Background: an optimization exercise with open tools, aiming at small area and a short achievable clock period. Do not read the settings as production practice. At most, simulation tests tie the RTL to the original design; equivalence was not proved. Not every run is shown, and edits may drop behaviour that the tests do not exercise. No functional check of the RTL was part of runs 7 to 10.

## design/flow/config.mk

```make
export PLATFORM = sky130hd
export DESIGN_NAME = gte_unr_divide
export DESIGN_NICKNAME = gte_unr_divide
export VERILOG_FILES = /design/flow/design.v
export SDC_FILE = /design/flow/constraint.sdc
export NUM_CORES = 4
export LEC_CHECK = 0
export CAP_MARGIN = 20
export CORE_MARGIN = 2
export CORE_UTILIZATION = 40
export SETUP_SLACK_MARGIN = 4.5
export SLEW_MARGIN = 20
```

## design/flow/run.sh

```bash
#!/bin/bash
# synth_recipe.tcl (not shown) runs the flow's synth.tcl, then flattens the netlist and writes it again
# the make line also repeats each setting of config.mk as NAME=value (left out here)
make -C /OpenROAD-flow-scripts/flow DESIGN_CONFIG=/design/flow/config.mk WORK_HOME=/design/flow/orfs CLKGATE_MAP_FILE= SYNTH_SCRIPT=/design/flow/synth_recipe.tcl finish
```

## design/flow/design.v

```verilog
module gte_unr_divide (
   input  wire        clk,
   input  wire        reset,
   input  wire        trigger,
   input  wire [15:0] lhs,
   input  wire [15:0] rhs,
   output reg  [16:0] result,
   output reg         div_error
);
   wire [9:0]  u1;
   wire tb_000;
   wire tb_001;
   wire tb_002;
   wire tb_003;
   wire tb_004;
   wire tb_005;
   wire tb_006;
   wire tb_007;
   wire tb_008;
   wire tb_009;
   wire tb_010;
   wire tb_011;
   wire tb_012;
   wire tb_013;
   wire tb_014;
   wire tb_015;
   wire tb_016;
   wire tb_017;
   wire tb_018;
   wire tb_019;
   wire tb_020;
   wire tb_021;
   wire tb_022;
   wire tb_023;
   wire tb_024;
   wire tb_025;
   wire tb_026;
   wire tb_027;
   wire tb_028;
   wire tb_029;
   wire tb_030;
   wire tb_031;
   wire tb_032;
   wire tb_033;
   wire tb_034;
   wire tb_035;
   wire tb_036;
   wire tb_037;
   wire tb_038;
   wire tb_039;
   wire tb_040;
   wire tb_041;
   wire tb_042;
   wire tb_043;
   wire tb_044;
   wire tb_045;
   wire tb_046;
   wire tb_047;
   wire tb_048;
   wire tb_049;
   wire tb_050;
   wire tb_051;
   wire tb_052;
   wire tb_053;
   wire tb_054;
   wire tb_055;
   wire tb_056;
   wire tb_057;
   wire tb_058;
   wire tb_059;
   wire tb_060;
   wire tb_061;
   wire tb_062;
   wire tb_063;
   wire tb_064;
   wire tb_065;
   wire tb_066;
   wire tb_067;
   wire tb_068;
   wire tb_069;
   wire tb_070;
   wire tb_071;
   wire tb_072;
   wire tb_073;
   wire tb_074;
   wire tb_075;
   wire tb_076;
   wire tb_077;
   wire tb_078;
   wire tb_079;
   wire tb_080;
   wire tb_081;
   wire tb_082;
   wire tb_083;
   wire tb_084;
   wire tb_085;
   wire tb_086;
   wire tb_087;
   wire tb_088;
   wire tb_089;
   wire tb_090;
   wire tb_091;
   wire tb_092;
   wire tb_093;
   wire tb_094;
   wire tb_095;
   wire tb_096;
   wire tb_097;
   wire tb_098;
   wire tb_099;
   wire tb_100;
   wire tb_101;
   wire tb_102;
   wire tb_103;
   wire tb_104;
   wire tb_105;
   wire tb_106;
   wire tb_107;
   wire tb_108;
   wire tb_109;
   wire tb_110;
   wire tb_111;
   wire tb_112;
   wire tb_113;
   wire tb_114;
   wire tb_115;
   wire tb_116;
   wire tb_117;
   wire tb_118;
   wire tb_119;
   wire tb_120;
   wire tb_121;
   wire tb_122;
   wire tb_123;
   wire tb_124;
   wire tb_125;
   wire tb_126;
   wire tb_127;
   wire tb_128;
   wire tb_129;
   wire tb_130;
   wire tb_131;
   wire tb_132;
   wire tb_133;
   wire tb_134;
   wire tb_135;
   wire tb_136;
   wire tb_137;
   wire tb_138;
   wire tb_139;
   wire tb_140;
   wire tb_141;
   wire tb_142;
   wire tb_143;
   wire tb_144;
   wire tb_145;
   wire tb_146;
   wire tb_147;
   wire tb_148;
   wire tb_149;
   wire tb_150;
   wire tb_151;
   wire tb_152;
   wire tb_153;
   wire tb_154;
   wire tb_155;
   wire tb_156;
   wire tb_157;
   wire tb_158;
   wire tb_159;
   wire tb_160;
   wire tb_161;
   wire tb_162;
   wire tb_163;
   wire tb_164;
   wire tb_165;
   wire tb_166;
   wire tb_167;
   wire tb_168;
   wire tb_169;
   wire tb_170;
   wire tb_171;
   wire tb_172;
   wire tb_173;
   wire tb_174;
   wire tb_175;
   wire tb_176;
   wire tb_177;
   wire tb_178;
   wire tb_179;
   wire tb_180;
   wire tb_181;
   wire tb_182;
   wire tb_183;
   wire tb_184;
   wire tb_185;
   wire tb_186;
   wire tb_187;
   wire tb_188;
   wire tb_189;
   wire tb_190;
   wire tb_191;
   wire tb_192;
   wire tb_193;
   wire tb_194;
   wire tb_195;
   wire tb_196;
   wire tb_197;
   wire tb_198;
   wire tb_199;
   wire tb_200;
   wire tb_201;
   wire tb_202;
   wire tb_203;
   wire tb_204;
   wire tb_205;
   wire tb_206;
   wire tb_207;
   wire tb_208;
   wire tb_209;
   wire tb_210;
   wire tb_211;
   wire tb_212;
   wire tb_213;
   wire tb_214;
   wire tb_215;
   wire tb_216;
   wire tb_217;
   wire tb_218;
   wire tb_219;
   wire tb_220;
   wire tb_221;
   wire tb_222;
   wire tb_223;
   wire tb_224;
   wire tb_225;
   wire tb_226;
   wire tb_227;
   wire tb_228;
   wire tb_229;
   wire tb_230;
   wire tb_231;
   wire tb_232;
   wire tb_233;
   wire tb_234;
   wire tb_235;
   wire tb_236;
   wire tb_237;
   wire tb_238;
   wire tb_239;
   wire tb_240;
   wire tb_241;
   wire tb_242;
   wire tb_243;
   wire tb_244;
   wire tb_245;
   wire tb_246;
   wire tb_247;
   wire tb_248;
   wire tb_249;
   wire tb_250;
   wire tb_251;
   wire tb_252;
   wire tb_253;
   wire tb_254;
   wire tb_255;
   wire tb_256;
   wire tb_257;
   wire tb_258;
   wire tb_259;
   wire tb_260;
   wire tb_261;
   wire tb_262;
   wire tb_263;
   wire tb_264;
   wire tb_265;
   wire tb_266;
   wire tb_267;
   wire tb_268;
   wire tb_269;
   wire tb_270;
   wire tb_271;
   wire tb_272;
   wire tb_273;
   wire tb_274;
   wire tb_275;
   wire tb_276;
   wire tb_277;
   wire tb_278;
   wire tb_279;
   wire tb_280;
   wire tb_281;
   wire tb_282;
   wire tb_283;
   wire tb_284;
   wire tb_285;
   wire tb_286;
   wire tb_287;
   wire tb_288;
   wire tb_289;
   wire tb_290;
   wire tb_291;
   wire tb_292;
   wire tb_293;
   wire tb_294;
   wire tb_295;
   wire tb_296;
   wire tb_297;
   wire tb_298;
   wire tb_299;
   wire tb_300;
   wire tb_301;
   wire tb_302;
   wire tb_303;
   wire tb_304;
   wire tb_305;
   wire tb_306;
   wire tb_307;
   wire tb_308;
   wire tb_309;
   wire tb_310;
   wire tb_311;
   wire tb_312;
   wire tb_313;
   wire tb_314;
   wire tb_315;
   wire tb_316;
   wire tb_317;
   wire tb_318;
   wire tb_319;
   wire tb_320;
   wire tb_321;
   wire tb_322;
   wire tb_323;
   wire tb_324;
   wire tb_325;
   wire tb_326;
   wire tb_327;
   wire tb_328;
   wire tb_329;
   wire tb_330;
   wire tb_331;
   wire tb_332;
   wire tb_333;
   wire tb_334;
   wire tb_335;
   wire tb_336;
   wire tb_337;
   wire tb_338;
   wire tb_339;
   wire tb_340;
   wire tb_341;
   wire tb_342;
   wire tb_343;
   wire tb_344;
   wire tb_345;
   wire tb_346;
   wire tb_347;
   wire tb_348;
   wire tb_349;
   wire tb_350;
   wire tb_351;
   wire tb_352;
   wire tb_353;
   wire tb_354;
   wire tb_355;
   wire tb_356;
   wire tb_357;
   wire tb_358;
   wire tb_359;
   wire tb_360;
   wire tb_361;
   wire tb_362;
   wire tb_363;
   wire tb_364;
   wire tb_365;
   wire tb_366;
   wire tb_367;
   wire tb_368;
   wire tb_369;
   wire tb_370;
   wire tb_371;
   wire tb_372;
   wire tb_373;
   wire tb_374;
   wire tb_375;
   wire tb_376;
   wire tb_377;
   wire tb_378;
   wire tb_379;
   wire tb_380;
   wire tb_381;
   wire tb_382;
   wire tb_383;
   wire tb_384;
   wire tb_385;
   assign tb_098 = ~dp1[9];
   assign tb_109 = ~dp1[10];
   assign tb_120 = dp1[6] | dp1[7];
   assign tb_131 = dp1[8] | tb_120;
   assign tb_141 = dp1[9] | tb_131;
   assign tb_152 = ~(dp1[10] | dp1[11]);
   assign tb_163 = dp1[10] | dp1[11];
   assign tb_174 = ~(dp1[12] | dp1[11]);
   assign tb_185 = tb_152 & ~(dp1[12]);
   assign tb_196 = ~(tb_141 | tb_163);
   assign tb_207 = ~(dp1[13] | dp1[12]);
   assign tb_218 = ~(tb_196 & tb_207);
   assign u1[9] = ~(dp1[14] | tb_218);
   assign u1[8] = ~u1[9];
   assign tb_248 = dp1[6] & dp1[7];
   assign tb_259 = ~(dp1[8] | tb_248);
   assign tb_270 = dp1[9] & ~(tb_259);
   assign tb_281 = dp1[10] | tb_270;
   assign tb_292 = dp1[11] & tb_281;
   assign tb_303 = dp1[12] | tb_292;
   assign tb_314 = dp1[13] & tb_303;
   assign tb_325 = ~(dp1[14] | tb_314);
   assign u1[7] = tb_218 & tb_325;
   assign tb_331 = dp1[8] & tb_120;
   assign tb_332 = ~(dp1[8] & tb_120);
   assign tb_333 = ~(tb_098 & tb_332);
   assign tb_334 = dp1[10] & dp1[11];
   assign tb_335 = dp1[10] & tb_333;
   assign tb_336 = ~(tb_333 & tb_334);
   assign tb_337 = ~(tb_207 & tb_336);
   assign tb_338 = ~(dp1[14] & tb_337);
   assign tb_339 = dp1[9] & tb_131;
   assign tb_340 = dp1[10] | tb_339;
   assign tb_341 = tb_163 | tb_339;
   assign tb_342 = dp1[12] & tb_341;
   assign tb_343 = dp1[12] ? tb_341 : tb_196;
   assign tb_344 = dp1[13] | tb_343;
   assign tb_345 = ~(tb_325 & tb_344);
   assign u1[6] = tb_338 & tb_345;
   assign tb_346 = ~(dp1[11] & tb_340);
   assign tb_347 = dp1[12] & ~(tb_346);
   assign tb_348 = tb_347 | ~(tb_314);
   assign tb_349 = tb_334 | ~(dp1[12]);
   assign tb_350 = ~(dp1[8] & tb_248);
   assign tb_351 = ~(tb_098 & tb_350);
   assign tb_352 = ~(dp1[10] & tb_351);
   assign tb_353 = ~(tb_334 & tb_351);
   assign tb_354 = dp1[12] & tb_353;
   assign tb_355 = ~(tb_342 & tb_353);
   assign tb_356 = ~(tb_098 & tb_259);
   assign tb_357 = dp1[10] | tb_356;
   assign tb_358 = ~(dp1[11] & tb_357);
   assign tb_359 = ~(dp1[12] | tb_196);
   assign tb_360 = ~(tb_358 & tb_359);
   assign tb_361 = tb_355 & tb_360;
   assign tb_362 = dp1[13] | tb_361;
   assign tb_363 = tb_348 & tb_362;
   assign tb_364 = dp1[14] | tb_363;
   assign tb_365 = tb_098 | tb_350;
   assign tb_366 = dp1[11] | ~(tb_365);
   assign tb_367 = ~(tb_152 & tb_365);
   assign tb_368 = ~(tb_185 & tb_365);
   assign tb_369 = ~(dp1[13] & tb_368);
   assign tb_370 = tb_338 | ~(tb_369);
   assign u1[5] = ~(tb_364 & tb_370);
   assign tb_371 = dp1[12] & tb_346;
   assign tb_372 = ~(tb_341 & tb_371);
   assign tb_373 = dp1[10] & tb_141;
   assign tb_374 = ~(dp1[11] | tb_373);
   assign tb_375 = tb_303 | tb_374;
   assign tb_376 = dp1[13] & tb_375;
   assign tb_377 = tb_372 & tb_376;
   assign tb_378 = ~(tb_163 & tb_366);
   assign tb_379 = ~(tb_340 & tb_378);
   assign tb_380 = tb_354 & tb_379;
   assign tb_381 = ~(dp1[13] | tb_380);
   assign tb_382 = dp1[11] & ~(tb_335);
   assign tb_383 = tb_335 | tb_358;
   assign tb_384 = dp1[10] | tb_141;
   assign tb_385 = ~(tb_374 & tb_384);
   assign tb_000 = ~(tb_383 & tb_385);
   assign tb_001 = dp1[12] | tb_000;
   assign tb_002 = ~(tb_381 & tb_001);
   assign tb_003 = ~(dp1[14] | tb_377);
   assign tb_004 = ~(tb_002 & tb_003);
   assign tb_005 = dp1[12] & ~(tb_378);
   assign tb_006 = ~(dp1[9] & tb_331);
   assign tb_007 = tb_109 & tb_006;
   assign tb_008 = tb_152 & tb_006;
   assign tb_009 = ~(dp1[12] | tb_008);
   assign tb_010 = tb_336 & tb_009;
   assign tb_011 = tb_005 | tb_010;
   assign tb_012 = dp1[13] | tb_011;
   assign tb_013 = tb_163 | tb_333;
   assign tb_014 = ~(dp1[12] & tb_013);
   assign tb_015 = tb_369 | ~(tb_014);
   assign tb_016 = dp1[14] & tb_015;
   assign tb_017 = ~(tb_012 & tb_016);
   assign u1[4] = tb_004 & tb_017;
   assign tb_018 = ~(dp1[10] ^ tb_339);
   assign tb_019 = ~(dp1[10] & tb_006);
   assign tb_020 = tb_019 | ~(tb_141);
   assign tb_021 = tb_357 & tb_020;
   assign tb_022 = dp1[12] ? tb_018 : tb_021;
   assign tb_023 = dp1[11] | tb_022;
   assign tb_024 = ~(dp1[10] & tb_270);
   assign tb_025 = ~(tb_303 & tb_024);
   assign tb_026 = tb_371 | tb_025;
   assign tb_027 = dp1[13] & tb_023;
   assign tb_028 = tb_026 & tb_027;
   assign tb_029 = ~(dp1[9] ^ tb_259);
   assign tb_030 = ~(tb_109 & tb_029);
   assign tb_031 = ~(tb_335 & tb_365);
   assign tb_032 = dp1[11] & tb_031;
   assign tb_033 = ~(tb_030 & tb_032);
   assign tb_034 = tb_141 & ~(tb_339);
   assign tb_035 = ~(dp1[11] | tb_034);
   assign tb_036 = ~(dp1[12] | tb_035);
   assign tb_037 = tb_033 & tb_036;
   assign tb_038 = ~(tb_292 & tb_352);
   assign tb_039 = dp1[11] | tb_031;
   assign tb_040 = tb_342 & tb_039;
   assign tb_041 = ~(tb_038 & tb_040);
   assign tb_042 = dp1[13] | ~(tb_041);
   assign tb_043 = tb_037 | tb_042;
   assign tb_044 = ~(dp1[14] | tb_028);
   assign tb_045 = ~(tb_043 & tb_044);
   assign tb_046 = ~(tb_382 & tb_384);
   assign tb_047 = ~(tb_009 & tb_046);
   assign tb_048 = ~(tb_381 & tb_047);
   assign tb_049 = ~(tb_346 & tb_367);
   assign tb_050 = dp1[12] | tb_049;
   assign tb_051 = tb_014 | ~(tb_358);
   assign tb_052 = dp1[13] & tb_051;
   assign tb_053 = ~(tb_050 & tb_052);
   assign tb_054 = dp1[14] & tb_053;
   assign tb_055 = ~(tb_048 & tb_054);
   assign u1[3] = ~(tb_045 & tb_055);
   assign tb_056 = ~(tb_131 & tb_350);
   assign tb_057 = ~(dp1[9] & tb_056);
   assign tb_058 = ~(tb_098 & tb_331);
   assign tb_059 = dp1[9] ? tb_056 : tb_331;
   assign tb_060 = dp1[10] & ~(dp1[11]);
   assign tb_061 = tb_098 ? tb_331 : tb_259;
   assign tb_062 = dp1[10] | tb_061;
   assign tb_063 = dp1[9] & tb_332;
   assign tb_064 = tb_098 ? tb_056 : tb_332;
   assign tb_065 = ~(dp1[10] & tb_064);
   assign tb_066 = ~(tb_062 & tb_065);
   assign tb_067 = ~(dp1[11] & tb_066);
   assign tb_068 = dp1[12] & tb_067;
   assign tb_069 = dp1[10] | tb_059;
   assign tb_070 = ~(tb_109 ^ tb_059);
   assign tb_071 = dp1[11] | tb_070;
   assign tb_072 = ~(tb_068 & tb_071);
   assign tb_073 = dp1[8] & ~(tb_120);
   assign tb_074 = dp1[8] ^ tb_120;
   assign tb_075 = ~tb_074;
   assign tb_076 = dp1[9] | tb_074;
   assign tb_077 = tb_057 & tb_076;
   assign tb_078 = tb_109 | tb_077;
   assign tb_079 = dp1[11] | ~(tb_074);
   assign tb_080 = tb_060 | ~(tb_079);
   assign tb_081 = ~(tb_078 & tb_080);
   assign tb_082 = dp1[9] | tb_259;
   assign tb_083 = tb_259 | tb_351;
   assign tb_084 = tb_270 | ~(tb_083);
   assign tb_085 = dp1[11] & ~(dp1[10]);
   assign tb_086 = ~(tb_084 & tb_085);
   assign tb_087 = ~(dp1[8] ^ tb_248);
   assign tb_088 = dp1[9] ? tb_087 : tb_075;
   assign tb_089 = tb_334 & tb_088;
   assign tb_090 = ~(dp1[12] | tb_089);
   assign tb_091 = tb_086 & tb_090;
   assign tb_092 = ~(tb_081 & tb_091);
   assign tb_093 = tb_072 & tb_092;
   assign tb_094 = dp1[14] | tb_093;
   assign tb_095 = tb_281 | ~(tb_141);
   assign tb_096 = ~(tb_032 & tb_095);
   assign tb_097 = ~(tb_333 & tb_007);
   assign tb_099 = tb_333 & tb_008;
   assign tb_100 = dp1[12] | ~(tb_352);
   assign tb_101 = dp1[11] & ~(dp1[12]);
   assign tb_102 = dp1[11] | tb_352;
   assign tb_103 = ~(dp1[12] | tb_099);
   assign tb_104 = tb_096 & tb_103;
   assign tb_105 = ~(tb_102 & tb_104);
   assign tb_106 = dp1[14] & tb_041;
   assign tb_107 = tb_105 & tb_106;
   assign tb_108 = ~(dp1[13] | tb_107);
   assign tb_110 = ~(tb_094 & tb_108);
   assign tb_111 = tb_098 ? tb_259 : tb_131;
   assign tb_112 = ~(tb_109 & tb_111);
   assign tb_113 = tb_174 & tb_112;
   assign tb_114 = ~(tb_065 & tb_113);
   assign tb_115 = tb_062 | ~(tb_101);
   assign tb_116 = tb_349 | tb_034;
   assign tb_117 = tb_334 & ~(tb_029);
   assign tb_118 = ~(dp1[14] | tb_117);
   assign tb_119 = tb_116 & tb_118;
   assign tb_121 = tb_115 & tb_119;
   assign tb_122 = ~(tb_114 & tb_121);
   assign tb_123 = dp1[9] & tb_350;
   assign tb_124 = tb_109 & tb_082;
   assign tb_125 = tb_123 | ~(tb_124);
   assign tb_126 = ~(tb_019 & tb_125);
   assign tb_127 = ~(tb_174 & tb_126);
   assign tb_128 = tb_356 ? dp1[10] : tb_085;
   assign tb_129 = tb_014 | tb_128;
   assign tb_130 = tb_346 | tb_100;
   assign tb_132 = dp1[14] & tb_129;
   assign tb_133 = tb_127 & tb_132;
   assign tb_134 = ~(tb_130 & tb_133);
   assign tb_135 = tb_122 & tb_134;
   assign tb_136 = ~(dp1[13] & tb_135);
   assign u1[2] = ~(tb_110 & tb_136);
   assign tb_137 = tb_120 & ~(tb_248);
   assign tb_138 = ~tb_137;
   assign tb_139 = ~(tb_185 & tb_137);
   assign tb_140 = tb_350 & ~(tb_074);
   assign tb_142 = dp1[9] | tb_140;
   assign tb_143 = dp1[9] & ~(tb_074);
   assign tb_144 = ~(tb_350 & tb_143);
   assign tb_145 = dp1[10] & tb_142;
   assign tb_146 = ~(tb_144 & tb_145);
   assign tb_147 = dp1[9] | tb_137;
   assign tb_148 = tb_259 | tb_147;
   assign tb_149 = tb_109 & tb_144;
   assign tb_150 = ~(tb_148 & tb_149);
   assign tb_151 = tb_146 & tb_150;
   assign tb_153 = dp1[11] | tb_151;
   assign tb_154 = ~(tb_098 & tb_087);
   assign tb_155 = tb_154 | ~(tb_131);
   assign tb_156 = tb_143 | ~(tb_155);
   assign tb_157 = ~(tb_334 & tb_156);
   assign tb_158 = ~(tb_120 & tb_259);
   assign tb_159 = ~(tb_063 & tb_158);
   assign tb_160 = tb_356 & tb_058;
   assign tb_161 = ~(tb_159 & tb_160);
   assign tb_162 = ~(tb_085 & tb_161);
   assign tb_164 = tb_157 & tb_162;
   assign tb_165 = dp1[12] & tb_164;
   assign tb_166 = ~(tb_153 & tb_165);
   assign tb_167 = tb_098 | tb_248;
   assign tb_168 = ~(dp1[9] & tb_137);
   assign tb_169 = tb_333 | ~(tb_158);
   assign tb_170 = ~(tb_168 & tb_169);
   assign tb_171 = ~(dp1[10] & tb_170);
   assign tb_172 = ~(tb_123 & tb_158);
   assign tb_173 = tb_109 & tb_172;
   assign tb_175 = ~(tb_147 & tb_173);
   assign tb_176 = dp1[11] & tb_175;
   assign tb_177 = ~(tb_171 & tb_176);
   assign tb_178 = tb_060 & tb_147;
   assign tb_179 = tb_172 & tb_178;
   assign tb_180 = ~(dp1[12] | tb_179);
   assign tb_181 = ~(tb_177 & tb_180);
   assign tb_182 = ~(tb_166 & tb_181);
   assign tb_183 = tb_139 & tb_182;
   assign tb_184 = dp1[13] | tb_183;
   assign tb_186 = ~(tb_076 & tb_173);
   assign tb_187 = tb_259 | tb_331;
   assign tb_188 = ~(dp1[9] & tb_187);
   assign tb_189 = dp1[9] ? tb_187 : tb_087;
   assign tb_190 = ~(dp1[10] & tb_189);
   assign tb_191 = tb_186 & tb_190;
   assign tb_192 = ~(tb_109 & tb_156);
   assign tb_193 = dp1[10] & tb_188;
   assign tb_194 = ~(tb_155 & tb_193);
   assign tb_195 = tb_192 & tb_194;
   assign tb_197 = dp1[11] ? tb_191 : tb_195;
   assign tb_198 = ~(tb_077 & tb_085);
   assign tb_199 = tb_087 | ~(tb_334);
   assign tb_200 = tb_079 & tb_199;
   assign tb_201 = ~(tb_198 & tb_200);
   assign tb_202 = dp1[12] ? tb_201 : tb_197;
   assign tb_203 = dp1[13] & tb_202;
   assign tb_204 = ~(dp1[14] | tb_203);
   assign tb_205 = ~(tb_184 & tb_204);
   assign tb_206 = ~(tb_270 & tb_350);
   assign tb_208 = ~(tb_335 & tb_206);
   assign tb_209 = tb_069 & tb_208;
   assign tb_210 = dp1[11] | tb_209;
   assign tb_211 = ~(tb_068 & tb_210);
   assign tb_212 = ~(dp1[10] & tb_084);
   assign tb_213 = tb_109 & ~(tb_143);
   assign tb_214 = tb_058 & tb_213;
   assign tb_215 = ~(dp1[11] | tb_214);
   assign tb_216 = ~(tb_212 & tb_215);
   assign tb_217 = ~(tb_334 & tb_059);
   assign tb_219 = tb_085 & ~(tb_088);
   assign tb_220 = ~(dp1[12] | tb_219);
   assign tb_221 = tb_217 & tb_220;
   assign tb_222 = ~(tb_216 & tb_221);
   assign tb_223 = ~(tb_211 & tb_222);
   assign tb_224 = dp1[13] | tb_223;
   assign tb_225 = tb_098 ? tb_056 : tb_350;
   assign tb_226 = ~(tb_057 & tb_124);
   assign tb_227 = tb_352 | ~(tb_006);
   assign tb_228 = ~(tb_226 & tb_227);
   assign tb_229 = tb_334 & tb_225;
   assign tb_230 = ~(dp1[12] | tb_229);
   assign tb_231 = dp1[11] ? tb_112 : tb_228;
   assign tb_232 = ~(tb_230 & tb_231);
   assign tb_233 = ~(tb_163 & tb_029);
   assign tb_234 = ~(dp1[12] & tb_233);
   assign tb_235 = tb_099 | tb_234;
   assign tb_236 = dp1[13] & tb_235;
   assign tb_237 = ~(tb_232 & tb_236);
   assign tb_238 = dp1[14] & tb_237;
   assign tb_239 = ~(tb_224 & tb_238);
   assign u1[1] = tb_205 & tb_239;
   assign tb_240 = dp1[11] ? tb_175 : tb_138;
   assign tb_241 = tb_137 | ~(tb_334);
   assign tb_242 = tb_240 & tb_241;
   assign tb_243 = tb_073 | tb_167;
   assign tb_244 = tb_109 & tb_243;
   assign tb_245 = tb_109 ? tb_243 : tb_144;
   assign tb_246 = ~(tb_144 & tb_147);
   assign tb_247 = ~(dp1[10] & tb_246);
   assign tb_249 = ~(tb_147 & tb_244);
   assign tb_250 = dp1[11] & tb_247;
   assign tb_251 = ~(tb_249 & tb_250);
   assign tb_252 = dp1[11] | ~(tb_148);
   assign tb_253 = tb_252 | ~(tb_245);
   assign tb_254 = ~(tb_251 & tb_253);
   assign tb_255 = dp1[12] ? tb_242 : tb_254;
   assign tb_256 = ~(dp1[13] & tb_255);
   assign tb_257 = tb_351 | tb_074;
   assign tb_258 = tb_206 & tb_257;
   assign tb_260 = ~(tb_109 & tb_258);
   assign tb_261 = ~(tb_145 & tb_243);
   assign tb_262 = dp1[11] & tb_260;
   assign tb_263 = ~(tb_261 & tb_262);
   assign tb_264 = ~(tb_060 & tb_189);
   assign tb_265 = dp1[9] ? tb_087 : tb_056;
   assign tb_266 = ~(tb_152 & tb_265);
   assign tb_267 = dp1[12] & tb_266;
   assign tb_268 = tb_264 & tb_267;
   assign tb_269 = ~(tb_263 & tb_268);
   assign tb_271 = ~(tb_174 & tb_020);
   assign tb_272 = ~(dp1[10] & tb_154);
   assign tb_273 = tb_063 | tb_272;
   assign tb_274 = tb_097 & tb_101;
   assign tb_275 = ~(tb_273 & tb_274);
   assign tb_276 = tb_271 & tb_275;
   assign tb_277 = tb_269 & tb_276;
   assign tb_278 = ~(dp1[13] | tb_277);
   assign tb_279 = ~(dp1[14] | tb_278);
   assign tb_280 = ~(tb_256 & tb_279);
   assign tb_282 = tb_098 | tb_140;
   assign tb_283 = tb_351 | ~(tb_158);
   assign tb_284 = ~(tb_282 & tb_283);
   assign tb_285 = ~(tb_152 & tb_284);
   assign tb_286 = ~(tb_334 & tb_258);
   assign tb_287 = tb_085 & ~(tb_143);
   assign tb_288 = ~(tb_154 & tb_287);
   assign tb_289 = tb_083 & tb_282;
   assign tb_290 = ~(tb_060 & tb_289);
   assign tb_291 = tb_285 & tb_286;
   assign tb_293 = tb_290 & tb_291;
   assign tb_294 = tb_288 & tb_293;
   assign tb_295 = dp1[12] | tb_294;
   assign tb_296 = dp1[10] | tb_087;
   assign tb_297 = dp1[11] & tb_296;
   assign tb_298 = ~(tb_212 & tb_297);
   assign tb_299 = ~(tb_206 & tb_283);
   assign tb_300 = ~(dp1[10] & tb_299);
   assign tb_301 = ~(tb_080 & tb_300);
   assign tb_302 = dp1[12] & tb_301;
   assign tb_304 = ~(tb_298 & tb_302);
   assign tb_305 = dp1[13] & tb_304;
   assign tb_306 = ~(tb_295 & tb_305);
   assign tb_307 = dp1[10] ? tb_243 : tb_144;
   assign tb_308 = ~(tb_142 & tb_307);
   assign tb_309 = ~(tb_160 & tb_173);
   assign tb_310 = ~(tb_145 & tb_188);
   assign tb_311 = dp1[11] | tb_308;
   assign tb_312 = dp1[11] & tb_309;
   assign tb_313 = ~(tb_310 & tb_312);
   assign tb_315 = ~(tb_311 & tb_313);
   assign tb_316 = ~(dp1[12] & tb_315);
   assign tb_317 = ~(tb_146 & tb_249);
   assign tb_318 = ~(tb_101 & tb_317);
   assign tb_319 = ~(tb_168 & tb_257);
   assign tb_320 = ~(tb_185 & tb_319);
   assign tb_321 = ~(tb_148 & tb_172);
   assign tb_322 = tb_060 & ~(dp1[12]);
   assign tb_323 = tb_321 & tb_322;
   assign tb_324 = ~(dp1[13] | tb_323);
   assign tb_326 = tb_320 & tb_324;
   assign tb_327 = tb_318 & tb_326;
   assign tb_328 = ~(tb_316 & tb_327);
   assign tb_329 = dp1[14] & tb_328;
   assign tb_330 = ~(tb_306 & tb_329);
   assign u1[0] = ~(tb_280 & tb_330);
   reg  [3:0] z0;
   integer    i;
   always @(*) begin
      z0 = 4'd0;
      for (i = 0; i < 16; i = i + 1)
         if (rhs[i]) z0 = 4'd15 - i[3:0];
   end
   wire        err0 = ({1'b0, lhs} >= {rhs, 1'b0});
   wire [31:0] nsh0 = {16'd0, lhs} << z0;
   wire [31:0] dsh0 = {16'd0, rhs} << z0;
   reg         ve1, ve2, ve3, ve4, ve5, ve6;
   reg  [16:0] np1, np2, np3, np4, np5;
   reg  [14:0] dp1, dp2;
   reg  [9:0]  u2, u3;
   reg  [17:0] s7;
   reg ud2_n0;
   reg ud2_o0;
   reg ud2_t0;
   reg ud2_n1;
   reg ud2_o1;
   reg ud2_t1;
   reg ud2_n2;
   reg ud2_o2;
   reg ud2_t2;
   reg ud2_n3;
   reg ud2_o3;
   reg ud2_t3;
   reg ud2_o4;
   reg ud2_t4;
   reg ud3_n0;
   reg ud3_o0;
   reg ud3_t0;
   reg ud3_n1;
   reg ud3_o1;
   reg ud3_t1;
   reg ud3_n2;
   reg ud3_o2;
   reg ud3_t2;
   reg ud3_n3;
   reg ud3_o3;
   reg ud3_t3;
   reg ud3_o4;
   reg ud3_t4;
   reg r3a_cy;
   reg r3a_8_0;
   reg r3a_8_1;
   reg r3a_9_2;
   reg r3a_9_3;
   reg r3a_10_4;
   reg r3a_10_5;
   reg r3a_11_6;
   reg r3a_11_7;
   reg r3a_12_8;
   reg r3a_12_9;
   reg r3a_13_10;
   reg r3a_13_11;
   reg r3a_14_12;
   reg r3a_14_13;
   reg r3a_15_14;
   reg r3a_15_15;
   reg r3a_16_16;
   reg r3a_16_17;
   reg r4a_0_0;
   reg r4a_0_1;
   reg r4a_1_2;
   reg r4a_2_3;
   reg r4a_2_4;
   reg r4a_2_5;
   reg r4a_3_6;
   reg r4a_3_7;
   reg r4a_4_8;
   reg r4a_4_9;
   reg r4a_4_10;
   reg r4a_5_11;
   reg r4a_5_12;
   reg r4a_5_13;
   reg r4a_6_14;
   reg r4a_6_15;
   reg r4a_6_16;
   reg r4a_7_17;
   reg r4a_7_18;
   reg r4a_7_19;
   reg r4a_8_20;
   reg r4a_8_21;
   reg r4a_8_22;
   reg r4a_9_23;
   reg r4a_9_24;
   reg r4a_9_25;
   reg r4a_10_26;
   reg r4a_10_27;
   reg r4a_10_28;
   reg r4a_11_29;
   reg r4a_11_30;
   reg r4a_11_31;
   reg r4a_12_32;
   reg r4a_12_33;
   reg r4a_12_34;
   reg r4a_13_35;
   reg r4a_13_36;
   reg r4a_13_37;
   reg r4a_14_38;
   reg r4a_14_39;
   reg r4a_14_40;
   reg r4a_15_41;
   reg r4a_15_42;
   reg r4a_15_43;
   reg r4a_16_44;
   reg r4a_16_45;
   reg r4a_17_46;
   reg r4a_17_47;
   reg r4a_18_48;
   reg r4a_19_49;
   reg r4a_20_50;
   reg r4a_21_51;
   reg r4a_22_52;
   reg r4a_23_53;
   reg r4a_24_54;
   reg r4a_25_55;
   reg rd5_n0;
   reg rd5_o0;
   reg rd5_t0;
   reg rd5_n1;
   reg rd5_o1;
   reg rd5_t1;
   reg rd5_n2;
   reg rd5_o2;
   reg rd5_t2;
   reg rd5_n3;
   reg rd5_o3;
   reg rd5_t3;
   reg rd5_n4;
   reg rd5_o4;
   reg rd5_t4;
   reg rd5_n5;
   reg rd5_o5;
   reg rd5_t5;
   reg rd5_n6;
   reg rd5_o6;
   reg rd5_t6;
   reg rd5_n7;
   reg rd5_o7;
   reg rd5_t7;
   reg rd5_o8;
   reg rd5_t8;
   reg r6a_cy;
   reg r6a_12_0;
   reg r6a_12_1;
   reg r6a_13_2;
   reg r6a_13_3;
   reg r6a_14_4;
   reg r6a_14_5;
   reg r6a_15_6;
   reg r6a_15_7;
   reg r6a_16_8;
   reg r6a_16_9;
   reg r6a_17_10;
   reg r6a_17_11;
   reg r6a_18_12;
   reg r6a_18_13;
   reg r6a_19_14;
   reg r6a_19_15;
   reg r6a_20_16;
   reg r6a_20_17;
   reg r6a_21_18;
   reg r6a_21_19;
   reg r6a_22_20;
   reg r6a_22_21;
   reg r6a_23_22;
   reg r6a_23_23;
   reg r6a_24_24;
   reg r6a_24_25;
   reg r6a_25_26;
   reg r6a_25_27;
   reg r6a_26_28;
   reg r6a_26_29;
   reg r6a_27_30;
   reg r6a_27_31;
   reg r6a_28_32;
   reg r6a_28_33;
   reg r6a_29_34;
   reg r6a_29_35;
   reg r6a_30_36;
   reg r6a_30_37;
   reg r6a_31_38;
   reg r6a_31_39;
   reg r6a_32_40;
   reg r6a_32_41;
   reg r6a_33_42;
   reg r6a_33_43;
   wire udo_1;
   wire udt_2;
   wire udo_3;
   wire udt_4;
   wire udo_5;
   wire udt_6;
   wire udo_7;
   wire udt_8;
   wire udo_9;
   wire udt_10;
   wire ap_11;
   wire ap_12;
   wire ap_13;
   wire ap_14;
   wire ap_15;
   wire ap_16;
   wire ap_17;
   wire ap_18;
   wire ap_19;
   wire ap_20;
   wire ap_21;
   wire ap_22;
   wire ap_23;
   wire ap_24;
   wire ap_25;
   wire ap_26;
   wire ap_27;
   wire ap_28;
   wire ap_29;
   wire ap_30;
   wire ap_31;
   wire ap_32;
   wire ap_33;
   wire ap_34;
   wire ap_35;
   wire ap_36;
   wire ap_37;
   wire ap_38;
   wire ap_39;
   wire ap_40;
   wire ap_41;
   wire ap_42;
   wire ap_43;
   wire ap_44;
   wire ap_45;
   wire ap_46;
   wire ap_47;
   wire ap_48;
   wire ap_49;
   wire ap_50;
   wire ap_51;
   wire ap_52;
   wire ap_53;
   wire ap_54;
   wire ap_55;
   wire ap_56;
   wire ap_57;
   wire ap_58;
   wire ap_59;
   wire ap_60;
   wire ap_61;
   wire ap_62;
   wire ap_63;
   wire ap_64;
   wire ap_65;
   wire ap_66;
   wire ap_67;
   wire ap_68;
   wire ap_69;
   wire ap_70;
   wire ap_71;
   wire ap_72;
   wire ap_73;
   wire ap_74;
   wire ap_75;
   wire ap_76;
   wire ap_77;
   wire ap_78;
   wire ap_79;
   wire ap_80;
   wire ap_81;
   wire ap_82;
   wire ap_83;
   wire ap_84;
   wire ap_85;
   wire ap_86;
   wire ap_87;
   wire ap_88;
   wire ap_89;
   wire ap_90;
   wire ap_91;
   wire ap_92;
   wire ap_93;
   wire ap_94;
   wire ap_95;
   wire ap_96;
   wire ap_97;
   wire ap_98;
   wire ap_99;
   wire as_100;
   wire ac_101;
   wire as_102;
   wire ac_103;
   wire as_104;
   wire ac_105;
   wire as_106;
   wire ac_107;
   wire as_108;
   wire ac_109;
   wire as_110;
   wire ac_111;
   wire as_112;
   wire ac_113;
   wire as_114;
   wire ac_115;
   wire as_116;
   wire ac_117;
   wire as_118;
   wire ac_119;
   wire as_120;
   wire ac_121;
   wire as_122;
   wire ac_123;
   wire as_124;
   wire ac_125;
   wire as_126;
   wire ac_127;
   wire as_128;
   wire ac_129;
   wire as_130;
   wire ac_131;
   wire as_132;
   wire ac_133;
   wire as_134;
   wire ac_135;
   wire as_136;
   wire ac_137;
   wire as_138;
   wire ac_139;
   wire as_140;
   wire ac_141;
   wire as_142;
   wire ac_143;
   wire as_144;
   wire ac_145;
   wire as_146;
   wire ac_147;
   wire as_148;
   wire ac_149;
   wire as_150;
   wire ac_151;
   wire as_152;
   wire ac_153;
   wire as_154;
   wire ac_155;
   wire as_156;
   wire ac_157;
   wire as_158;
   wire ac_159;
   wire as_160;
   wire ac_161;
   wire as_162;
   wire ac_163;
   wire as_164;
   wire ac_165;
   wire as_166;
   wire ac_167;
   wire as_168;
   wire ac_169;
   wire as_170;
   wire ac_171;
   wire as_172;
   wire ac_173;
   wire as_174;
   wire ac_175;
   wire as_176;
   wire ac_177;
   wire as_178;
   wire ac_179;
   wire as_180;
   wire ac_181;
   wire as_182;
   wire ac_183;
   wire as_184;
   wire ac_185;
   wire as_186;
   wire ac_187;
   wire as_188;
   wire ac_189;
   wire as_190;
   wire ac_191;
   wire as_192;
   wire ac_193;
   wire as_194;
   wire ac_195;
   wire [8:0] r3alc_196;
   wire bp_197;
   wire bp_198;
   wire bp_199;
   wire bp_200;
   wire bp_201;
   wire bp_202;
   wire bp_203;
   wire bp_204;
   wire bp_205;
   wire bp_206;
   wire bp_207;
   wire bp_208;
   wire bp_209;
   wire bp_210;
   wire bp_211;
   wire bp_212;
   wire bp_213;
   wire bp_214;
   wire bp_215;
   wire bp_216;
   wire bp_217;
   wire bp_218;
   wire bp_219;
   wire bp_220;
   wire bp_221;
   wire bp_222;
   wire bp_223;
   wire bp_224;
   wire bp_225;
   wire bp_226;
   wire bp_227;
   wire bp_228;
   wire bp_229;
   wire bp_230;
   wire bp_231;
   wire bp_232;
   wire bp_233;
   wire bp_234;
   wire bp_235;
   wire bp_236;
   wire bp_237;
   wire bp_238;
   wire bp_239;
   wire bp_240;
   wire bp_241;
   wire bp_242;
   wire bp_243;
   wire bp_244;
   wire bp_245;
   wire bp_246;
   wire bs_247;
   wire bc_248;
   wire bs_249;
   wire bc_250;
   wire bs_251;
   wire bc_252;
   wire bs_253;
   wire bc_254;
   wire bs_255;
   wire bc_256;
   wire bs_257;
   wire bc_258;
   wire bs_259;
   wire bc_260;
   wire bs_261;
   wire bc_262;
   wire bs_263;
   wire bs_264;
   wire bc_265;
   wire bs_266;
   wire bc_267;
   wire bs_268;
   wire bc_269;
   wire bs_270;
   wire bc_271;
   wire bs_272;
   wire bc_273;
   wire bs_274;
   wire bc_275;
   wire bs_276;
   wire bc_277;
   wire bs_278;
   wire bc_279;
   wire bs_280;
   wire bc_281;
   wire bs_282;
   wire bc_283;
   wire bs_284;
   wire bs_285;
   wire bc_286;
   wire bs_287;
   wire bc_288;
   wire bs_289;
   wire bc_290;
   wire bs_291;
   wire bc_292;
   wire bs_293;
   wire bc_294;
   wire bs_295;
   wire bc_296;
   wire bs_297;
   wire bc_298;
   wire bs_299;
   wire bc_300;
   wire bs_301;
   wire bc_302;
   wire bs_303;
   wire bc_304;
   wire bs_305;
   wire bc_306;
   wire bs_307;
   wire bc_308;
   wire bs_309;
   wire bc_310;
   wire bs_311;
   wire bc_312;
   wire bs_313;
   wire bc_314;
   wire bs_315;
   wire bc_316;
   wire bs_317;
   wire bs_318;
   wire bs_319;
   wire bs_320;
   wire bs_321;
   wire bs_322;
   wire bs_323;
   wire bs_324;
   wire rdo_325;
   wire rdt_326;
   wire rdo_327;
   wire rdt_328;
   wire rdo_329;
   wire rdt_330;
   wire rdo_331;
   wire rdt_332;
   wire rdo_333;
   wire rdt_334;
   wire rdo_335;
   wire rdt_336;
   wire rdo_337;
   wire rdt_338;
   wire rdo_339;
   wire rdt_340;
   wire rdo_341;
   wire rdt_342;
   wire cp_343;
   wire cp_344;
   wire cp_345;
   wire cp_346;
   wire cp_347;
   wire cp_348;
   wire cp_349;
   wire cp_350;
   wire cp_351;
   wire cp_352;
   wire cp_353;
   wire cp_354;
   wire cp_355;
   wire cp_356;
   wire cp_357;
   wire cp_358;
   wire cp_359;
   wire cp_360;
   wire cp_361;
   wire cp_362;
   wire cp_363;
   wire cp_364;
   wire cp_365;
   wire cp_366;
   wire cp_367;
   wire cp_368;
   wire cp_369;
   wire cp_370;
   wire cp_371;
   wire cp_372;
   wire cp_373;
   wire cp_374;
   wire cp_375;
   wire cp_376;
   wire cp_377;
   wire cp_378;
   wire cp_379;
   wire cp_380;
   wire cp_381;
   wire cp_382;
   wire cp_383;
   wire cp_384;
   wire cp_385;
   wire cp_386;
   wire cp_387;
   wire cp_388;
   wire cp_389;
   wire cp_390;
   wire cp_391;
   wire cp_392;
   wire cp_393;
   wire cp_394;
   wire cp_395;
   wire cp_396;
   wire cp_397;
   wire cp_398;
   wire cp_399;
   wire cp_400;
   wire cp_401;
   wire cp_402;
   wire cp_403;
   wire cp_404;
   wire cp_405;
   wire cp_406;
   wire cp_407;
   wire cp_408;
   wire cp_409;
   wire cp_410;
   wire cp_411;
   wire cp_412;
   wire cp_413;
   wire cp_414;
   wire cp_415;
   wire cp_416;
   wire cp_417;
   wire cp_418;
   wire cp_419;
   wire cp_420;
   wire cp_421;
   wire cp_422;
   wire cp_423;
   wire cp_424;
   wire cp_425;
   wire cp_426;
   wire cp_427;
   wire cp_428;
   wire cp_429;
   wire cp_430;
   wire cp_431;
   wire cp_432;
   wire cp_433;
   wire cp_434;
   wire cp_435;
   wire cp_436;
   wire cp_437;
   wire cp_438;
   wire cp_439;
   wire cp_440;
   wire cp_441;
   wire cp_442;
   wire cp_443;
   wire cp_444;
   wire cp_445;
   wire cp_446;
   wire cp_447;
   wire cp_448;
   wire cp_449;
   wire cp_450;
   wire cp_451;
   wire cp_452;
   wire cp_453;
   wire cp_454;
   wire cp_455;
   wire cp_456;
   wire cp_457;
   wire cp_458;
   wire cp_459;
   wire cp_460;
   wire cp_461;
   wire cp_462;
   wire cp_463;
   wire cp_464;
   wire cp_465;
   wire cp_466;
   wire cp_467;
   wire cp_468;
   wire cp_469;
   wire cp_470;
   wire cp_471;
   wire cp_472;
   wire cp_473;
   wire cp_474;
   wire cp_475;
   wire cp_476;
   wire cp_477;
   wire cp_478;
   wire cp_479;
   wire cp_480;
   wire cp_481;
   wire cp_482;
   wire cp_483;
   wire cp_484;
   wire cp_485;
   wire cp_486;
   wire cp_487;
   wire cp_488;
   wire cp_489;
   wire cp_490;
   wire cp_491;
   wire cp_492;
   wire cp_493;
   wire cp_494;
   wire cp_495;
   wire cp_496;
   wire cp_497;
   wire cp_498;
   wire cp_499;
   wire cp_500;
   wire cp_501;
   wire cp_502;
   wire cp_503;
   wire cp_504;
   wire cp_505;
   wire cp_506;
   wire cp_507;
   wire cp_508;
   wire cp_509;
   wire cp_510;
   wire cp_511;
   wire cp_512;
   wire cs_513;
   wire cs_514;
   wire cs_515;
   wire cc_516;
   wire cs_517;
   wire cc_518;
   wire cs_519;
   wire cc_520;
   wire cs_521;
   wire cc_522;
   wire cs_523;
   wire cc_524;
   wire cs_525;
   wire cc_526;
   wire cs_527;
   wire cc_528;
   wire cs_529;
   wire cc_530;
   wire cs_531;
   wire cc_532;
   wire cs_533;
   wire cc_534;
   wire cs_535;
   wire cc_536;
   wire cs_537;
   wire cc_538;
   wire cs_539;
   wire cc_540;
   wire cs_541;
   wire cc_542;
   wire cs_543;
   wire cc_544;
   wire cs_545;
   wire cc_546;
   wire cs_547;
   wire cc_548;
   wire cs_549;
   wire cc_550;
   wire cs_551;
   wire cc_552;
   wire cs_553;
   wire cc_554;
   wire cs_555;
   wire cc_556;
   wire cs_557;
   wire cc_558;
   wire cs_559;
   wire cc_560;
   wire cs_561;
   wire cc_562;
   wire cs_563;
   wire cc_564;
   wire cs_565;
   wire cc_566;
   wire cs_567;
   wire cc_568;
   wire cs_569;
   wire cc_570;
   wire cs_571;
   wire cc_572;
   wire cs_573;
   wire cc_574;
   wire cs_575;
   wire cc_576;
   wire cs_577;
   wire cc_578;
   wire cs_579;
   wire cc_580;
   wire cs_581;
   wire cc_582;
   wire cs_583;
   wire cc_584;
   wire cs_585;
   wire cs_586;
   wire cc_587;
   wire cs_588;
   wire cc_589;
   wire cs_590;
   wire cc_591;
   wire cs_592;
   wire cc_593;
   wire cs_594;
   wire cc_595;
   wire cs_596;
   wire cc_597;
   wire cs_598;
   wire cc_599;
   wire cs_600;
   wire cc_601;
   wire cs_602;
   wire cc_603;
   wire cs_604;
   wire cc_605;
   wire cs_606;
   wire cc_607;
   wire cs_608;
   wire cc_609;
   wire cs_610;
   wire cc_611;
   wire cs_612;
   wire cc_613;
   wire cs_614;
   wire cc_615;
   wire cs_616;
   wire cc_617;
   wire cs_618;
   wire cc_619;
   wire cs_620;
   wire cc_621;
   wire cs_622;
   wire cc_623;
   wire cs_624;
   wire cc_625;
   wire cs_626;
   wire cc_627;
   wire cs_628;
   wire cc_629;
   wire cs_630;
   wire cc_631;
   wire cs_632;
   wire cc_633;
   wire cs_634;
   wire cc_635;
   wire cs_636;
   wire cc_637;
   wire cs_638;
   wire cc_639;
   wire cs_640;
   wire cc_641;
   wire cs_642;
   wire cc_643;
   wire cs_644;
   wire cc_645;
   wire cs_646;
   wire cc_647;
   wire cs_648;
   wire cc_649;
   wire cs_650;
   wire cc_651;
   wire cs_652;
   wire cc_653;
   wire cs_654;
   wire cc_655;
   wire cs_656;
   wire cc_657;
   wire cs_658;
   wire cc_659;
   wire cs_660;
   wire cc_661;
   wire cs_662;
   wire cc_663;
   wire cs_664;
   wire cc_665;
   wire cs_666;
   wire cc_667;
   wire cs_668;
   wire cc_669;
   wire cs_670;
   wire cc_671;
   wire cs_672;
   wire cs_673;
   wire cc_674;
   wire cs_675;
   wire cc_676;
   wire cs_677;
   wire cc_678;
   wire cs_679;
   wire cc_680;
   wire cs_681;
   wire cc_682;
   wire cs_683;
   wire cc_684;
   wire cs_685;
   wire cc_686;
   wire cs_687;
   wire cc_688;
   wire cs_689;
   wire cc_690;
   wire cs_691;
   wire cc_692;
   wire cs_693;
   wire cc_694;
   wire cs_695;
   wire cc_696;
   wire cs_697;
   wire cc_698;
   wire cs_699;
   wire cc_700;
   wire cs_701;
   wire cc_702;
   wire cs_703;
   wire cc_704;
   wire cs_705;
   wire cc_706;
   wire cs_707;
   wire cc_708;
   wire cs_709;
   wire cc_710;
   wire cs_711;
   wire cc_712;
   wire cs_713;
   wire cc_714;
   wire cs_715;
   wire cc_716;
   wire cs_717;
   wire cc_718;
   wire cs_719;
   wire cc_720;
   wire cs_721;
   wire cc_722;
   wire cs_723;
   wire cc_724;
   wire cs_725;
   wire cc_726;
   wire cs_727;
   wire cs_728;
   wire cc_729;
   wire cs_730;
   wire cc_731;
   wire cs_732;
   wire cc_733;
   wire cs_734;
   wire cc_735;
   wire cs_736;
   wire cc_737;
   wire cs_738;
   wire cc_739;
   wire cs_740;
   wire cc_741;
   wire cs_742;
   wire cc_743;
   wire cs_744;
   wire cc_745;
   wire cs_746;
   wire cc_747;
   wire cs_748;
   wire cc_749;
   wire cs_750;
   wire cc_751;
   wire cs_752;
   wire cc_753;
   wire cs_754;
   wire cc_755;
   wire cs_756;
   wire cc_757;
   wire cs_758;
   wire cc_759;
   wire cs_760;
   wire cc_761;
   wire cs_762;
   wire cc_763;
   wire cs_764;
   wire cc_765;
   wire cs_766;
   wire cc_767;
   wire cs_768;
   wire cc_769;
   wire cs_770;
   wire cc_771;
   wire cs_772;
   wire cc_773;
   wire cs_774;
   wire cc_775;
   wire cs_776;
   wire cc_777;
   wire cs_778;
   wire cc_779;
   wire cs_780;
   wire cc_781;
   wire cs_782;
   wire cc_783;
   wire cs_784;
   wire cc_785;
   wire cs_786;
   wire cc_787;
   wire cs_788;
   wire cc_789;
   wire cs_790;
   wire [12:0] r6alc_791;
   assign udo_1 = u1[0] ^ 1'b0;
   assign udt_2 = (u1[1] & ~u1[0] & ~1'b0) | (~u1[1] & u1[0] & 1'b0);
   assign udo_3 = u1[2] ^ u1[1];
   assign udt_4 = (u1[3] & ~u1[2] & ~u1[1]) | (~u1[3] & u1[2] & u1[1]);
   assign udo_5 = u1[4] ^ u1[3];
   assign udt_6 = (u1[5] & ~u1[4] & ~u1[3]) | (~u1[5] & u1[4] & u1[3]);
   assign udo_7 = u1[6] ^ u1[5];
   assign udt_8 = (u1[7] & ~u1[6] & ~u1[5]) | (~u1[7] & u1[6] & u1[5]);
   assign udo_9 = u1[8] ^ u1[7];
   assign udt_10 = (u1[8] & u1[7]) | u1[9];
   assign ap_11 = (((ud2_o0 & dp2[0]) | (ud2_t0 & 1'b0)) ^ ~ud2_n0);
   assign ap_12 = (((ud2_o0 & dp2[1]) | (ud2_t0 & dp2[0])) ^ ~ud2_n0);
   assign ap_13 = (((ud2_o0 & dp2[2]) | (ud2_t0 & dp2[1])) ^ ~ud2_n0);
   assign ap_14 = (((ud2_o0 & dp2[3]) | (ud2_t0 & dp2[2])) ^ ~ud2_n0);
   assign ap_15 = (((ud2_o0 & dp2[4]) | (ud2_t0 & dp2[3])) ^ ~ud2_n0);
   assign ap_16 = (((ud2_o0 & dp2[5]) | (ud2_t0 & dp2[4])) ^ ~ud2_n0);
   assign ap_17 = (((ud2_o0 & dp2[6]) | (ud2_t0 & dp2[5])) ^ ~ud2_n0);
   assign ap_18 = (((ud2_o0 & dp2[7]) | (ud2_t0 & dp2[6])) ^ ~ud2_n0);
   assign ap_19 = (((ud2_o0 & dp2[8]) | (ud2_t0 & dp2[7])) ^ ~ud2_n0);
   assign ap_20 = (((ud2_o0 & dp2[9]) | (ud2_t0 & dp2[8])) ^ ~ud2_n0);
   assign ap_21 = (((ud2_o0 & dp2[10]) | (ud2_t0 & dp2[9])) ^ ~ud2_n0);
   assign ap_22 = (((ud2_o0 & dp2[11]) | (ud2_t0 & dp2[10])) ^ ~ud2_n0);
   assign ap_23 = (((ud2_o0 & dp2[12]) | (ud2_t0 & dp2[11])) ^ ~ud2_n0);
   assign ap_24 = (((ud2_o0 & dp2[13]) | (ud2_t0 & dp2[12])) ^ ~ud2_n0);
   assign ap_25 = (((ud2_o0 & dp2[14]) | (ud2_t0 & dp2[13])) ^ ~ud2_n0);
   assign ap_26 = (((ud2_o0 & 1'b1) | (ud2_t0 & dp2[14])) ^ ~ud2_n0);
   assign ap_27 = (((ud2_o0 & 1'b0) | (ud2_t0 & 1'b1)) ^ ~ud2_n0);
   assign ap_28 = ~(~ud2_n0);
   assign ap_29 = (((ud2_o1 & dp2[0]) | (ud2_t1 & 1'b0)) ^ ~ud2_n1);
   assign ap_30 = (((ud2_o1 & dp2[1]) | (ud2_t1 & dp2[0])) ^ ~ud2_n1);
   assign ap_31 = (((ud2_o1 & dp2[2]) | (ud2_t1 & dp2[1])) ^ ~ud2_n1);
   assign ap_32 = (((ud2_o1 & dp2[3]) | (ud2_t1 & dp2[2])) ^ ~ud2_n1);
   assign ap_33 = (((ud2_o1 & dp2[4]) | (ud2_t1 & dp2[3])) ^ ~ud2_n1);
   assign ap_34 = (((ud2_o1 & dp2[5]) | (ud2_t1 & dp2[4])) ^ ~ud2_n1);
   assign ap_35 = (((ud2_o1 & dp2[6]) | (ud2_t1 & dp2[5])) ^ ~ud2_n1);
   assign ap_36 = (((ud2_o1 & dp2[7]) | (ud2_t1 & dp2[6])) ^ ~ud2_n1);
   assign ap_37 = (((ud2_o1 & dp2[8]) | (ud2_t1 & dp2[7])) ^ ~ud2_n1);
   assign ap_38 = (((ud2_o1 & dp2[9]) | (ud2_t1 & dp2[8])) ^ ~ud2_n1);
   assign ap_39 = (((ud2_o1 & dp2[10]) | (ud2_t1 & dp2[9])) ^ ~ud2_n1);
   assign ap_40 = (((ud2_o1 & dp2[11]) | (ud2_t1 & dp2[10])) ^ ~ud2_n1);
   assign ap_41 = (((ud2_o1 & dp2[12]) | (ud2_t1 & dp2[11])) ^ ~ud2_n1);
   assign ap_42 = (((ud2_o1 & dp2[13]) | (ud2_t1 & dp2[12])) ^ ~ud2_n1);
   assign ap_43 = (((ud2_o1 & dp2[14]) | (ud2_t1 & dp2[13])) ^ ~ud2_n1);
   assign ap_44 = (((ud2_o1 & 1'b1) | (ud2_t1 & dp2[14])) ^ ~ud2_n1);
   assign ap_45 = (((ud2_o1 & 1'b0) | (ud2_t1 & 1'b1)) ^ ~ud2_n1);
   assign ap_46 = ~(~ud2_n1);
   assign ap_47 = (((ud2_o2 & dp2[0]) | (ud2_t2 & 1'b0)) ^ ~ud2_n2);
   assign ap_48 = (((ud2_o2 & dp2[1]) | (ud2_t2 & dp2[0])) ^ ~ud2_n2);
   assign ap_49 = (((ud2_o2 & dp2[2]) | (ud2_t2 & dp2[1])) ^ ~ud2_n2);
   assign ap_50 = (((ud2_o2 & dp2[3]) | (ud2_t2 & dp2[2])) ^ ~ud2_n2);
   assign ap_51 = (((ud2_o2 & dp2[4]) | (ud2_t2 & dp2[3])) ^ ~ud2_n2);
   assign ap_52 = (((ud2_o2 & dp2[5]) | (ud2_t2 & dp2[4])) ^ ~ud2_n2);
   assign ap_53 = (((ud2_o2 & dp2[6]) | (ud2_t2 & dp2[5])) ^ ~ud2_n2);
   assign ap_54 = (((ud2_o2 & dp2[7]) | (ud2_t2 & dp2[6])) ^ ~ud2_n2);
   assign ap_55 = (((ud2_o2 & dp2[8]) | (ud2_t2 & dp2[7])) ^ ~ud2_n2);
   assign ap_56 = (((ud2_o2 & dp2[9]) | (ud2_t2 & dp2[8])) ^ ~ud2_n2);
   assign ap_57 = (((ud2_o2 & dp2[10]) | (ud2_t2 & dp2[9])) ^ ~ud2_n2);
   assign ap_58 = (((ud2_o2 & dp2[11]) | (ud2_t2 & dp2[10])) ^ ~ud2_n2);
   assign ap_59 = (((ud2_o2 & dp2[12]) | (ud2_t2 & dp2[11])) ^ ~ud2_n2);
   assign ap_60 = (((ud2_o2 & dp2[13]) | (ud2_t2 & dp2[12])) ^ ~ud2_n2);
   assign ap_61 = (((ud2_o2 & dp2[14]) | (ud2_t2 & dp2[13])) ^ ~ud2_n2);
   assign ap_62 = (((ud2_o2 & 1'b1) | (ud2_t2 & dp2[14])) ^ ~ud2_n2);
   assign ap_63 = (((ud2_o2 & 1'b0) | (ud2_t2 & 1'b1)) ^ ~ud2_n2);
   assign ap_64 = ~(~ud2_n2);
   assign ap_65 = (((ud2_o3 & dp2[0]) | (ud2_t3 & 1'b0)) ^ ~ud2_n3);
   assign ap_66 = (((ud2_o3 & dp2[1]) | (ud2_t3 & dp2[0])) ^ ~ud2_n3);
   assign ap_67 = (((ud2_o3 & dp2[2]) | (ud2_t3 & dp2[1])) ^ ~ud2_n3);
   assign ap_68 = (((ud2_o3 & dp2[3]) | (ud2_t3 & dp2[2])) ^ ~ud2_n3);
   assign ap_69 = (((ud2_o3 & dp2[4]) | (ud2_t3 & dp2[3])) ^ ~ud2_n3);
   assign ap_70 = (((ud2_o3 & dp2[5]) | (ud2_t3 & dp2[4])) ^ ~ud2_n3);
   assign ap_71 = (((ud2_o3 & dp2[6]) | (ud2_t3 & dp2[5])) ^ ~ud2_n3);
   assign ap_72 = (((ud2_o3 & dp2[7]) | (ud2_t3 & dp2[6])) ^ ~ud2_n3);
   assign ap_73 = (((ud2_o3 & dp2[8]) | (ud2_t3 & dp2[7])) ^ ~ud2_n3);
   assign ap_74 = (((ud2_o3 & dp2[9]) | (ud2_t3 & dp2[8])) ^ ~ud2_n3);
   assign ap_75 = (((ud2_o3 & dp2[10]) | (ud2_t3 & dp2[9])) ^ ~ud2_n3);
   assign ap_76 = (((ud2_o3 & dp2[11]) | (ud2_t3 & dp2[10])) ^ ~ud2_n3);
   assign ap_77 = (((ud2_o3 & dp2[12]) | (ud2_t3 & dp2[11])) ^ ~ud2_n3);
   assign ap_78 = (((ud2_o3 & dp2[13]) | (ud2_t3 & dp2[12])) ^ ~ud2_n3);
   assign ap_79 = (((ud2_o3 & dp2[14]) | (ud2_t3 & dp2[13])) ^ ~ud2_n3);
   assign ap_80 = (((ud2_o3 & 1'b1) | (ud2_t3 & dp2[14])) ^ ~ud2_n3);
   assign ap_81 = (((ud2_o3 & 1'b0) | (ud2_t3 & 1'b1)) ^ ~ud2_n3);
   assign ap_82 = ~(~ud2_n3);
   assign ap_83 = (((ud2_o4 & dp2[0]) | (ud2_t4 & 1'b0)) ^ 1'b1);
   assign ap_84 = (((ud2_o4 & dp2[1]) | (ud2_t4 & dp2[0])) ^ 1'b1);
   assign ap_85 = (((ud2_o4 & dp2[2]) | (ud2_t4 & dp2[1])) ^ 1'b1);
   assign ap_86 = (((ud2_o4 & dp2[3]) | (ud2_t4 & dp2[2])) ^ 1'b1);
   assign ap_87 = (((ud2_o4 & dp2[4]) | (ud2_t4 & dp2[3])) ^ 1'b1);
   assign ap_88 = (((ud2_o4 & dp2[5]) | (ud2_t4 & dp2[4])) ^ 1'b1);
   assign ap_89 = (((ud2_o4 & dp2[6]) | (ud2_t4 & dp2[5])) ^ 1'b1);
   assign ap_90 = (((ud2_o4 & dp2[7]) | (ud2_t4 & dp2[6])) ^ 1'b1);
   assign ap_91 = (((ud2_o4 & dp2[8]) | (ud2_t4 & dp2[7])) ^ 1'b1);
   assign ap_92 = (((ud2_o4 & dp2[9]) | (ud2_t4 & dp2[8])) ^ 1'b1);
   assign ap_93 = (((ud2_o4 & dp2[10]) | (ud2_t4 & dp2[9])) ^ 1'b1);
   assign ap_94 = (((ud2_o4 & dp2[11]) | (ud2_t4 & dp2[10])) ^ 1'b1);
   assign ap_95 = (((ud2_o4 & dp2[12]) | (ud2_t4 & dp2[11])) ^ 1'b1);
   assign ap_96 = (((ud2_o4 & dp2[13]) | (ud2_t4 & dp2[12])) ^ 1'b1);
   assign ap_97 = (((ud2_o4 & dp2[14]) | (ud2_t4 & dp2[13])) ^ 1'b1);
   assign ap_98 = (((ud2_o4 & 1'b1) | (ud2_t4 & dp2[14])) ^ 1'b1);
   assign ap_99 = (((ud2_o4 & 1'b0) | (ud2_t4 & 1'b1)) ^ 1'b1);
   assign as_100 = ap_17 ^ ap_33;
   assign ac_101 = ap_17 & ap_33;
   assign as_102 = ~(ap_18 ^ ap_34);
   assign ac_103 = ap_18 | ap_34;
   assign as_104 = ~(ap_19 ^ ap_35);
   assign ac_105 = ap_19 | ap_35;
   assign as_106 = ap_51 ^ ap_67;
   assign ac_107 = ap_51 & ap_67;
   assign as_108 = ap_20 ^ ap_36 ^ ap_52;
   assign ac_109 = (ap_20 & ap_36) | (ap_20 & ap_52) | (ap_36 & ap_52);
   assign as_110 = ap_68 ^ ap_84;
   assign ac_111 = ap_68 & ap_84;
   assign as_112 = ap_21 ^ ap_37 ^ ap_53;
   assign ac_113 = (ap_21 & ap_37) | (ap_21 & ap_53) | (ap_37 & ap_53);
   assign as_114 = ap_69 ^ ap_85;
   assign ac_115 = ap_69 & ap_85;
   assign as_116 = ap_22 ^ ap_38 ^ ap_54;
   assign ac_117 = (ap_22 & ap_38) | (ap_22 & ap_54) | (ap_38 & ap_54);
   assign as_118 = ap_70 ^ ap_86;
   assign ac_119 = ap_70 & ap_86;
   assign as_120 = ap_23 ^ ap_39 ^ ap_55;
   assign ac_121 = (ap_23 & ap_39) | (ap_23 & ap_55) | (ap_39 & ap_55);
   assign as_122 = ap_71 ^ ap_87;
   assign ac_123 = ap_71 & ap_87;
   assign as_124 = ap_24 ^ ap_40 ^ ap_56;
   assign ac_125 = (ap_24 & ap_40) | (ap_24 & ap_56) | (ap_40 & ap_56);
   assign as_126 = ap_72 ^ ap_88;
   assign ac_127 = ap_72 & ap_88;
   assign as_128 = ap_25 ^ ap_41 ^ ap_57;
   assign ac_129 = (ap_25 & ap_41) | (ap_25 & ap_57) | (ap_41 & ap_57);
   assign as_130 = ap_73 ^ ap_89;
   assign ac_131 = ap_73 & ap_89;
   assign as_132 = ap_26 ^ ap_42 ^ ap_58;
   assign ac_133 = (ap_26 & ap_42) | (ap_26 & ap_58) | (ap_42 & ap_58);
   assign as_134 = ap_74 ^ ap_90;
   assign ac_135 = ap_74 & ap_90;
   assign as_136 = ap_27 ^ ap_43 ^ ap_59;
   assign ac_137 = (ap_27 & ap_43) | (ap_27 & ap_59) | (ap_43 & ap_59);
   assign as_138 = ap_75 ^ ap_91;
   assign ac_139 = ap_75 & ap_91;
   assign as_140 = ap_15 ^ ap_31;
   assign ac_141 = ap_15 & ap_31;
   assign as_142 = ap_16 ^ ap_32;
   assign ac_143 = ap_16 & ap_32;
   assign as_144 = ap_49 ^ ap_65 ^ ~ud2_n3;
   assign ac_145 = (ap_49 & ap_65) | (ap_49 & ~ud2_n3) | (ap_65 & ~ud2_n3);
   assign as_146 = ap_50 ^ ap_66 ^ ac_101;
   assign ac_147 = (ap_50 & ap_66) | (ap_50 & ac_101) | (ap_66 & ac_101);
   assign as_148 = ap_83 ^ ac_103 ^ as_104;
   assign ac_149 = (ap_83 & ac_103) | (ap_83 & as_104) | (ac_103 & as_104);
   assign as_150 = ac_105 ^ ac_107 ^ as_110;
   assign ac_151 = (ac_105 & ac_107) | (ac_105 & as_110) | (ac_107 & as_110);
   assign as_152 = ac_111 ^ as_114 ^ ac_109;
   assign ac_153 = (ac_111 & as_114) | (ac_111 & ac_109) | (as_114 & ac_109);
   assign as_154 = ac_115 ^ as_118 ^ ac_113;
   assign ac_155 = (ac_115 & as_118) | (ac_115 & ac_113) | (as_118 & ac_113);
   assign as_156 = ac_119 ^ as_122 ^ ac_117;
   assign ac_157 = (ac_119 & as_122) | (ac_119 & ac_117) | (as_122 & ac_117);
   assign as_158 = ac_123 ^ as_126 ^ ac_121;
   assign ac_159 = (ac_123 & as_126) | (ac_123 & ac_121) | (as_126 & ac_121);
   assign as_160 = ac_127 ^ as_130 ^ ac_125;
   assign ac_161 = (ac_127 & as_130) | (ac_127 & ac_125) | (as_130 & ac_125);
   assign as_162 = ac_131 ^ as_134 ^ ac_129;
   assign ac_163 = (ac_131 & as_134) | (ac_131 & ac_129) | (as_134 & ac_129);
   assign as_164 = ac_135 ^ as_138 ^ ac_133;
   assign ac_165 = (ac_135 & as_138) | (ac_135 & ac_133) | (as_138 & ac_133);
   assign as_166 = ap_13 ^ ap_29;
   assign ac_167 = ap_13 & ap_29;
   assign as_168 = ap_14 ^ ap_30;
   assign ac_169 = ap_14 & ap_30;
   assign as_170 = ap_47 ^ ~ud2_n2 ^ as_140;
   assign ac_171 = (ap_47 & ~ud2_n2) | (ap_47 & as_140) | (~ud2_n2 & as_140);
   assign as_172 = ap_48 ^ ac_141 ^ as_142;
   assign ac_173 = (ap_48 & ac_141) | (ap_48 & as_142) | (ac_141 & as_142);
   assign as_174 = ac_143 ^ as_100 ^ as_144;
   assign ac_175 = (ac_143 & as_100) | (ac_143 & as_144) | (as_100 & as_144);
   assign as_176 = as_102 ^ ac_145 ^ as_146;
   assign ac_177 = (as_102 & ac_145) | (as_102 & as_146) | (ac_145 & as_146);
   assign as_178 = as_106 ^ ac_147 ^ as_148;
   assign ac_179 = (as_106 & ac_147) | (as_106 & as_148) | (ac_147 & as_148);
   assign as_180 = as_108 ^ ac_149 ^ as_150;
   assign ac_181 = (as_108 & ac_149) | (as_108 & as_150) | (ac_149 & as_150);
   assign as_182 = as_112 ^ ac_151 ^ as_152;
   assign ac_183 = (as_112 & ac_151) | (as_112 & as_152) | (ac_151 & as_152);
   assign as_184 = as_116 ^ ac_153 ^ as_154;
   assign ac_185 = (as_116 & ac_153) | (as_116 & as_154) | (ac_153 & as_154);
   assign as_186 = as_120 ^ ac_155 ^ as_156;
   assign ac_187 = (as_120 & ac_155) | (as_120 & as_156) | (ac_155 & as_156);
   assign as_188 = as_124 ^ ac_157 ^ as_158;
   assign ac_189 = (as_124 & ac_157) | (as_124 & as_158) | (ac_157 & as_158);
   assign as_190 = as_128 ^ ac_159 ^ as_160;
   assign ac_191 = (as_128 & ac_159) | (as_128 & as_160) | (ac_159 & as_160);
   assign as_192 = as_132 ^ ac_161 ^ as_162;
   assign ac_193 = (as_132 & ac_161) | (as_132 & as_162) | (ac_161 & as_162);
   assign as_194 = as_136 ^ ac_163 ^ as_164;
   assign ac_195 = (as_136 & ac_163) | (as_136 & as_164) | (ac_163 & as_164);
   assign r3alc_196 = {1'b0, ac_175, ac_173, ac_171, ac_169, ac_167, as_166, ap_12, ap_11} + {1'b0, as_176, as_174, as_172, as_170, as_168, ~ud2_n1, 1'b0, ~ud2_n0};
   assign bp_197 = (((ud3_o0 & w3[8]) | (ud3_t0 & 1'b0)) ^ ud3_n0);
   assign bp_198 = (((ud3_o0 & w3[9]) | (ud3_t0 & w3[8])) ^ ud3_n0);
   assign bp_199 = (((ud3_o0 & w3[10]) | (ud3_t0 & w3[9])) ^ ud3_n0);
   assign bp_200 = (((ud3_o0 & w3[11]) | (ud3_t0 & w3[10])) ^ ud3_n0);
   assign bp_201 = (((ud3_o0 & w3[12]) | (ud3_t0 & w3[11])) ^ ud3_n0);
   assign bp_202 = (((ud3_o0 & w3[13]) | (ud3_t0 & w3[12])) ^ ud3_n0);
   assign bp_203 = (((ud3_o0 & w3[14]) | (ud3_t0 & w3[13])) ^ ud3_n0);
   assign bp_204 = (((ud3_o0 & w3[15]) | (ud3_t0 & w3[14])) ^ ud3_n0);
   assign bp_205 = (((ud3_o0 & w3[16]) | (ud3_t0 & w3[15])) ^ ud3_n0);
   assign bp_206 = ~(((ud3_o0 & w3[16]) | (ud3_t0 & w3[16])) ^ ud3_n0);
   assign bp_207 = (((ud3_o1 & w3[8]) | (ud3_t1 & 1'b0)) ^ ud3_n1);
   assign bp_208 = (((ud3_o1 & w3[9]) | (ud3_t1 & w3[8])) ^ ud3_n1);
   assign bp_209 = (((ud3_o1 & w3[10]) | (ud3_t1 & w3[9])) ^ ud3_n1);
   assign bp_210 = (((ud3_o1 & w3[11]) | (ud3_t1 & w3[10])) ^ ud3_n1);
   assign bp_211 = (((ud3_o1 & w3[12]) | (ud3_t1 & w3[11])) ^ ud3_n1);
   assign bp_212 = (((ud3_o1 & w3[13]) | (ud3_t1 & w3[12])) ^ ud3_n1);
   assign bp_213 = (((ud3_o1 & w3[14]) | (ud3_t1 & w3[13])) ^ ud3_n1);
   assign bp_214 = (((ud3_o1 & w3[15]) | (ud3_t1 & w3[14])) ^ ud3_n1);
   assign bp_215 = (((ud3_o1 & w3[16]) | (ud3_t1 & w3[15])) ^ ud3_n1);
   assign bp_216 = ~(((ud3_o1 & w3[16]) | (ud3_t1 & w3[16])) ^ ud3_n1);
   assign bp_217 = (((ud3_o2 & w3[8]) | (ud3_t2 & 1'b0)) ^ ud3_n2);
   assign bp_218 = (((ud3_o2 & w3[9]) | (ud3_t2 & w3[8])) ^ ud3_n2);
   assign bp_219 = (((ud3_o2 & w3[10]) | (ud3_t2 & w3[9])) ^ ud3_n2);
   assign bp_220 = (((ud3_o2 & w3[11]) | (ud3_t2 & w3[10])) ^ ud3_n2);
   assign bp_221 = (((ud3_o2 & w3[12]) | (ud3_t2 & w3[11])) ^ ud3_n2);
   assign bp_222 = (((ud3_o2 & w3[13]) | (ud3_t2 & w3[12])) ^ ud3_n2);
   assign bp_223 = (((ud3_o2 & w3[14]) | (ud3_t2 & w3[13])) ^ ud3_n2);
   assign bp_224 = (((ud3_o2 & w3[15]) | (ud3_t2 & w3[14])) ^ ud3_n2);
   assign bp_225 = (((ud3_o2 & w3[16]) | (ud3_t2 & w3[15])) ^ ud3_n2);
   assign bp_226 = ~(((ud3_o2 & w3[16]) | (ud3_t2 & w3[16])) ^ ud3_n2);
   assign bp_227 = (((ud3_o3 & w3[8]) | (ud3_t3 & 1'b0)) ^ ud3_n3);
   assign bp_228 = (((ud3_o3 & w3[9]) | (ud3_t3 & w3[8])) ^ ud3_n3);
   assign bp_229 = (((ud3_o3 & w3[10]) | (ud3_t3 & w3[9])) ^ ud3_n3);
   assign bp_230 = (((ud3_o3 & w3[11]) | (ud3_t3 & w3[10])) ^ ud3_n3);
   assign bp_231 = (((ud3_o3 & w3[12]) | (ud3_t3 & w3[11])) ^ ud3_n3);
   assign bp_232 = (((ud3_o3 & w3[13]) | (ud3_t3 & w3[12])) ^ ud3_n3);
   assign bp_233 = (((ud3_o3 & w3[14]) | (ud3_t3 & w3[13])) ^ ud3_n3);
   assign bp_234 = (((ud3_o3 & w3[15]) | (ud3_t3 & w3[14])) ^ ud3_n3);
   assign bp_235 = (((ud3_o3 & w3[16]) | (ud3_t3 & w3[15])) ^ ud3_n3);
   assign bp_236 = ~(((ud3_o3 & w3[16]) | (ud3_t3 & w3[16])) ^ ud3_n3);
   assign bp_237 = ((ud3_o4 & w3[8]) | (ud3_t4 & 1'b0));
   assign bp_238 = ((ud3_o4 & w3[9]) | (ud3_t4 & w3[8]));
   assign bp_239 = ((ud3_o4 & w3[10]) | (ud3_t4 & w3[9]));
   assign bp_240 = ((ud3_o4 & w3[11]) | (ud3_t4 & w3[10]));
   assign bp_241 = ((ud3_o4 & w3[12]) | (ud3_t4 & w3[11]));
   assign bp_242 = ((ud3_o4 & w3[13]) | (ud3_t4 & w3[12]));
   assign bp_243 = ((ud3_o4 & w3[14]) | (ud3_t4 & w3[13]));
   assign bp_244 = ((ud3_o4 & w3[15]) | (ud3_t4 & w3[14]));
   assign bp_245 = ((ud3_o4 & w3[16]) | (ud3_t4 & w3[15]));
   assign bp_246 = ~((ud3_o4 & w3[16]) | (ud3_t4 & w3[16]));
   assign bs_247 = bp_203 ^ bp_211;
   assign bc_248 = bp_203 & bp_211;
   assign bs_249 = ~(bp_204 ^ bp_212);
   assign bc_250 = bp_204 | bp_212;
   assign bs_251 = bp_205 ^ bp_213 ^ bp_221;
   assign bc_252 = (bp_205 & bp_213) | (bp_205 & bp_221) | (bp_213 & bp_221);
   assign bs_253 = ~(bp_206 ^ bp_214);
   assign bc_254 = bp_206 | bp_214;
   assign bs_255 = bp_222 ^ bp_230;
   assign bc_256 = bp_222 & bp_230;
   assign bs_257 = ~(bp_215 ^ bp_223);
   assign bc_258 = bp_215 | bp_223;
   assign bs_259 = bp_231 ^ bp_239;
   assign bc_260 = bp_231 & bp_239;
   assign bs_261 = bp_216 ^ bp_224 ^ bp_232;
   assign bc_262 = (bp_216 & bp_224) | (bp_216 & bp_232) | (bp_224 & bp_232);
   assign bs_263 = ~(bp_225);
   assign bs_264 = bp_201 ^ bp_209;
   assign bc_265 = bp_201 & bp_209;
   assign bs_266 = bp_202 ^ bp_210;
   assign bc_267 = bp_202 & bp_210;
   assign bs_268 = bp_219 ^ bp_227 ^ ud3_n3;
   assign bc_269 = (bp_219 & bp_227) | (bp_219 & ud3_n3) | (bp_227 & ud3_n3);
   assign bs_270 = bp_220 ^ bp_228 ^ bc_248;
   assign bc_271 = (bp_220 & bp_228) | (bp_220 & bc_248) | (bp_228 & bc_248);
   assign bs_272 = bp_229 ^ bp_237 ^ bc_250;
   assign bc_273 = (bp_229 & bp_237) | (bp_229 & bc_250) | (bp_237 & bc_250);
   assign bs_274 = bp_238 ^ bs_253 ^ bs_255;
   assign bc_275 = (bp_238 & bs_253) | (bp_238 & bs_255) | (bs_253 & bs_255);
   assign bs_276 = bc_254 ^ bc_256 ^ bs_257;
   assign bc_277 = (bc_254 & bc_256) | (bc_254 & bs_257) | (bc_256 & bs_257);
   assign bs_278 = bp_240 ^ bc_258 ^ bc_260;
   assign bc_279 = (bp_240 & bc_258) | (bp_240 & bc_260) | (bc_258 & bc_260);
   assign bs_280 = bp_233 ^ bp_241 ^ bs_263;
   assign bc_281 = (bp_233 & bp_241) | (bp_233 & bs_263) | (bp_241 & bs_263);
   assign bs_282 = bp_225 ^ bp_226 ^ bp_234;
   assign bc_283 = (bp_225 & bp_226) | (bp_225 & bp_234) | (bp_226 & bp_234);
   assign bs_284 = ~(bp_235);
   assign bs_285 = r4a_2_3 ^ r4a_2_4;
   assign bc_286 = r4a_2_3 & r4a_2_4;
   assign bs_287 = r4a_3_6 ^ r4a_3_7;
   assign bc_288 = r4a_3_6 & r4a_3_7;
   assign bs_289 = r4a_4_8 ^ r4a_4_9 ^ r4a_4_10;
   assign bc_290 = (r4a_4_8 & r4a_4_9) | (r4a_4_8 & r4a_4_10) | (r4a_4_9 & r4a_4_10);
   assign bs_291 = r4a_5_11 ^ r4a_5_12 ^ r4a_5_13;
   assign bc_292 = (r4a_5_11 & r4a_5_12) | (r4a_5_11 & r4a_5_13) | (r4a_5_12 & r4a_5_13);
   assign bs_293 = r4a_6_14 ^ r4a_6_15 ^ r4a_6_16;
   assign bc_294 = (r4a_6_14 & r4a_6_15) | (r4a_6_14 & r4a_6_16) | (r4a_6_15 & r4a_6_16);
   assign bs_295 = r4a_7_17 ^ r4a_7_18 ^ r4a_7_19;
   assign bc_296 = (r4a_7_17 & r4a_7_18) | (r4a_7_17 & r4a_7_19) | (r4a_7_18 & r4a_7_19);
   assign bs_297 = r4a_8_20 ^ r4a_8_21 ^ r4a_8_22;
   assign bc_298 = (r4a_8_20 & r4a_8_21) | (r4a_8_20 & r4a_8_22) | (r4a_8_21 & r4a_8_22);
   assign bs_299 = r4a_9_23 ^ r4a_9_24 ^ r4a_9_25;
   assign bc_300 = (r4a_9_23 & r4a_9_24) | (r4a_9_23 & r4a_9_25) | (r4a_9_24 & r4a_9_25);
   assign bs_301 = r4a_10_26 ^ r4a_10_27 ^ r4a_10_28;
   assign bc_302 = (r4a_10_26 & r4a_10_27) | (r4a_10_26 & r4a_10_28) | (r4a_10_27 & r4a_10_28);
   assign bs_303 = r4a_11_29 ^ r4a_11_30 ^ r4a_11_31;
   assign bc_304 = (r4a_11_29 & r4a_11_30) | (r4a_11_29 & r4a_11_31) | (r4a_11_30 & r4a_11_31);
   assign bs_305 = r4a_12_32 ^ r4a_12_33 ^ r4a_12_34;
   assign bc_306 = (r4a_12_32 & r4a_12_33) | (r4a_12_32 & r4a_12_34) | (r4a_12_33 & r4a_12_34);
   assign bs_307 = r4a_13_35 ^ r4a_13_36 ^ r4a_13_37;
   assign bc_308 = (r4a_13_35 & r4a_13_36) | (r4a_13_35 & r4a_13_37) | (r4a_13_36 & r4a_13_37);
   assign bs_309 = r4a_14_38 ^ r4a_14_39 ^ r4a_14_40;
   assign bc_310 = (r4a_14_38 & r4a_14_39) | (r4a_14_38 & r4a_14_40) | (r4a_14_39 & r4a_14_40);
   assign bs_311 = r4a_15_41 ^ r4a_15_42 ^ r4a_15_43;
   assign bc_312 = (r4a_15_41 & r4a_15_42) | (r4a_15_41 & r4a_15_43) | (r4a_15_42 & r4a_15_43);
   assign bs_313 = ~(r4a_16_44 ^ r4a_16_45);
   assign bc_314 = r4a_16_44 | r4a_16_45;
   assign bs_315 = r4a_17_46 ^ r4a_17_47;
   assign bc_316 = r4a_17_46 & r4a_17_47;
   assign bs_317 = ~(r4a_18_48);
   assign bs_318 = ~(r4a_19_49);
   assign bs_319 = ~(r4a_20_50);
   assign bs_320 = ~(r4a_21_51);
   assign bs_321 = ~(r4a_22_52);
   assign bs_322 = ~(r4a_23_53);
   assign bs_323 = ~(r4a_24_54);
   assign bs_324 = ~(r4a_25_55);
   assign rdo_325 = p4[8] ^ 1'b0;
   assign rdt_326 = (p4[9] & ~p4[8] & ~1'b0) | (~p4[9] & p4[8] & 1'b0);
   assign rdo_327 = p4[10] ^ p4[9];
   assign rdt_328 = (p4[11] & ~p4[10] & ~p4[9]) | (~p4[11] & p4[10] & p4[9]);
   assign rdo_329 = p4[12] ^ p4[11];
   assign rdt_330 = (p4[13] & ~p4[12] & ~p4[11]) | (~p4[13] & p4[12] & p4[11]);
   assign rdo_331 = p4[14] ^ p4[13];
   assign rdt_332 = (p4[15] & ~p4[14] & ~p4[13]) | (~p4[15] & p4[14] & p4[13]);
   assign rdo_333 = p4[16] ^ p4[15];
   assign rdt_334 = (p4[17] & ~p4[16] & ~p4[15]) | (~p4[17] & p4[16] & p4[15]);
   assign rdo_335 = p4[18] ^ p4[17];
   assign rdt_336 = (p4[19] & ~p4[18] & ~p4[17]) | (~p4[19] & p4[18] & p4[17]);
   assign rdo_337 = p4[20] ^ p4[19];
   assign rdt_338 = (p4[21] & ~p4[20] & ~p4[19]) | (~p4[21] & p4[20] & p4[19]);
   assign rdo_339 = p4[22] ^ p4[21];
   assign rdt_340 = (p4[23] & ~p4[22] & ~p4[21]) | (~p4[23] & p4[22] & p4[21]);
   assign rdo_341 = p4[24] ^ p4[23];
   assign rdt_342 = (p4[24] & p4[23]) | p4[25];
   assign cp_343 = (((rd5_o0 & np5[0]) | (rd5_t0 & 1'b0)) ^ rd5_n0);
   assign cp_344 = (((rd5_o0 & np5[1]) | (rd5_t0 & np5[0])) ^ rd5_n0);
   assign cp_345 = (((rd5_o0 & np5[2]) | (rd5_t0 & np5[1])) ^ rd5_n0);
   assign cp_346 = (((rd5_o0 & np5[3]) | (rd5_t0 & np5[2])) ^ rd5_n0);
   assign cp_347 = (((rd5_o0 & np5[4]) | (rd5_t0 & np5[3])) ^ rd5_n0);
   assign cp_348 = (((rd5_o0 & np5[5]) | (rd5_t0 & np5[4])) ^ rd5_n0);
   assign cp_349 = (((rd5_o0 & np5[6]) | (rd5_t0 & np5[5])) ^ rd5_n0);
   assign cp_350 = (((rd5_o0 & np5[7]) | (rd5_t0 & np5[6])) ^ rd5_n0);
   assign cp_351 = (((rd5_o0 & np5[8]) | (rd5_t0 & np5[7])) ^ rd5_n0);
   assign cp_352 = (((rd5_o0 & np5[9]) | (rd5_t0 & np5[8])) ^ rd5_n0);
   assign cp_353 = (((rd5_o0 & np5[10]) | (rd5_t0 & np5[9])) ^ rd5_n0);
   assign cp_354 = (((rd5_o0 & np5[11]) | (rd5_t0 & np5[10])) ^ rd5_n0);
   assign cp_355 = (((rd5_o0 & np5[12]) | (rd5_t0 & np5[11])) ^ rd5_n0);
   assign cp_356 = (((rd5_o0 & np5[13]) | (rd5_t0 & np5[12])) ^ rd5_n0);
   assign cp_357 = (((rd5_o0 & np5[14]) | (rd5_t0 & np5[13])) ^ rd5_n0);
   assign cp_358 = (((rd5_o0 & np5[15]) | (rd5_t0 & np5[14])) ^ rd5_n0);
   assign cp_359 = (((rd5_o0 & np5[16]) | (rd5_t0 & np5[15])) ^ rd5_n0);
   assign cp_360 = (((rd5_o0 & 1'b0) | (rd5_t0 & np5[16])) ^ rd5_n0);
   assign cp_361 = ~(rd5_n0);
   assign cp_362 = (((rd5_o1 & np5[0]) | (rd5_t1 & 1'b0)) ^ rd5_n1);
   assign cp_363 = (((rd5_o1 & np5[1]) | (rd5_t1 & np5[0])) ^ rd5_n1);
   assign cp_364 = (((rd5_o1 & np5[2]) | (rd5_t1 & np5[1])) ^ rd5_n1);
   assign cp_365 = (((rd5_o1 & np5[3]) | (rd5_t1 & np5[2])) ^ rd5_n1);
   assign cp_366 = (((rd5_o1 & np5[4]) | (rd5_t1 & np5[3])) ^ rd5_n1);
   assign cp_367 = (((rd5_o1 & np5[5]) | (rd5_t1 & np5[4])) ^ rd5_n1);
   assign cp_368 = (((rd5_o1 & np5[6]) | (rd5_t1 & np5[5])) ^ rd5_n1);
   assign cp_369 = (((rd5_o1 & np5[7]) | (rd5_t1 & np5[6])) ^ rd5_n1);
   assign cp_370 = (((rd5_o1 & np5[8]) | (rd5_t1 & np5[7])) ^ rd5_n1);
   assign cp_371 = (((rd5_o1 & np5[9]) | (rd5_t1 & np5[8])) ^ rd5_n1);
   assign cp_372 = (((rd5_o1 & np5[10]) | (rd5_t1 & np5[9])) ^ rd5_n1);
   assign cp_373 = (((rd5_o1 & np5[11]) | (rd5_t1 & np5[10])) ^ rd5_n1);
   assign cp_374 = (((rd5_o1 & np5[12]) | (rd5_t1 & np5[11])) ^ rd5_n1);
   assign cp_375 = (((rd5_o1 & np5[13]) | (rd5_t1 & np5[12])) ^ rd5_n1);
   assign cp_376 = (((rd5_o1 & np5[14]) | (rd5_t1 & np5[13])) ^ rd5_n1);
   assign cp_377 = (((rd5_o1 & np5[15]) | (rd5_t1 & np5[14])) ^ rd5_n1);
   assign cp_378 = (((rd5_o1 & np5[16]) | (rd5_t1 & np5[15])) ^ rd5_n1);
   assign cp_379 = (((rd5_o1 & 1'b0) | (rd5_t1 & np5[16])) ^ rd5_n1);
   assign cp_380 = ~(rd5_n1);
   assign cp_381 = (((rd5_o2 & np5[0]) | (rd5_t2 & 1'b0)) ^ rd5_n2);
   assign cp_382 = (((rd5_o2 & np5[1]) | (rd5_t2 & np5[0])) ^ rd5_n2);
   assign cp_383 = (((rd5_o2 & np5[2]) | (rd5_t2 & np5[1])) ^ rd5_n2);
   assign cp_384 = (((rd5_o2 & np5[3]) | (rd5_t2 & np5[2])) ^ rd5_n2);
   assign cp_385 = (((rd5_o2 & np5[4]) | (rd5_t2 & np5[3])) ^ rd5_n2);
   assign cp_386 = (((rd5_o2 & np5[5]) | (rd5_t2 & np5[4])) ^ rd5_n2);
   assign cp_387 = (((rd5_o2 & np5[6]) | (rd5_t2 & np5[5])) ^ rd5_n2);
   assign cp_388 = (((rd5_o2 & np5[7]) | (rd5_t2 & np5[6])) ^ rd5_n2);
   assign cp_389 = (((rd5_o2 & np5[8]) | (rd5_t2 & np5[7])) ^ rd5_n2);
   assign cp_390 = (((rd5_o2 & np5[9]) | (rd5_t2 & np5[8])) ^ rd5_n2);
   assign cp_391 = (((rd5_o2 & np5[10]) | (rd5_t2 & np5[9])) ^ rd5_n2);
   assign cp_392 = (((rd5_o2 & np5[11]) | (rd5_t2 & np5[10])) ^ rd5_n2);
   assign cp_393 = (((rd5_o2 & np5[12]) | (rd5_t2 & np5[11])) ^ rd5_n2);
   assign cp_394 = (((rd5_o2 & np5[13]) | (rd5_t2 & np5[12])) ^ rd5_n2);
   assign cp_395 = (((rd5_o2 & np5[14]) | (rd5_t2 & np5[13])) ^ rd5_n2);
   assign cp_396 = (((rd5_o2 & np5[15]) | (rd5_t2 & np5[14])) ^ rd5_n2);
   assign cp_397 = (((rd5_o2 & np5[16]) | (rd5_t2 & np5[15])) ^ rd5_n2);
   assign cp_398 = (((rd5_o2 & 1'b0) | (rd5_t2 & np5[16])) ^ rd5_n2);
   assign cp_399 = ~(rd5_n2);
   assign cp_400 = (((rd5_o3 & np5[0]) | (rd5_t3 & 1'b0)) ^ rd5_n3);
   assign cp_401 = (((rd5_o3 & np5[1]) | (rd5_t3 & np5[0])) ^ rd5_n3);
   assign cp_402 = (((rd5_o3 & np5[2]) | (rd5_t3 & np5[1])) ^ rd5_n3);
   assign cp_403 = (((rd5_o3 & np5[3]) | (rd5_t3 & np5[2])) ^ rd5_n3);
   assign cp_404 = (((rd5_o3 & np5[4]) | (rd5_t3 & np5[3])) ^ rd5_n3);
   assign cp_405 = (((rd5_o3 & np5[5]) | (rd5_t3 & np5[4])) ^ rd5_n3);
   assign cp_406 = (((rd5_o3 & np5[6]) | (rd5_t3 & np5[5])) ^ rd5_n3);
   assign cp_407 = (((rd5_o3 & np5[7]) | (rd5_t3 & np5[6])) ^ rd5_n3);
   assign cp_408 = (((rd5_o3 & np5[8]) | (rd5_t3 & np5[7])) ^ rd5_n3);
   assign cp_409 = (((rd5_o3 & np5[9]) | (rd5_t3 & np5[8])) ^ rd5_n3);
   assign cp_410 = (((rd5_o3 & np5[10]) | (rd5_t3 & np5[9])) ^ rd5_n3);
   assign cp_411 = (((rd5_o3 & np5[11]) | (rd5_t3 & np5[10])) ^ rd5_n3);
   assign cp_412 = (((rd5_o3 & np5[12]) | (rd5_t3 & np5[11])) ^ rd5_n3);
   assign cp_413 = (((rd5_o3 & np5[13]) | (rd5_t3 & np5[12])) ^ rd5_n3);
   assign cp_414 = (((rd5_o3 & np5[14]) | (rd5_t3 & np5[13])) ^ rd5_n3);
   assign cp_415 = (((rd5_o3 & np5[15]) | (rd5_t3 & np5[14])) ^ rd5_n3);
   assign cp_416 = (((rd5_o3 & np5[16]) | (rd5_t3 & np5[15])) ^ rd5_n3);
   assign cp_417 = (((rd5_o3 & 1'b0) | (rd5_t3 & np5[16])) ^ rd5_n3);
   assign cp_418 = ~(rd5_n3);
   assign cp_419 = (((rd5_o4 & np5[0]) | (rd5_t4 & 1'b0)) ^ rd5_n4);
   assign cp_420 = (((rd5_o4 & np5[1]) | (rd5_t4 & np5[0])) ^ rd5_n4);
   assign cp_421 = (((rd5_o4 & np5[2]) | (rd5_t4 & np5[1])) ^ rd5_n4);
   assign cp_422 = (((rd5_o4 & np5[3]) | (rd5_t4 & np5[2])) ^ rd5_n4);
   assign cp_423 = (((rd5_o4 & np5[4]) | (rd5_t4 & np5[3])) ^ rd5_n4);
   assign cp_424 = (((rd5_o4 & np5[5]) | (rd5_t4 & np5[4])) ^ rd5_n4);
   assign cp_425 = (((rd5_o4 & np5[6]) | (rd5_t4 & np5[5])) ^ rd5_n4);
   assign cp_426 = (((rd5_o4 & np5[7]) | (rd5_t4 & np5[6])) ^ rd5_n4);
   assign cp_427 = (((rd5_o4 & np5[8]) | (rd5_t4 & np5[7])) ^ rd5_n4);
   assign cp_428 = (((rd5_o4 & np5[9]) | (rd5_t4 & np5[8])) ^ rd5_n4);
   assign cp_429 = (((rd5_o4 & np5[10]) | (rd5_t4 & np5[9])) ^ rd5_n4);
   assign cp_430 = (((rd5_o4 & np5[11]) | (rd5_t4 & np5[10])) ^ rd5_n4);
   assign cp_431 = (((rd5_o4 & np5[12]) | (rd5_t4 & np5[11])) ^ rd5_n4);
   assign cp_432 = (((rd5_o4 & np5[13]) | (rd5_t4 & np5[12])) ^ rd5_n4);
   assign cp_433 = (((rd5_o4 & np5[14]) | (rd5_t4 & np5[13])) ^ rd5_n4);
   assign cp_434 = (((rd5_o4 & np5[15]) | (rd5_t4 & np5[14])) ^ rd5_n4);
   assign cp_435 = (((rd5_o4 & np5[16]) | (rd5_t4 & np5[15])) ^ rd5_n4);
   assign cp_436 = (((rd5_o4 & 1'b0) | (rd5_t4 & np5[16])) ^ rd5_n4);
   assign cp_437 = ~(rd5_n4);
   assign cp_438 = (((rd5_o5 & np5[0]) | (rd5_t5 & 1'b0)) ^ rd5_n5);
   assign cp_439 = (((rd5_o5 & np5[1]) | (rd5_t5 & np5[0])) ^ rd5_n5);
   assign cp_440 = (((rd5_o5 & np5[2]) | (rd5_t5 & np5[1])) ^ rd5_n5);
   assign cp_441 = (((rd5_o5 & np5[3]) | (rd5_t5 & np5[2])) ^ rd5_n5);
   assign cp_442 = (((rd5_o5 & np5[4]) | (rd5_t5 & np5[3])) ^ rd5_n5);
   assign cp_443 = (((rd5_o5 & np5[5]) | (rd5_t5 & np5[4])) ^ rd5_n5);
   assign cp_444 = (((rd5_o5 & np5[6]) | (rd5_t5 & np5[5])) ^ rd5_n5);
   assign cp_445 = (((rd5_o5 & np5[7]) | (rd5_t5 & np5[6])) ^ rd5_n5);
   assign cp_446 = (((rd5_o5 & np5[8]) | (rd5_t5 & np5[7])) ^ rd5_n5);
   assign cp_447 = (((rd5_o5 & np5[9]) | (rd5_t5 & np5[8])) ^ rd5_n5);
   assign cp_448 = (((rd5_o5 & np5[10]) | (rd5_t5 & np5[9])) ^ rd5_n5);
   assign cp_449 = (((rd5_o5 & np5[11]) | (rd5_t5 & np5[10])) ^ rd5_n5);
   assign cp_450 = (((rd5_o5 & np5[12]) | (rd5_t5 & np5[11])) ^ rd5_n5);
   assign cp_451 = (((rd5_o5 & np5[13]) | (rd5_t5 & np5[12])) ^ rd5_n5);
   assign cp_452 = (((rd5_o5 & np5[14]) | (rd5_t5 & np5[13])) ^ rd5_n5);
   assign cp_453 = (((rd5_o5 & np5[15]) | (rd5_t5 & np5[14])) ^ rd5_n5);
   assign cp_454 = (((rd5_o5 & np5[16]) | (rd5_t5 & np5[15])) ^ rd5_n5);
   assign cp_455 = (((rd5_o5 & 1'b0) | (rd5_t5 & np5[16])) ^ rd5_n5);
   assign cp_456 = ~(rd5_n5);
   assign cp_457 = (((rd5_o6 & np5[0]) | (rd5_t6 & 1'b0)) ^ rd5_n6);
   assign cp_458 = (((rd5_o6 & np5[1]) | (rd5_t6 & np5[0])) ^ rd5_n6);
   assign cp_459 = (((rd5_o6 & np5[2]) | (rd5_t6 & np5[1])) ^ rd5_n6);
   assign cp_460 = (((rd5_o6 & np5[3]) | (rd5_t6 & np5[2])) ^ rd5_n6);
   assign cp_461 = (((rd5_o6 & np5[4]) | (rd5_t6 & np5[3])) ^ rd5_n6);
   assign cp_462 = (((rd5_o6 & np5[5]) | (rd5_t6 & np5[4])) ^ rd5_n6);
   assign cp_463 = (((rd5_o6 & np5[6]) | (rd5_t6 & np5[5])) ^ rd5_n6);
   assign cp_464 = (((rd5_o6 & np5[7]) | (rd5_t6 & np5[6])) ^ rd5_n6);
   assign cp_465 = (((rd5_o6 & np5[8]) | (rd5_t6 & np5[7])) ^ rd5_n6);
   assign cp_466 = (((rd5_o6 & np5[9]) | (rd5_t6 & np5[8])) ^ rd5_n6);
   assign cp_467 = (((rd5_o6 & np5[10]) | (rd5_t6 & np5[9])) ^ rd5_n6);
   assign cp_468 = (((rd5_o6 & np5[11]) | (rd5_t6 & np5[10])) ^ rd5_n6);
   assign cp_469 = (((rd5_o6 & np5[12]) | (rd5_t6 & np5[11])) ^ rd5_n6);
   assign cp_470 = (((rd5_o6 & np5[13]) | (rd5_t6 & np5[12])) ^ rd5_n6);
   assign cp_471 = (((rd5_o6 & np5[14]) | (rd5_t6 & np5[13])) ^ rd5_n6);
   assign cp_472 = (((rd5_o6 & np5[15]) | (rd5_t6 & np5[14])) ^ rd5_n6);
   assign cp_473 = (((rd5_o6 & np5[16]) | (rd5_t6 & np5[15])) ^ rd5_n6);
   assign cp_474 = (((rd5_o6 & 1'b0) | (rd5_t6 & np5[16])) ^ rd5_n6);
   assign cp_475 = ~(rd5_n6);
   assign cp_476 = (((rd5_o7 & np5[0]) | (rd5_t7 & 1'b0)) ^ rd5_n7);
   assign cp_477 = (((rd5_o7 & np5[1]) | (rd5_t7 & np5[0])) ^ rd5_n7);
   assign cp_478 = (((rd5_o7 & np5[2]) | (rd5_t7 & np5[1])) ^ rd5_n7);
   assign cp_479 = (((rd5_o7 & np5[3]) | (rd5_t7 & np5[2])) ^ rd5_n7);
   assign cp_480 = (((rd5_o7 & np5[4]) | (rd5_t7 & np5[3])) ^ rd5_n7);
   assign cp_481 = (((rd5_o7 & np5[5]) | (rd5_t7 & np5[4])) ^ rd5_n7);
   assign cp_482 = (((rd5_o7 & np5[6]) | (rd5_t7 & np5[5])) ^ rd5_n7);
   assign cp_483 = (((rd5_o7 & np5[7]) | (rd5_t7 & np5[6])) ^ rd5_n7);
   assign cp_484 = (((rd5_o7 & np5[8]) | (rd5_t7 & np5[7])) ^ rd5_n7);
   assign cp_485 = (((rd5_o7 & np5[9]) | (rd5_t7 & np5[8])) ^ rd5_n7);
   assign cp_486 = (((rd5_o7 & np5[10]) | (rd5_t7 & np5[9])) ^ rd5_n7);
   assign cp_487 = (((rd5_o7 & np5[11]) | (rd5_t7 & np5[10])) ^ rd5_n7);
   assign cp_488 = (((rd5_o7 & np5[12]) | (rd5_t7 & np5[11])) ^ rd5_n7);
   assign cp_489 = (((rd5_o7 & np5[13]) | (rd5_t7 & np5[12])) ^ rd5_n7);
   assign cp_490 = (((rd5_o7 & np5[14]) | (rd5_t7 & np5[13])) ^ rd5_n7);
   assign cp_491 = (((rd5_o7 & np5[15]) | (rd5_t7 & np5[14])) ^ rd5_n7);
   assign cp_492 = (((rd5_o7 & np5[16]) | (rd5_t7 & np5[15])) ^ rd5_n7);
   assign cp_493 = (((rd5_o7 & 1'b0) | (rd5_t7 & np5[16])) ^ rd5_n7);
   assign cp_494 = ~(rd5_n7);
   assign cp_495 = ((rd5_o8 & np5[0]) | (rd5_t8 & 1'b0));
   assign cp_496 = ((rd5_o8 & np5[1]) | (rd5_t8 & np5[0]));
   assign cp_497 = ((rd5_o8 & np5[2]) | (rd5_t8 & np5[1]));
   assign cp_498 = ((rd5_o8 & np5[3]) | (rd5_t8 & np5[2]));
   assign cp_499 = ((rd5_o8 & np5[4]) | (rd5_t8 & np5[3]));
   assign cp_500 = ((rd5_o8 & np5[5]) | (rd5_t8 & np5[4]));
   assign cp_501 = ((rd5_o8 & np5[6]) | (rd5_t8 & np5[5]));
   assign cp_502 = ((rd5_o8 & np5[7]) | (rd5_t8 & np5[6]));
   assign cp_503 = ((rd5_o8 & np5[8]) | (rd5_t8 & np5[7]));
   assign cp_504 = ((rd5_o8 & np5[9]) | (rd5_t8 & np5[8]));
   assign cp_505 = ((rd5_o8 & np5[10]) | (rd5_t8 & np5[9]));
   assign cp_506 = ((rd5_o8 & np5[11]) | (rd5_t8 & np5[10]));
   assign cp_507 = ((rd5_o8 & np5[12]) | (rd5_t8 & np5[11]));
   assign cp_508 = ((rd5_o8 & np5[13]) | (rd5_t8 & np5[12]));
   assign cp_509 = ((rd5_o8 & np5[14]) | (rd5_t8 & np5[13]));
   assign cp_510 = ((rd5_o8 & np5[15]) | (rd5_t8 & np5[14]));
   assign cp_511 = ((rd5_o8 & np5[16]) | (rd5_t8 & np5[15]));
   assign cp_512 = ((rd5_o8 & 1'b0) | (rd5_t8 & np5[16]));
   assign cs_513 = ~(cp_361);
   assign cs_514 = ~(cp_379);
   assign cs_515 = cp_353 ^ cp_370;
   assign cc_516 = cp_353 & cp_370;
   assign cs_517 = cp_354 ^ cp_371;
   assign cc_518 = cp_354 & cp_371;
   assign cs_519 = cp_355 ^ cp_372 ^ cp_389;
   assign cc_520 = (cp_355 & cp_372) | (cp_355 & cp_389) | (cp_372 & cp_389);
   assign cs_521 = cp_406 ^ cp_423;
   assign cc_522 = cp_406 & cp_423;
   assign cs_523 = cp_356 ^ cp_373 ^ cp_390;
   assign cc_524 = (cp_356 & cp_373) | (cp_356 & cp_390) | (cp_373 & cp_390);
   assign cs_525 = cp_407 ^ cp_424;
   assign cc_526 = cp_407 & cp_424;
   assign cs_527 = cp_357 ^ cp_374 ^ cp_391;
   assign cc_528 = (cp_357 & cp_374) | (cp_357 & cp_391) | (cp_374 & cp_391);
   assign cs_529 = cp_408 ^ cp_425 ^ cp_442;
   assign cc_530 = (cp_408 & cp_425) | (cp_408 & cp_442) | (cp_425 & cp_442);
   assign cs_531 = cp_459 ^ cp_476;
   assign cc_532 = cp_459 & cp_476;
   assign cs_533 = ~(cp_358 ^ cp_375);
   assign cc_534 = cp_358 | cp_375;
   assign cs_535 = cp_392 ^ cp_409 ^ cp_426;
   assign cc_536 = (cp_392 & cp_409) | (cp_392 & cp_426) | (cp_409 & cp_426);
   assign cs_537 = cp_443 ^ cp_460 ^ cp_477;
   assign cc_538 = (cp_443 & cp_460) | (cp_443 & cp_477) | (cp_460 & cp_477);
   assign cs_539 = cp_359 ^ cp_376 ^ cp_393;
   assign cc_540 = (cp_359 & cp_376) | (cp_359 & cp_393) | (cp_376 & cp_393);
   assign cs_541 = cp_410 ^ cp_427 ^ cp_444;
   assign cc_542 = (cp_410 & cp_427) | (cp_410 & cp_444) | (cp_427 & cp_444);
   assign cs_543 = cp_461 ^ cp_478 ^ cp_495;
   assign cc_544 = (cp_461 & cp_478) | (cp_461 & cp_495) | (cp_478 & cp_495);
   assign cs_545 = cp_360 ^ cp_377 ^ cp_394;
   assign cc_546 = (cp_360 & cp_377) | (cp_360 & cp_394) | (cp_377 & cp_394);
   assign cs_547 = cp_411 ^ cp_428 ^ cp_445;
   assign cc_548 = (cp_411 & cp_428) | (cp_411 & cp_445) | (cp_428 & cp_445);
   assign cs_549 = cp_462 ^ cp_479 ^ cp_496;
   assign cc_550 = (cp_462 & cp_479) | (cp_462 & cp_496) | (cp_479 & cp_496);
   assign cs_551 = cp_378 ^ cp_395 ^ cp_412;
   assign cc_552 = (cp_378 & cp_395) | (cp_378 & cp_412) | (cp_395 & cp_412);
   assign cs_553 = cp_429 ^ cp_446 ^ cp_463;
   assign cc_554 = (cp_429 & cp_446) | (cp_429 & cp_463) | (cp_446 & cp_463);
   assign cs_555 = cp_480 ^ cp_497 ^ cs_513;
   assign cc_556 = (cp_480 & cp_497) | (cp_480 & cs_513) | (cp_497 & cs_513);
   assign cs_557 = cp_361 ^ cp_396 ^ cp_413;
   assign cc_558 = (cp_361 & cp_396) | (cp_361 & cp_413) | (cp_396 & cp_413);
   assign cs_559 = cp_430 ^ cp_447 ^ cp_464;
   assign cc_560 = (cp_430 & cp_447) | (cp_430 & cp_464) | (cp_447 & cp_464);
   assign cs_561 = cp_481 ^ cp_498 ^ cs_514;
   assign cc_562 = (cp_481 & cp_498) | (cp_481 & cs_514) | (cp_498 & cs_514);
   assign cs_563 = cp_379 ^ cp_380 ^ cp_397;
   assign cc_564 = (cp_379 & cp_380) | (cp_379 & cp_397) | (cp_380 & cp_397);
   assign cs_565 = cp_414 ^ cp_431 ^ cp_448;
   assign cc_566 = (cp_414 & cp_431) | (cp_414 & cp_448) | (cp_431 & cp_448);
   assign cs_567 = cp_465 ^ cp_482 ^ cp_499;
   assign cc_568 = (cp_465 & cp_482) | (cp_465 & cp_499) | (cp_482 & cp_499);
   assign cs_569 = ~(cp_398 ^ cp_415);
   assign cc_570 = cp_398 | cp_415;
   assign cs_571 = cp_432 ^ cp_449 ^ cp_466;
   assign cc_572 = (cp_432 & cp_449) | (cp_432 & cp_466) | (cp_449 & cp_466);
   assign cs_573 = cp_483 ^ cp_500;
   assign cc_574 = cp_483 & cp_500;
   assign cs_575 = cp_399 ^ cp_416 ^ cp_433;
   assign cc_576 = (cp_399 & cp_416) | (cp_399 & cp_433) | (cp_416 & cp_433);
   assign cs_577 = cp_450 ^ cp_467 ^ cp_484;
   assign cc_578 = (cp_450 & cp_467) | (cp_450 & cp_484) | (cp_467 & cp_484);
   assign cs_579 = ~(cp_417 ^ cp_434);
   assign cc_580 = cp_417 | cp_434;
   assign cs_581 = cp_451 ^ cp_468;
   assign cc_582 = cp_451 & cp_468;
   assign cs_583 = cp_418 ^ cp_435 ^ cp_452;
   assign cc_584 = (cp_418 & cp_435) | (cp_418 & cp_452) | (cp_435 & cp_452);
   assign cs_585 = ~(cp_436);
   assign cs_586 = cp_349 ^ cp_366;
   assign cc_587 = cp_349 & cp_366;
   assign cs_588 = cp_350 ^ cp_367;
   assign cc_589 = cp_350 & cp_367;
   assign cs_590 = cp_351 ^ cp_368 ^ cp_385;
   assign cc_591 = (cp_351 & cp_368) | (cp_351 & cp_385) | (cp_368 & cp_385);
   assign cs_592 = cp_402 ^ cp_419;
   assign cc_593 = cp_402 & cp_419;
   assign cs_594 = cp_352 ^ cp_369 ^ cp_386;
   assign cc_595 = (cp_352 & cp_369) | (cp_352 & cp_386) | (cp_369 & cp_386);
   assign cs_596 = cp_403 ^ cp_420;
   assign cc_597 = cp_403 & cp_420;
   assign cs_598 = cp_387 ^ cp_404 ^ cp_421;
   assign cc_599 = (cp_387 & cp_404) | (cp_387 & cp_421) | (cp_404 & cp_421);
   assign cs_600 = cp_438 ^ rd5_n5 ^ cs_515;
   assign cc_601 = (cp_438 & rd5_n5) | (cp_438 & cs_515) | (rd5_n5 & cs_515);
   assign cs_602 = cp_388 ^ cp_405 ^ cp_422;
   assign cc_603 = (cp_388 & cp_405) | (cp_388 & cp_422) | (cp_405 & cp_422);
   assign cs_604 = cp_439 ^ cc_516 ^ cs_517;
   assign cc_605 = (cp_439 & cc_516) | (cp_439 & cs_517) | (cc_516 & cs_517);
   assign cs_606 = cp_440 ^ cp_457 ^ rd5_n6;
   assign cc_607 = (cp_440 & cp_457) | (cp_440 & rd5_n6) | (cp_457 & rd5_n6);
   assign cs_608 = cc_518 ^ cs_521 ^ cs_519;
   assign cc_609 = (cc_518 & cs_521) | (cc_518 & cs_519) | (cs_521 & cs_519);
   assign cs_610 = cp_441 ^ cp_458 ^ cc_522;
   assign cc_611 = (cp_441 & cp_458) | (cp_441 & cc_522) | (cp_458 & cc_522);
   assign cs_612 = cs_525 ^ cc_520 ^ cs_523;
   assign cc_613 = (cs_525 & cc_520) | (cs_525 & cs_523) | (cc_520 & cs_523);
   assign cs_614 = rd5_n7 ^ cc_526 ^ cs_531;
   assign cc_615 = (rd5_n7 & cc_526) | (rd5_n7 & cs_531) | (cc_526 & cs_531);
   assign cs_616 = cc_524 ^ cs_527 ^ cs_529;
   assign cc_617 = (cc_524 & cs_527) | (cc_524 & cs_529) | (cs_527 & cs_529);
   assign cs_618 = cc_532 ^ cs_533 ^ cc_528;
   assign cc_619 = (cc_532 & cs_533) | (cc_532 & cc_528) | (cs_533 & cc_528);
   assign cs_620 = cc_530 ^ cs_535 ^ cs_537;
   assign cc_621 = (cc_530 & cs_535) | (cc_530 & cs_537) | (cs_535 & cs_537);
   assign cs_622 = cc_534 ^ cc_536 ^ cc_538;
   assign cc_623 = (cc_534 & cc_536) | (cc_534 & cc_538) | (cc_536 & cc_538);
   assign cs_624 = cs_539 ^ cs_541 ^ cs_543;
   assign cc_625 = (cs_539 & cs_541) | (cs_539 & cs_543) | (cs_541 & cs_543);
   assign cs_626 = cc_540 ^ cc_542 ^ cc_544;
   assign cc_627 = (cc_540 & cc_542) | (cc_540 & cc_544) | (cc_542 & cc_544);
   assign cs_628 = cs_545 ^ cs_547 ^ cs_549;
   assign cc_629 = (cs_545 & cs_547) | (cs_545 & cs_549) | (cs_547 & cs_549);
   assign cs_630 = cc_546 ^ cc_548 ^ cc_550;
   assign cc_631 = (cc_546 & cc_548) | (cc_546 & cc_550) | (cc_548 & cc_550);
   assign cs_632 = cs_551 ^ cs_553 ^ cs_555;
   assign cc_633 = (cs_551 & cs_553) | (cs_551 & cs_555) | (cs_553 & cs_555);
   assign cs_634 = cc_552 ^ cc_554 ^ cc_556;
   assign cc_635 = (cc_552 & cc_554) | (cc_552 & cc_556) | (cc_554 & cc_556);
   assign cs_636 = cs_557 ^ cs_559 ^ cs_561;
   assign cc_637 = (cs_557 & cs_559) | (cs_557 & cs_561) | (cs_559 & cs_561);
   assign cs_638 = cc_558 ^ cc_560 ^ cc_562;
   assign cc_639 = (cc_558 & cc_560) | (cc_558 & cc_562) | (cc_560 & cc_562);
   assign cs_640 = cs_563 ^ cs_565 ^ cs_567;
   assign cc_641 = (cs_563 & cs_565) | (cs_563 & cs_567) | (cs_565 & cs_567);
   assign cs_642 = cs_569 ^ cs_573 ^ cc_564;
   assign cc_643 = (cs_569 & cs_573) | (cs_569 & cc_564) | (cs_573 & cc_564);
   assign cs_644 = cc_566 ^ cc_568 ^ cs_571;
   assign cc_645 = (cc_566 & cc_568) | (cc_566 & cs_571) | (cc_568 & cs_571);
   assign cs_646 = cp_501 ^ cc_570 ^ cc_574;
   assign cc_647 = (cp_501 & cc_570) | (cp_501 & cc_574) | (cc_570 & cc_574);
   assign cs_648 = cc_572 ^ cs_575 ^ cs_577;
   assign cc_649 = (cc_572 & cs_575) | (cc_572 & cs_577) | (cs_575 & cs_577);
   assign cs_650 = cp_485 ^ cp_502 ^ cs_579;
   assign cc_651 = (cp_485 & cp_502) | (cp_485 & cs_579) | (cp_502 & cs_579);
   assign cs_652 = cs_581 ^ cc_576 ^ cc_578;
   assign cc_653 = (cs_581 & cc_576) | (cs_581 & cc_578) | (cc_576 & cc_578);
   assign cs_654 = cp_469 ^ cp_486 ^ cp_503;
   assign cc_655 = (cp_469 & cp_486) | (cp_469 & cp_503) | (cp_486 & cp_503);
   assign cs_656 = cc_580 ^ cc_582 ^ cs_583;
   assign cc_657 = (cc_580 & cc_582) | (cc_580 & cs_583) | (cc_582 & cs_583);
   assign cs_658 = cp_453 ^ cp_470 ^ cp_487;
   assign cc_659 = (cp_453 & cp_470) | (cp_453 & cp_487) | (cp_470 & cp_487);
   assign cs_660 = cp_504 ^ cs_585 ^ cc_584;
   assign cc_661 = (cp_504 & cs_585) | (cp_504 & cc_584) | (cs_585 & cc_584);
   assign cs_662 = cp_436 ^ cp_437 ^ cp_454;
   assign cc_663 = (cp_436 & cp_437) | (cp_436 & cp_454) | (cp_437 & cp_454);
   assign cs_664 = cp_471 ^ cp_488 ^ cp_505;
   assign cc_665 = (cp_471 & cp_488) | (cp_471 & cp_505) | (cp_488 & cp_505);
   assign cs_666 = ~(cp_455 ^ cp_472);
   assign cc_667 = cp_455 | cp_472;
   assign cs_668 = cp_489 ^ cp_506;
   assign cc_669 = cp_489 & cp_506;
   assign cs_670 = cp_456 ^ cp_473 ^ cp_490;
   assign cc_671 = (cp_456 & cp_473) | (cp_456 & cp_490) | (cp_473 & cp_490);
   assign cs_672 = ~(cp_474);
   assign cs_673 = cp_347 ^ cp_364;
   assign cc_674 = cp_347 & cp_364;
   assign cs_675 = cp_348 ^ cp_365;
   assign cc_676 = cp_348 & cp_365;
   assign cs_677 = cp_383 ^ cp_400 ^ rd5_n3;
   assign cc_678 = (cp_383 & cp_400) | (cp_383 & rd5_n3) | (cp_400 & rd5_n3);
   assign cs_679 = cp_384 ^ cp_401 ^ cc_587;
   assign cc_680 = (cp_384 & cp_401) | (cp_384 & cc_587) | (cp_401 & cc_587);
   assign cs_681 = rd5_n4 ^ cc_589 ^ cs_592;
   assign cc_682 = (rd5_n4 & cc_589) | (rd5_n4 & cs_592) | (cc_589 & cs_592);
   assign cs_683 = cc_593 ^ cs_596 ^ cc_591;
   assign cc_684 = (cc_593 & cs_596) | (cc_593 & cc_591) | (cs_596 & cc_591);
   assign cs_685 = cc_597 ^ cc_595 ^ cs_598;
   assign cc_686 = (cc_597 & cc_595) | (cc_597 & cs_598) | (cc_595 & cs_598);
   assign cs_687 = cc_599 ^ cs_602 ^ cc_601;
   assign cc_688 = (cc_599 & cs_602) | (cc_599 & cc_601) | (cs_602 & cc_601);
   assign cs_689 = cc_603 ^ cs_606 ^ cc_605;
   assign cc_690 = (cc_603 & cs_606) | (cc_603 & cc_605) | (cs_606 & cc_605);
   assign cs_691 = cc_607 ^ cs_610 ^ cc_609;
   assign cc_692 = (cc_607 & cs_610) | (cc_607 & cc_609) | (cs_610 & cc_609);
   assign cs_693 = cc_611 ^ cs_614 ^ cc_613;
   assign cc_694 = (cc_611 & cs_614) | (cc_611 & cc_613) | (cs_614 & cc_613);
   assign cs_695 = cc_615 ^ cc_617 ^ cs_618;
   assign cc_696 = (cc_615 & cc_617) | (cc_615 & cs_618) | (cc_617 & cs_618);
   assign cs_697 = cc_619 ^ cc_621 ^ cs_622;
   assign cc_698 = (cc_619 & cc_621) | (cc_619 & cs_622) | (cc_621 & cs_622);
   assign cs_699 = cc_623 ^ cc_625 ^ cs_626;
   assign cc_700 = (cc_623 & cc_625) | (cc_623 & cs_626) | (cc_625 & cs_626);
   assign cs_701 = cc_627 ^ cc_629 ^ cs_630;
   assign cc_702 = (cc_627 & cc_629) | (cc_627 & cs_630) | (cc_629 & cs_630);
   assign cs_703 = cc_631 ^ cc_633 ^ cs_634;
   assign cc_704 = (cc_631 & cc_633) | (cc_631 & cs_634) | (cc_633 & cs_634);
   assign cs_705 = cc_635 ^ cc_637 ^ cs_638;
   assign cc_706 = (cc_635 & cc_637) | (cc_635 & cs_638) | (cc_637 & cs_638);
   assign cs_707 = cc_639 ^ cc_641 ^ cs_642;
   assign cc_708 = (cc_639 & cc_641) | (cc_639 & cs_642) | (cc_641 & cs_642);
   assign cs_709 = cs_646 ^ cc_643 ^ cc_645;
   assign cc_710 = (cs_646 & cc_643) | (cs_646 & cc_645) | (cc_643 & cc_645);
   assign cs_711 = cc_647 ^ cs_650 ^ cc_649;
   assign cc_712 = (cc_647 & cs_650) | (cc_647 & cc_649) | (cs_650 & cc_649);
   assign cs_713 = cs_654 ^ cc_651 ^ cc_653;
   assign cc_714 = (cs_654 & cc_651) | (cs_654 & cc_653) | (cc_651 & cc_653);
   assign cs_715 = cc_655 ^ cs_658 ^ cc_657;
   assign cc_716 = (cc_655 & cs_658) | (cc_655 & cc_657) | (cs_658 & cc_657);
   assign cs_717 = cc_659 ^ cs_662 ^ cs_664;
   assign cc_718 = (cc_659 & cs_662) | (cc_659 & cs_664) | (cs_662 & cs_664);
   assign cs_719 = cs_666 ^ cs_668 ^ cc_663;
   assign cc_720 = (cs_666 & cs_668) | (cs_666 & cc_663) | (cs_668 & cc_663);
   assign cs_721 = cp_507 ^ cc_667 ^ cc_669;
   assign cc_722 = (cp_507 & cc_667) | (cp_507 & cc_669) | (cc_667 & cc_669);
   assign cs_723 = cp_491 ^ cp_508 ^ cs_672;
   assign cc_724 = (cp_491 & cp_508) | (cp_491 & cs_672) | (cp_508 & cs_672);
   assign cs_725 = cp_474 ^ cp_475 ^ cp_492;
   assign cc_726 = (cp_474 & cp_475) | (cp_474 & cp_492) | (cp_475 & cp_492);
   assign cs_727 = ~(cp_493);
   assign cs_728 = cp_345 ^ cp_362;
   assign cc_729 = cp_345 & cp_362;
   assign cs_730 = cp_346 ^ cp_363;
   assign cc_731 = cp_346 & cp_363;
   assign cs_732 = cp_381 ^ rd5_n2 ^ cs_673;
   assign cc_733 = (cp_381 & rd5_n2) | (cp_381 & cs_673) | (rd5_n2 & cs_673);
   assign cs_734 = cp_382 ^ cc_674 ^ cs_675;
   assign cc_735 = (cp_382 & cc_674) | (cp_382 & cs_675) | (cc_674 & cs_675);
   assign cs_736 = cc_676 ^ cs_586 ^ cs_677;
   assign cc_737 = (cc_676 & cs_586) | (cc_676 & cs_677) | (cs_586 & cs_677);
   assign cs_738 = cs_588 ^ cc_678 ^ cs_679;
   assign cc_739 = (cs_588 & cc_678) | (cs_588 & cs_679) | (cc_678 & cs_679);
   assign cs_740 = cs_590 ^ cc_680 ^ cs_681;
   assign cc_741 = (cs_590 & cc_680) | (cs_590 & cs_681) | (cc_680 & cs_681);
   assign cs_742 = cs_594 ^ cc_682 ^ cs_683;
   assign cc_743 = (cs_594 & cc_682) | (cs_594 & cs_683) | (cc_682 & cs_683);
   assign cs_744 = cs_600 ^ cc_684 ^ cs_685;
   assign cc_745 = (cs_600 & cc_684) | (cs_600 & cs_685) | (cc_684 & cs_685);
   assign cs_746 = cs_604 ^ cc_686 ^ cs_687;
   assign cc_747 = (cs_604 & cc_686) | (cs_604 & cs_687) | (cc_686 & cs_687);
   assign cs_748 = cs_608 ^ cc_688 ^ cs_689;
   assign cc_749 = (cs_608 & cc_688) | (cs_608 & cs_689) | (cc_688 & cs_689);
   assign cs_750 = cs_612 ^ cc_690 ^ cs_691;
   assign cc_751 = (cs_612 & cc_690) | (cs_612 & cs_691) | (cc_690 & cs_691);
   assign cs_752 = cs_616 ^ cc_692 ^ cs_693;
   assign cc_753 = (cs_616 & cc_692) | (cs_616 & cs_693) | (cc_692 & cs_693);
   assign cs_754 = cs_620 ^ cc_694 ^ cs_695;
   assign cc_755 = (cs_620 & cc_694) | (cs_620 & cs_695) | (cc_694 & cs_695);
   assign cs_756 = cs_624 ^ cc_696 ^ cs_697;
   assign cc_757 = (cs_624 & cc_696) | (cs_624 & cs_697) | (cc_696 & cs_697);
   assign cs_758 = cs_628 ^ cc_698 ^ cs_699;
   assign cc_759 = (cs_628 & cc_698) | (cs_628 & cs_699) | (cc_698 & cs_699);
   assign cs_760 = cs_632 ^ cc_700 ^ cs_701;
   assign cc_761 = (cs_632 & cc_700) | (cs_632 & cs_701) | (cc_700 & cs_701);
   assign cs_762 = cs_636 ^ cc_702 ^ cs_703;
   assign cc_763 = (cs_636 & cc_702) | (cs_636 & cs_703) | (cc_702 & cs_703);
   assign cs_764 = cs_640 ^ cc_704 ^ cs_705;
   assign cc_765 = (cs_640 & cc_704) | (cs_640 & cs_705) | (cc_704 & cs_705);
   assign cs_766 = cs_644 ^ cc_706 ^ cs_707;
   assign cc_767 = (cs_644 & cc_706) | (cs_644 & cs_707) | (cc_706 & cs_707);
   assign cs_768 = cs_648 ^ cc_708 ^ cs_709;
   assign cc_769 = (cs_648 & cc_708) | (cs_648 & cs_709) | (cc_708 & cs_709);
   assign cs_770 = cs_652 ^ cc_710 ^ cs_711;
   assign cc_771 = (cs_652 & cc_710) | (cs_652 & cs_711) | (cc_710 & cs_711);
   assign cs_772 = cs_656 ^ cc_712 ^ cs_713;
   assign cc_773 = (cs_656 & cc_712) | (cs_656 & cs_713) | (cc_712 & cs_713);
   assign cs_774 = cs_660 ^ cc_714 ^ cs_715;
   assign cc_775 = (cs_660 & cc_714) | (cs_660 & cs_715) | (cc_714 & cs_715);
   assign cs_776 = cc_661 ^ cs_717 ^ cc_716;
   assign cc_777 = (cc_661 & cs_717) | (cc_661 & cc_716) | (cs_717 & cc_716);
   assign cs_778 = cc_665 ^ cc_718 ^ cs_719;
   assign cc_779 = (cc_665 & cc_718) | (cc_665 & cs_719) | (cc_718 & cs_719);
   assign cs_780 = cs_670 ^ cs_721 ^ cc_720;
   assign cc_781 = (cs_670 & cs_721) | (cs_670 & cc_720) | (cs_721 & cc_720);
   assign cs_782 = cc_671 ^ cs_723 ^ cc_722;
   assign cc_783 = (cc_671 & cs_723) | (cc_671 & cc_722) | (cs_723 & cc_722);
   assign cs_784 = cp_509 ^ cc_724 ^ cs_725;
   assign cc_785 = (cp_509 & cc_724) | (cp_509 & cs_725) | (cc_724 & cs_725);
   assign cs_786 = cp_510 ^ cs_727 ^ cc_726;
   assign cc_787 = (cp_510 & cs_727) | (cp_510 & cc_726) | (cs_727 & cc_726);
   assign cs_788 = cp_493 ^ cp_494 ^ cp_511;
   assign cc_789 = (cp_493 & cp_494) | (cp_493 & cp_511) | (cp_494 & cp_511);
   assign cs_790 = ~(cp_512);
   assign r6alc_791 = {1'b0, cc_745, cc_743, cc_741, cc_739, cc_737, cc_735, cc_733, cc_731, cc_729, cs_728, cp_344, cp_343} + {1'b0, cs_746, cs_744, cs_742, cs_740, cs_738, cs_736, cs_734, cs_732, cs_730, rd5_n1, 1'b0, rd5_n0};
   wire [16:0] w3 = {r3a_16_16, r3a_15_14, r3a_14_12, r3a_13_10, r3a_12_8, r3a_11_6, r3a_10_4, r3a_9_2, r3a_8_0, 1'b0, 1'b0, 1'b0, 1'b0, 1'b0, 1'b0, 1'b0, 1'b0} + {r3a_16_17, r3a_15_15, r3a_14_13, r3a_13_11, r3a_12_9, r3a_11_7, r3a_10_5, r3a_9_3, r3a_8_1, 1'b0, 1'b0, 1'b0, 1'b0, 1'b0, 1'b0, 1'b0, 1'b0} + {r3a_cy, 8'd0};
   wire [25:0] p4 = {r4a_24_54, r4a_23_53, r4a_22_52, r4a_21_51, r4a_20_50, r4a_19_49, r4a_18_48, bc_316, bc_314, bc_312, bc_310, bc_308, bc_306, bc_304, bc_302, bc_300, bc_298, bc_296, bc_294, bc_292, bc_290, bc_288, bc_286, bs_285, r4a_1_2, r4a_0_0} + {bs_324, bs_323, bs_322, bs_321, bs_320, bs_319, bs_318, bs_317, bs_315, bs_313, bs_311, bs_309, bs_307, bs_305, bs_303, bs_301, bs_299, bs_297, bs_295, bs_293, bs_291, bs_289, bs_287, r4a_2_5, 1'b0, r4a_0_1};
   wire [33:0] s6 = {r6a_33_42, r6a_32_40, r6a_31_38, r6a_30_36, r6a_29_34, r6a_28_32, r6a_27_30, r6a_26_28, r6a_25_26, r6a_24_24, r6a_23_22, r6a_22_20, r6a_21_18, r6a_20_16, r6a_19_14, r6a_18_12, r6a_17_10, r6a_16_8, r6a_15_6, r6a_14_4, r6a_13_2, r6a_12_0, 1'b0, 1'b0, 1'b0, 1'b0, 1'b0, 1'b0, 1'b0, 1'b0, 1'b0, 1'b0, 1'b0, 1'b0} + {r6a_33_43, r6a_32_41, r6a_31_39, r6a_30_37, r6a_29_35, r6a_28_33, r6a_27_31, r6a_26_29, r6a_25_27, r6a_24_25, r6a_23_23, r6a_22_21, r6a_21_19, r6a_20_17, r6a_19_15, r6a_18_13, r6a_17_11, r6a_16_9, r6a_15_7, r6a_14_5, r6a_13_3, r6a_12_1, 1'b0, 1'b0, 1'b0, 1'b0, 1'b0, 1'b0, 1'b0, 1'b0, 1'b0, 1'b0, 1'b0, 1'b0} + {r6a_cy, 12'd0};
   always @(posedge clk) begin
      ve1  <= ~reset & trigger & err0;
      np1  <= nsh0[16:0];
      dp1  <= dsh0[14:0];
      ve2  <= ~reset & ve1;
      np2  <= np1;
      dp2  <= dp1;
      u2   <= u1;
      ve3  <= ~reset & ve2;
      np3  <= np2;
      u3   <= u2;
      ve4  <= ~reset & ve3;
      np4  <= np3;
      ve5  <= ~reset & ve4;
      np5  <= np4;
      ve6  <= ~reset & ve5;
      ud2_n0 <= u1[1];
      ud2_o0 <= udo_1;
      ud2_t0 <= udt_2;
      ud2_n1 <= u1[3];
      ud2_o1 <= udo_3;
      ud2_t1 <= udt_4;
      ud2_n2 <= u1[5];
      ud2_o2 <= udo_5;
      ud2_t2 <= udt_6;
      ud2_n3 <= u1[7];
      ud2_o3 <= udo_7;
      ud2_t3 <= udt_8;
      ud2_o4 <= udo_9;
      ud2_t4 <= udt_10;
      ud3_n0 <= ud2_n0;
      ud3_o0 <= ud2_o0;
      ud3_t0 <= ud2_t0;
      ud3_n1 <= ud2_n1;
      ud3_o1 <= ud2_o1;
      ud3_t1 <= ud2_t1;
      ud3_n2 <= ud2_n2;
      ud3_o2 <= ud2_o2;
      ud3_t2 <= ud2_t2;
      ud3_n3 <= ud2_n3;
      ud3_o3 <= ud2_o3;
      ud3_t3 <= ud2_t3;
      ud3_o4 <= ud2_o4;
      ud3_t4 <= ud2_t4;
      r3a_cy <= r3alc_196[8];
      r3a_8_0 <= ac_177;
      r3a_8_1 <= as_178;
      r3a_9_2 <= ac_179;
      r3a_9_3 <= as_180;
      r3a_10_4 <= ac_181;
      r3a_10_5 <= as_182;
      r3a_11_6 <= ac_183;
      r3a_11_7 <= as_184;
      r3a_12_8 <= ac_185;
      r3a_12_9 <= as_186;
      r3a_13_10 <= ac_187;
      r3a_13_11 <= as_188;
      r3a_14_12 <= ac_189;
      r3a_14_13 <= as_190;
      r3a_15_14 <= ac_191;
      r3a_15_15 <= as_192;
      r3a_16_16 <= ac_193;
      r3a_16_17 <= as_194;
      r4a_0_0 <= bp_197;
      r4a_0_1 <= ud3_n0;
      r4a_1_2 <= bp_198;
      r4a_2_3 <= bp_199;
      r4a_2_4 <= bp_207;
      r4a_2_5 <= ud3_n1;
      r4a_3_6 <= bp_200;
      r4a_3_7 <= bp_208;
      r4a_4_8 <= bs_264;
      r4a_4_9 <= bp_217;
      r4a_4_10 <= ud3_n2;
      r4a_5_11 <= bc_265;
      r4a_5_12 <= bs_266;
      r4a_5_13 <= bp_218;
      r4a_6_14 <= bc_267;
      r4a_6_15 <= bs_268;
      r4a_6_16 <= bs_247;
      r4a_7_17 <= bc_269;
      r4a_7_18 <= bs_270;
      r4a_7_19 <= bs_249;
      r4a_8_20 <= bc_271;
      r4a_8_21 <= bs_272;
      r4a_8_22 <= bs_251;
      r4a_9_23 <= bc_273;
      r4a_9_24 <= bs_274;
      r4a_9_25 <= bc_252;
      r4a_10_26 <= bc_275;
      r4a_10_27 <= bs_276;
      r4a_10_28 <= bs_259;
      r4a_11_29 <= bc_277;
      r4a_11_30 <= bs_278;
      r4a_11_31 <= bs_261;
      r4a_12_32 <= bc_279;
      r4a_12_33 <= bs_280;
      r4a_12_34 <= bc_262;
      r4a_13_35 <= bc_281;
      r4a_13_36 <= bs_282;
      r4a_13_37 <= bp_242;
      r4a_14_38 <= bc_283;
      r4a_14_39 <= bs_284;
      r4a_14_40 <= bp_243;
      r4a_15_41 <= bp_235;
      r4a_15_42 <= bp_236;
      r4a_15_43 <= bp_244;
      r4a_16_44 <= bp_245;
      r4a_16_45 <= u3[0];
      r4a_17_46 <= bp_246;
      r4a_17_47 <= u3[1];
      r4a_18_48 <= u3[2];
      r4a_19_49 <= u3[3];
      r4a_20_50 <= u3[4];
      r4a_21_51 <= u3[5];
      r4a_22_52 <= u3[6];
      r4a_23_53 <= u3[7];
      r4a_24_54 <= u3[8];
      r4a_25_55 <= u3[9];
      rd5_n0 <= p4[9];
      rd5_o0 <= rdo_325;
      rd5_t0 <= rdt_326;
      rd5_n1 <= p4[11];
      rd5_o1 <= rdo_327;
      rd5_t1 <= rdt_328;
      rd5_n2 <= p4[13];
      rd5_o2 <= rdo_329;
      rd5_t2 <= rdt_330;
      rd5_n3 <= p4[15];
      rd5_o3 <= rdo_331;
      rd5_t3 <= rdt_332;
      rd5_n4 <= p4[17];
      rd5_o4 <= rdo_333;
      rd5_t4 <= rdt_334;
      rd5_n5 <= p4[19];
      rd5_o5 <= rdo_335;
      rd5_t5 <= rdt_336;
      rd5_n6 <= p4[21];
      rd5_o6 <= rdo_337;
      rd5_t6 <= rdt_338;
      rd5_n7 <= p4[23];
      rd5_o7 <= rdo_339;
      rd5_t7 <= rdt_340;
      rd5_o8 <= rdo_341;
      rd5_t8 <= rdt_342;
      r6a_cy <= r6alc_791[12];
      r6a_12_0 <= cc_747;
      r6a_12_1 <= cs_748;
      r6a_13_2 <= cc_749;
      r6a_13_3 <= cs_750;
      r6a_14_4 <= cc_751;
      r6a_14_5 <= cs_752;
      r6a_15_6 <= cc_753;
      r6a_15_7 <= cs_754;
      r6a_16_8 <= cc_755;
      r6a_16_9 <= cs_756;
      r6a_17_10 <= cc_757;
      r6a_17_11 <= cs_758;
      r6a_18_12 <= cc_759;
      r6a_18_13 <= cs_760;
      r6a_19_14 <= cc_761;
      r6a_19_15 <= cs_762;
      r6a_20_16 <= cc_763;
      r6a_20_17 <= cs_764;
      r6a_21_18 <= cc_765;
      r6a_21_19 <= cs_766;
      r6a_22_20 <= cc_767;
      r6a_22_21 <= cs_768;
      r6a_23_22 <= cc_769;
      r6a_23_23 <= cs_770;
      r6a_24_24 <= cc_771;
      r6a_24_25 <= cs_772;
      r6a_25_26 <= cc_773;
      r6a_25_27 <= cs_774;
      r6a_26_28 <= cc_775;
      r6a_26_29 <= cs_776;
      r6a_27_30 <= cc_777;
      r6a_27_31 <= cs_778;
      r6a_28_32 <= cc_779;
      r6a_28_33 <= cs_780;
      r6a_29_34 <= cc_781;
      r6a_29_35 <= cs_782;
      r6a_30_36 <= cc_783;
      r6a_30_37 <= cs_784;
      r6a_31_38 <= cc_785;
      r6a_31_39 <= cs_786;
      r6a_32_40 <= cc_787;
      r6a_32_41 <= cs_788;
      r6a_33_42 <= cc_789;
      r6a_33_43 <= cs_790;
      div_error <= ~reset & ve6;
      result    <= (s6[33] | ve6) ? 17'h1FFFF : s6[32:16];
   end
endmodule
```

## design/flow/constraint.sdc

```tcl
create_clock -name core_clock -period 8.0 [get_ports {clk}]
set_input_delay 1.6000 -clock core_clock [delete_from_list [all_inputs] [get_ports {clk}]]
set_output_delay 1.6000 -clock core_clock [all_outputs]
set_load 0.01 [all_outputs]
```

### Wires at chosen ports, followed through buffers, run 1

The bar under the picture is 50 um long.
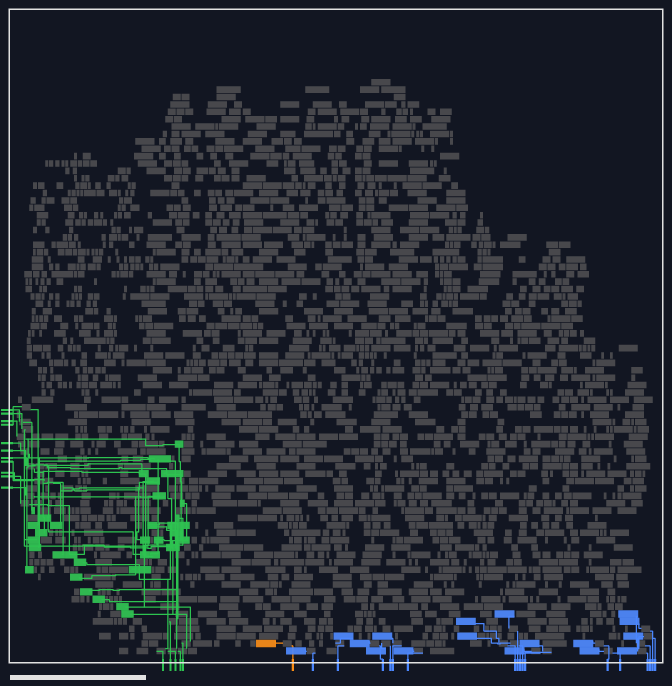
green -> `lhs`  # bits 16, direction input, edge 11 west, 5 south, end cells 34, buffers 16, wire 1790 um
orange -> `div_error`  # bits 1, direction output, edge south, end cells 1, buffers 1, wire 9.50 um
blue -> `result`  # bits 17, direction output, edge south, end cells 17, buffers 17, wire 229 um
Buffers on Ports: 52
Ports: 53

### Clock distribution, run 1

The bar under the picture is 50 um long.
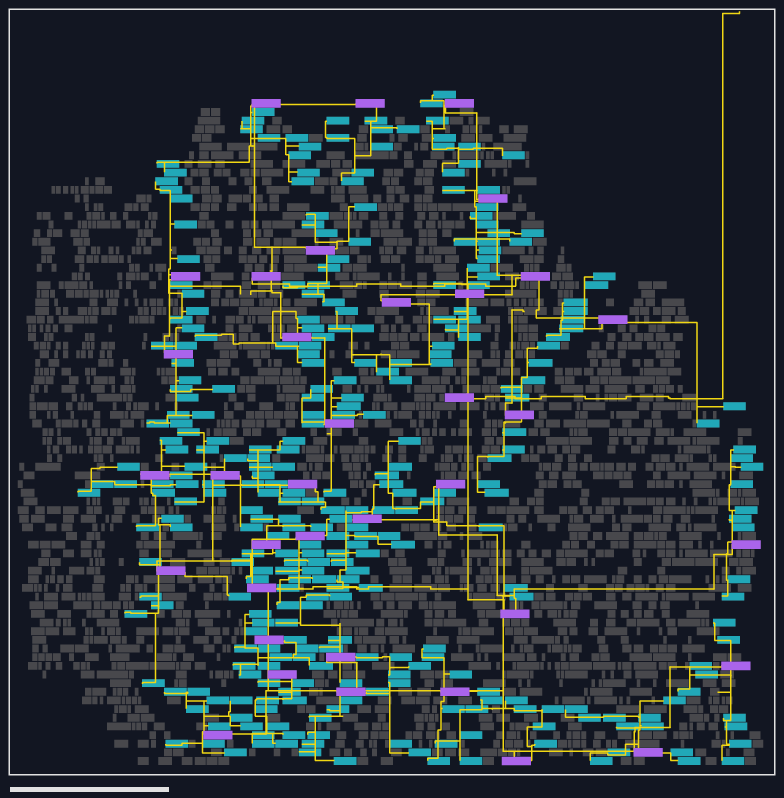
purple -> clock drivers  # count 36
yellow -> clock wires  # length 4120 um
cyan -> flip-flops  # count 320
routed clock nets = 37
Setup Skew: 0.0415 ns

==> notes.md, run 1 <==
- Status: finished clean
- Mapped Cells: 2351
- CTS tree: yes
- Clock-pin transition on the worst setup and hold timing paths: 0.06 ns
- Fill count: 5272
- Synth Register Bits: 320
- Period Utilization, post-route: 43.3%
- Crit. Startpoint: rhs[6]
- Post-synth EDFFs: 0
- Antenna violations before repair: 0
- Final number of setup-violating endpoints: 0
- Detailed Route WL: 54400 um
- # hold bufs at CTS: 0
- Max_slew headroom: 33.2%
- Max-Cap Viols: 0
- Hold_sp: np4[11]$_DFF_P_
- Vias: 16781
- Hold crit path type: register to register
- Final Hold Vio Count: 0
- GP Congestion: 0.869
- Slew @ Worst Pin: 1.00 ns
- Total CTS buffers: 36
- DR WL/cell: 17.7 um
- Sum of negative setup slack: 0 ns
- Startpoint class of the critical path: input port
- CP Data Arrival Time: 3.87 ns
- Detail Placement HPWL: 38000 um
- Setup crit end kind: register
- Post-synthesis sequential area ratio: 28.7%
- Fmax: 289 MHz
- Std-Cell Rows: 86
- Worst skew pair latency: 0.58 ns
- Drt pass-1 iters: 8
- Fin nets: 2655
- Htree depth: 2
- RSZ-0062 raised after global routing: true
- Antenna diode count: 0
- Clock Sinks: 320
- Top FF cell, synth: dfxtp_1
- WP data required: 8.41 ns
- Yosys warnings: 1
- Die area: 57700 sq um
- Reg-to-Reg Start: rd5_o7$_DFF_P_
- Routed Antenna Nets: 0
- Initial DRC count: 1078
- Post-route minimum period: 3.46 ns
- Most frequent cells in the layout: dfxtp_1 (289), a22oi_1 (226), inv_1 (191), xnor2_1 (186), ha_1 (166)
- Die width: 240 um
- Chip height: 240 um
- Synth unique cells: 79
- Gr ovfl total: 0
- Final slew viol count: 0
- Gr usage total: 18.9%
- Max FO, Critical Path: 9
- Inst Count DP: 2975
- Layout Cells excl Fill: 3067
- Kind of critical path: input port to register
- Largest net degree at the start of global routing: 60
- DR vias/cell: 5.47
- Commonest non-fill, non-tap cell in the layout: dfxtp_1
- Vias in the first global route: 17079
### Cell density map, run 1

The bar under the picture is 50 um long. The die is cut into 24 by 24 equal tiles; dark purple is low, yellow is high, 0 to 100% covered.
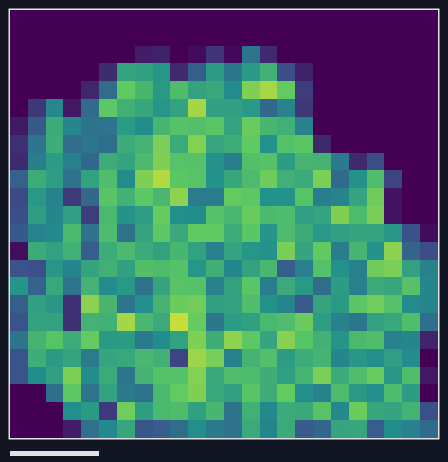
emptiest ninth of the die = north-east
mean over tiles = 42%
fullest tile = 92%
nearly empty tiles = 22%
tiles over 75% full = 8.9%
final core occ: 45.6%
Initial Util: 40.5%
Core Region: 55100 sq um

## run 1: worst max-delay path, cell delays in order
cell and delay (ns):
clkdlybuf4s50_1 0.52, inv_2 0.13, a41oi_2 0.18, a41oi_4 0.42, buf_6 0.17, buf_16 0.16, mux2i_4 0.26, mux2i_2 0.12
mux2i_1 0.19, o22ai_1 0.11
## run 1: routing by layer
metal,up-vias,GRT usage [%],routed length [um]
met5,-,0,0
met4,0,6.17,1060
met3,84,2.79,2990
met2,521,33.1,27200
met1,8166,23.9,23100
li1,8010,-,-
## run 1: synth_stat cells, types with 5 or more instances
cell	number	area (sq um)
a211oi_1	15	113
a21boi_0	6	45.0
a21o_1	16	120
a21oi_1	94	470
a22o_1	21	184
a22oi_1	228	1710
a311oi_1	8	70.1
a31oi_1	15	93.8
a32oi_1	5	43.8
and2_1	7	43.8
and3_1	7	43.8
buf_1	33	124
buf_2	12	60.1
clkbuf_1	140	526
dfxtp_1	320	6410
fa_1	158	3160
ha_1	170	2130
inv_1	197	739
mux2_2	6	67.6
mux2i_1	54	541
nand2_1	140	526
nand2b_1	17	106
nand3_1	27	135
nand4_1	7	43.8
nor2_1	75	282
nor2b_1	18	113
nor3_1	23	115
nor3b_1	5	37.5
nor4_1	5	31.3
o211ai_1	13	97.6
o21a_1	11	82.6
o21ai_0	94	470
o21bai_1	8	60.1
o311ai_0	7	61.3
o31ai_1	7	52.6
or3_1	7	43.8
xnor2_1	190	1660
xor2_1	110	963
## run 1: area by class of cell
| cell class | count | area, sq um | area share, % |
|---|---|---|---|
| clock buffer | 46 | 998 | 3.97 |
| clock inverter | 19 | 246 | 0.981 |
| inverter | 202 | 767 | 3.05 |
| multi-input combinational | 1644 | 14800 | 59.1 |
| sequential | 320 | 6440 | 25.7 |
| tap | 748 | 936 | 3.73 |
| timing repair buffer | 87 | 877 | 3.49 |
| timing repair inverter | 1 | 5.00 | 0.0199 |
## run 1: cells by family (layout without fill, tap and decap cells)
kind of cell               after synthesis  after routing  synth area share (%)
adders and majority gates              328            328                  23.7
muxes                                   63             63                  3.03
AOI/OAI and AO/OA                      597            599                  18.7
xor gates and xnor gates               301            301                  11.9
and+or+nand+nor                        353            353                  7.35
buffers and inverters                  389            355                  6.65
DFF                                    320            320                  28.7
## run 1: sequential cells by signal (all words and copies together) (netlist names), 10 cells and up
register / cells
u3: 10
u2: 10
np2: 17
dp1: 15
np4: 17
np3: 17
np5: 17
np1: 17
result: 17
dp2: 15
## run 1: final timing paths
path / cells after the start / slack (ns) / end
max: 10 / 4.54 / np1[8]$_DFF_P_
min: 0 / 0.29 / np5[11]$_DFF_P_
max reg2reg: 9 / 4.60 / r6a_21_19$_DFF_P_
min reg2reg: 0 / 0.29 / np5[11]$_DFF_P_
## run 1: through the flow
step / util (%) / hold slack [ns] / worst slack [ns] / cell area [sq um]
2_1_floorplan: - / 0.310 / 4.50 / 22300
3_3_place_gp: 42.0 / 0.310 / 3.12 / 23100
3_5_place_dp: 42.0 / 0.312 / 3.31 / 23200
4_1_cts: 44.9 / 0.293 / 4.44 / 24700
5_1_grt: 45.6 / 0.295 / 4.43 / 25100
6_report: 45.6 / 0.286 / 4.54 / 25100
## run 1: what timing repair did
action | 4_1_cts | 5_1_grt
gates resized for setup | 50 | 92
endpoints found under the setup margin | 80 | 77
cloned | 4 | 1
pin swaps | 9 | 13
buffers inserted | 10 | 12
endpoints found under the hold margin | 0 | 0
### Wires after detailed routing, run 1

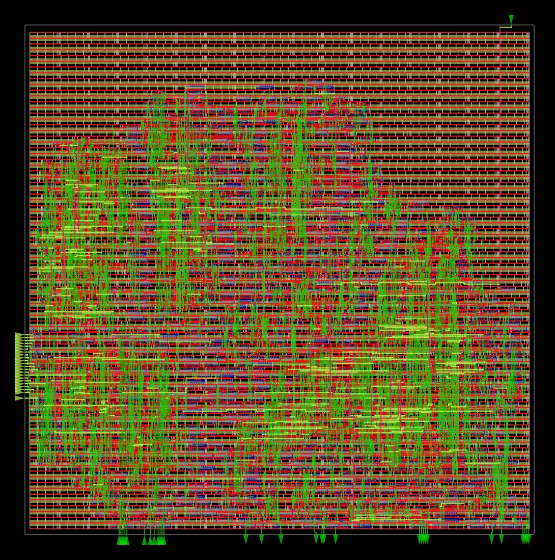

--- run 2 (diff from run 1) ---
--- a/design/flow/config.mk
+++ b/design/flow/config.mk
@@ -9,4 +9,3 @@
 export CORE_MARGIN = 2
 export CORE_UTILIZATION = 40
-export SETUP_SLACK_MARGIN = 4.5
 export SLEW_MARGIN = 20
### Wires after detailed routing, run 2

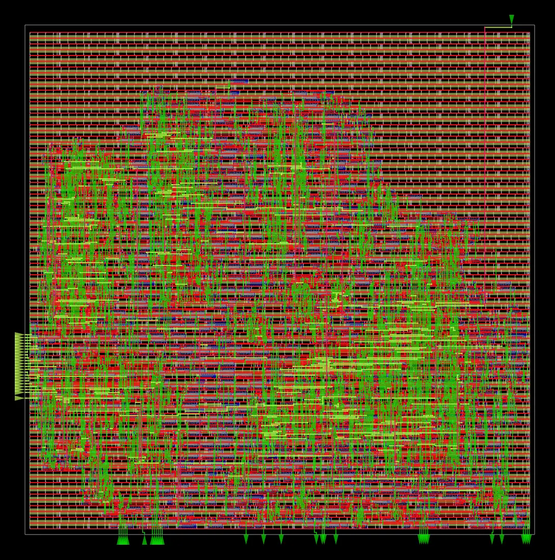
gr usage total: 18.7%
Detailed Route WL: 53400 um
Metal-1 WL: 23000 um
met3 wire len: 2980 um
Met2 Wirelength: 26200 um

### Wires at chosen ports, followed through buffers, run 2

The bar under the picture is 50 um long.
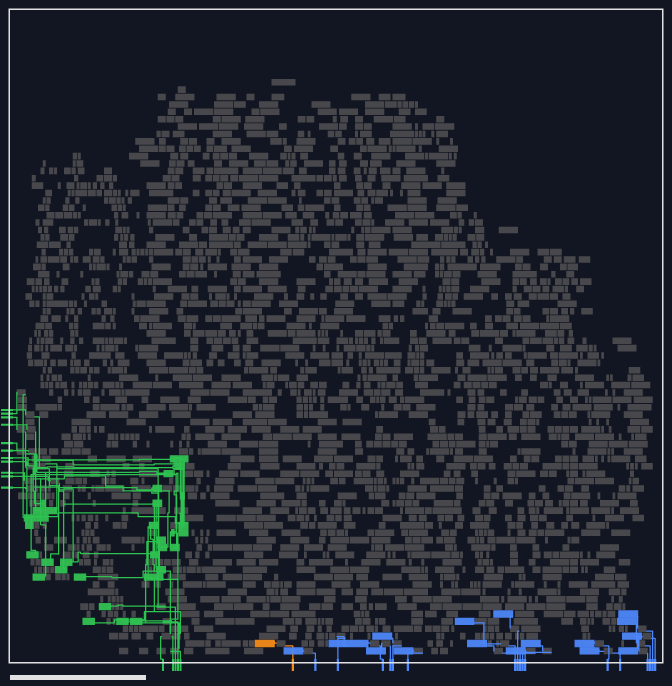
blue -> `result`  # bits 17, direction output, edge south, end cells 17, buffers 17, wire 220 um
orange -> `div_error`  # bits 1, direction output, edge south, end cells 1, buffers 1, wire 10.0 um
green -> `lhs`  # bits 16, direction input, edge 11 west, 5 south, end cells 34, buffers 16, wire 1750 um

### Cell density map, run 2

The bar under the picture is 50 um long. The die is cut into 24 by 24 equal tiles; dark purple is low, yellow is high, 0 to 100% covered.
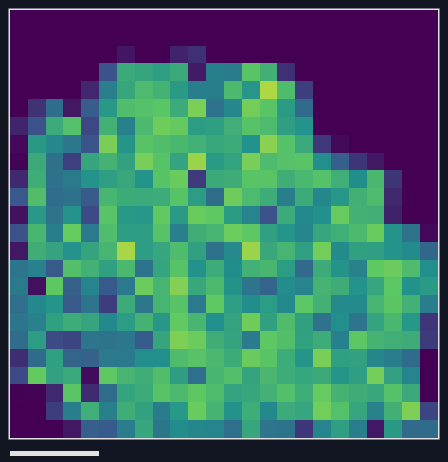
tiles over 75% full = 6.6%
emptiest ninth of the die = north-east
fullest tile = 88%
mean over tiles = 41%
final core occ: 44.2%

==> notes.md, run 2 <==
- Reg-to-Reg Start: r6a_15_6$_DFF_P_
- Die width: 240 um
- Routed Antenna Nets: 0
- Clock Sinks: 320
- Ys async rst share: 0%
- Drt pass-1 iters: 6
- Mapped Cells: 2351
- Die area: 57700 sq um
- Clock-pin transition on the worst setup and hold timing paths: 0.06 ns
- Initial DRC count: 1041
- DR WL/cell: 17.6 um
- Critical path's largest stage delay: 0.62 ns
- Fin nets: 2627
- CP top delay family: compound AO/OA/AOI/OAI gates
- CTS tree: yes
- Final number of setup-violating endpoints: 0
- Crit. Startpoint: rhs[0]
- Worst skew pair latency: 0.56 ns
- Post-synth top area share: 28.7%
- Area growth syn-to-layout: 9.30%
- Antenna violations before repair: 0
- Antenna diode count: 0
- Multiplexer area fraction after synthesis: 3.03%
- Std-Cell Rows: 86
- Top FF cell, synth: dfxtp_1
- Crit path max-delay cell type: clkdlybuf4s50_1
- Buffers on Ports: 52
- WP data required: 8.39 ns
- Compound-Gate Fraction of Synth Area: 18.7%
- Initial Util: 40.5%
- Yosys top cell by area: dfxtp_1
- Startpoint class of the critical path: input port
- Post-synthesis sequential area ratio: 28.7%
- Commonest non-fill, non-tap cell in the layout: dfxtp_1
- Hold_ws: 0.317 ns
- Slew @ Worst Pin: 1.01 ns
- GP Congestion: 0.862
- Xor and xnor area share after synthesis: 11.9%
- Most frequent cells in the layout: dfxtp_1 (318), a22oi_1 (228), inv_1 (197), xnor2_1 (190), ha_1 (170)
- Most numerous cell in the Yosys netlist: dfxtp_1
- Synth Register Bits: 320
- Total CTS buffers: 35
- Period Utilization, post-route: 52.7%
- Sum of negative setup slack: 0 ns
- # hold bufs at CTS: 0
- Ports: 53
- First-pass GRT wire length: 87600 um
- Setup crit end kind: register
- Vias in the first global route: 16985
- CP Data Arrival Time: 4.61 ns
- Setup Skew: 0.0239 ns
- # resized after CTS: 0
- Final Hold Vio Count: 0
- Hold_sp: u3[2]$_DFF_P_
- Core Region: 55100 sq um
- Final slew viol count: 0
- Kind of critical path: input port to register
- Post-synth EDFFs: 0
- Largest family of logic cells by synthesized area: adder cells
- Post-Synth Adder-Cell Area: 23.7%
- Max_slew headroom: 32.9%
- CP Cell Sequence: clkdlybuf4s50_1 -> nand2b_1 -> a21oi_1 -> o21ai_0 -> a41oi_1 -> a41oi_4 -> buf_4 -> mux2i_1 -> a2bb2oi_1 -> o21a_1 -> o221ai_1
- Vias: 16648
- Max-Cap Viols: 0
- Synth unique cells: 79
- Simple-gate area share of the yosys netlist: 7.35%
- Largest cells by area after synthesis: dfxtp_1 (29%), fa_1 (14%), ha_1 (9.5%), a22oi_1 (7.7%), xnor2_1 (7.5%)
- Post-synthesis net count: 2714
- DRC: 0
- Detail Placement HPWL: 37800 um
- Max FO, Critical Path: 37
- Yosys warnings: 1
- RSZ-0062 raised after global routing: false
- Synth top cells by count: dfxtp_1 (320), a22oi_1 (228), inv_1 (197), xnor2_1 (190), ha_1 (170)
- Post-CTS Repair Setup Buffers: 0
- Post-route minimum period: 4.22 ns
- Hold crit path type: register to register
- Chip height: 240 um
- Status: finished clean
- Largest net degree at the start of global routing: 60
- Htree depth: 2
- DR vias/cell: 5.48
- Gr ovfl total: 0
- Buf+Inv Stages, Crit Path: 2
- Clock tree root buffer cell: clkbuf_16
- Fmax: 237 MHz
==> run 2: per-stage QoR <==
step	worst slack, ns	std cells	area [sq um]
global route	3.59	3036	24400
CTS	3.83	3036	24400
finish	3.78	3036	24400
global placement	2.99	2975	23100
floorplan	4.43	2351	22300
detailed placement	3.27	2975	23200
==> run 2: worst paths after layout <==
kind	endpoint	slack (ns)	depth (start not counted)
min reg2reg	r4a_18_48$_DFF_P_	0.32	0
min	r4a_18_48$_DFF_P_	0.32	0
max reg2reg	result[7]$_SDFF_PP1_	3.91	10
max	dp1[14]$_DFF_P_	3.78	11
==> run 2: logic make-up after synthesis <==
| family | count (synthesis) |
|---|---|
| compound gates | 597 |
| buf+inv | 389 |
| simple gates | 353 |
| fa+ha+maj | 328 |
| flops | 320 |
| xor+xnor | 301 |
| mux | 63 |
==> run 2: worst register-to-register path, stage by stage (launching register included) <==
cell	delay, ns
dfxtp_1	0.30
ha_1	0.28
ha_1	0.30
o21a_1	0.22
a21oi_1	0.39
o22ai_2	0.25
a2111oi_0	0.83
o31ai_1	0.21
xnor2_1	0.17
nor2_1	0.75
o21ai_0	0.22
==> run 2: metal layers <==
metal  vias up  GRT usage [%]  part of all wire [%]
met1      8158           23.6                    43
met5         -              0                     0
met2       486           32.4                    49
li1       7916              -                     -
met3        88           3.02                   5.6
met4         0           6.29                   2.3
==> run 2: area by class of cell <==
| type | instances | area (sq um) |
|---|---|---|
| inverter | 202 | 758 |
| multi-input combinational | 1642 | 14400 |
| sequential | 320 | 6410 |
| clock inverter | 15 | 205 |
| clock buffer | 46 | 1020 |
| timing repair buffer | 63 | 603 |
| tap | 748 | 936 |
| fill | 5300 | 30700 |
### Clock distribution, run 2

The bar under the picture is 50 um long.
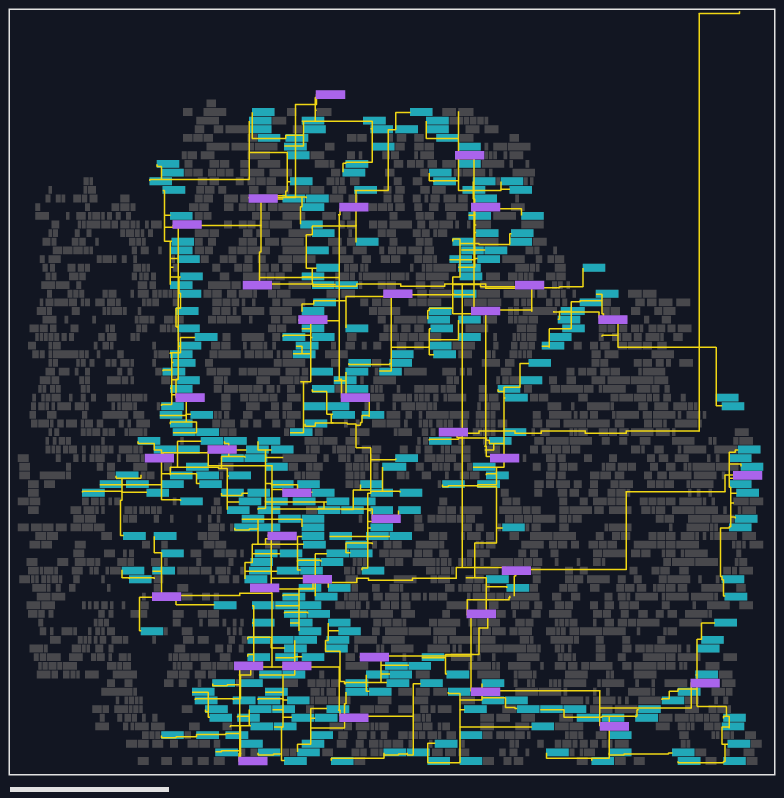

--- run 3 (diff from run 2) ---
--- a/design/flow/config.mk
+++ b/design/flow/config.mk
@@ -9,3 +9,4 @@
 export CORE_MARGIN = 2
 export CORE_UTILIZATION = 40
+export SETUP_SLACK_MARGIN = 5
 export SLEW_MARGIN = 20
### Clock distribution, run 3

The bar under the picture is 50 um long.
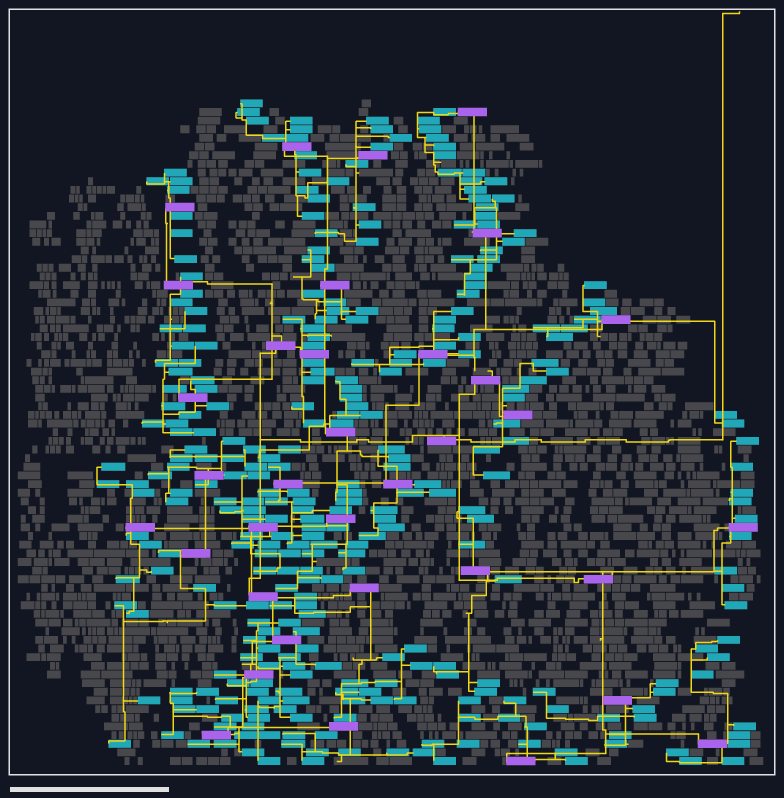
purple -> clock drivers  # count 35
yellow -> clock wires  # length 4100 um
cyan -> flip-flops  # count 320
routed clock nets = 36

### Cell placement, run 3

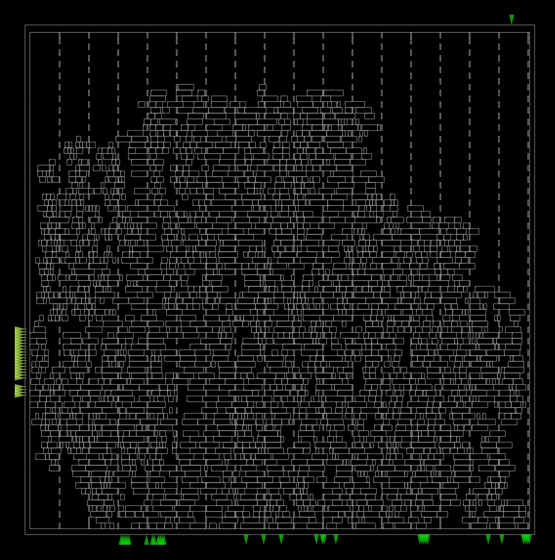
fill count: 5035
Layout Cells excl Fill: 3171
Well Taps: 748
final core occ: 49.7%

==> notes.md, run 3 <==
- Post-synth EDFFs: 0
- Synth Register Bits: 320
- First-pass GRT wire length: 92100 um
- Drt pass-1 iters: 6
- Sum of negative setup slack: 0 ns
- Setup Skew: 0.0145 ns
- Die area: 57700 sq um
- Most frequent cells in the layout: dfxtp_1 (270), a22oi_1 (180), xnor2_1 (177), inv_1 (176), ha_1 (147)
- Yosys top cell by area: dfxtp_1
- DR WL/cell: 18.7 um
- Buffers on Ports: 52
- Clock tree root buffer cell: clkbuf_16
- Post-synthesis net count: 2714
- Worst skew pair latency: 0.55 ns
- Slew @ Worst Pin: 0.854 ns
- Total CTS buffers: 35
- Fmax: 298 MHz
- Commonest non-fill, non-tap cell in the layout: dfxtp_1
- Post-synthesis sequential area ratio: 28.7%
- CP Data Arrival Time: 3.81 ns
- Yosys warnings: 1
- Mapped Cells: 2351
- Htree depth: 2
- Status: finished clean
- Clock-pin transition on the worst setup and hold timing paths: 0.06 ns
- Startpoint class of the critical path: register
- Detailed Route WL: 59200 um
- Hold crit path type: register to register
- Core Region: 55100 sq um
- Area growth syn-to-layout: 22.9%
- Final Hold Vio Count: 0
- Chip height: 240 um
- Final slew viol count: 0
- Antenna diode count: 0
- Post-synth top area share: 28.7%
- GP Congestion: 0.866
- Top FF cell, synth: dfxtp_1
- Max_slew headroom: 42.7%
- Post-route minimum period: 3.35 ns
- DRC: 0
- Detail Placement HPWL: 38100 um
- Antenna violations before repair: 0
- RSZ-0062 raised after global routing: true
- Std-Cell Rows: 86
- Register area: 6550 sq um
- Max-Cap Viols: 0
- Hold_ws: 0.322 ns
- Inst Count DP: 2976
- Final number of setup-violating endpoints: 0
- Area taken by multi-input logic gates: 15900 sq um
- Clock Sinks: 320
- Die width: 240 um
- DR vias/cell: 5.58
- Max FO, Critical Path: 4
- Vias in the first global route: 17690
### Wires at chosen ports, followed through buffers, run 3

The bar under the picture is 50 um long.
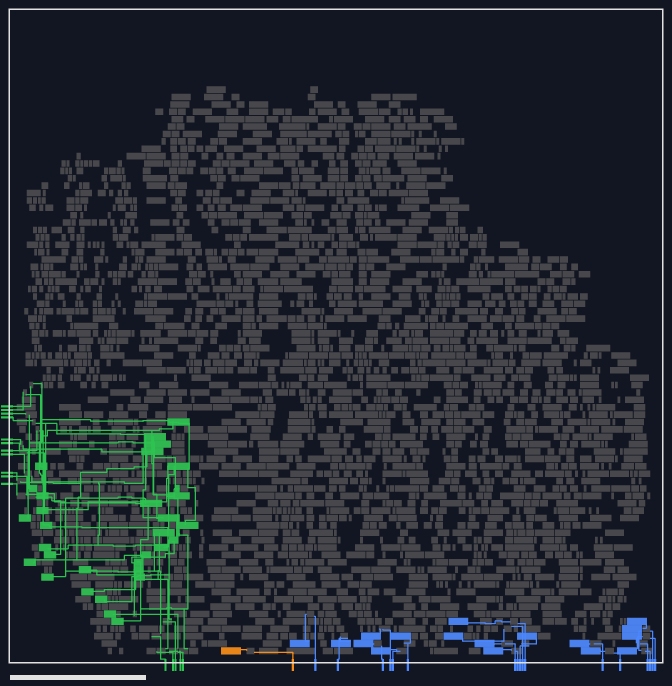
orange -> `div_error`  # bits 1, direction output, edge south, end cells 1, buffers 1, wire 20.1 um
green -> `lhs`  # bits 16, direction input, edge 11 west, 5 south, end cells 34, buffers 16, wire 1810 um
blue -> `result`  # bits 17, direction output, edge south, end cells 17, buffers 17, wire 275 um

==> run 3: routing by layer <==
metal,global-route usage (%),up-vias,part of all wire [%],wire [um]
met1,24.4,8654,41,24400
met2,34.2,676,49,29100
met3,2.72,142,6.3,3710
li1,-,8211,-,-
met4,7.60,0,3.3,1940
met5,0,-,0,0
==> run 3: cells by family (layout without fill, tap and decap cells) <==
group,Yosys count,after routing,share of synthesized area [%]
DFF,320,320,28.7
muxes,63,63,3.03
AOI/OAI and AO/OA,597,601,18.7
adders and majority gates,328,328,23.7
buffers and inverters,389,456,6.65
xor gates and xnor gates,301,301,11.9
and+or+nand+nor,353,354,7.35
==> run 3: what timing repair did <==
| action | CTS | global route |
|---|---|---|
| pin swaps | 55 | 89 |
| resized for setup | 313 | 234 |
| hold buffers | 0 | 0 |
| buffers inserted | 68 | 51 |
| endpoints found under the setup margin | 134 | 126 |
| gates cloned | 12 | 1 |
==> run 3: critical path, stage by stage (launching register included) <==
cell	delay, ns
dfxtp_2	0.32
inv_2	0.03
fa_1	0.54
inv_2	0.05
ha_4	0.21
a211o_1	0.26
o221a_4	0.25
a2111oi_4	0.28
buf_4	0.19
o21ai_4	0.08
a21o_1	0.16
a21o_1	0.20
a21oi_2	0.15
xnor2_1	0.14
ha_2	0.20
nor2_1	0.05
mux2i_1	0.16
==> run 3: worst paths after layout <==
check,start,endpoint,slack (ns),cells after the start
setup / recovery,r4a_5_11$_DFF_P_,rd5_t8$_DFF_P_,4.65,16
hold reg to reg,np4[6]$_DFF_P_,np5[6]$_DFF_P_,0.32,0
setup reg to reg,r4a_5_11$_DFF_P_,rd5_t8$_DFF_P_,4.65,16
hold / removal,np4[6]$_DFF_P_,np5[6]$_DFF_P_,0.32,0
==> run 3: final cells by class <==
type	count	area share (%)
multi-input combinational	1647	57.9
tap	748	3.42
timing repair inverter	1	0.0183
clock buffer	44	3.54
sequential	320	23.9
clock inverter	19	1.03
timing repair buffer	190	7.35
inverter	202	2.84
==> run 3: metrics by stage <==
step	setup slack, ns	cell area, sq um
after floorplan	4.71	22600
after detailed placement	3.39	23200
after global routing	4.48	27400
after global placement	3.27	23200
after CTS	4.61	26100
final	4.65	27400
### Cell density map, run 3

The bar under the picture is 50 um long. The die is cut into 24 by 24 equal tiles; dark purple is low, yellow is high, 0 to 100% covered.
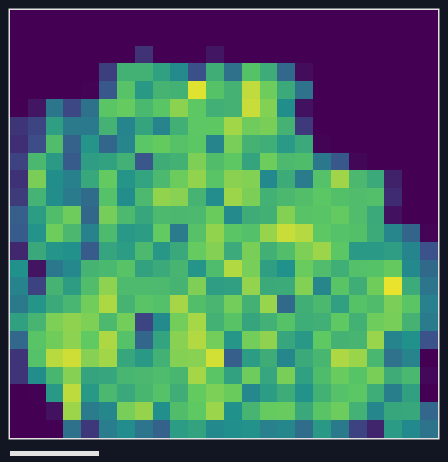

--- run 4 (diff from run 3) ---
--- a/design/flow/config.mk
+++ b/design/flow/config.mk
@@ -6,7 +6,8 @@
 export NUM_CORES = 4
 export LEC_CHECK = 0
+export ABC_AREA = 1
 export CAP_MARGIN = 20
 export CORE_MARGIN = 2
 export CORE_UTILIZATION = 40
-export SETUP_SLACK_MARGIN = 5
+export SETUP_SLACK_MARGIN = 4.5
 export SLEW_MARGIN = 20
### Cell density map, run 4

The bar under the picture is 50 um long. The die is cut into 24 by 24 equal tiles; dark purple is low, yellow is high, 0 to 100% covered.
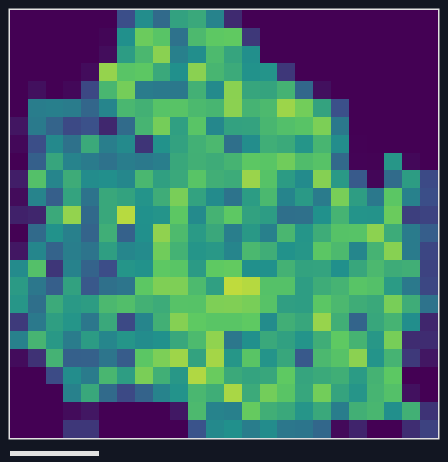
emptiest ninth of the die = north-east
nearly empty tiles = 20%
fullest tile = 90%
tiles over 75% full = 8.5%
mean over tiles = 42%

### Wires after detailed routing, run 4

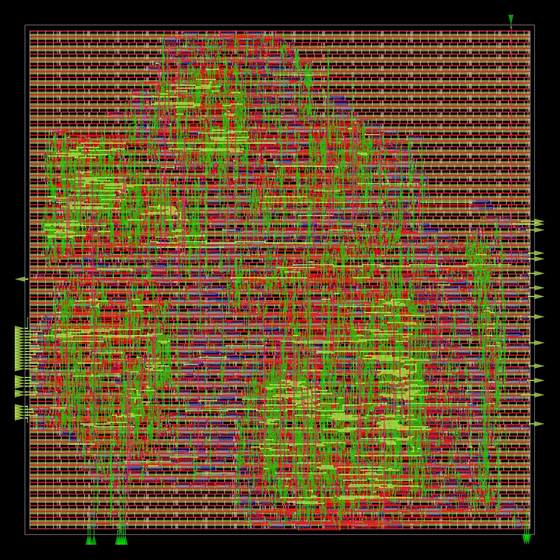
Met2 Wirelength: 26300 um
DR WL/cell: 16.9 um

==> notes.md, run 4 <==
- Worst skew pair latency: 0.56 ns
- Cell repeated most along the worst path: fa_1
- Kind of critical path: register to register
- Critical R2R Capture: r6a_cy$_DFF_P_
- Drt pass-1 iters: 5
- Critical path's largest stage delay: 0.50 ns
- Hold EP: np5[10]$_DFF_P_
- Largest net degree at the start of global routing: 35
- Initial DRC count: 1608
- Post-synth EDFFs: 0
- WP data required: 8.39 ns
- Final slew viol count: 0
- RSZ-0062 raised after global routing: true
- Status: finished clean
- Ys async rst share: 0%
- CP Cell Sequence: clkinvlp_4 -> o22ai_2 -> xor2_1 -> fa_1 -> fa_1 -> fa_1 -> inv_1 -> ha_1 -> nand2_1 -> inv_1 -> nand3_1 -> nor3_2 -> o21ai_1 -> o2111ai_1
- Final Hold Vio Count: 0
- DR vias/cell: 5.34
- Total CTS buffers: 38
- Post-synthesis sequential area ratio: 28.9%
- Crit path max-delay cell type: fa_1
- Vias in the first global route: 17865
- Antenna violations before repair: 0
- CP top delay family: adder cells
- Die width: 239 um
- Post-synthesis net count: 2991
- Detail Placement HPWL: 42400 um
- Top FF cell, synth: dfxtp_1
- First-pass GRT wire length: 93100 um
- Reg-to-Reg Start: rd5_o3$_DFF_P_
- Chip height: 239 um
- Hold_sp: np4[10]$_DFF_P_
- Worst R2R Setup Slack: 4.53 ns
- Clock-pin transition on the worst setup and hold timing paths: 0.06 ns
- Slew @ Worst Pin: 0.883 ns
- Gr usage total: 20.2%
- Ports: 53
- Max_slew headroom: 41.0%
- Synth Register Bits: 320
- Setup Skew: 0.0326 ns
- Max-Cap Viols: 0
- Yosys warnings: 1
- Fmax: 288 MHz
- Buffers on Ports: 52
- Largest cells by area after synthesis: dfxtp_1 (29%), fa_1 (14%), xor2_1 (10%), ha_1 (9.6%), o22ai_1 (6.7%)
- Sum of negative setup slack: 0 ns
- Clock Sinks: 320
- Gr ovfl total: 0
- DRC: 0
- Post-synth top area share: 28.9%
- Clock tree root buffer cell: clkbuf_16
- Most frequent cells in the layout: inv_1 (362), nand2_1 (321), dfxtp_1 (307), xor2_1 (265), o22ai_1 (235)
- Die area: 57300 sq um
- Max FO, Critical Path: 4
- Detailed Route WL: 58200 um
- Inst Count DP: 3338
### Logic cells by family, run 4

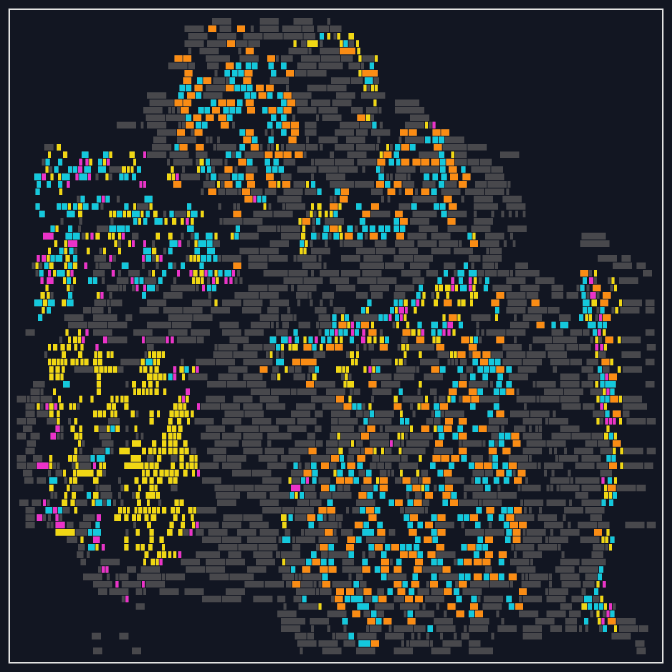
orange -> xor and xnor cells  # cells 290, most used xor2_1
yellow -> nand cells  # cells 533, most used nand2_1
magenta -> nor cells  # cells 124, most used nor2_1
cyan -> aoi and oai cells  # cells 488, most used o22ai_1, where spread over the die
commonest non-fill, non-tap cell in the layout: inv_1
Layout Cells excl Fill: 3442
multi-input gate share of total cell area: 55.4%

## run 4: changes by cell type after synthesis, moves of 158 or more
cell     previous run  this run
xnor2_1           190        24
nand3_1            27       185
inv_1             197       374
o22ai_1             4       239
nand2_1           140       321
a22oi_1           228         0
## run 4: per-stage QoR
stage | cell area [sq um] | utilization [%]
after floorplan | 22200 | -
after global placement | 23300 | 42.3
after detailed placement | 23300 | 42.3
after CTS | 24900 | 45.3
after global routing | 25100 | 45.7
final | 25100 | 45.7
## run 4: kinds of logic after synthesis
group                    Yosys count  share of synthesized area (%)
AO/OA/AOI/OAI                    503                           13.7
multiplexers                       2                          0.102
AND/OR/NAND/NOR                  665                           13.0
adder cells (fa/ha/maj)          328                           23.9
buffers and inverters            520                           8.98
flip-flops                       320                           28.9
XOR/XNOR                         290                           11.5
## run 4: final cells by class
type,count,area [sq um],area share [%]
Multi-Input combinational cell,1791,13900,55.4
Timing Repair Buffer,89,801,3.19
Tap cell,748,936,3.73
Timing Repair inverter,1,7.51,0.0299
Inverter,425,1710,6.81
Clock buffer,49,1070,4.28
Sequential cell,320,6430,25.6
Clock inverter,19,229,0.912
## run 4: per-layer routing
metal	share of wire, %	global-route usage (%)	vias to the layer above
li1	-	-	8763
met2	45	32.7	763
met3	6.8	3.35	176
met5	0	0	-
met4	4.5	8.96	0
met1	43	26.4	8672
## run 4: repair_timing
item                       CTS  global route
cloned                       1             3
pin swaps                    0             2
setup endpoints to repair   57            58
gates resized for setup     47            34
buffers inserted            24             8
hold buffers                 0             0
## run 4: how the worst max path moves through the flow
stage,from,endpoint,slack [ns],cells after the start
after detailed placement,rhs[0],dp1[13]$_DFF_P_,3.44,16
final,rd5_o3$_DFF_P_,r6a_cy$_DFF_P_,4.53,14
after global placement,rhs[0],dp1[14]$_DFF_P_,3.47,16
after global routing,rd5_o3$_DFF_P_,r6a_cy$_DFF_P_,4.38,14
after floorplan,rd5_n2$_DFF_P_,r6a_cy$_DFF_P_,4.51,14
after CTS,np5[10]$_DFF_P_,r6a_cy$_DFF_P_,4.38,15
### Wires at chosen ports, followed through buffers, run 4

The bar under the picture is 50 um long.
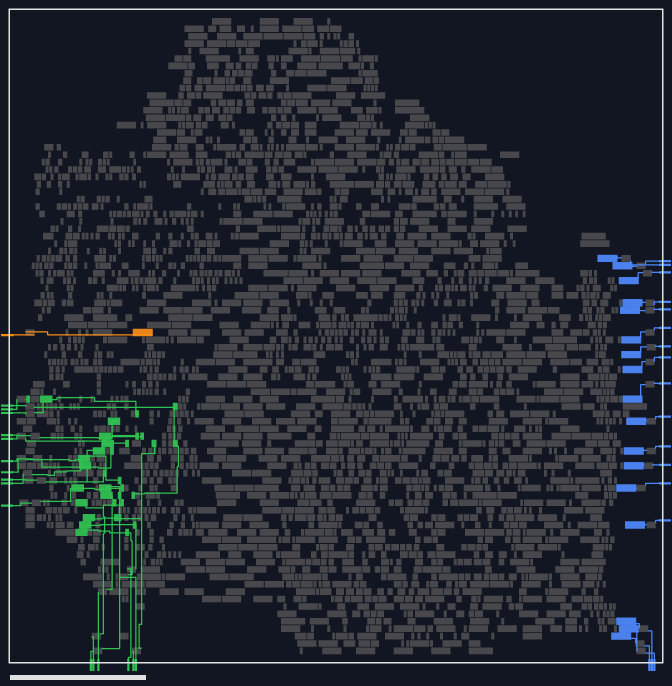

--- run 5 (diff from run 4) ---
--- a/design/flow/config.mk
+++ b/design/flow/config.mk
@@ -6,8 +6,9 @@
 export NUM_CORES = 4
 export LEC_CHECK = 0
-export ABC_AREA = 1
 export CAP_MARGIN = 20
 export CORE_MARGIN = 2
-export CORE_UTILIZATION = 40
+export CORE_UTILIZATION = 65
+export CTS_CLUSTER_DIAMETER = 100
+export CTS_CLUSTER_SIZE = 25
 export SETUP_SLACK_MARGIN = 4.5
 export SLEW_MARGIN = 20
### Wires at chosen ports, followed through buffers, run 5

The bar under the picture is 50 um long.
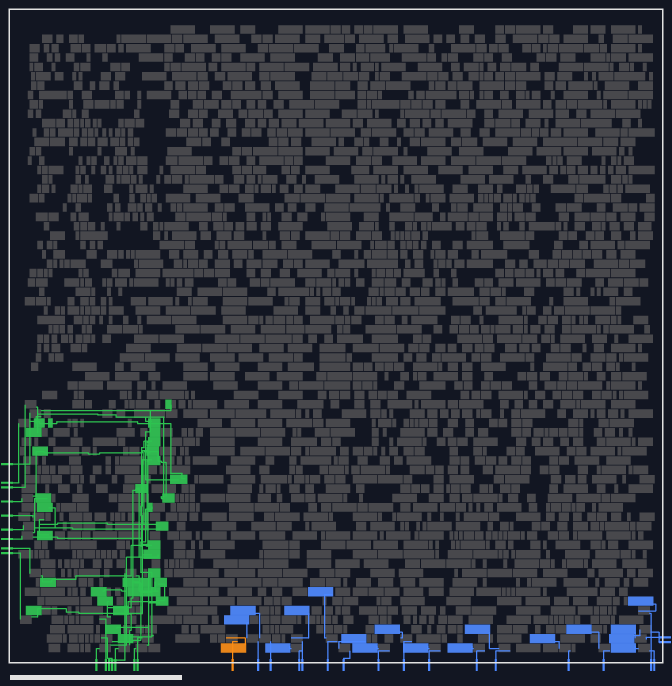
blue -> `result`  # bits 17, direction output, edge 15 south, 2 east, end cells 17, buffers 17, wire 195 um
green -> `lhs`  # bits 16, direction input, edge 9 west, 7 south, end cells 34, buffers 16, wire 1130 um
orange -> `div_error`  # bits 1, direction output, edge south, end cells 1, buffers 1, wire 14.6 um

### Wires after detailed routing, run 5

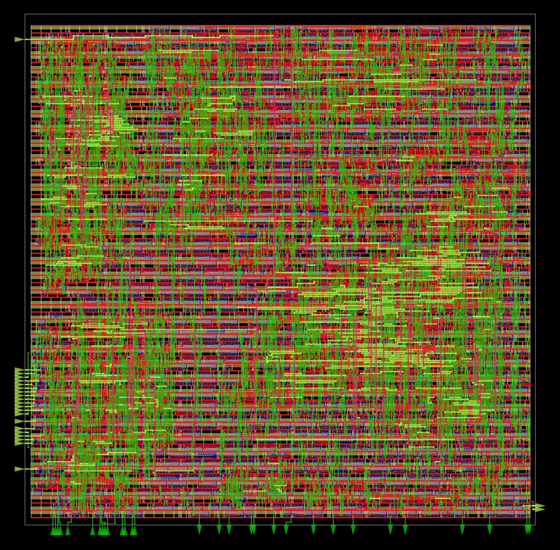
Vias: 17018
gr usage total: 29.6%
met3 wire len: 3420 um

==> notes.md, run 5 <==
- Crit. Startpoint: r4a_15_41$_DFF_P_
- Ys async rst share: 0%
- Final slew viol count: 0
- Reg-to-Reg Start: r4a_15_41$_DFF_P_
- Period Utilization, post-route: 43.4%
- Area growth syn-to-layout: 7.27%
- Antenna violations before repair: 0
- CP Data Arrival Time: 3.91 ns
- Post-synth top area share: 28.7%
- Sum of negative setup slack: 0 ns
- DRC: 0
- # hold bufs at CTS: 0
- First-pass GRT wire length: 87100 um
- Clock-pin transition on the worst setup and hold timing paths: 0.10 ns
- Post-route minimum period: 3.47 ns
- CTS tree: yes
- Fin nets: 2639
- Initial Util: 66.2%
- Total CTS buffers: 17
- Mapped Cells: 2351
- Commonest non-fill, non-tap cell in the layout: dfxtp_1
- Final Hold Vio Count: 0
- Slew @ Worst Pin: 1.02 ns
- Drt pass-1 iters: 6
- Layout Cells excl Fill: 2727
- Register area: 6450 sq um
- Ports: 53
- Clock Sinks: 320
- Startpoint class of the critical path: register
- DR WL/cell: 19.5 um
- WP data required: 8.44 ns
- Inst Count DP: 2675
- Area taken by multi-input logic gates: 14800 sq um
- Largest net degree at the start of global routing: 60
- Max FO, Critical Path: 11
- Yosys warnings: 1
- Largest cells by area after synthesis: dfxtp_1 (29%), fa_1 (14%), ha_1 (9.5%), a22oi_1 (7.7%), xnor2_1 (7.5%)
- Clock tree root buffer cell: clkbuf_16
- Final number of setup-violating endpoints: 0
- Worst R2R Setup Slack: 4.53 ns
- Hold crit path type: register to register
- Max_slew headroom: 31.8%
- Critical R2R Capture: rd5_t8$_DFF_P_
- Status: finished clean
- Fmax: 288 MHz
- Synth top cells by count: dfxtp_1 (320), a22oi_1 (228), inv_1 (197), xnor2_1 (190), ha_1 (170)
- GP Congestion: 0.894
- Detail Placement HPWL: 37100 um
- Routed Antenna Nets: 0
- Critical path destination: rd5_t8$_DFF_P_
- Die width: 189 um
- Post-synthesis net count: 2714
- Setup crit end kind: register
- Die area: 35800 sq um
- Setup Skew: 0.0193 ns
- Yosys top cell by area: dfxtp_1
- Post-synth EDFFs: 0
- Synth unique cells: 79
- Buffers on Ports: 52
- Max-Cap Viols: 0
### Cell placement, run 5

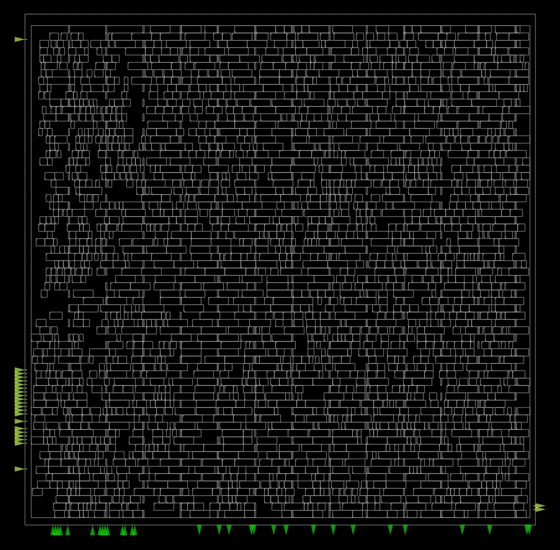
Seq/total area: 27.0%
Well Taps: 448
final core occ: 71.0%
fill count: 2640
Core Region: 33700 sq um

==> run 5: changes by cell type in the layout (fill, tap and decap cells not counted), moves of 31 or more <==
cell     delta
a22oi_1   +227
inv_1     -169
mux2i_1    +48
nand2_1   -182
nand3_1   -159
nor2_1     -31
o22ai_1   -232
xnor2_1   +165
xor2_1    -156
==> run 5: stage by stage <==
stage	worst slack, ns	hold slack (ns)	instance area [sq um]	utilization [%]
finish	4.53	0.315	23900	71.0
global route	4.40	0.322	23900	71.0
CTS	4.50	0.316	23600	70.1
detailed placement	3.36	0.312	22800	67.6
global placement	3.04	0.310	22800	67.6
floorplan	4.50	0.310	22300	-
==> run 5: timing repair <==
item,4_1_cts,5_1_grt
setup buffers,15,9
gates resized for setup,54,77
gates cloned,4,2
endpoints found under the setup margin,83,80
hold endpoints to repair,0,0
pin swaps,8,14
==> run 5: area by class of cell <==
type / count / share of cell area, %
clock buffers: 18 / 1.84
clock inverters: 4 / 0.204
inverters: 202 / 3.23
multi-input cells: 1645 / 61.7
flip-flops and latches: 320 / 27.0
well taps: 448 / 2.34
repair buffers: 89 / 3.68
repair inverters: 1 / 0.0209
==> run 5: how the worst min path moves through the flow <==
| stage | to | cells after the start | slack, ns | start |
|---|---|---|---|---|
| after global routing | np5[11]$_DFF_P_ | 0 | 0.32 | np4[11]$_DFF_P_ |
| after global placement | np2[13]$_DFF_P_ | 0 | 0.31 | np1[13]$_DFF_P_ |
| after detailed placement | dp2[0]$_DFF_P_ | 0 | 0.31 | dp1[0]$_SDFF_PP0_ |
| after floorplan | dp2[0]$_DFF_P_ | 0 | 0.31 | dp1[0]$_SDFF_PP0_ |
| final | np5[11]$_DFF_P_ | 0 | 0.32 | np4[11]$_DFF_P_ |
| after CTS | np4[7]$_DFF_P_ | 0 | 0.32 | np3[7]$_DFF_P_ |
==> run 5: metal layers <==
metal / GRT usage, % / routed length, um / up-vias
li1: - / - / 7942
met2: 51.3 / 26200 / 715
met4: 10.6 / 1660 / 0
met5: 0 / 0 / -
met1: 38.2 / 21900 / 8218
met3: 3.69 / 3420 / 143
==> run 5: cell families after synthesis <==
logic type,synth area share (%)
compound gates,18.7
buf+inv,6.65
simple gates,7.35
fa+ha+maj,23.7
flops,28.7
xor+xnor,11.9
mux,3.03
==> run 5: worst max-delay path, stage by stage, from the launching register on <==
cell     delay (ns)
dfxtp_1        0.32
inv_1          0.05
fa_1           0.42
inv_1          0.07
ha_1           0.38
a21oi_1        0.27
o21ai_0        0.14
a221o_1        0.34
a21oi_2        0.22
o21ai_4        0.11
a21o_1         0.18
a21o_1         0.19
a21oi_2        0.16
xnor2_1        0.14
ha_2           0.21
nor2_1         0.05
mux2i_1        0.13
### Cell density map, run 5

The bar under the picture is 50 um long. The die is cut into 19 by 19 equal tiles; dark purple is low, yellow is high, 0 to 100% covered.
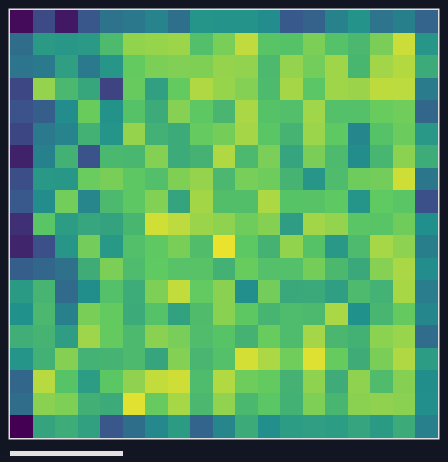

--- run 6 (diff from run 5) ---
==> design/flow/flow/run.sh (new file) <==
#!/bin/bash
# The standard ORFS layout (standard.sh: the standard flow's synthesis and flow), with two
# changes: the port buffers are buf_2 cells instead of the default choice, and
# the repair steps aim for a tighter setup margin.
set -euo pipefail
MARGIN=$(cat flow/margin.txt)
bash standard.sh "BUFFER_PORTS_ARGS=-buffer_cell sky130_fd_sc_hd__buf_2" "SETUP_SLACK_MARGIN=$MARGIN" finish > standard_make.log 2>&1
==> design/flow/flow/margin.txt (new file) <==
5
==> design/flow/standard.sh (new file) <==
#!/bin/bash
# synth_recipe.tcl (not shown) runs the flow's synth.tcl, then flattens the netlist and writes it again
# the make line also repeats each setting of config.mk as NAME=value (left out here)
make -C /OpenROAD-flow-scripts/flow DESIGN_CONFIG=/design/flow/config.mk WORK_HOME=/design/flow/orfs CLKGATE_MAP_FILE= SYNTH_SCRIPT=/design/flow/synth_recipe.tcl "${@:-finish}"
--- a/design/flow/config.mk
+++ b/design/flow/config.mk
@@ -8,7 +8,4 @@
 export CAP_MARGIN = 20
 export CORE_MARGIN = 2
-export CORE_UTILIZATION = 65
-export CTS_CLUSTER_DIAMETER = 100
-export CTS_CLUSTER_SIZE = 25
-export SETUP_SLACK_MARGIN = 4.5
+export CORE_UTILIZATION = 40
 export SLEW_MARGIN = 20
removed: design/flow/run.sh
### Cell density map, run 6

The bar under the picture is 50 um long. The die is cut into 24 by 24 equal tiles; dark purple is low, yellow is high, 0 to 100% covered.
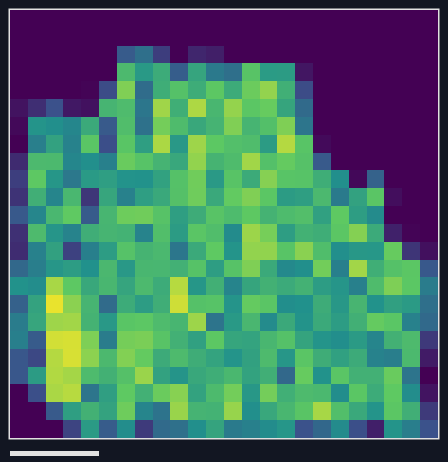
densest ninth of the die = centre
mean over tiles = 44%
fullest tile = 97%
emptiest ninth of the die = north-east
nearly empty tiles = 24%
tiles over 75% full = 12%

### Wires after detailed routing, run 6

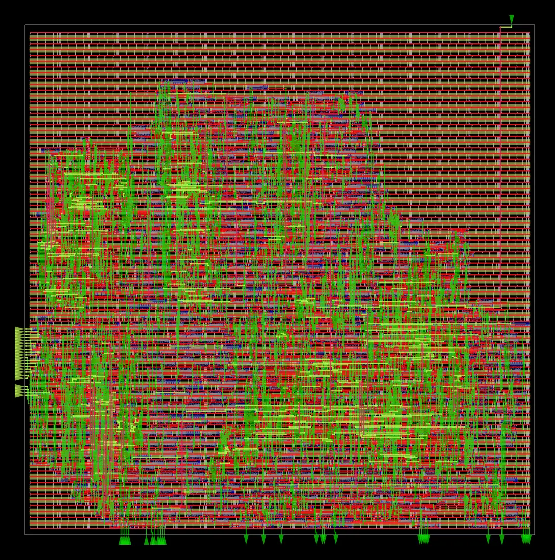
Met2 Wirelength: 27200 um
Detailed Route WL: 55500 um
DR top layer: met4

==> notes.md, run 6 <==
- Status: finished clean
- WP data required: 8.48 ns
- Die width: 240 um
- Simple-gate area share of the yosys netlist: 7.35%
- Post-synth top area share: 28.7%
- DR vias/cell: 5.56
- Kind of critical path: register to register
- Htree depth: 2
- Gr ovfl total: 0
- Post-Synth Adder-Cell Area: 23.7%
- Multiplexer area fraction after synthesis: 3.03%
- Commonest non-fill, non-tap cell in the layout: dfxtp_1
- Setup Skew: 0.0332 ns
- Std-Cell Rows: 86
- Chip height: 240 um
- Fill count: 5140
- Most numerous cell in the Yosys netlist: dfxtp_1
- Largest net degree at the start of global routing: 61
- Mapped Cells: 2351
- Crit path max-delay cell type: fa_1
- Gr usage total: 19.2%
- Initial Util: 40.5%
- Sum of negative setup slack: 0 ns
- Compound-Gate Fraction of Synth Area: 18.7%
- Initial DRC count: 1284
- Avg Inst Size Synth: 9.49 sq um
- Top FF cell, synth: dfxtp_1
- Ys async rst share: 0%
- DRC: 0
- Vias in the first global route: 17460
- Most frequent cells in the layout: dfxtp_1 (273), a22oi_1 (214), xnor2_1 (181), inv_1 (181), ha_1 (150)
- Yosys warnings: 1
- GP Congestion: 0.871
- Largest cells by area after synthesis: dfxtp_1 (29%), fa_1 (14%), ha_1 (9.5%), a22oi_1 (7.7%), xnor2_1 (7.5%)
- Post-synth EDFFs: 0
- CP Cell Sequence: inv_2 -> fa_1 -> inv_2 -> ha_4 -> a211o_1 -> o221a_4 -> a2111oi_4 -> buf_6 -> o21ai_4 -> a21o_1 -> a21o_1 -> a21oi_2 -> xnor2_1 -> ha_2 -> nor2_1 -> mux2i_1
- Setup crit end kind: register
- Largest family of logic cells by synthesized area: adder cells
- Worst skew pair latency: 0.57 ns
- Max_slew headroom: 46.3%
- Vias: 17346
- Clock tree buffer depth: 3
- Slew @ Worst Pin: 0.804 ns
- Detail Placement HPWL: 38300 um
- Critical path's largest stage delay: 0.54 ns
- Fin nets: 2709
- Fmax: 296 MHz
- Ports: 53
- Clock-pin transition on the worst setup and hold timing paths: 0.06 ns
- Post-synthesis sequential area ratio: 28.7%
- Routed Antenna Nets: 0
- Final Hold Vio Count: 0
- Period Utilization, post-route: 42.2%
- # hold bufs at CTS: 0
- Clock tree root buffer cell: clkbuf_16
- Xor and xnor area share after synthesis: 11.9%
- Antenna diode count: 0
- DR WL/cell: 17.8 um
- Synth Register Bits: 320
- First-pass GRT wire length: 90700 um
- Hold crit path type: register to register
- CP Data Arrival Time: 3.85 ns
- Share of cells above drive strength 1: 20.0%
- Hold_ws: 0.301 ns
- Area growth syn-to-layout: 18.0%
- Synth top cells by count: dfxtp_1 (320), a22oi_1 (228), inv_1 (197), xnor2_1 (190), ha_1 (170)
- Max-Cap Viols: 0
- Final number of setup-violating endpoints: 0
- Final slew viol count: 0
- Yosys top cell by area: dfxtp_1
- RSZ-0062 raised after global routing: true
- Buffers on Ports: 52
- Synth unique cells: 79
- Die area: 57700 sq um
- Clock Sinks: 320
- Post-route minimum period: 3.37 ns
- Antenna violations before repair: 0
- Total CTS buffers: 35
- CTS tree: yes
- Synthesized cell area: 22300 sq um
- Max FO, Critical Path: 4
- Startpoint class of the critical path: register
- Drt pass-1 iters: 5
- Post-synthesis net count: 2714
### Cell placement, run 6

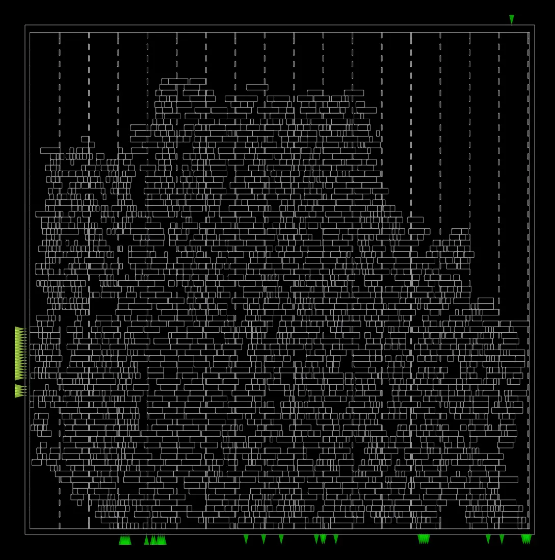
final core occ: 47.8%
Core Region: 55100 sq um
Layout Cells excl Fill: 3121

run 6: cell counts after synthesis:
No cell type changed its count.
run 6: final timing paths:
check                                 startpoint               to  slack (ns)  cells past startpoint
worst min register to register   np4[13]$_DFF_P_  np5[13]$_DFF_P_        0.30                      0
worst max register to register  r4a_5_13$_DFF_P_   rd5_t8$_DFF_P_        4.63                     16
worst min-delay path             np4[13]$_DFF_P_  np5[13]$_DFF_P_        0.30                      0
worst max-delay path            r4a_5_13$_DFF_P_   rd5_t8$_DFF_P_        4.63                     16
run 6: metal layers:
layer | track usage (%) | part of all wire, % | up-vias
met5 | 0 | 0 | -
met4 | 7.25 | 3.0 | 0
met3 | 2.58 | 5.5 | 117
met2 | 32.8 | 49 | 602
met1 | 24.7 | 42 | 8523
li1 | - | - | 8104
run 6: per-stage QoR:
stage                     cells  utilization [%]  instance area (sq um)  setup slack (ns)
after global placement     2976             41.7                  23000              3.83
after floorplan            2351                -                  22600              4.71
final                      3121             47.8                  26300              4.63
after CTS                  3091             46.1                  25400              4.56
after detailed placement   2976             41.7                  23000              3.82
after global routing       3121             47.8                  26300              4.42
run 6: timing repair:
action | 4_1_cts | 5_1_grt
pin swaps | 55 | 61
setup endpoints to repair | 127 | 120
cloned | 8 | 3
gates resized for setup | 201 | 156
buffers inserted | 43 | 27
run 6: layout make-up:
| type | count | area (sq um) | share of cell area [%] |
|---|---|---|---|
| flip-flops and latches | 320 | 6480 | 24.6 |
| repair inverters | 1 | 5.00 | 0.0190 |
| well taps | 748 | 936 | 3.56 |
| repair buffers | 141 | 1220 | 4.62 |
| clock buffers | 41 | 938 | 3.56 |
| inverters | 202 | 783 | 2.98 |
| clock inverters | 23 | 329 | 1.25 |
| multi-input cells | 1645 | 15600 | 59.4 |
run 6: cells by family after synthesis:
logic type / after synthesis
DFF: 320
and+or+nand+nor: 353
xor gates and xnor gates: 301
adders and majority gates: 328
buffers and inverters: 389
AOI/OAI and AO/OA: 597
muxes: 63
run 6: critical path: cells and delay by family, from the launching register on:
| family | cells | cell delay [ns] |
|---|---|---|
| DFF | 1 | 0.32 |
| AOI/OAI and AO/OA | 7 | 1.44 |
| buffers and inverters | 3 | 0.25 |
| xor gates and xnor gates | 1 | 0.14 |
| and+or+nand+nor | 1 | 0.04 |
| muxes | 1 | 0.17 |
| adders and majority gates | 3 | 0.95 |
### Logic cells by family, run 6

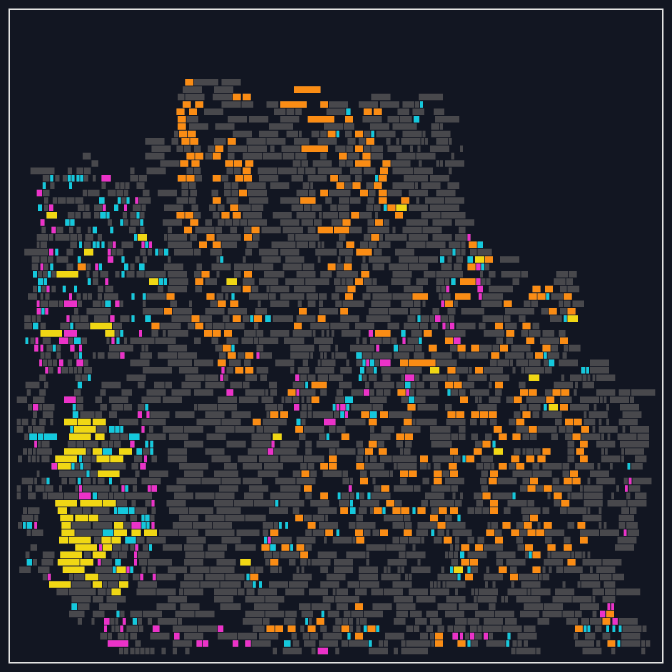

## Run 7: files that changed since run 6, shown whole
removed: design/flow/flow/run.sh
removed: design/flow/flow/margin.txt
removed: design/flow/standard.sh
==> design/flow/design.v <==
module gte_unr_divide (
   input  wire        clk,
   input  wire        reset,
   input  wire        trigger,
   input  wire [15:0] lhs,
   input  wire [15:0] rhs,
   output reg  [16:0] result,
   output reg         div_error
);
   function [7:0] unr_table;
      input [8:0] idx;
      begin
         case (idx)
         9'd0: unr_table = 8'hFF;
         9'd1: unr_table = 8'hFD;
         9'd2: unr_table = 8'hFB;
         9'd3: unr_table = 8'hF9;
         9'd4: unr_table = 8'hF7;
         9'd5: unr_table = 8'hF5;
         9'd6: unr_table = 8'hF3;
         9'd7: unr_table = 8'hF1;
         9'd8: unr_table = 8'hEF;
         9'd9: unr_table = 8'hEE;
         9'd10: unr_table = 8'hEC;
         9'd11: unr_table = 8'hEA;
         9'd12: unr_table = 8'hE8;
         9'd13: unr_table = 8'hE6;
         9'd14: unr_table = 8'hE4;
         9'd15: unr_table = 8'hE3;
         9'd16: unr_table = 8'hE1;
         9'd17: unr_table = 8'hDF;
         9'd18: unr_table = 8'hDD;
         9'd19: unr_table = 8'hDC;
         9'd20: unr_table = 8'hDA;
         9'd21: unr_table = 8'hD8;
         9'd22: unr_table = 8'hD6;
         9'd23: unr_table = 8'hD5;
         9'd24: unr_table = 8'hD3;
         9'd25: unr_table = 8'hD1;
         9'd26: unr_table = 8'hD0;
         9'd27: unr_table = 8'hCE;
         9'd28: unr_table = 8'hCD;
         9'd29: unr_table = 8'hCB;
         9'd30: unr_table = 8'hC9;
         9'd31: unr_table = 8'hC8;
         9'd32: unr_table = 8'hC6;
         9'd33: unr_table = 8'hC5;
         9'd34: unr_table = 8'hC3;
         9'd35: unr_table = 8'hC1;
         9'd36: unr_table = 8'hC0;
         9'd37: unr_table = 8'hBE;
         9'd38: unr_table = 8'hBD;
         9'd39: unr_table = 8'hBB;
         9'd40: unr_table = 8'hBA;
         9'd41: unr_table = 8'hB8;
         9'd42: unr_table = 8'hB7;
         9'd43: unr_table = 8'hB5;
         9'd44: unr_table = 8'hB4;
         9'd45: unr_table = 8'hB2;
         9'd46: unr_table = 8'hB1;
         9'd47: unr_table = 8'hB0;
         9'd48: unr_table = 8'hAE;
         9'd49: unr_table = 8'hAD;
         9'd50: unr_table = 8'hAB;
         9'd51: unr_table = 8'hAA;
         9'd52: unr_table = 8'hA9;
         9'd53: unr_table = 8'hA7;
         9'd54: unr_table = 8'hA6;
         9'd55: unr_table = 8'hA4;
         9'd56: unr_table = 8'hA3;
         9'd57: unr_table = 8'hA2;
         9'd58: unr_table = 8'hA0;
         9'd59: unr_table = 8'h9F;
         9'd60: unr_table = 8'h9E;
         9'd61: unr_table = 8'h9C;
         9'd62: unr_table = 8'h9B;
         9'd63: unr_table = 8'h9A;
         9'd64: unr_table = 8'h99;
         9'd65: unr_table = 8'h97;
         9'd66: unr_table = 8'h96;
         9'd67: unr_table = 8'h95;
         9'd68: unr_table = 8'h94;
         9'd69: unr_table = 8'h92;
         9'd70: unr_table = 8'h91;
         9'd71: unr_table = 8'h90;
         9'd72: unr_table = 8'h8F;
         9'd73: unr_table = 8'h8D;
         9'd74: unr_table = 8'h8C;
         9'd75: unr_table = 8'h8B;
         9'd76: unr_table = 8'h8A;
         9'd77: unr_table = 8'h89;
         9'd78: unr_table = 8'h87;
         9'd79: unr_table = 8'h86;
         9'd80: unr_table = 8'h85;
         9'd81: unr_table = 8'h84;
         9'd82: unr_table = 8'h83;
         9'd83: unr_table = 8'h82;
         9'd84: unr_table = 8'h81;
         9'd85: unr_table = 8'h7F;
         9'd86: unr_table = 8'h7E;
         9'd87: unr_table = 8'h7D;
         9'd88: unr_table = 8'h7C;
         9'd89: unr_table = 8'h7B;
         9'd90: unr_table = 8'h7A;
         9'd91: unr_table = 8'h79;
         9'd92: unr_table = 8'h78;
         9'd93: unr_table = 8'h77;
         9'd94: unr_table = 8'h75;
         9'd95: unr_table = 8'h74;
         9'd96: unr_table = 8'h73;
         9'd97: unr_table = 8'h72;
         9'd98: unr_table = 8'h71;
         9'd99: unr_table = 8'h70;
         9'd100: unr_table = 8'h6F;
         9'd101: unr_table = 8'h6E;
         9'd102: unr_table = 8'h6D;
         9'd103: unr_table = 8'h6C;
         9'd104: unr_table = 8'h6B;
         9'd105: unr_table = 8'h6A;
         9'd106: unr_table = 8'h69;
         9'd107: unr_table = 8'h68;
         9'd108: unr_table = 8'h67;
         9'd109: unr_table = 8'h66;
         9'd110: unr_table = 8'h65;
         9'd111: unr_table = 8'h64;
         9'd112: unr_table = 8'h63;
         9'd113: unr_table = 8'h62;
         9'd114: unr_table = 8'h61;
         9'd115: unr_table = 8'h60;
         9'd116: unr_table = 8'h5F;
         9'd117: unr_table = 8'h5E;
         9'd118: unr_table = 8'h5D;
         9'd119: unr_table = 8'h5D;
         9'd120: unr_table = 8'h5C;
         9'd121: unr_table = 8'h5B;
         9'd122: unr_table = 8'h5A;
         9'd123: unr_table = 8'h59;
         9'd124: unr_table = 8'h58;
         9'd125: unr_table = 8'h57;
         9'd126: unr_table = 8'h56;
         9'd127: unr_table = 8'h55;
         9'd128: unr_table = 8'h54;
         9'd129: unr_table = 8'h53;
         9'd130: unr_table = 8'h53;
         9'd131: unr_table = 8'h52;
         9'd132: unr_table = 8'h51;
         9'd133: unr_table = 8'h50;
         9'd134: unr_table = 8'h4F;
         9'd135: unr_table = 8'h4E;
         9'd136: unr_table = 8'h4D;
         9'd137: unr_table = 8'h4D;
         9'd138: unr_table = 8'h4C;
         9'd139: unr_table = 8'h4B;
         9'd140: unr_table = 8'h4A;
         9'd141: unr_table = 8'h49;
         9'd142: unr_table = 8'h48;
         9'd143: unr_table = 8'h48;
         9'd144: unr_table = 8'h47;
         9'd145: unr_table = 8'h46;
         9'd146: unr_table = 8'h45;
         9'd147: unr_table = 8'h44;
         9'd148: unr_table = 8'h43;
         9'd149: unr_table = 8'h43;
         9'd150: unr_table = 8'h42;
         9'd151: unr_table = 8'h41;
         9'd152: unr_table = 8'h40;
         9'd153: unr_table = 8'h3F;
         9'd154: unr_table = 8'h3F;
         9'd155: unr_table = 8'h3E;
         9'd156: unr_table = 8'h3D;
         9'd157: unr_table = 8'h3C;
         9'd158: unr_table = 8'h3C;
         9'd159: unr_table = 8'h3B;
         9'd160: unr_table = 8'h3A;
         9'd161: unr_table = 8'h39;
         9'd162: unr_table = 8'h39;
         9'd163: unr_table = 8'h38;
         9'd164: unr_table = 8'h37;
         9'd165: unr_table = 8'h36;
         9'd166: unr_table = 8'h36;
         9'd167: unr_table = 8'h35;
         9'd168: unr_table = 8'h34;
         9'd169: unr_table = 8'h33;
         9'd170: unr_table = 8'h33;
         9'd171: unr_table = 8'h32;
         9'd172: unr_table = 8'h31;
         9'd173: unr_table = 8'h31;
         9'd174: unr_table = 8'h30;
         9'd175: unr_table = 8'h2F;
         9'd176: unr_table = 8'h2E;
         9'd177: unr_table = 8'h2E;
         9'd178: unr_table = 8'h2D;
         9'd179: unr_table = 8'h2C;
         9'd180: unr_table = 8'h2C;
         9'd181: unr_table = 8'h2B;
         9'd182: unr_table = 8'h2A;
         9'd183: unr_table = 8'h2A;
         9'd184: unr_table = 8'h29;
         9'd185: unr_table = 8'h28;
         9'd186: unr_table = 8'h28;
         9'd187: unr_table = 8'h27;
         9'd188: unr_table = 8'h26;
         9'd189: unr_table = 8'h26;
         9'd190: unr_table = 8'h25;
         9'd191: unr_table = 8'h24;
         9'd192: unr_table = 8'h24;
         9'd193: unr_table = 8'h23;
         9'd194: unr_table = 8'h22;
         9'd195: unr_table = 8'h22;
         9'd196: unr_table = 8'h21;
         9'd197: unr_table = 8'h20;
         9'd198: unr_table = 8'h20;
         9'd199: unr_table = 8'h1F;
         9'd200: unr_table = 8'h1E;
         9'd201: unr_table = 8'h1E;
         9'd202: unr_table = 8'h1D;
         9'd203: unr_table = 8'h1D;
         9'd204: unr_table = 8'h1C;
         9'd205: unr_table = 8'h1B;
         9'd206: unr_table = 8'h1B;
         9'd207: unr_table = 8'h1A;
         9'd208: unr_table = 8'h19;
         9'd209: unr_table = 8'h19;
         9'd210: unr_table = 8'h18;
         9'd211: unr_table = 8'h18;
         9'd212: unr_table = 8'h17;
         9'd213: unr_table = 8'h16;
         9'd214: unr_table = 8'h16;
         9'd215: unr_table = 8'h15;
         9'd216: unr_table = 8'h15;
         9'd217: unr_table = 8'h14;
         9'd218: unr_table = 8'h14;
         9'd219: unr_table = 8'h13;
         9'd220: unr_table = 8'h12;
         9'd221: unr_table = 8'h12;
         9'd222: unr_table = 8'h11;
         9'd223: unr_table = 8'h11;
         9'd224: unr_table = 8'h10;
         9'd225: unr_table = 8'h0F;
         9'd226: unr_table = 8'h0F;
         9'd227: unr_table = 8'h0E;
         9'd228: unr_table = 8'h0E;
         9'd229: unr_table = 8'h0D;
         9'd230: unr_table = 8'h0D;
         9'd231: unr_table = 8'h0C;
         9'd232: unr_table = 8'h0C;
         9'd233: unr_table = 8'h0B;
         9'd234: unr_table = 8'h0A;
         9'd235: unr_table = 8'h0A;
         9'd236: unr_table = 8'h09;
         9'd237: unr_table = 8'h09;
         9'd238: unr_table = 8'h08;
         9'd239: unr_table = 8'h08;
         9'd240: unr_table = 8'h07;
         9'd241: unr_table = 8'h07;
         9'd242: unr_table = 8'h06;
         9'd243: unr_table = 8'h06;
         9'd244: unr_table = 8'h05;
         9'd245: unr_table = 8'h05;
         9'd246: unr_table = 8'h04;
         9'd247: unr_table = 8'h04;
         9'd248: unr_table = 8'h03;
         9'd249: unr_table = 8'h03;
         9'd250: unr_table = 8'h02;
         9'd251: unr_table = 8'h02;
         9'd252: unr_table = 8'h01;
         9'd253: unr_table = 8'h01;
         9'd254: unr_table = 8'h00;
         9'd255: unr_table = 8'h00;
         9'd256: unr_table = 8'h00;
         default: unr_table = 8'h00;
         endcase
      end
   endfunction
   reg         trigger_1;
   reg         divError_1;
   reg  [15:0] lhs_1;
   reg  [15:0] rhs_1;
   reg  [3:0]  shiftcount;
   reg         trigger_2;
   reg         divError_2;
   reg  [15:0] lhs_2;
   reg  [3:0]  shiftcount_2;
   reg  [15:0] calc_rhs;
   reg         trigger_3;
   reg         divError_3;
   reg  [15:0] lhs_3;
   reg  [3:0]  shiftcount_3;
   reg  [7:0]  tableValue;
   reg  [16:0] divisor;
   reg         trigger_4;
   reg         divError_4;
   reg  [15:0] lhs_4;
   reg  [3:0]  shiftcount_4;
   reg  [16:0] divisor_4;
   reg  signed [10:0] calc_val_x;
   reg  signed [10:0] calc_val_xn;
   reg         trigger_5;
   reg         divError_5;
   reg  [15:0] lhs_5;
   reg  [3:0]  shiftcount_5;
   reg  signed [10:0] calc_val_x_5;
   reg  signed [19:0] calc_val_d;
   reg         trigger_6;
   reg         divError_6;
   reg  [31:0] calc_lhs;
   reg  [19:0] calc_val_r;
   reg  [3:0]  lz;
   integer     i;
   always @(*) begin
      lz = 4'd0;
      for (i = 0; i < 16; i = i + 1)
         if (rhs[i]) lz = 4'd15 - i[3:0];
   end
   wire [8:0]          tbl_idx    = ({1'b0, calc_rhs[14:0]} + 16'd64) >> 7;
   wire [10:0]         x_val      = {3'b000, tableValue} + 11'h101;
   wire signed [27:0]  var_calc_d = $signed(divisor_4) * calc_val_xn + 28'sd128;
   wire signed [30:0]  prod_r     = calc_val_x_5 * calc_val_d + 31'sd128;
   wire signed [27:0]  var_calc_r = {prod_r[30], prod_r[26:0]};
   wire [51:0]         prod_res   = calc_lhs * calc_val_r + 52'h8000;
   wire [31:0]         calc_result = prod_res[47:16];
   always @(posedge clk) begin
      lhs_1      <= lhs;
      divError_1 <= 1'b0;
      if (trigger) begin
         rhs_1      <= rhs;
         divError_1 <= ({rhs, 1'b0} <= {1'b0, lhs});
         shiftcount <= lz;
      end
      divError_2   <= divError_1;
      lhs_2        <= lhs_1;
      shiftcount_2 <= shiftcount;
      if (trigger_1)
         calc_rhs <= rhs_1 << shiftcount;
      divError_3   <= divError_2;
      lhs_3        <= lhs_2;
      shiftcount_3 <= shiftcount_2;
      if (trigger_2) begin
         tableValue <= unr_table(tbl_idx);
         divisor    <= {1'b0, 1'b1, calc_rhs[14:0]};
      end
      divError_4   <= divError_3;
      lhs_4        <= lhs_3;
      shiftcount_4 <= shiftcount_3;
      divisor_4    <= divisor;
      if (trigger_3) begin
         calc_val_x  <= $signed(x_val);
         calc_val_xn <= -$signed(x_val);
      end
      divError_5   <= divError_4;
      lhs_5        <= lhs_4;
      shiftcount_5 <= shiftcount_4;
      calc_val_x_5 <= calc_val_x;
      if (trigger_4)
         calc_val_d <= 20'sh20000 + var_calc_d[27:8];
      divError_6 <= divError_5;
      if (trigger_5) begin
         calc_val_r <= var_calc_r[27:8];
         calc_lhs   <= {16'd0, lhs_5} << shiftcount_5;
      end
      if (trigger_6) begin
         if (calc_result > 32'h1FFFF || divError_6)
            result <= 17'h1FFFF;
         else
            result <= calc_result[16:0];
      end
      if (reset) begin
         trigger_1 <= 1'b0;
         trigger_2 <= 1'b0;
         trigger_3 <= 1'b0;
         trigger_4 <= 1'b0;
         trigger_5 <= 1'b0;
         trigger_6 <= 1'b0;
         div_error <= 1'b0;
      end else begin
         trigger_1 <= trigger;
         trigger_2 <= trigger_1;
         trigger_3 <= trigger_2;
         trigger_4 <= trigger_3;
         trigger_5 <= trigger_4;
         trigger_6 <= trigger_5;
         div_error <= trigger_6 & divError_6;
      end
   end
endmodule
==> design/flow/run.sh <==
#!/bin/bash
# synth_recipe.tcl (not shown) runs the flow's synth.tcl, then flattens the netlist and writes it again
# the make line also repeats each setting of config.mk as NAME=value (left out here)
make -C /OpenROAD-flow-scripts/flow DESIGN_CONFIG=/design/flow/config.mk WORK_HOME=/design/flow/orfs CLKGATE_MAP_FILE= SYNTH_SCRIPT=/design/flow/synth_recipe.tcl finish
### Logic cells by family, run 7

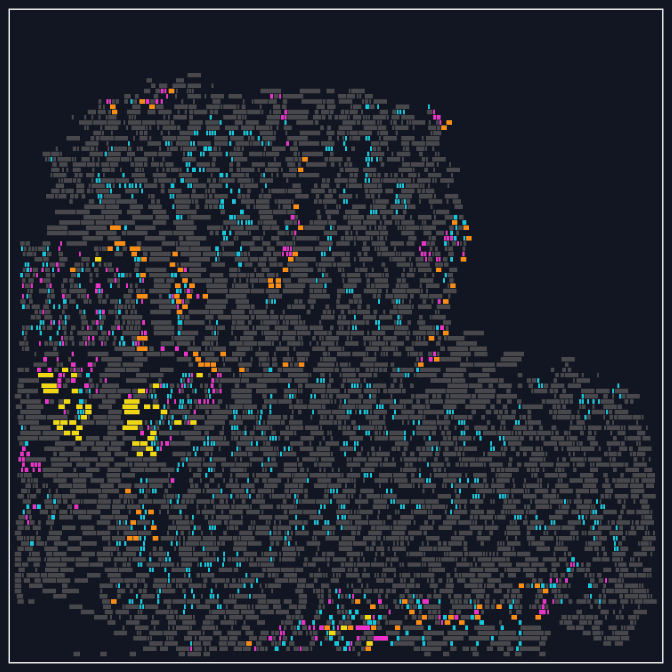
cyan -> nand cells  # cells 684, most used nand2_1
magenta -> nor cells  # cells 207, most used nor2_1
orange -> xor and xnor cells  # cells 94, most used xnor2_1
yellow -> mux cells  # cells 45, most used mux2i_1

### Clock distribution, run 7

The bar under the picture is 100 um long.
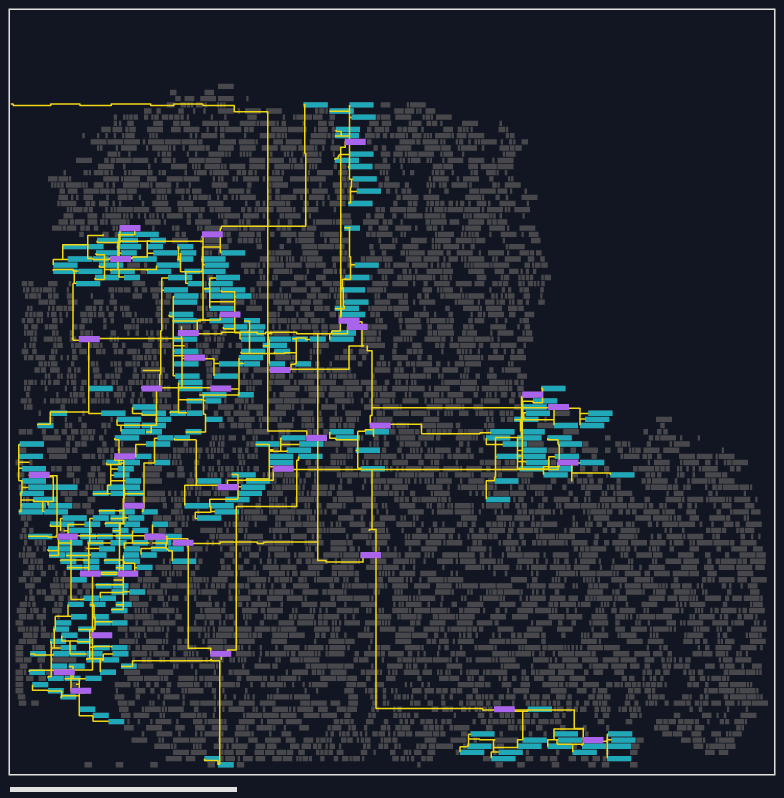
cyan -> flip-flops  # count 299
purple -> clock drivers  # count 35
yellow -> clock wires  # length 4600 um
routed clock nets = 36

==> notes.md, run 7 <==
- Routed Antenna Nets: 0
- Gr usage total: 19.9%
- # hold bufs at CTS: 0
- Clock Sinks: 299
- Synth unique cells: 78
- Kind of critical path: register to register
- Htree depth: 2
- Max-Cap Viols: 0
- Startpoint class of the critical path: register
- Sum of negative setup slack: 0 ns
- Hold_sp: shiftcount_3[2]$_DFF_P_
- Drt pass-1 iters: 7
- Simple-gate area share of the yosys netlist: 16.2%
- Chip height: 337 um
- Worst R2R Setup Slack: 0.25 ns
- CP Data Arrival Time: 8.08 ns
- DP Area: 46700 sq um
- Setup crit end kind: register
- Mapped Cells: 4672
- Detail Placement HPWL: 87500 um
- Met3 wire len: 6410 um
- Die area: 114000 sq um
- Largest Register: calc_lhs
- Post-synth top area share: 37.0%
- Initial DRC count: 2099
- Post-route minimum period: 7.75 ns
- Final slew viol count: 0
- CTS tree: yes
- Max FO, Critical Path: 17
- Final core occ: 43.8%
- Most numerous cell in the Yosys netlist: inv_1
- Synth top cells by count: inv_1 (937), fa_1 (819), nand2_1 (579), and2_1 (502), ha_1 (350)
- Share of cells above drive strength 1: 5.34%
- Largest cells by area after synthesis: fa_1 (37%), edfxtp_1 (11%), ha_1 (9.9%), inv_1 (7.9%), and2_1 (7.1%)
- GP Congestion: 0.876
- Max_slew headroom: 33.3%
- Top flop regs: calc_lhs x31, calc_val_d x20, calc_val_r x20
- Antenna violations before repair: 1
- Setup Skew: 0.0511 ns
- Metal-1 WL: 47100 um
- Yosys warnings: 1
- Layout Cell Area excl Fill: 48300 sq um
- Final number of setup-violating endpoints: 0
- Number of flip-flops in the largest register: 31
- Post-Synth Adder-Cell Area: 46.9%
- First-pass GRT wire length: 179000 um
- Reg-to-Reg Start: calc_val_r[15]$_DFFE_PP_
- DR vias/cell: 5.02
- Avg Inst Size Synth: 9.49 sq um
- Vias: 31011
- Status: finished clean
- Period Utilization, post-route: 96.8%
- Post-synth EDFFs: 165
- Largest family of logic cells by synthesized area: adder cells
- Total CTS buffers: 35
- Die width: 337 um
- Clock tree root buffer cell: clkbuf_16
- Vias in the first global route: 32947
- Fmax: 129 MHz
- Hold_ws: 0.295 ns
- Top FF cell, synth: edfxtp_1
- Ports: 53
- DRC: 0
- Clock tree buffer depth: 3
- Met2 Wirelength: 52100 um
- Compound-Gate Fraction of Synth Area: 6.54%
- Detailed Route WL: 109000 um
- Antenna diode count: 0
- Commonest non-fill, non-tap cell in the layout: inv_1
- Hold crit path type: register to register
- Synth Register Bits: 299
- Ys async rst share: 0%
- Initial Util: 40.2%
- Synthesized cell area: 44300 sq um
- Area growth syn-to-layout: 8.97%
- Fin nets: 5861
- Largest net degree at the start of global routing: 53
- Buffers on Ports: 52
- Xor and xnor area share after synthesis: 1.86%
- Slew @ Worst Pin: 1.00 ns
- DR WL/cell: 17.6 um
- Final Hold Vio Count: 0
- Crit. Startpoint: calc_val_r[15]$_DFFE_PP_
- Multiplexer area fraction after synthesis: 1.27%
- WP data required: 8.33 ns
- Worst skew pair latency: 0.59 ns
- DR top layer: met4
- Most frequent cells in the layout: inv_1 (937), fa_1 (819), nand2_1 (579), and2_1 (502), ha_1 (350)
- Clock-pin transition on the worst setup and hold timing paths: 0.06 ns
- Yosys top cell by area: fa_1
- Gr ovfl total: 0
- Post-synthesis sequential area ratio: 17.2%
- Post-synthesis net count: 5876
### Cell placement, run 7

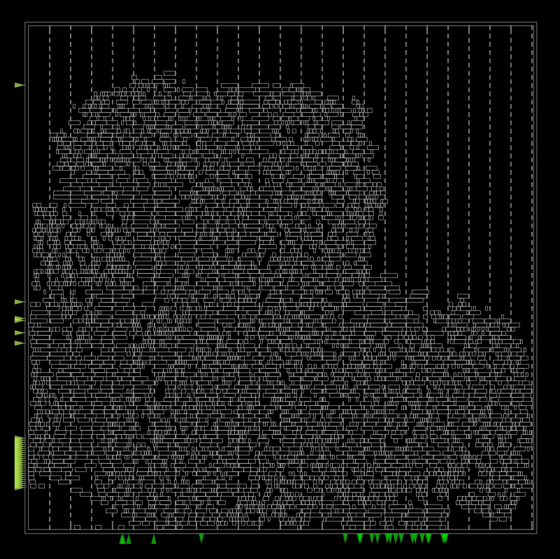
Seq/total area: 15.8%
fill count: 10692
Std-Cell Rows: 122
Core Region: 110000 sq um

run 7: per-layer routing:
layer,vias to the layer above,GRT usage (%)
met5,-,0
met4,0,5.02
li1,14319,-
met3,172,2.91
met1,15682,27.0
met2,838,33.5
run 7: layout make-up:
| class | instances | area (sq um) | share of cell area [%] |
|---|---|---|---|
| multi-input cells | 3187 | 32300 | 66.8 |
| flip-flops and latches | 299 | 7640 | 15.8 |
| inverters | 939 | 3520 | 7.29 |
| well taps | 1488 | 1860 | 3.85 |
| repair buffers | 195 | 1730 | 3.58 |
| clock buffers | 40 | 936 | 1.94 |
| clock inverters | 24 | 337 | 0.697 |
run 7: cells by family (layout without fill, tap and decap cells):
kind of cell	Yosys count	count (layout)
simple gates	1432	1432
compound gates	446	446
other cells	1	1
fa+ha+maj	1169	1169
buf+inv	1186	1198
flops	299	299
xor+xnor	94	94
mux	45	45
run 7: timing repair:
item,4_1_cts,5_1_grt
endpoints found under the setup margin,17,17
setup buffers,20,19
gates resized for setup,1,2
endpoints found under the hold margin,0,0
run 7: worst paths after layout:
kind	to	depth (start not counted)
max	result[10]$_SDFFCE_PP1P_	25
min	shiftcount_4[2]$_DFF_P_	0
max reg2reg	result[10]$_SDFFCE_PP1P_	25
min reg2reg	shiftcount_4[2]$_DFF_P_	0
run 7: critical path, stage by stage (launching register included):
cell,delay (ns)
edfxtp_1,0.65
buf_4,0.32
and2_1,0.19
fa_1,0.49
inv_1,0.05
fa_1,0.56
fa_1,0.43
fa_1,0.46
fa_1,0.49
inv_1,0.05
fa_1,0.52
inv_1,0.06
fa_1,0.48
inv_1,0.04
ha_1,0.36
nand2_1,0.12
nor3_2,0.39
nand4_1,0.25
o211ai_1,0.26
a21oi_2,0.20
and2_1,0.23
o21ai_0,0.20
xnor2_1,0.14
nor4_4,0.31
buf_12,0.18
nand3_1,0.08
run 7: through the flow:
stage | cells | worst slack, ns
after floorplan | 4672 | 0.645
after global placement | 6068 | -0.170
after detailed placement | 6069 | -0.187
after CTS | 6153 | 0.0496
after global routing | 6172 | -0.00764
final | 6172 | 0.252
--- run 8 (changed files replaced; the others as in run 7) ---
==> design/flow/design.v <==
module gte_unr_divide (
   input  wire        clk,
   input  wire        reset,
   input  wire        trigger,
   input  wire [15:0] lhs,
   input  wire [15:0] rhs,
   output reg  [16:0] result,
   output reg         div_error
);
   function [9:0] unr_u;
      input [8:0] j;
      begin
         case (j)
         9'd0: unr_u = 10'h200;
         9'd1: unr_u = 10'h1FE;
         9'd2: unr_u = 10'h1FE;
         9'd3: unr_u = 10'h1FC;
         9'd4: unr_u = 10'h1FC;
         9'd5: unr_u = 10'h1FA;
         9'd6: unr_u = 10'h1FA;
         9'd7: unr_u = 10'h1F8;
         9'd8: unr_u = 10'h1F8;
         9'd9: unr_u = 10'h1F6;
         9'd10: unr_u = 10'h1F6;
         9'd11: unr_u = 10'h1F4;
         9'd12: unr_u = 10'h1F4;
         9'd13: unr_u = 10'h1F2;
         9'd14: unr_u = 10'h1F2;
         9'd15: unr_u = 10'h1F0;
         9'd16: unr_u = 10'h1F0;
         9'd17: unr_u = 10'h1EF;
         9'd18: unr_u = 10'h1EF;
         9'd19: unr_u = 10'h1ED;
         9'd20: unr_u = 10'h1ED;
         9'd21: unr_u = 10'h1EB;
         9'd22: unr_u = 10'h1EB;
         9'd23: unr_u = 10'h1E9;
         9'd24: unr_u = 10'h1E9;
         9'd25: unr_u = 10'h1E7;
         9'd26: unr_u = 10'h1E7;
         9'd27: unr_u = 10'h1E5;
         9'd28: unr_u = 10'h1E5;
         9'd29: unr_u = 10'h1E4;
         9'd30: unr_u = 10'h1E4;
         9'd31: unr_u = 10'h1E2;
         9'd32: unr_u = 10'h1E2;
         9'd33: unr_u = 10'h1E0;
         9'd34: unr_u = 10'h1E0;
         9'd35: unr_u = 10'h1DE;
         9'd36: unr_u = 10'h1DE;
         9'd37: unr_u = 10'h1DD;
         9'd38: unr_u = 10'h1DD;
         9'd39: unr_u = 10'h1DB;
         9'd40: unr_u = 10'h1DB;
         9'd41: unr_u = 10'h1D9;
         9'd42: unr_u = 10'h1D9;
         9'd43: unr_u = 10'h1D7;
         9'd44: unr_u = 10'h1D7;
         9'd45: unr_u = 10'h1D6;
         9'd46: unr_u = 10'h1D6;
         9'd47: unr_u = 10'h1D4;
         9'd48: unr_u = 10'h1D4;
         9'd49: unr_u = 10'h1D2;
         9'd50: unr_u = 10'h1D2;
         9'd51: unr_u = 10'h1D1;
         9'd52: unr_u = 10'h1D1;
         9'd53: unr_u = 10'h1CF;
         9'd54: unr_u = 10'h1CF;
         9'd55: unr_u = 10'h1CE;
         9'd56: unr_u = 10'h1CE;
         9'd57: unr_u = 10'h1CC;
         9'd58: unr_u = 10'h1CC;
         9'd59: unr_u = 10'h1CA;
         9'd60: unr_u = 10'h1CA;
         9'd61: unr_u = 10'h1C9;
         9'd62: unr_u = 10'h1C9;
         9'd63: unr_u = 10'h1C7;
         9'd64: unr_u = 10'h1C7;
         9'd65: unr_u = 10'h1C6;
         9'd66: unr_u = 10'h1C6;
         9'd67: unr_u = 10'h1C4;
         9'd68: unr_u = 10'h1C4;
         9'd69: unr_u = 10'h1C2;
         9'd70: unr_u = 10'h1C2;
         9'd71: unr_u = 10'h1C1;
         9'd72: unr_u = 10'h1C1;
         9'd73: unr_u = 10'h1BF;
         9'd74: unr_u = 10'h1BF;
         9'd75: unr_u = 10'h1BE;
         9'd76: unr_u = 10'h1BE;
         9'd77: unr_u = 10'h1BC;
         9'd78: unr_u = 10'h1BC;
         9'd79: unr_u = 10'h1BB;
         9'd80: unr_u = 10'h1BB;
         9'd81: unr_u = 10'h1B9;
         9'd82: unr_u = 10'h1B9;
         9'd83: unr_u = 10'h1B8;
         9'd84: unr_u = 10'h1B8;
         9'd85: unr_u = 10'h1B6;
         9'd86: unr_u = 10'h1B6;
         9'd87: unr_u = 10'h1B5;
         9'd88: unr_u = 10'h1B5;
         9'd89: unr_u = 10'h1B3;
         9'd90: unr_u = 10'h1B3;
         9'd91: unr_u = 10'h1B2;
         9'd92: unr_u = 10'h1B2;
         9'd93: unr_u = 10'h1B1;
         9'd94: unr_u = 10'h1B1;
         9'd95: unr_u = 10'h1AF;
         9'd96: unr_u = 10'h1AF;
         9'd97: unr_u = 10'h1AE;
         9'd98: unr_u = 10'h1AE;
         9'd99: unr_u = 10'h1AC;
         9'd100: unr_u = 10'h1AC;
         9'd101: unr_u = 10'h1AB;
         9'd102: unr_u = 10'h1AB;
         9'd103: unr_u = 10'h1AA;
         9'd104: unr_u = 10'h1AA;
         9'd105: unr_u = 10'h1A8;
         9'd106: unr_u = 10'h1A8;
         9'd107: unr_u = 10'h1A7;
         9'd108: unr_u = 10'h1A7;
         9'd109: unr_u = 10'h1A5;
         9'd110: unr_u = 10'h1A5;
         9'd111: unr_u = 10'h1A4;
         9'd112: unr_u = 10'h1A4;
         9'd113: unr_u = 10'h1A3;
         9'd114: unr_u = 10'h1A3;
         9'd115: unr_u = 10'h1A1;
         9'd116: unr_u = 10'h1A1;
         9'd117: unr_u = 10'h1A0;
         9'd118: unr_u = 10'h1A0;
         9'd119: unr_u = 10'h19F;
         9'd120: unr_u = 10'h19F;
         9'd121: unr_u = 10'h19D;
         9'd122: unr_u = 10'h19D;
         9'd123: unr_u = 10'h19C;
         9'd124: unr_u = 10'h19C;
         9'd125: unr_u = 10'h19B;
         9'd126: unr_u = 10'h19B;
         9'd127: unr_u = 10'h19A;
         9'd128: unr_u = 10'h19A;
         9'd129: unr_u = 10'h198;
         9'd130: unr_u = 10'h198;
         9'd131: unr_u = 10'h197;
         9'd132: unr_u = 10'h197;
         9'd133: unr_u = 10'h196;
         9'd134: unr_u = 10'h196;
         9'd135: unr_u = 10'h195;
         9'd136: unr_u = 10'h195;
         9'd137: unr_u = 10'h193;
         9'd138: unr_u = 10'h193;
         9'd139: unr_u = 10'h192;
         9'd140: unr_u = 10'h192;
         9'd141: unr_u = 10'h191;
         9'd142: unr_u = 10'h191;
         9'd143: unr_u = 10'h190;
         9'd144: unr_u = 10'h190;
         9'd145: unr_u = 10'h18E;
         9'd146: unr_u = 10'h18E;
         9'd147: unr_u = 10'h18D;
         9'd148: unr_u = 10'h18D;
         9'd149: unr_u = 10'h18C;
         9'd150: unr_u = 10'h18C;
         9'd151: unr_u = 10'h18B;
         9'd152: unr_u = 10'h18B;
         9'd153: unr_u = 10'h18A;
         9'd154: unr_u = 10'h18A;
         9'd155: unr_u = 10'h188;
         9'd156: unr_u = 10'h188;
         9'd157: unr_u = 10'h187;
         9'd158: unr_u = 10'h187;
         9'd159: unr_u = 10'h186;
         9'd160: unr_u = 10'h186;
         9'd161: unr_u = 10'h185;
         9'd162: unr_u = 10'h185;
         9'd163: unr_u = 10'h184;
         9'd164: unr_u = 10'h184;
         9'd165: unr_u = 10'h183;
         9'd166: unr_u = 10'h183;
         9'd167: unr_u = 10'h182;
         9'd168: unr_u = 10'h182;
         9'd169: unr_u = 10'h180;
         9'd170: unr_u = 10'h180;
         9'd171: unr_u = 10'h17F;
         9'd172: unr_u = 10'h17F;
         9'd173: unr_u = 10'h17E;
         9'd174: unr_u = 10'h17E;
         9'd175: unr_u = 10'h17D;
         9'd176: unr_u = 10'h17D;
         9'd177: unr_u = 10'h17C;
         9'd178: unr_u = 10'h17C;
         9'd179: unr_u = 10'h17B;
         9'd180: unr_u = 10'h17B;
         9'd181: unr_u = 10'h17A;
         9'd182: unr_u = 10'h17A;
         9'd183: unr_u = 10'h179;
         9'd184: unr_u = 10'h179;
         9'd185: unr_u = 10'h178;
         9'd186: unr_u = 10'h178;
         9'd187: unr_u = 10'h176;
         9'd188: unr_u = 10'h176;
         9'd189: unr_u = 10'h175;
         9'd190: unr_u = 10'h175;
         9'd191: unr_u = 10'h174;
         9'd192: unr_u = 10'h174;
         9'd193: unr_u = 10'h173;
         9'd194: unr_u = 10'h173;
         9'd195: unr_u = 10'h172;
         9'd196: unr_u = 10'h172;
         9'd197: unr_u = 10'h171;
         9'd198: unr_u = 10'h171;
         9'd199: unr_u = 10'h170;
         9'd200: unr_u = 10'h170;
         9'd201: unr_u = 10'h16F;
         9'd202: unr_u = 10'h16F;
         9'd203: unr_u = 10'h16E;
         9'd204: unr_u = 10'h16E;
         9'd205: unr_u = 10'h16D;
         9'd206: unr_u = 10'h16D;
         9'd207: unr_u = 10'h16C;
         9'd208: unr_u = 10'h16C;
         9'd209: unr_u = 10'h16B;
         9'd210: unr_u = 10'h16B;
         9'd211: unr_u = 10'h16A;
         9'd212: unr_u = 10'h16A;
         9'd213: unr_u = 10'h169;
         9'd214: unr_u = 10'h169;
         9'd215: unr_u = 10'h168;
         9'd216: unr_u = 10'h168;
         9'd217: unr_u = 10'h167;
         9'd218: unr_u = 10'h167;
         9'd219: unr_u = 10'h166;
         9'd220: unr_u = 10'h166;
         9'd221: unr_u = 10'h165;
         9'd222: unr_u = 10'h165;
         9'd223: unr_u = 10'h164;
         9'd224: unr_u = 10'h164;
         9'd225: unr_u = 10'h163;
         9'd226: unr_u = 10'h163;
         9'd227: unr_u = 10'h162;
         9'd228: unr_u = 10'h162;
         9'd229: unr_u = 10'h161;
         9'd230: unr_u = 10'h161;
         9'd231: unr_u = 10'h160;
         9'd232: unr_u = 10'h160;
         9'd233: unr_u = 10'h15F;
         9'd234: unr_u = 10'h15F;
         9'd235: unr_u = 10'h15E;
         9'd236: unr_u = 10'h15E;
         9'd237: unr_u = 10'h15E;
         9'd238: unr_u = 10'h15E;
         9'd239: unr_u = 10'h15D;
         9'd240: unr_u = 10'h15D;
         9'd241: unr_u = 10'h15C;
         9'd242: unr_u = 10'h15C;
         9'd243: unr_u = 10'h15B;
         9'd244: unr_u = 10'h15B;
         9'd245: unr_u = 10'h15A;
         9'd246: unr_u = 10'h15A;
         9'd247: unr_u = 10'h159;
         9'd248: unr_u = 10'h159;
         9'd249: unr_u = 10'h158;
         9'd250: unr_u = 10'h158;
         9'd251: unr_u = 10'h157;
         9'd252: unr_u = 10'h157;
         9'd253: unr_u = 10'h156;
         9'd254: unr_u = 10'h156;
         9'd255: unr_u = 10'h155;
         9'd256: unr_u = 10'h155;
         9'd257: unr_u = 10'h154;
         9'd258: unr_u = 10'h154;
         9'd259: unr_u = 10'h154;
         9'd260: unr_u = 10'h154;
         9'd261: unr_u = 10'h153;
         9'd262: unr_u = 10'h153;
         9'd263: unr_u = 10'h152;
         9'd264: unr_u = 10'h152;
         9'd265: unr_u = 10'h151;
         9'd266: unr_u = 10'h151;
         9'd267: unr_u = 10'h150;
         9'd268: unr_u = 10'h150;
         9'd269: unr_u = 10'h14F;
         9'd270: unr_u = 10'h14F;
         9'd271: unr_u = 10'h14E;
         9'd272: unr_u = 10'h14E;
         9'd273: unr_u = 10'h14E;
         9'd274: unr_u = 10'h14E;
         9'd275: unr_u = 10'h14D;
         9'd276: unr_u = 10'h14D;
         9'd277: unr_u = 10'h14C;
         9'd278: unr_u = 10'h14C;
         9'd279: unr_u = 10'h14B;
         9'd280: unr_u = 10'h14B;
         9'd281: unr_u = 10'h14A;
         9'd282: unr_u = 10'h14A;
         9'd283: unr_u = 10'h149;
         9'd284: unr_u = 10'h149;
         9'd285: unr_u = 10'h149;
         9'd286: unr_u = 10'h149;
         9'd287: unr_u = 10'h148;
         9'd288: unr_u = 10'h148;
         9'd289: unr_u = 10'h147;
         9'd290: unr_u = 10'h147;
         9'd291: unr_u = 10'h146;
         9'd292: unr_u = 10'h146;
         9'd293: unr_u = 10'h145;
         9'd294: unr_u = 10'h145;
         9'd295: unr_u = 10'h144;
         9'd296: unr_u = 10'h144;
         9'd297: unr_u = 10'h144;
         9'd298: unr_u = 10'h144;
         9'd299: unr_u = 10'h143;
         9'd300: unr_u = 10'h143;
         9'd301: unr_u = 10'h142;
         9'd302: unr_u = 10'h142;
         9'd303: unr_u = 10'h141;
         9'd304: unr_u = 10'h141;
         9'd305: unr_u = 10'h140;
         9'd306: unr_u = 10'h140;
         9'd307: unr_u = 10'h140;
         9'd308: unr_u = 10'h140;
         9'd309: unr_u = 10'h13F;
         9'd310: unr_u = 10'h13F;
         9'd311: unr_u = 10'h13E;
         9'd312: unr_u = 10'h13E;
         9'd313: unr_u = 10'h13D;
         9'd314: unr_u = 10'h13D;
         9'd315: unr_u = 10'h13D;
         9'd316: unr_u = 10'h13D;
         9'd317: unr_u = 10'h13C;
         9'd318: unr_u = 10'h13C;
         9'd319: unr_u = 10'h13B;
         9'd320: unr_u = 10'h13B;
         9'd321: unr_u = 10'h13A;
         9'd322: unr_u = 10'h13A;
         9'd323: unr_u = 10'h13A;
         9'd324: unr_u = 10'h13A;
         9'd325: unr_u = 10'h139;
         9'd326: unr_u = 10'h139;
         9'd327: unr_u = 10'h138;
         9'd328: unr_u = 10'h138;
         9'd329: unr_u = 10'h137;
         9'd330: unr_u = 10'h137;
         9'd331: unr_u = 10'h137;
         9'd332: unr_u = 10'h137;
         9'd333: unr_u = 10'h136;
         9'd334: unr_u = 10'h136;
         9'd335: unr_u = 10'h135;
         9'd336: unr_u = 10'h135;
         9'd337: unr_u = 10'h134;
         9'd338: unr_u = 10'h134;
         9'd339: unr_u = 10'h134;
         9'd340: unr_u = 10'h134;
         9'd341: unr_u = 10'h133;
         9'd342: unr_u = 10'h133;
         9'd343: unr_u = 10'h132;
         9'd344: unr_u = 10'h132;
         9'd345: unr_u = 10'h132;
         9'd346: unr_u = 10'h132;
         9'd347: unr_u = 10'h131;
         9'd348: unr_u = 10'h131;
         9'd349: unr_u = 10'h130;
         9'd350: unr_u = 10'h130;
         9'd351: unr_u = 10'h12F;
         9'd352: unr_u = 10'h12F;
         9'd353: unr_u = 10'h12F;
         9'd354: unr_u = 10'h12F;
         9'd355: unr_u = 10'h12E;
         9'd356: unr_u = 10'h12E;
         9'd357: unr_u = 10'h12D;
         9'd358: unr_u = 10'h12D;
         9'd359: unr_u = 10'h12D;
         9'd360: unr_u = 10'h12D;
         9'd361: unr_u = 10'h12C;
         9'd362: unr_u = 10'h12C;
         9'd363: unr_u = 10'h12B;
         9'd364: unr_u = 10'h12B;
         9'd365: unr_u = 10'h12B;
         9'd366: unr_u = 10'h12B;
         9'd367: unr_u = 10'h12A;
         9'd368: unr_u = 10'h12A;
         9'd369: unr_u = 10'h129;
         9'd370: unr_u = 10'h129;
         9'd371: unr_u = 10'h129;
         9'd372: unr_u = 10'h129;
         9'd373: unr_u = 10'h128;
         9'd374: unr_u = 10'h128;
         9'd375: unr_u = 10'h127;
         9'd376: unr_u = 10'h127;
         9'd377: unr_u = 10'h127;
         9'd378: unr_u = 10'h127;
         9'd379: unr_u = 10'h126;
         9'd380: unr_u = 10'h126;
         9'd381: unr_u = 10'h125;
         9'd382: unr_u = 10'h125;
         9'd383: unr_u = 10'h125;
         9'd384: unr_u = 10'h125;
         9'd385: unr_u = 10'h124;
         9'd386: unr_u = 10'h124;
         9'd387: unr_u = 10'h123;
         9'd388: unr_u = 10'h123;
         9'd389: unr_u = 10'h123;
         9'd390: unr_u = 10'h123;
         9'd391: unr_u = 10'h122;
         9'd392: unr_u = 10'h122;
         9'd393: unr_u = 10'h121;
         9'd394: unr_u = 10'h121;
         9'd395: unr_u = 10'h121;
         9'd396: unr_u = 10'h121;
         9'd397: unr_u = 10'h120;
         9'd398: unr_u = 10'h120;
         9'd399: unr_u = 10'h11F;
         9'd400: unr_u = 10'h11F;
         9'd401: unr_u = 10'h11F;
         9'd402: unr_u = 10'h11F;
         9'd403: unr_u = 10'h11E;
         9'd404: unr_u = 10'h11E;
         9'd405: unr_u = 10'h11E;
         9'd406: unr_u = 10'h11E;
         9'd407: unr_u = 10'h11D;
         9'd408: unr_u = 10'h11D;
         9'd409: unr_u = 10'h11C;
         9'd410: unr_u = 10'h11C;
         9'd411: unr_u = 10'h11C;
         9'd412: unr_u = 10'h11C;
         9'd413: unr_u = 10'h11B;
         9'd414: unr_u = 10'h11B;
         9'd415: unr_u = 10'h11A;
         9'd416: unr_u = 10'h11A;
         9'd417: unr_u = 10'h11A;
         9'd418: unr_u = 10'h11A;
         9'd419: unr_u = 10'h119;
         9'd420: unr_u = 10'h119;
         9'd421: unr_u = 10'h119;
         9'd422: unr_u = 10'h119;
         9'd423: unr_u = 10'h118;
         9'd424: unr_u = 10'h118;
         9'd425: unr_u = 10'h117;
         9'd426: unr_u = 10'h117;
         9'd427: unr_u = 10'h117;
         9'd428: unr_u = 10'h117;
         9'd429: unr_u = 10'h116;
         9'd430: unr_u = 10'h116;
         9'd431: unr_u = 10'h116;
         9'd432: unr_u = 10'h116;
         9'd433: unr_u = 10'h115;
         9'd434: unr_u = 10'h115;
         9'd435: unr_u = 10'h115;
         9'd436: unr_u = 10'h115;
         9'd437: unr_u = 10'h114;
         9'd438: unr_u = 10'h114;
         9'd439: unr_u = 10'h113;
         9'd440: unr_u = 10'h113;
         9'd441: unr_u = 10'h113;
         9'd442: unr_u = 10'h113;
         9'd443: unr_u = 10'h112;
         9'd444: unr_u = 10'h112;
         9'd445: unr_u = 10'h112;
         9'd446: unr_u = 10'h112;
         9'd447: unr_u = 10'h111;
         9'd448: unr_u = 10'h111;
         9'd449: unr_u = 10'h110;
         9'd450: unr_u = 10'h110;
         9'd451: unr_u = 10'h110;
         9'd452: unr_u = 10'h110;
         9'd453: unr_u = 10'h10F;
         9'd454: unr_u = 10'h10F;
         9'd455: unr_u = 10'h10F;
         9'd456: unr_u = 10'h10F;
         9'd457: unr_u = 10'h10E;
         9'd458: unr_u = 10'h10E;
         9'd459: unr_u = 10'h10E;
         9'd460: unr_u = 10'h10E;
         9'd461: unr_u = 10'h10D;
         9'd462: unr_u = 10'h10D;
         9'd463: unr_u = 10'h10D;
         9'd464: unr_u = 10'h10D;
         9'd465: unr_u = 10'h10C;
         9'd466: unr_u = 10'h10C;
         9'd467: unr_u = 10'h10B;
         9'd468: unr_u = 10'h10B;
         9'd469: unr_u = 10'h10B;
         9'd470: unr_u = 10'h10B;
         9'd471: unr_u = 10'h10A;
         9'd472: unr_u = 10'h10A;
         9'd473: unr_u = 10'h10A;
         9'd474: unr_u = 10'h10A;
         9'd475: unr_u = 10'h109;
         9'd476: unr_u = 10'h109;
         9'd477: unr_u = 10'h109;
         9'd478: unr_u = 10'h109;
         9'd479: unr_u = 10'h108;
         9'd480: unr_u = 10'h108;
         9'd481: unr_u = 10'h108;
         9'd482: unr_u = 10'h108;
         9'd483: unr_u = 10'h107;
         9'd484: unr_u = 10'h107;
         9'd485: unr_u = 10'h107;
         9'd486: unr_u = 10'h107;
         9'd487: unr_u = 10'h106;
         9'd488: unr_u = 10'h106;
         9'd489: unr_u = 10'h106;
         9'd490: unr_u = 10'h106;
         9'd491: unr_u = 10'h105;
         9'd492: unr_u = 10'h105;
         9'd493: unr_u = 10'h105;
         9'd494: unr_u = 10'h105;
         9'd495: unr_u = 10'h104;
         9'd496: unr_u = 10'h104;
         9'd497: unr_u = 10'h104;
         9'd498: unr_u = 10'h104;
         9'd499: unr_u = 10'h103;
         9'd500: unr_u = 10'h103;
         9'd501: unr_u = 10'h103;
         9'd502: unr_u = 10'h103;
         9'd503: unr_u = 10'h102;
         9'd504: unr_u = 10'h102;
         9'd505: unr_u = 10'h102;
         9'd506: unr_u = 10'h102;
         9'd507: unr_u = 10'h101;
         9'd508: unr_u = 10'h101;
         9'd509: unr_u = 10'h101;
         9'd510: unr_u = 10'h101;
         9'd511: unr_u = 10'h101;
         default: unr_u = 10'h000;
         endcase
      end
   endfunction
   reg  [3:0] z0;
   integer    i;
   always @(*) begin
      z0 = 4'd0;
      for (i = 0; i < 16; i = i + 1)
         if (rhs[i]) z0 = 4'd15 - i[3:0];
   end
   wire        err0 = ({1'b0, lhs} >= {rhs, 1'b0});
   wire [31:0] nsh0 = {16'd0, lhs} << z0;
   wire [31:0] dsh0 = {16'd0, rhs} << z0;
   reg         ve1;
   reg  [16:0] np1;
   reg  [14:0] dp1;
   always @(posedge clk) begin
      ve1 <= ~reset & trigger & err0;
      np1 <= nsh0[16:0];
      dp1 <= dsh0[14:0];
   end
   reg         ve2;
   reg  [16:0] np2;
   reg  [14:0] dp2;
   reg  [9:0]  u2;
   always @(posedge clk) begin
      ve2 <= ~reset & ve1;
      np2 <= np1;
      dp2 <= dp1;
      u2  <= unr_u(dp1[14:6]);
   end
   wire [16:0] tl2 = {1'b1, dp2} * u2;            
   wire [16:0] w2  = 17'h00080 - tl2;
   reg         ve3;
   reg  [16:0] np3;
   reg  [9:0]  u3;
   reg  [8:0]  dl3;
   always @(posedge clk) begin
      ve3 <= ~reset & ve2;
      np3 <= np2;
      u3  <= u2;
      dl3 <= w2[16:8];
   end
   wire signed [19:0] p3  = $signed(dl3) * $signed({1'b0, u3}) + 20'sd128;
   wire        [17:0] r3  = {u3, 8'd0} + {{6{p3[19]}}, p3[19:8]};
   reg         ve4;
   reg  [16:0] np4;
   reg  [16:0] rho4;
   always @(posedge clk) begin
      ve4  <= ~reset & ve3;
      np4  <= np3;
      rho4 <= {r3[17], r3[15:0]};                   
   end
   wire [25:0] a4 = np4 * rho4[7:0] + 26'h8000;
   reg         ve5;
   reg  [16:0] np5;
   reg  [8:0]  rh5;
   reg  [17:0] a5;
   always @(posedge clk) begin
      ve5 <= ~reset & ve4;
      np5 <= np4;
      rh5 <= rho4[16:8];
      a5  <= a4[25:8];
   end
   wire [26:0] t5 = np5 * rh5 + a5 + {np5, 8'd0};
   reg         ve6;
   reg  [17:0] s6;
   always @(posedge clk) begin
      ve6 <= ~reset & ve5;
      s6  <= t5[25:8];
   end
   always @(posedge clk) begin
      div_error <= ~reset & ve6;
      result    <= (s6[17] | ve6) ? 17'h1FFFF : s6[16:0];
   end
endmodule
==> notes.md, run 8 <==
- Status: did not finish
- Error: ERROR: TCL interpreter returned an error: Source files actually used in the design:
- Exit stage: synthesis
- Yosys warnings: 1
--- run 9 (diff from run 8) ---
--- a/design/flow/config.mk
+++ b/design/flow/config.mk
@@ -10,2 +10,3 @@
 export CORE_UTILIZATION = 40
 export SLEW_MARGIN = 20
+export SYNTH_MEMORY_MAX_BITS = 16384
### Wires at chosen ports, followed through buffers, run 9

The bar under the picture is 100 um long.
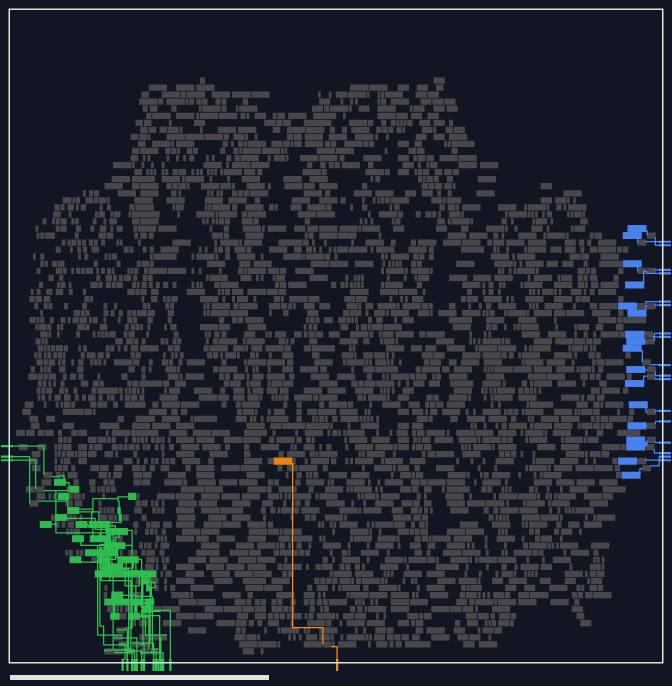
green -> `lhs`  # bits 16, direction input, edge 13 south, 3 west, end cells 36, buffers 16, wire 1140 um
blue -> `result`  # bits 17, direction output, edge east, end cells 17, buffers 17, wire 116 um
orange -> `div_error`  # bits 1, direction output, edge south, end cells 1, buffers 1, wire 89.6 um

### Wires after detailed routing, run 9

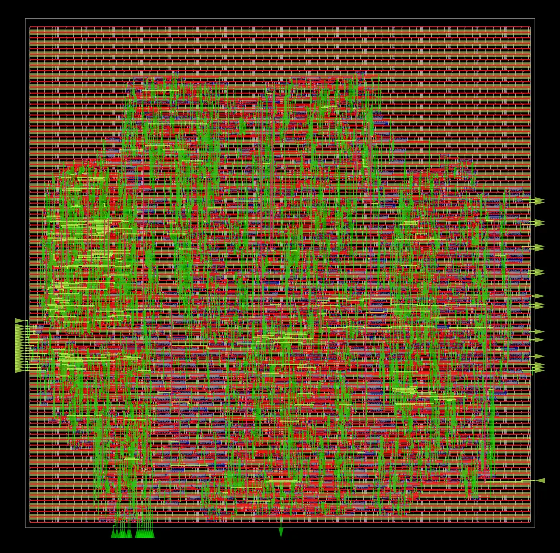
DR WL/cell: 16.0 um
Met2 Wirelength: 27500 um
gr usage total: 17.7%
met3 wire len: 2000 um
Metal-1 WL: 24100 um

### Cell density map, run 9

The bar under the picture is 100 um long. The die is cut into 25 by 25 equal tiles; dark purple is low, yellow is high, 0 to 100% covered.
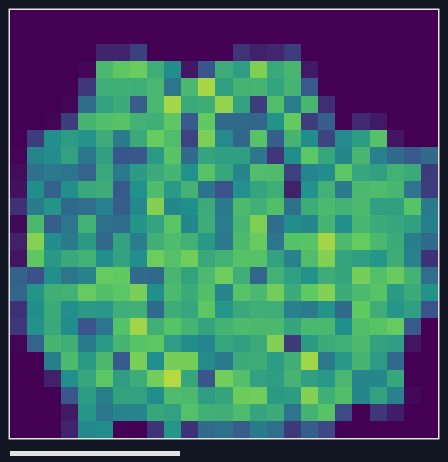
nearly empty tiles = 23%
tiles over 75% full = 6.6%
fullest tile = 89%
emptiest ninth of the die = north-east
mean over tiles = 40%
Core Region: 60500 sq um
Initial Util: 40.6%
final core occ: 43.9%

==> notes.md, run 9 <==
- Status: finished clean
- Final number of setup-violating endpoints: 0
- Most numerous cell in the Yosys netlist: inv_1
- Period Utilization, post-route: 96.3%
- Post-synth top area share: 29.6%
- Post-synthesis net count: 3292
- Clock tree root buffer cell: clkbuf_16
- Routed Antenna Nets: 0
- Initial DRC count: 1051
- Fmax: 130 MHz
- Cell repeated most along the worst path: fa_1
- Vias in the first global route: 18765
- Chip height: 252 um
- Fin nets: 3256
- DR vias/cell: 5.17
- Largest cells by area after synthesis: fa_1 (30%), dfxtp_1 (19%), ha_1 (12%), and2_1 (6.4%), inv_1 (5.9%)
- Hold_sp: np3[11]$_DFF_P_
- Hold EP: np4[11]$_DFF_P_
- Most frequent cells in the layout: inv_1 (383), fa_1 (363), nand2_1 (337), and2_1 (252), ha_1 (236)
- Avg Inst Size Synth: 9.23 sq um
- Startpoint class of the critical path: register
- Worst R2R Path Depth: 26
- Vias: 17721
- Critical R2R Capture: rho4[16]$_DFF_P_
- Largest net degree at the start of global routing: 63
- Total CTS buffers: 27
- Max FO, Critical Path: 10
- Post-synth EDFFs: 0
- WP data required: 8.43 ns
- Clock-pin transition on the worst setup and hold timing paths: 0.07 ns
- Antenna diode count: 0
- Hold crit path type: register to register
- Max_slew headroom: 33.8%
- Sum of negative setup slack: 0 ns
- DRC: 0
- Final slew viol count: 0
- First-pass GRT wire length: 93000 um
- Reg-to-Reg Start: u3[6]$_DFF_P_
- Worst R2R Setup Slack: 0.29 ns
- Antenna violations before repair: 0
- Yosys warnings: 1
- CP top delay family: adder cells
- Max-Cap Viols: 0
- Hold Path Depth: 0
run 9: final cells by class:
cell class	count	area, sq um
clock buffer	34	722
fill	5815	33900
multi-input combinational	1913	18000
inverter	386	1450
tap	782	978
sequential	230	4610
clock inverter	16	213
timing repair buffer	64	611
run 9: per-stage QoR:
stage / area (sq um) / std cells / hold slack (ns)
floorplan: 24500 / 2658 / 0.310
finish: 26600 / 3425 / 0.321
global route: 26600 / 3425 / 0.325
detailed placement: 25600 / 3375 / 0.312
global placement: 25600 / 3375 / 0.311
CTS: 26500 / 3425 / 0.325
run 9: what timing repair did:
| action | in CTS | in global routing |
|---|---|---|
| hold buffers | 0 | 0 |
| buffers inserted | 0 | 0 |
| setup endpoints to repair | 0 | 1 |
| gates resized for setup | 0 | 2 |
run 9: worst reg2reg max path: stages, from the launching register on:
cell and delay (ns):
dfxtp_1 0.56, nand2_1 0.14, fa_1 0.55, inv_1 0.05
fa_1 0.50, inv_1 0.06, fa_1 0.53, inv_1 0.05
fa_1 0.51, fa_1 0.43, ha_1 0.32, a21o_1 0.16
a21oi_1 0.23, a31oi_2 0.18, o211a_1 0.30, o21a_1 0.22
o21a_1 0.22, o41ai_1 0.50, xnor2_2 0.26, ha_1 0.37
nor2b_1 0.14, o21a_1 0.18, or4_1 0.42, a31o_2 0.24
a21oi_1 0.16, xor2_1 0.21, xnor2_1 0.09
run 9: worst max path at each step:
stage                   startpoint               end  slack, ns
floorplan           dl3[2]$_DFF_P_  rho4[16]$_DFF_P_       0.94
global route         u3[6]$_DFF_P_  rho4[16]$_DFF_P_      -0.10
CTS                  u3[6]$_DFF_P_  rho4[16]$_DFF_P_       0.14
detailed placement   u3[6]$_DFF_P_  rho4[16]$_DFF_P_       0.22
global placement     u3[6]$_DFF_P_  rho4[16]$_DFF_P_       0.37
finish               u3[6]$_DFF_P_  rho4[16]$_DFF_P_       0.29
run 9: cells by family (layout without fill, tap and decap cells):
group	Yosys count	in the layout	synth area share (%)
buffers and inverters	515	500	7.96
multiplexers	46	46	2.49
AND/OR/NAND/NOR	825	825	16.7
XOR/XNOR	79	79	2.82
adder cells (fa/ha/maj)	600	600	41.7
flip-flops	230	230	18.8
AO/OA/AOI/OAI	363	363	9.58
run 9: metal layers:
metal | share of wire [%] | wire length [um] | GRT usage [%]
met1 | 44 | 24100 | 22.6
met3 | 3.6 | 2000 | 1.63
met4 | 2.2 | 1200 | 4.51
met2 | 50 | 27500 | 31.9
met5 | 0 | 0 | 0
### Clock distribution, run 9

The bar under the picture is 100 um long.
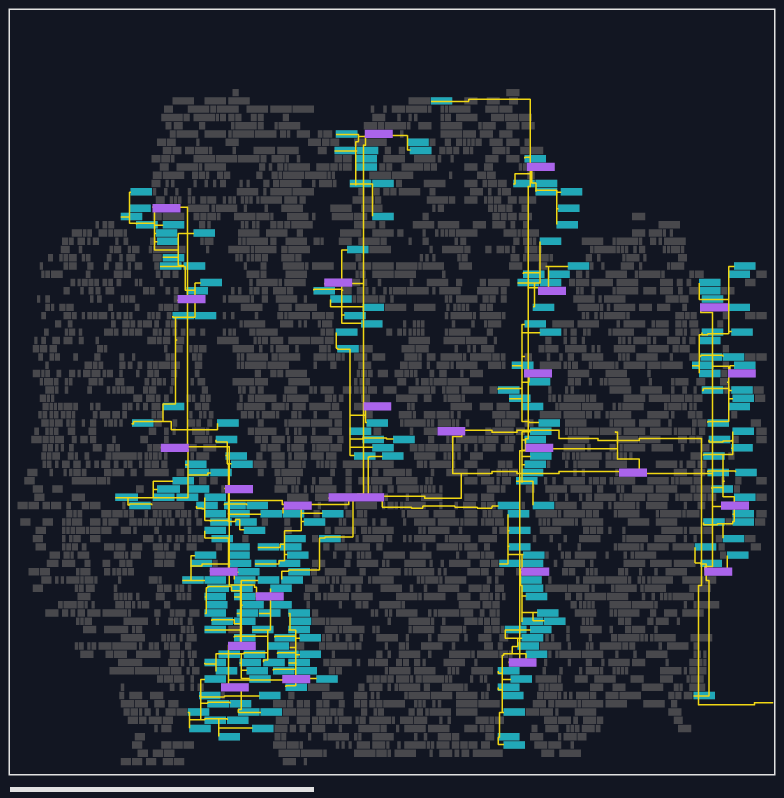

--- run 10 (diff from run 9) ---
--- a/design/flow/design.v
+++ b/design/flow/design.v
@@ -556,6 +556,5 @@
       u2  <= unr_u(dp1[14:6]);
    end
-   wire [16:0] tl2 = {1'b1, dp2} * u2;            
-   wire [16:0] w2  = 17'h00080 - tl2;
+   wire [16:0] w2  = 17'h00080 - {1'b1, dp2} * u2;    
    reg         ve3;
    reg  [16:0] np3;
@@ -568,6 +567,6 @@
       dl3 <= w2[16:8];
    end
-   wire signed [19:0] p3  = $signed(dl3) * $signed({1'b0, u3}) + 20'sd128;
-   wire        [17:0] r3  = {u3, 8'd0} + {{6{p3[19]}}, p3[19:8]};
+   wire [25:0] p3  = {u3, 16'd0} + dl3 * u3 - {u3 & {10{dl3[8]}}, 9'd0} + 26'd128;
+   wire [17:0] r3  = p3[25:8];
    reg         ve4;
    reg  [16:0] np4;
--- a/design/flow/config.mk
+++ b/design/flow/config.mk
@@ -9,4 +9,5 @@
 export CORE_MARGIN = 2
 export CORE_UTILIZATION = 40
+export SETUP_SLACK_MARGIN = 2.5
 export SLEW_MARGIN = 20
 export SYNTH_MEMORY_MAX_BITS = 16384
### Clock distribution, run 10

The bar under the picture is 100 um long.
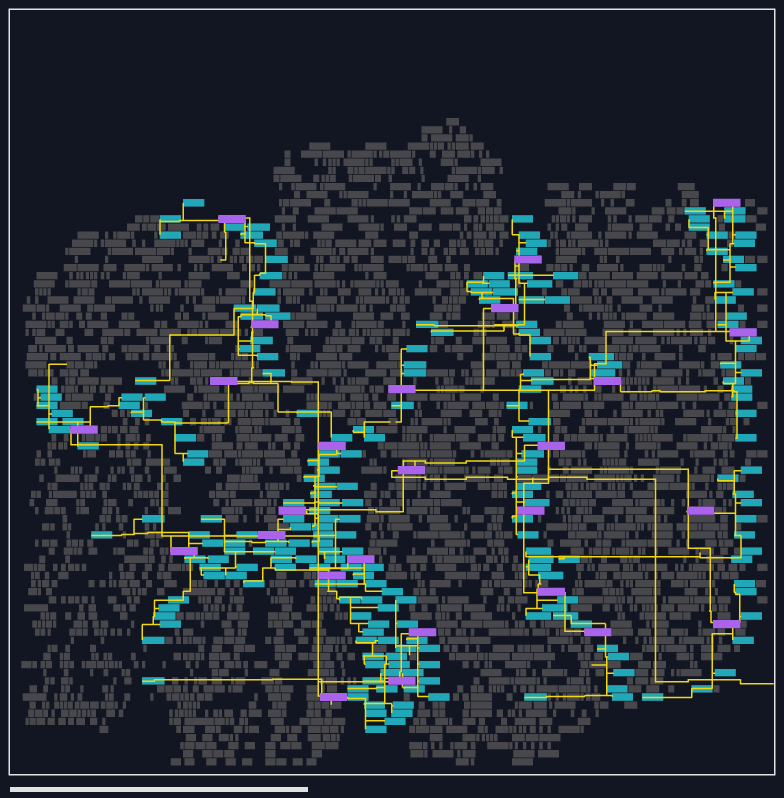
cyan -> flip-flops  # count 230
yellow -> clock wires  # length 3270 um
purple -> clock drivers  # count 26
routed clock nets = 27

### Logic cells by family, run 10

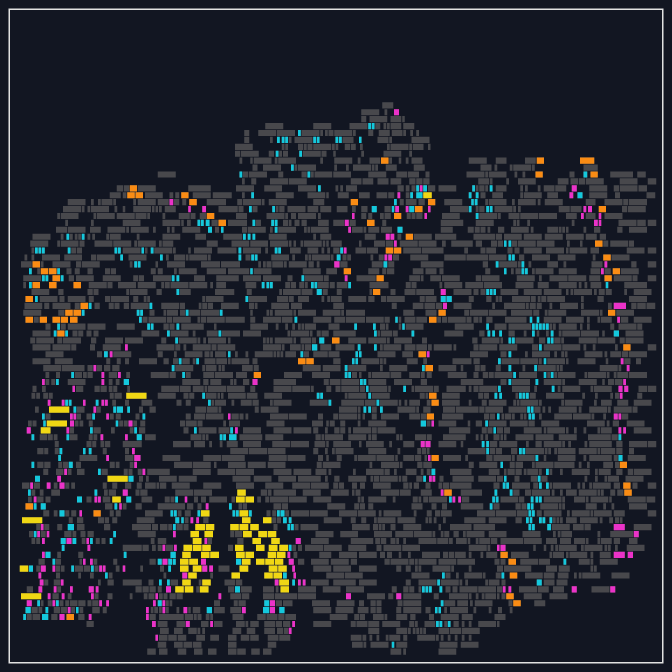
yellow -> mux cells  # cells 66, most used mux2i_1
orange -> xor and xnor cells  # cells 71, most used xnor2_1
cyan -> nand cells  # cells 365, most used nand2_1
magenta -> nor cells  # cells 181, most used nor2_1
multi-input gate share of total cell area: 65.8%
Layout Cells excl Fill: 3736

### Wires after detailed routing, run 10

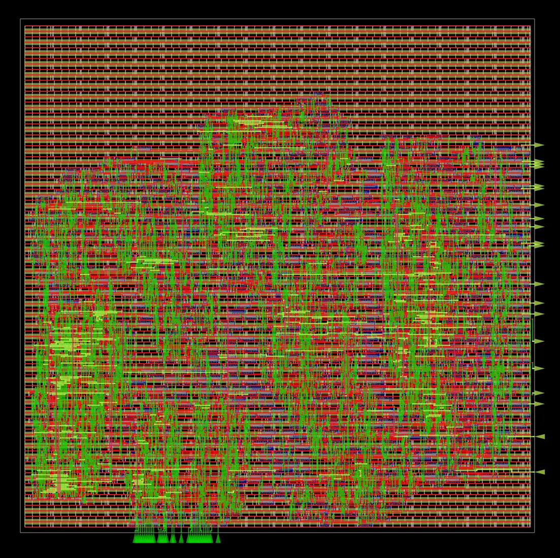
DR WL/cell: 15.5 um
Detailed Route WL: 57900 um
gr usage total: 17.8%

==> notes.md, run 10 <==
- Die area: 65800 sq um
- Final Hold Vio Count: 0
- Setup Skew: 0.0168 ns
- Antenna violations before repair: 0
- Hold crit path type: register to register
- # hold bufs at CTS: 0
- Post-synthesis net count: 3513
- Top flop regs: a5 x18, s6 x18
- Fmax: 183 MHz
- Synthesized cell area: 25500 sq um
- Top FF cell, synth: dfxtp_1
- First-pass GRT wire length: 98100 um
- Chip height: 256 um
- Yosys top cell by area: fa_1
- Commonest non-fill, non-tap cell in the layout: inv_1
- DRC: 0
- Mapped Cells: 2863
- Core Region: 63100 sq um
- GP Congestion: 0.905
- Most frequent cells in the layout: inv_1 (527), fa_1 (372), nand2_1 (310), and2_1 (262), ha_1 (239)
- Final number of setup-violating endpoints: 0
- Clock tree root buffer cell: clkbuf_16
- Kind of critical path: register to register
- Clock Sinks: 230
- Clock-pin transition on the worst setup and hold timing paths: 0.06 ns
- RSZ-0062 raised after global routing: true
- Fin nets: 3520
- Largest net degree at the start of global routing: 73
- Initial DRC count: 1077
- Fill count: 6150
- Post-synthesis sequential area ratio: 18.1%
- Routed Antenna Nets: 0
- Drt pass-1 iters: 5
- Status: finished clean
- WP data required: 8.48 ns
- Worst skew pair latency: 0.55 ns
- Detail Placement HPWL: 44600 um
- Register area: 4710 sq um
- Most numerous cell in the Yosys netlist: inv_1
- DR vias/cell: 5.08
-- run 10: area by class of cell --
cell class | instances | area share, %
clock buffer | 36 | 2.70
clock inverter | 12 | 0.512
inverter | 532 | 7.10
multi-input combinational | 1972 | 65.8
sequential | 230 | 16.7
tap | 846 | 3.76
timing repair buffer | 108 | 3.35
-- run 10: stage by stage --
step	hold slack, ns	worst slack (ns)	util, %
finish	0.324	2.52	44.6
global route	0.326	2.35	44.6
CTS	0.321	2.44	44.3
detailed placement	0.312	1.89	42.3
global placement	0.310	2.00	42.3
floorplan	0.310	2.50	-
-- run 10: worst max-delay path, cell delays in order, from the launching register on --
cell and delay (ns):
dfxtp_4 0.38, and2_1 0.19, fa_1 0.48, fa_1 0.55
fa_1 0.44, fa_1 0.51, inv_2 0.04, fa_1 0.49
inv_2 0.05, ha_4 0.22, a21o_1 0.19, a2111o_1 0.42
a41oi_2 0.25, nand2_2 0.12, a32o_2 0.27, o41a_1 0.34
or4_1 0.40, nand3_1 0.07
-- run 10: path summary, 6_finish.rpt --
| check | start | to | slack, ns | cells past startpoint |
|---|---|---|---|---|
| min reg2reg | rho4[15]$_DFF_P_ | rh5[7]$_DFF_P_ | 0.32 | 0 |
| max | np5[2]$_DFF_P_ | s6[17]$_DFF_P_ | 2.52 | 17 |
| max reg2reg | np5[2]$_DFF_P_ | s6[17]$_DFF_P_ | 2.52 | 17 |
| min | rho4[15]$_DFF_P_ | rh5[7]$_DFF_P_ | 0.32 | 0 |
-- run 10: repair_timing --
item                       in CTS  in global routing
pin swaps                      11                 17
setup buffers                  29                 15
setup endpoints to repair      18                 20
resized for setup              58                 32
cloned                          0                  0
-- run 10: cell families (layout without fill, tap and decap cells) --
group	Yosys count	in the layout	share of synthesized area, %
buffers and inverters	661	688	9.78
muxes	66	66	2.90
AOI/OAI and AO/OA	360	360	8.89
adders and majority gates	616	616	41.2
xor gates and xnor gates	71	71	2.44
and+or+nand+nor	859	859	16.7
DFF	230	230	18.1
-- run 10: layer usage --
metal / vias up / part of all wire [%] / routed length, um / GRT usage (%)
met5: - / 0 / 0 / 0
met4: 0 / 1.9 / 1130 / 3.99
met3: 93 / 4.4 / 2570 / 2.10
met2: 521 / 50 / 28800 / 32.2
met1: 9332 / 44 / 25400 / 22.7
li1: 9017 / - / - / -

==> layout pictures side by side <==
Wires at chosen ports, followed through buffers.
panel A
The bar under the picture is 50 um long.
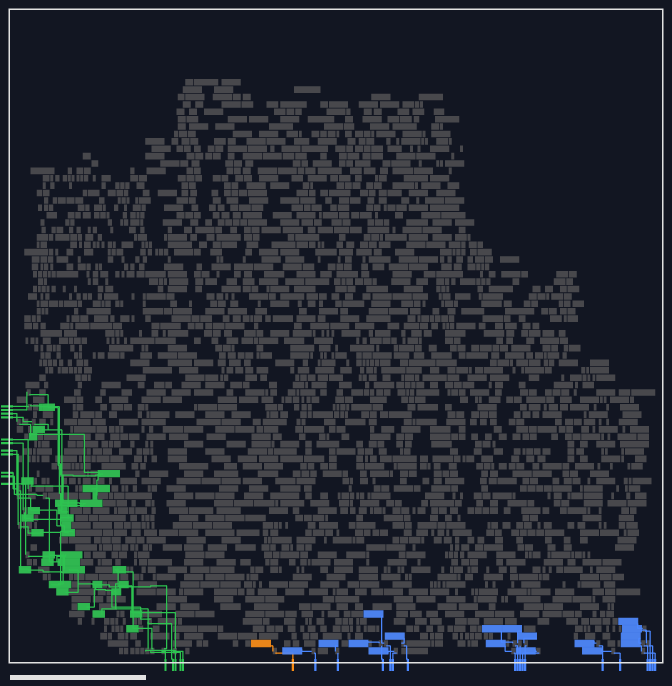
panel B
The bar under the picture is 100 um long.
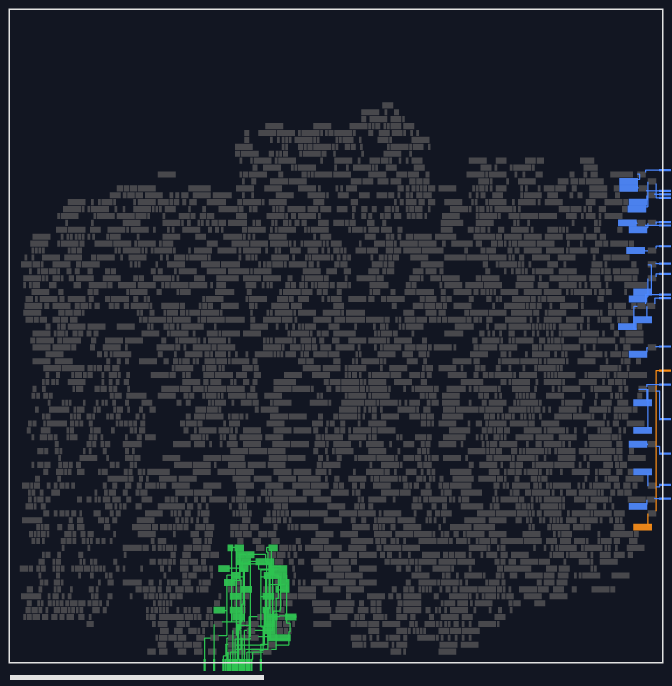
panel C
The bar under the picture is 100 um long.
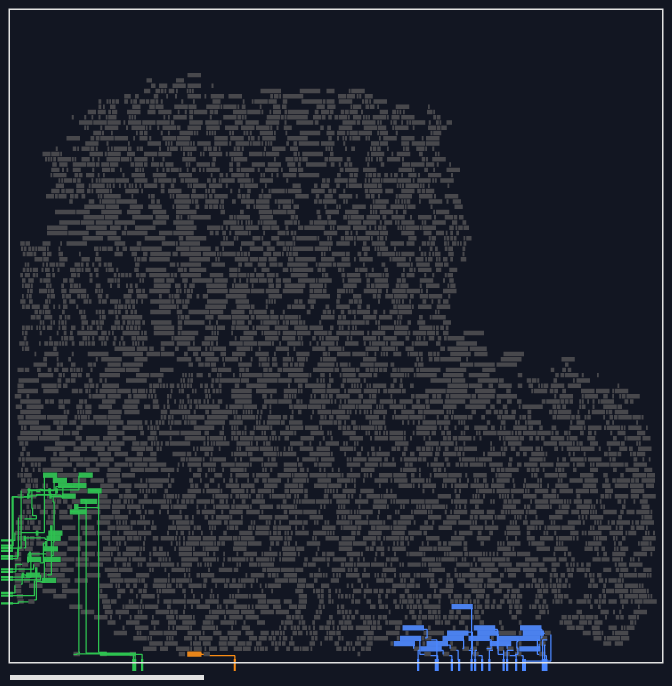
For run 6, see panel A.
For run 10, see panel B.
For run 7, see panel C.

Key to panel C:
blue -> `result`  # bits 17, direction output, edge south, end cells 17, buffers 17, wire 271 um
orange -> `div_error`  # bits 1, direction output, edge south, end cells 1, buffers 1, wire 17.8 um
green -> `lhs`  # bits 16, direction input, edge 13 west, 3 south, end cells 32, buffers 16, wire 930 um


==> gallery <==
Clock distribution.
The bar under the picture is 50 um long.
shot_01.png
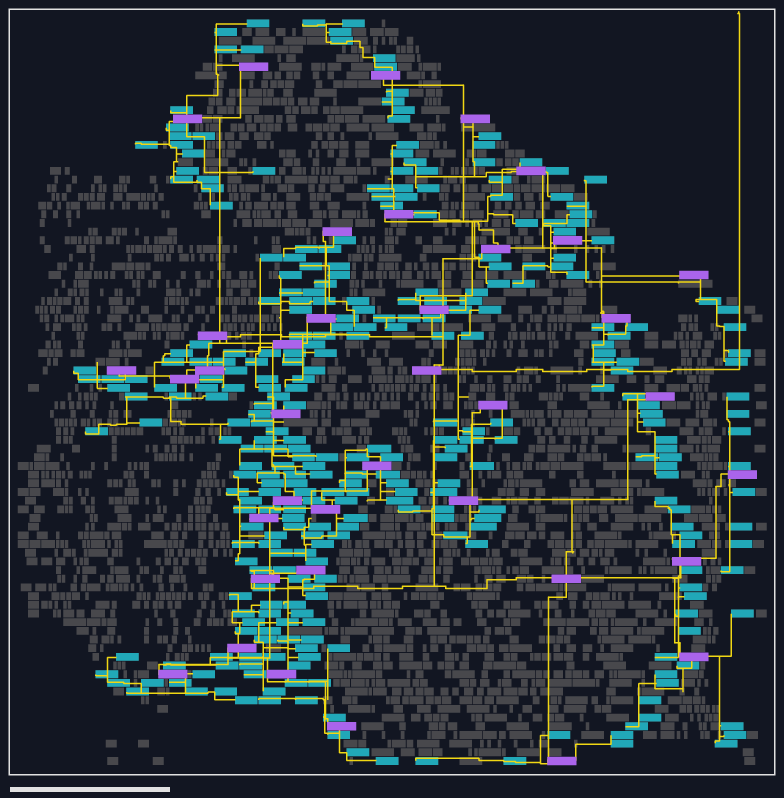
shot_02.png
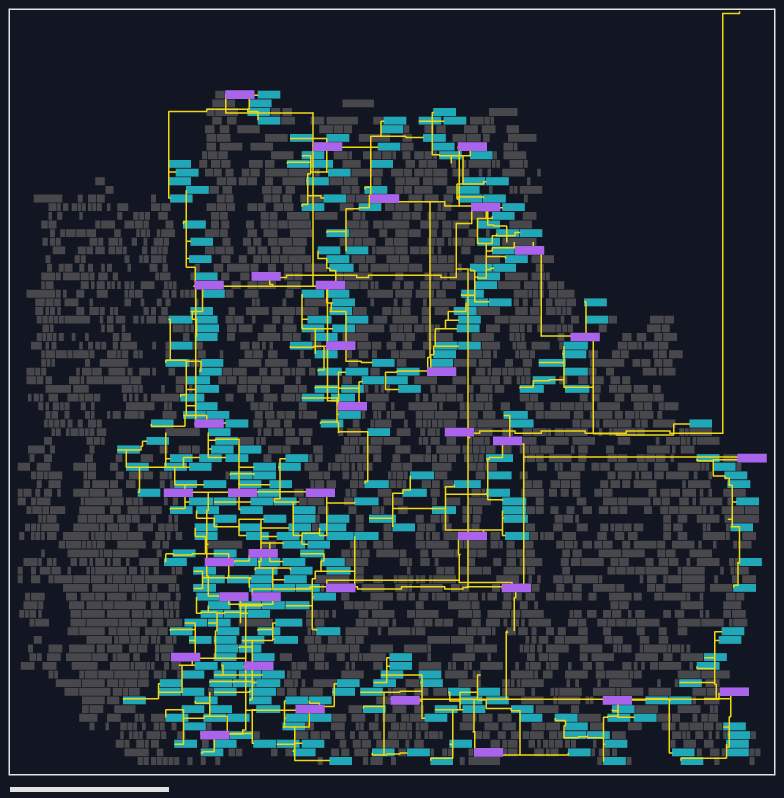
shot_03.png
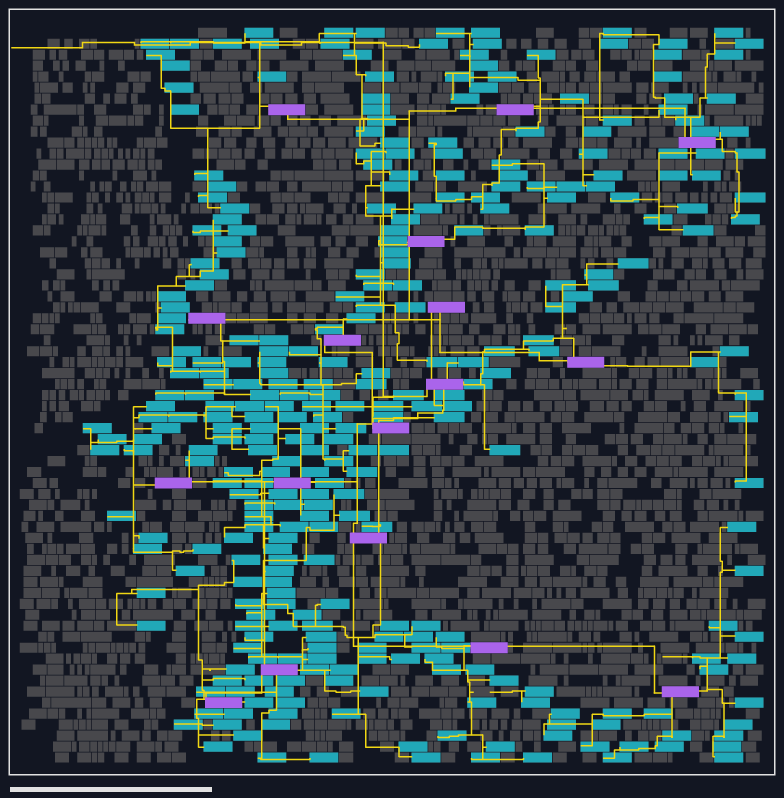
Of these, smallest die: shot_03.png
shot_02.png comes from run 6.
shot_03.png comes from run 5.
shot_01.png comes from run 4.

Key to shot_03.png:
yellow -> clock wires  # length 3400 um
cyan -> flip-flops  # count 320
purple -> clock drivers  # count 17
routed clock nets = 18
flops lie = spread over the die

## separate check: timing with driven ports
The results above use ideal ports. As a check the final layouts listed here were re-extracted and re-timed, cells and wires unchanged.
Step 1 assumes that a clkbuf_16 drives the clock port and a buf_2 every other input.
Step 2, shift: input delay + t, output delay - t, t = (earliest + latest rising clock arrival at the registers) / 2. This alone moves slack from input paths to output paths.
a / b / c = no drivers / after step 1 / after step 2; a / b = the first two.
| run | shift t [ns] | setup WS [ns] | hold WS [ns] | worst data-port slew with drivers (ns) |
|---|---|---|---|---|
| run 1 | 0.609 | 4.539 / 4.567 / 3.958 | 0.286 / 0.286 / 0.286 | 0.04 |
| run 2 | 0.605 | 3.785 / 3.819 / 3.214 | 0.317 / 0.317 / 0.317 | 0.06 |
| run 3 | 0.600 | 4.646 / 4.646 / 4.282 | 0.322 / 0.322 / 0.322 | 0.06 |
| run 4 | 0.598 | 4.525 / 4.525 / 4.121 | 0.320 / 0.320 / 0.320 | 0.04 |
| run 5 | 0.565 | 4.529 / 4.529 / 4.039 | 0.315 / 0.315 / 0.315 | 0.04 |
| run 6 | 0.605 | 4.626 / 4.626 / 4.188 | 0.301 / 0.301 / 0.301 | 0.05 |
| run 7 | 0.634 | 0.252 / 0.252 / 0.252 | 0.295 / 0.295 / 0.295 | 0.05 |
| run 9 | 0.611 | 0.294 / 0.294 / 0.294 | 0.321 / 0.321 / 0.321 | 0.04 |
| run 10 | 0.599 | 2.525 / 2.525 / 2.525 | 0.324 / 0.324 / 0.324 | 0.04 |
After both steps every run listed still meets setup and hold. The setup slack of run 1, which loses most, moves by +0.028 ns with the drivers and by -0.581 ns with both steps.
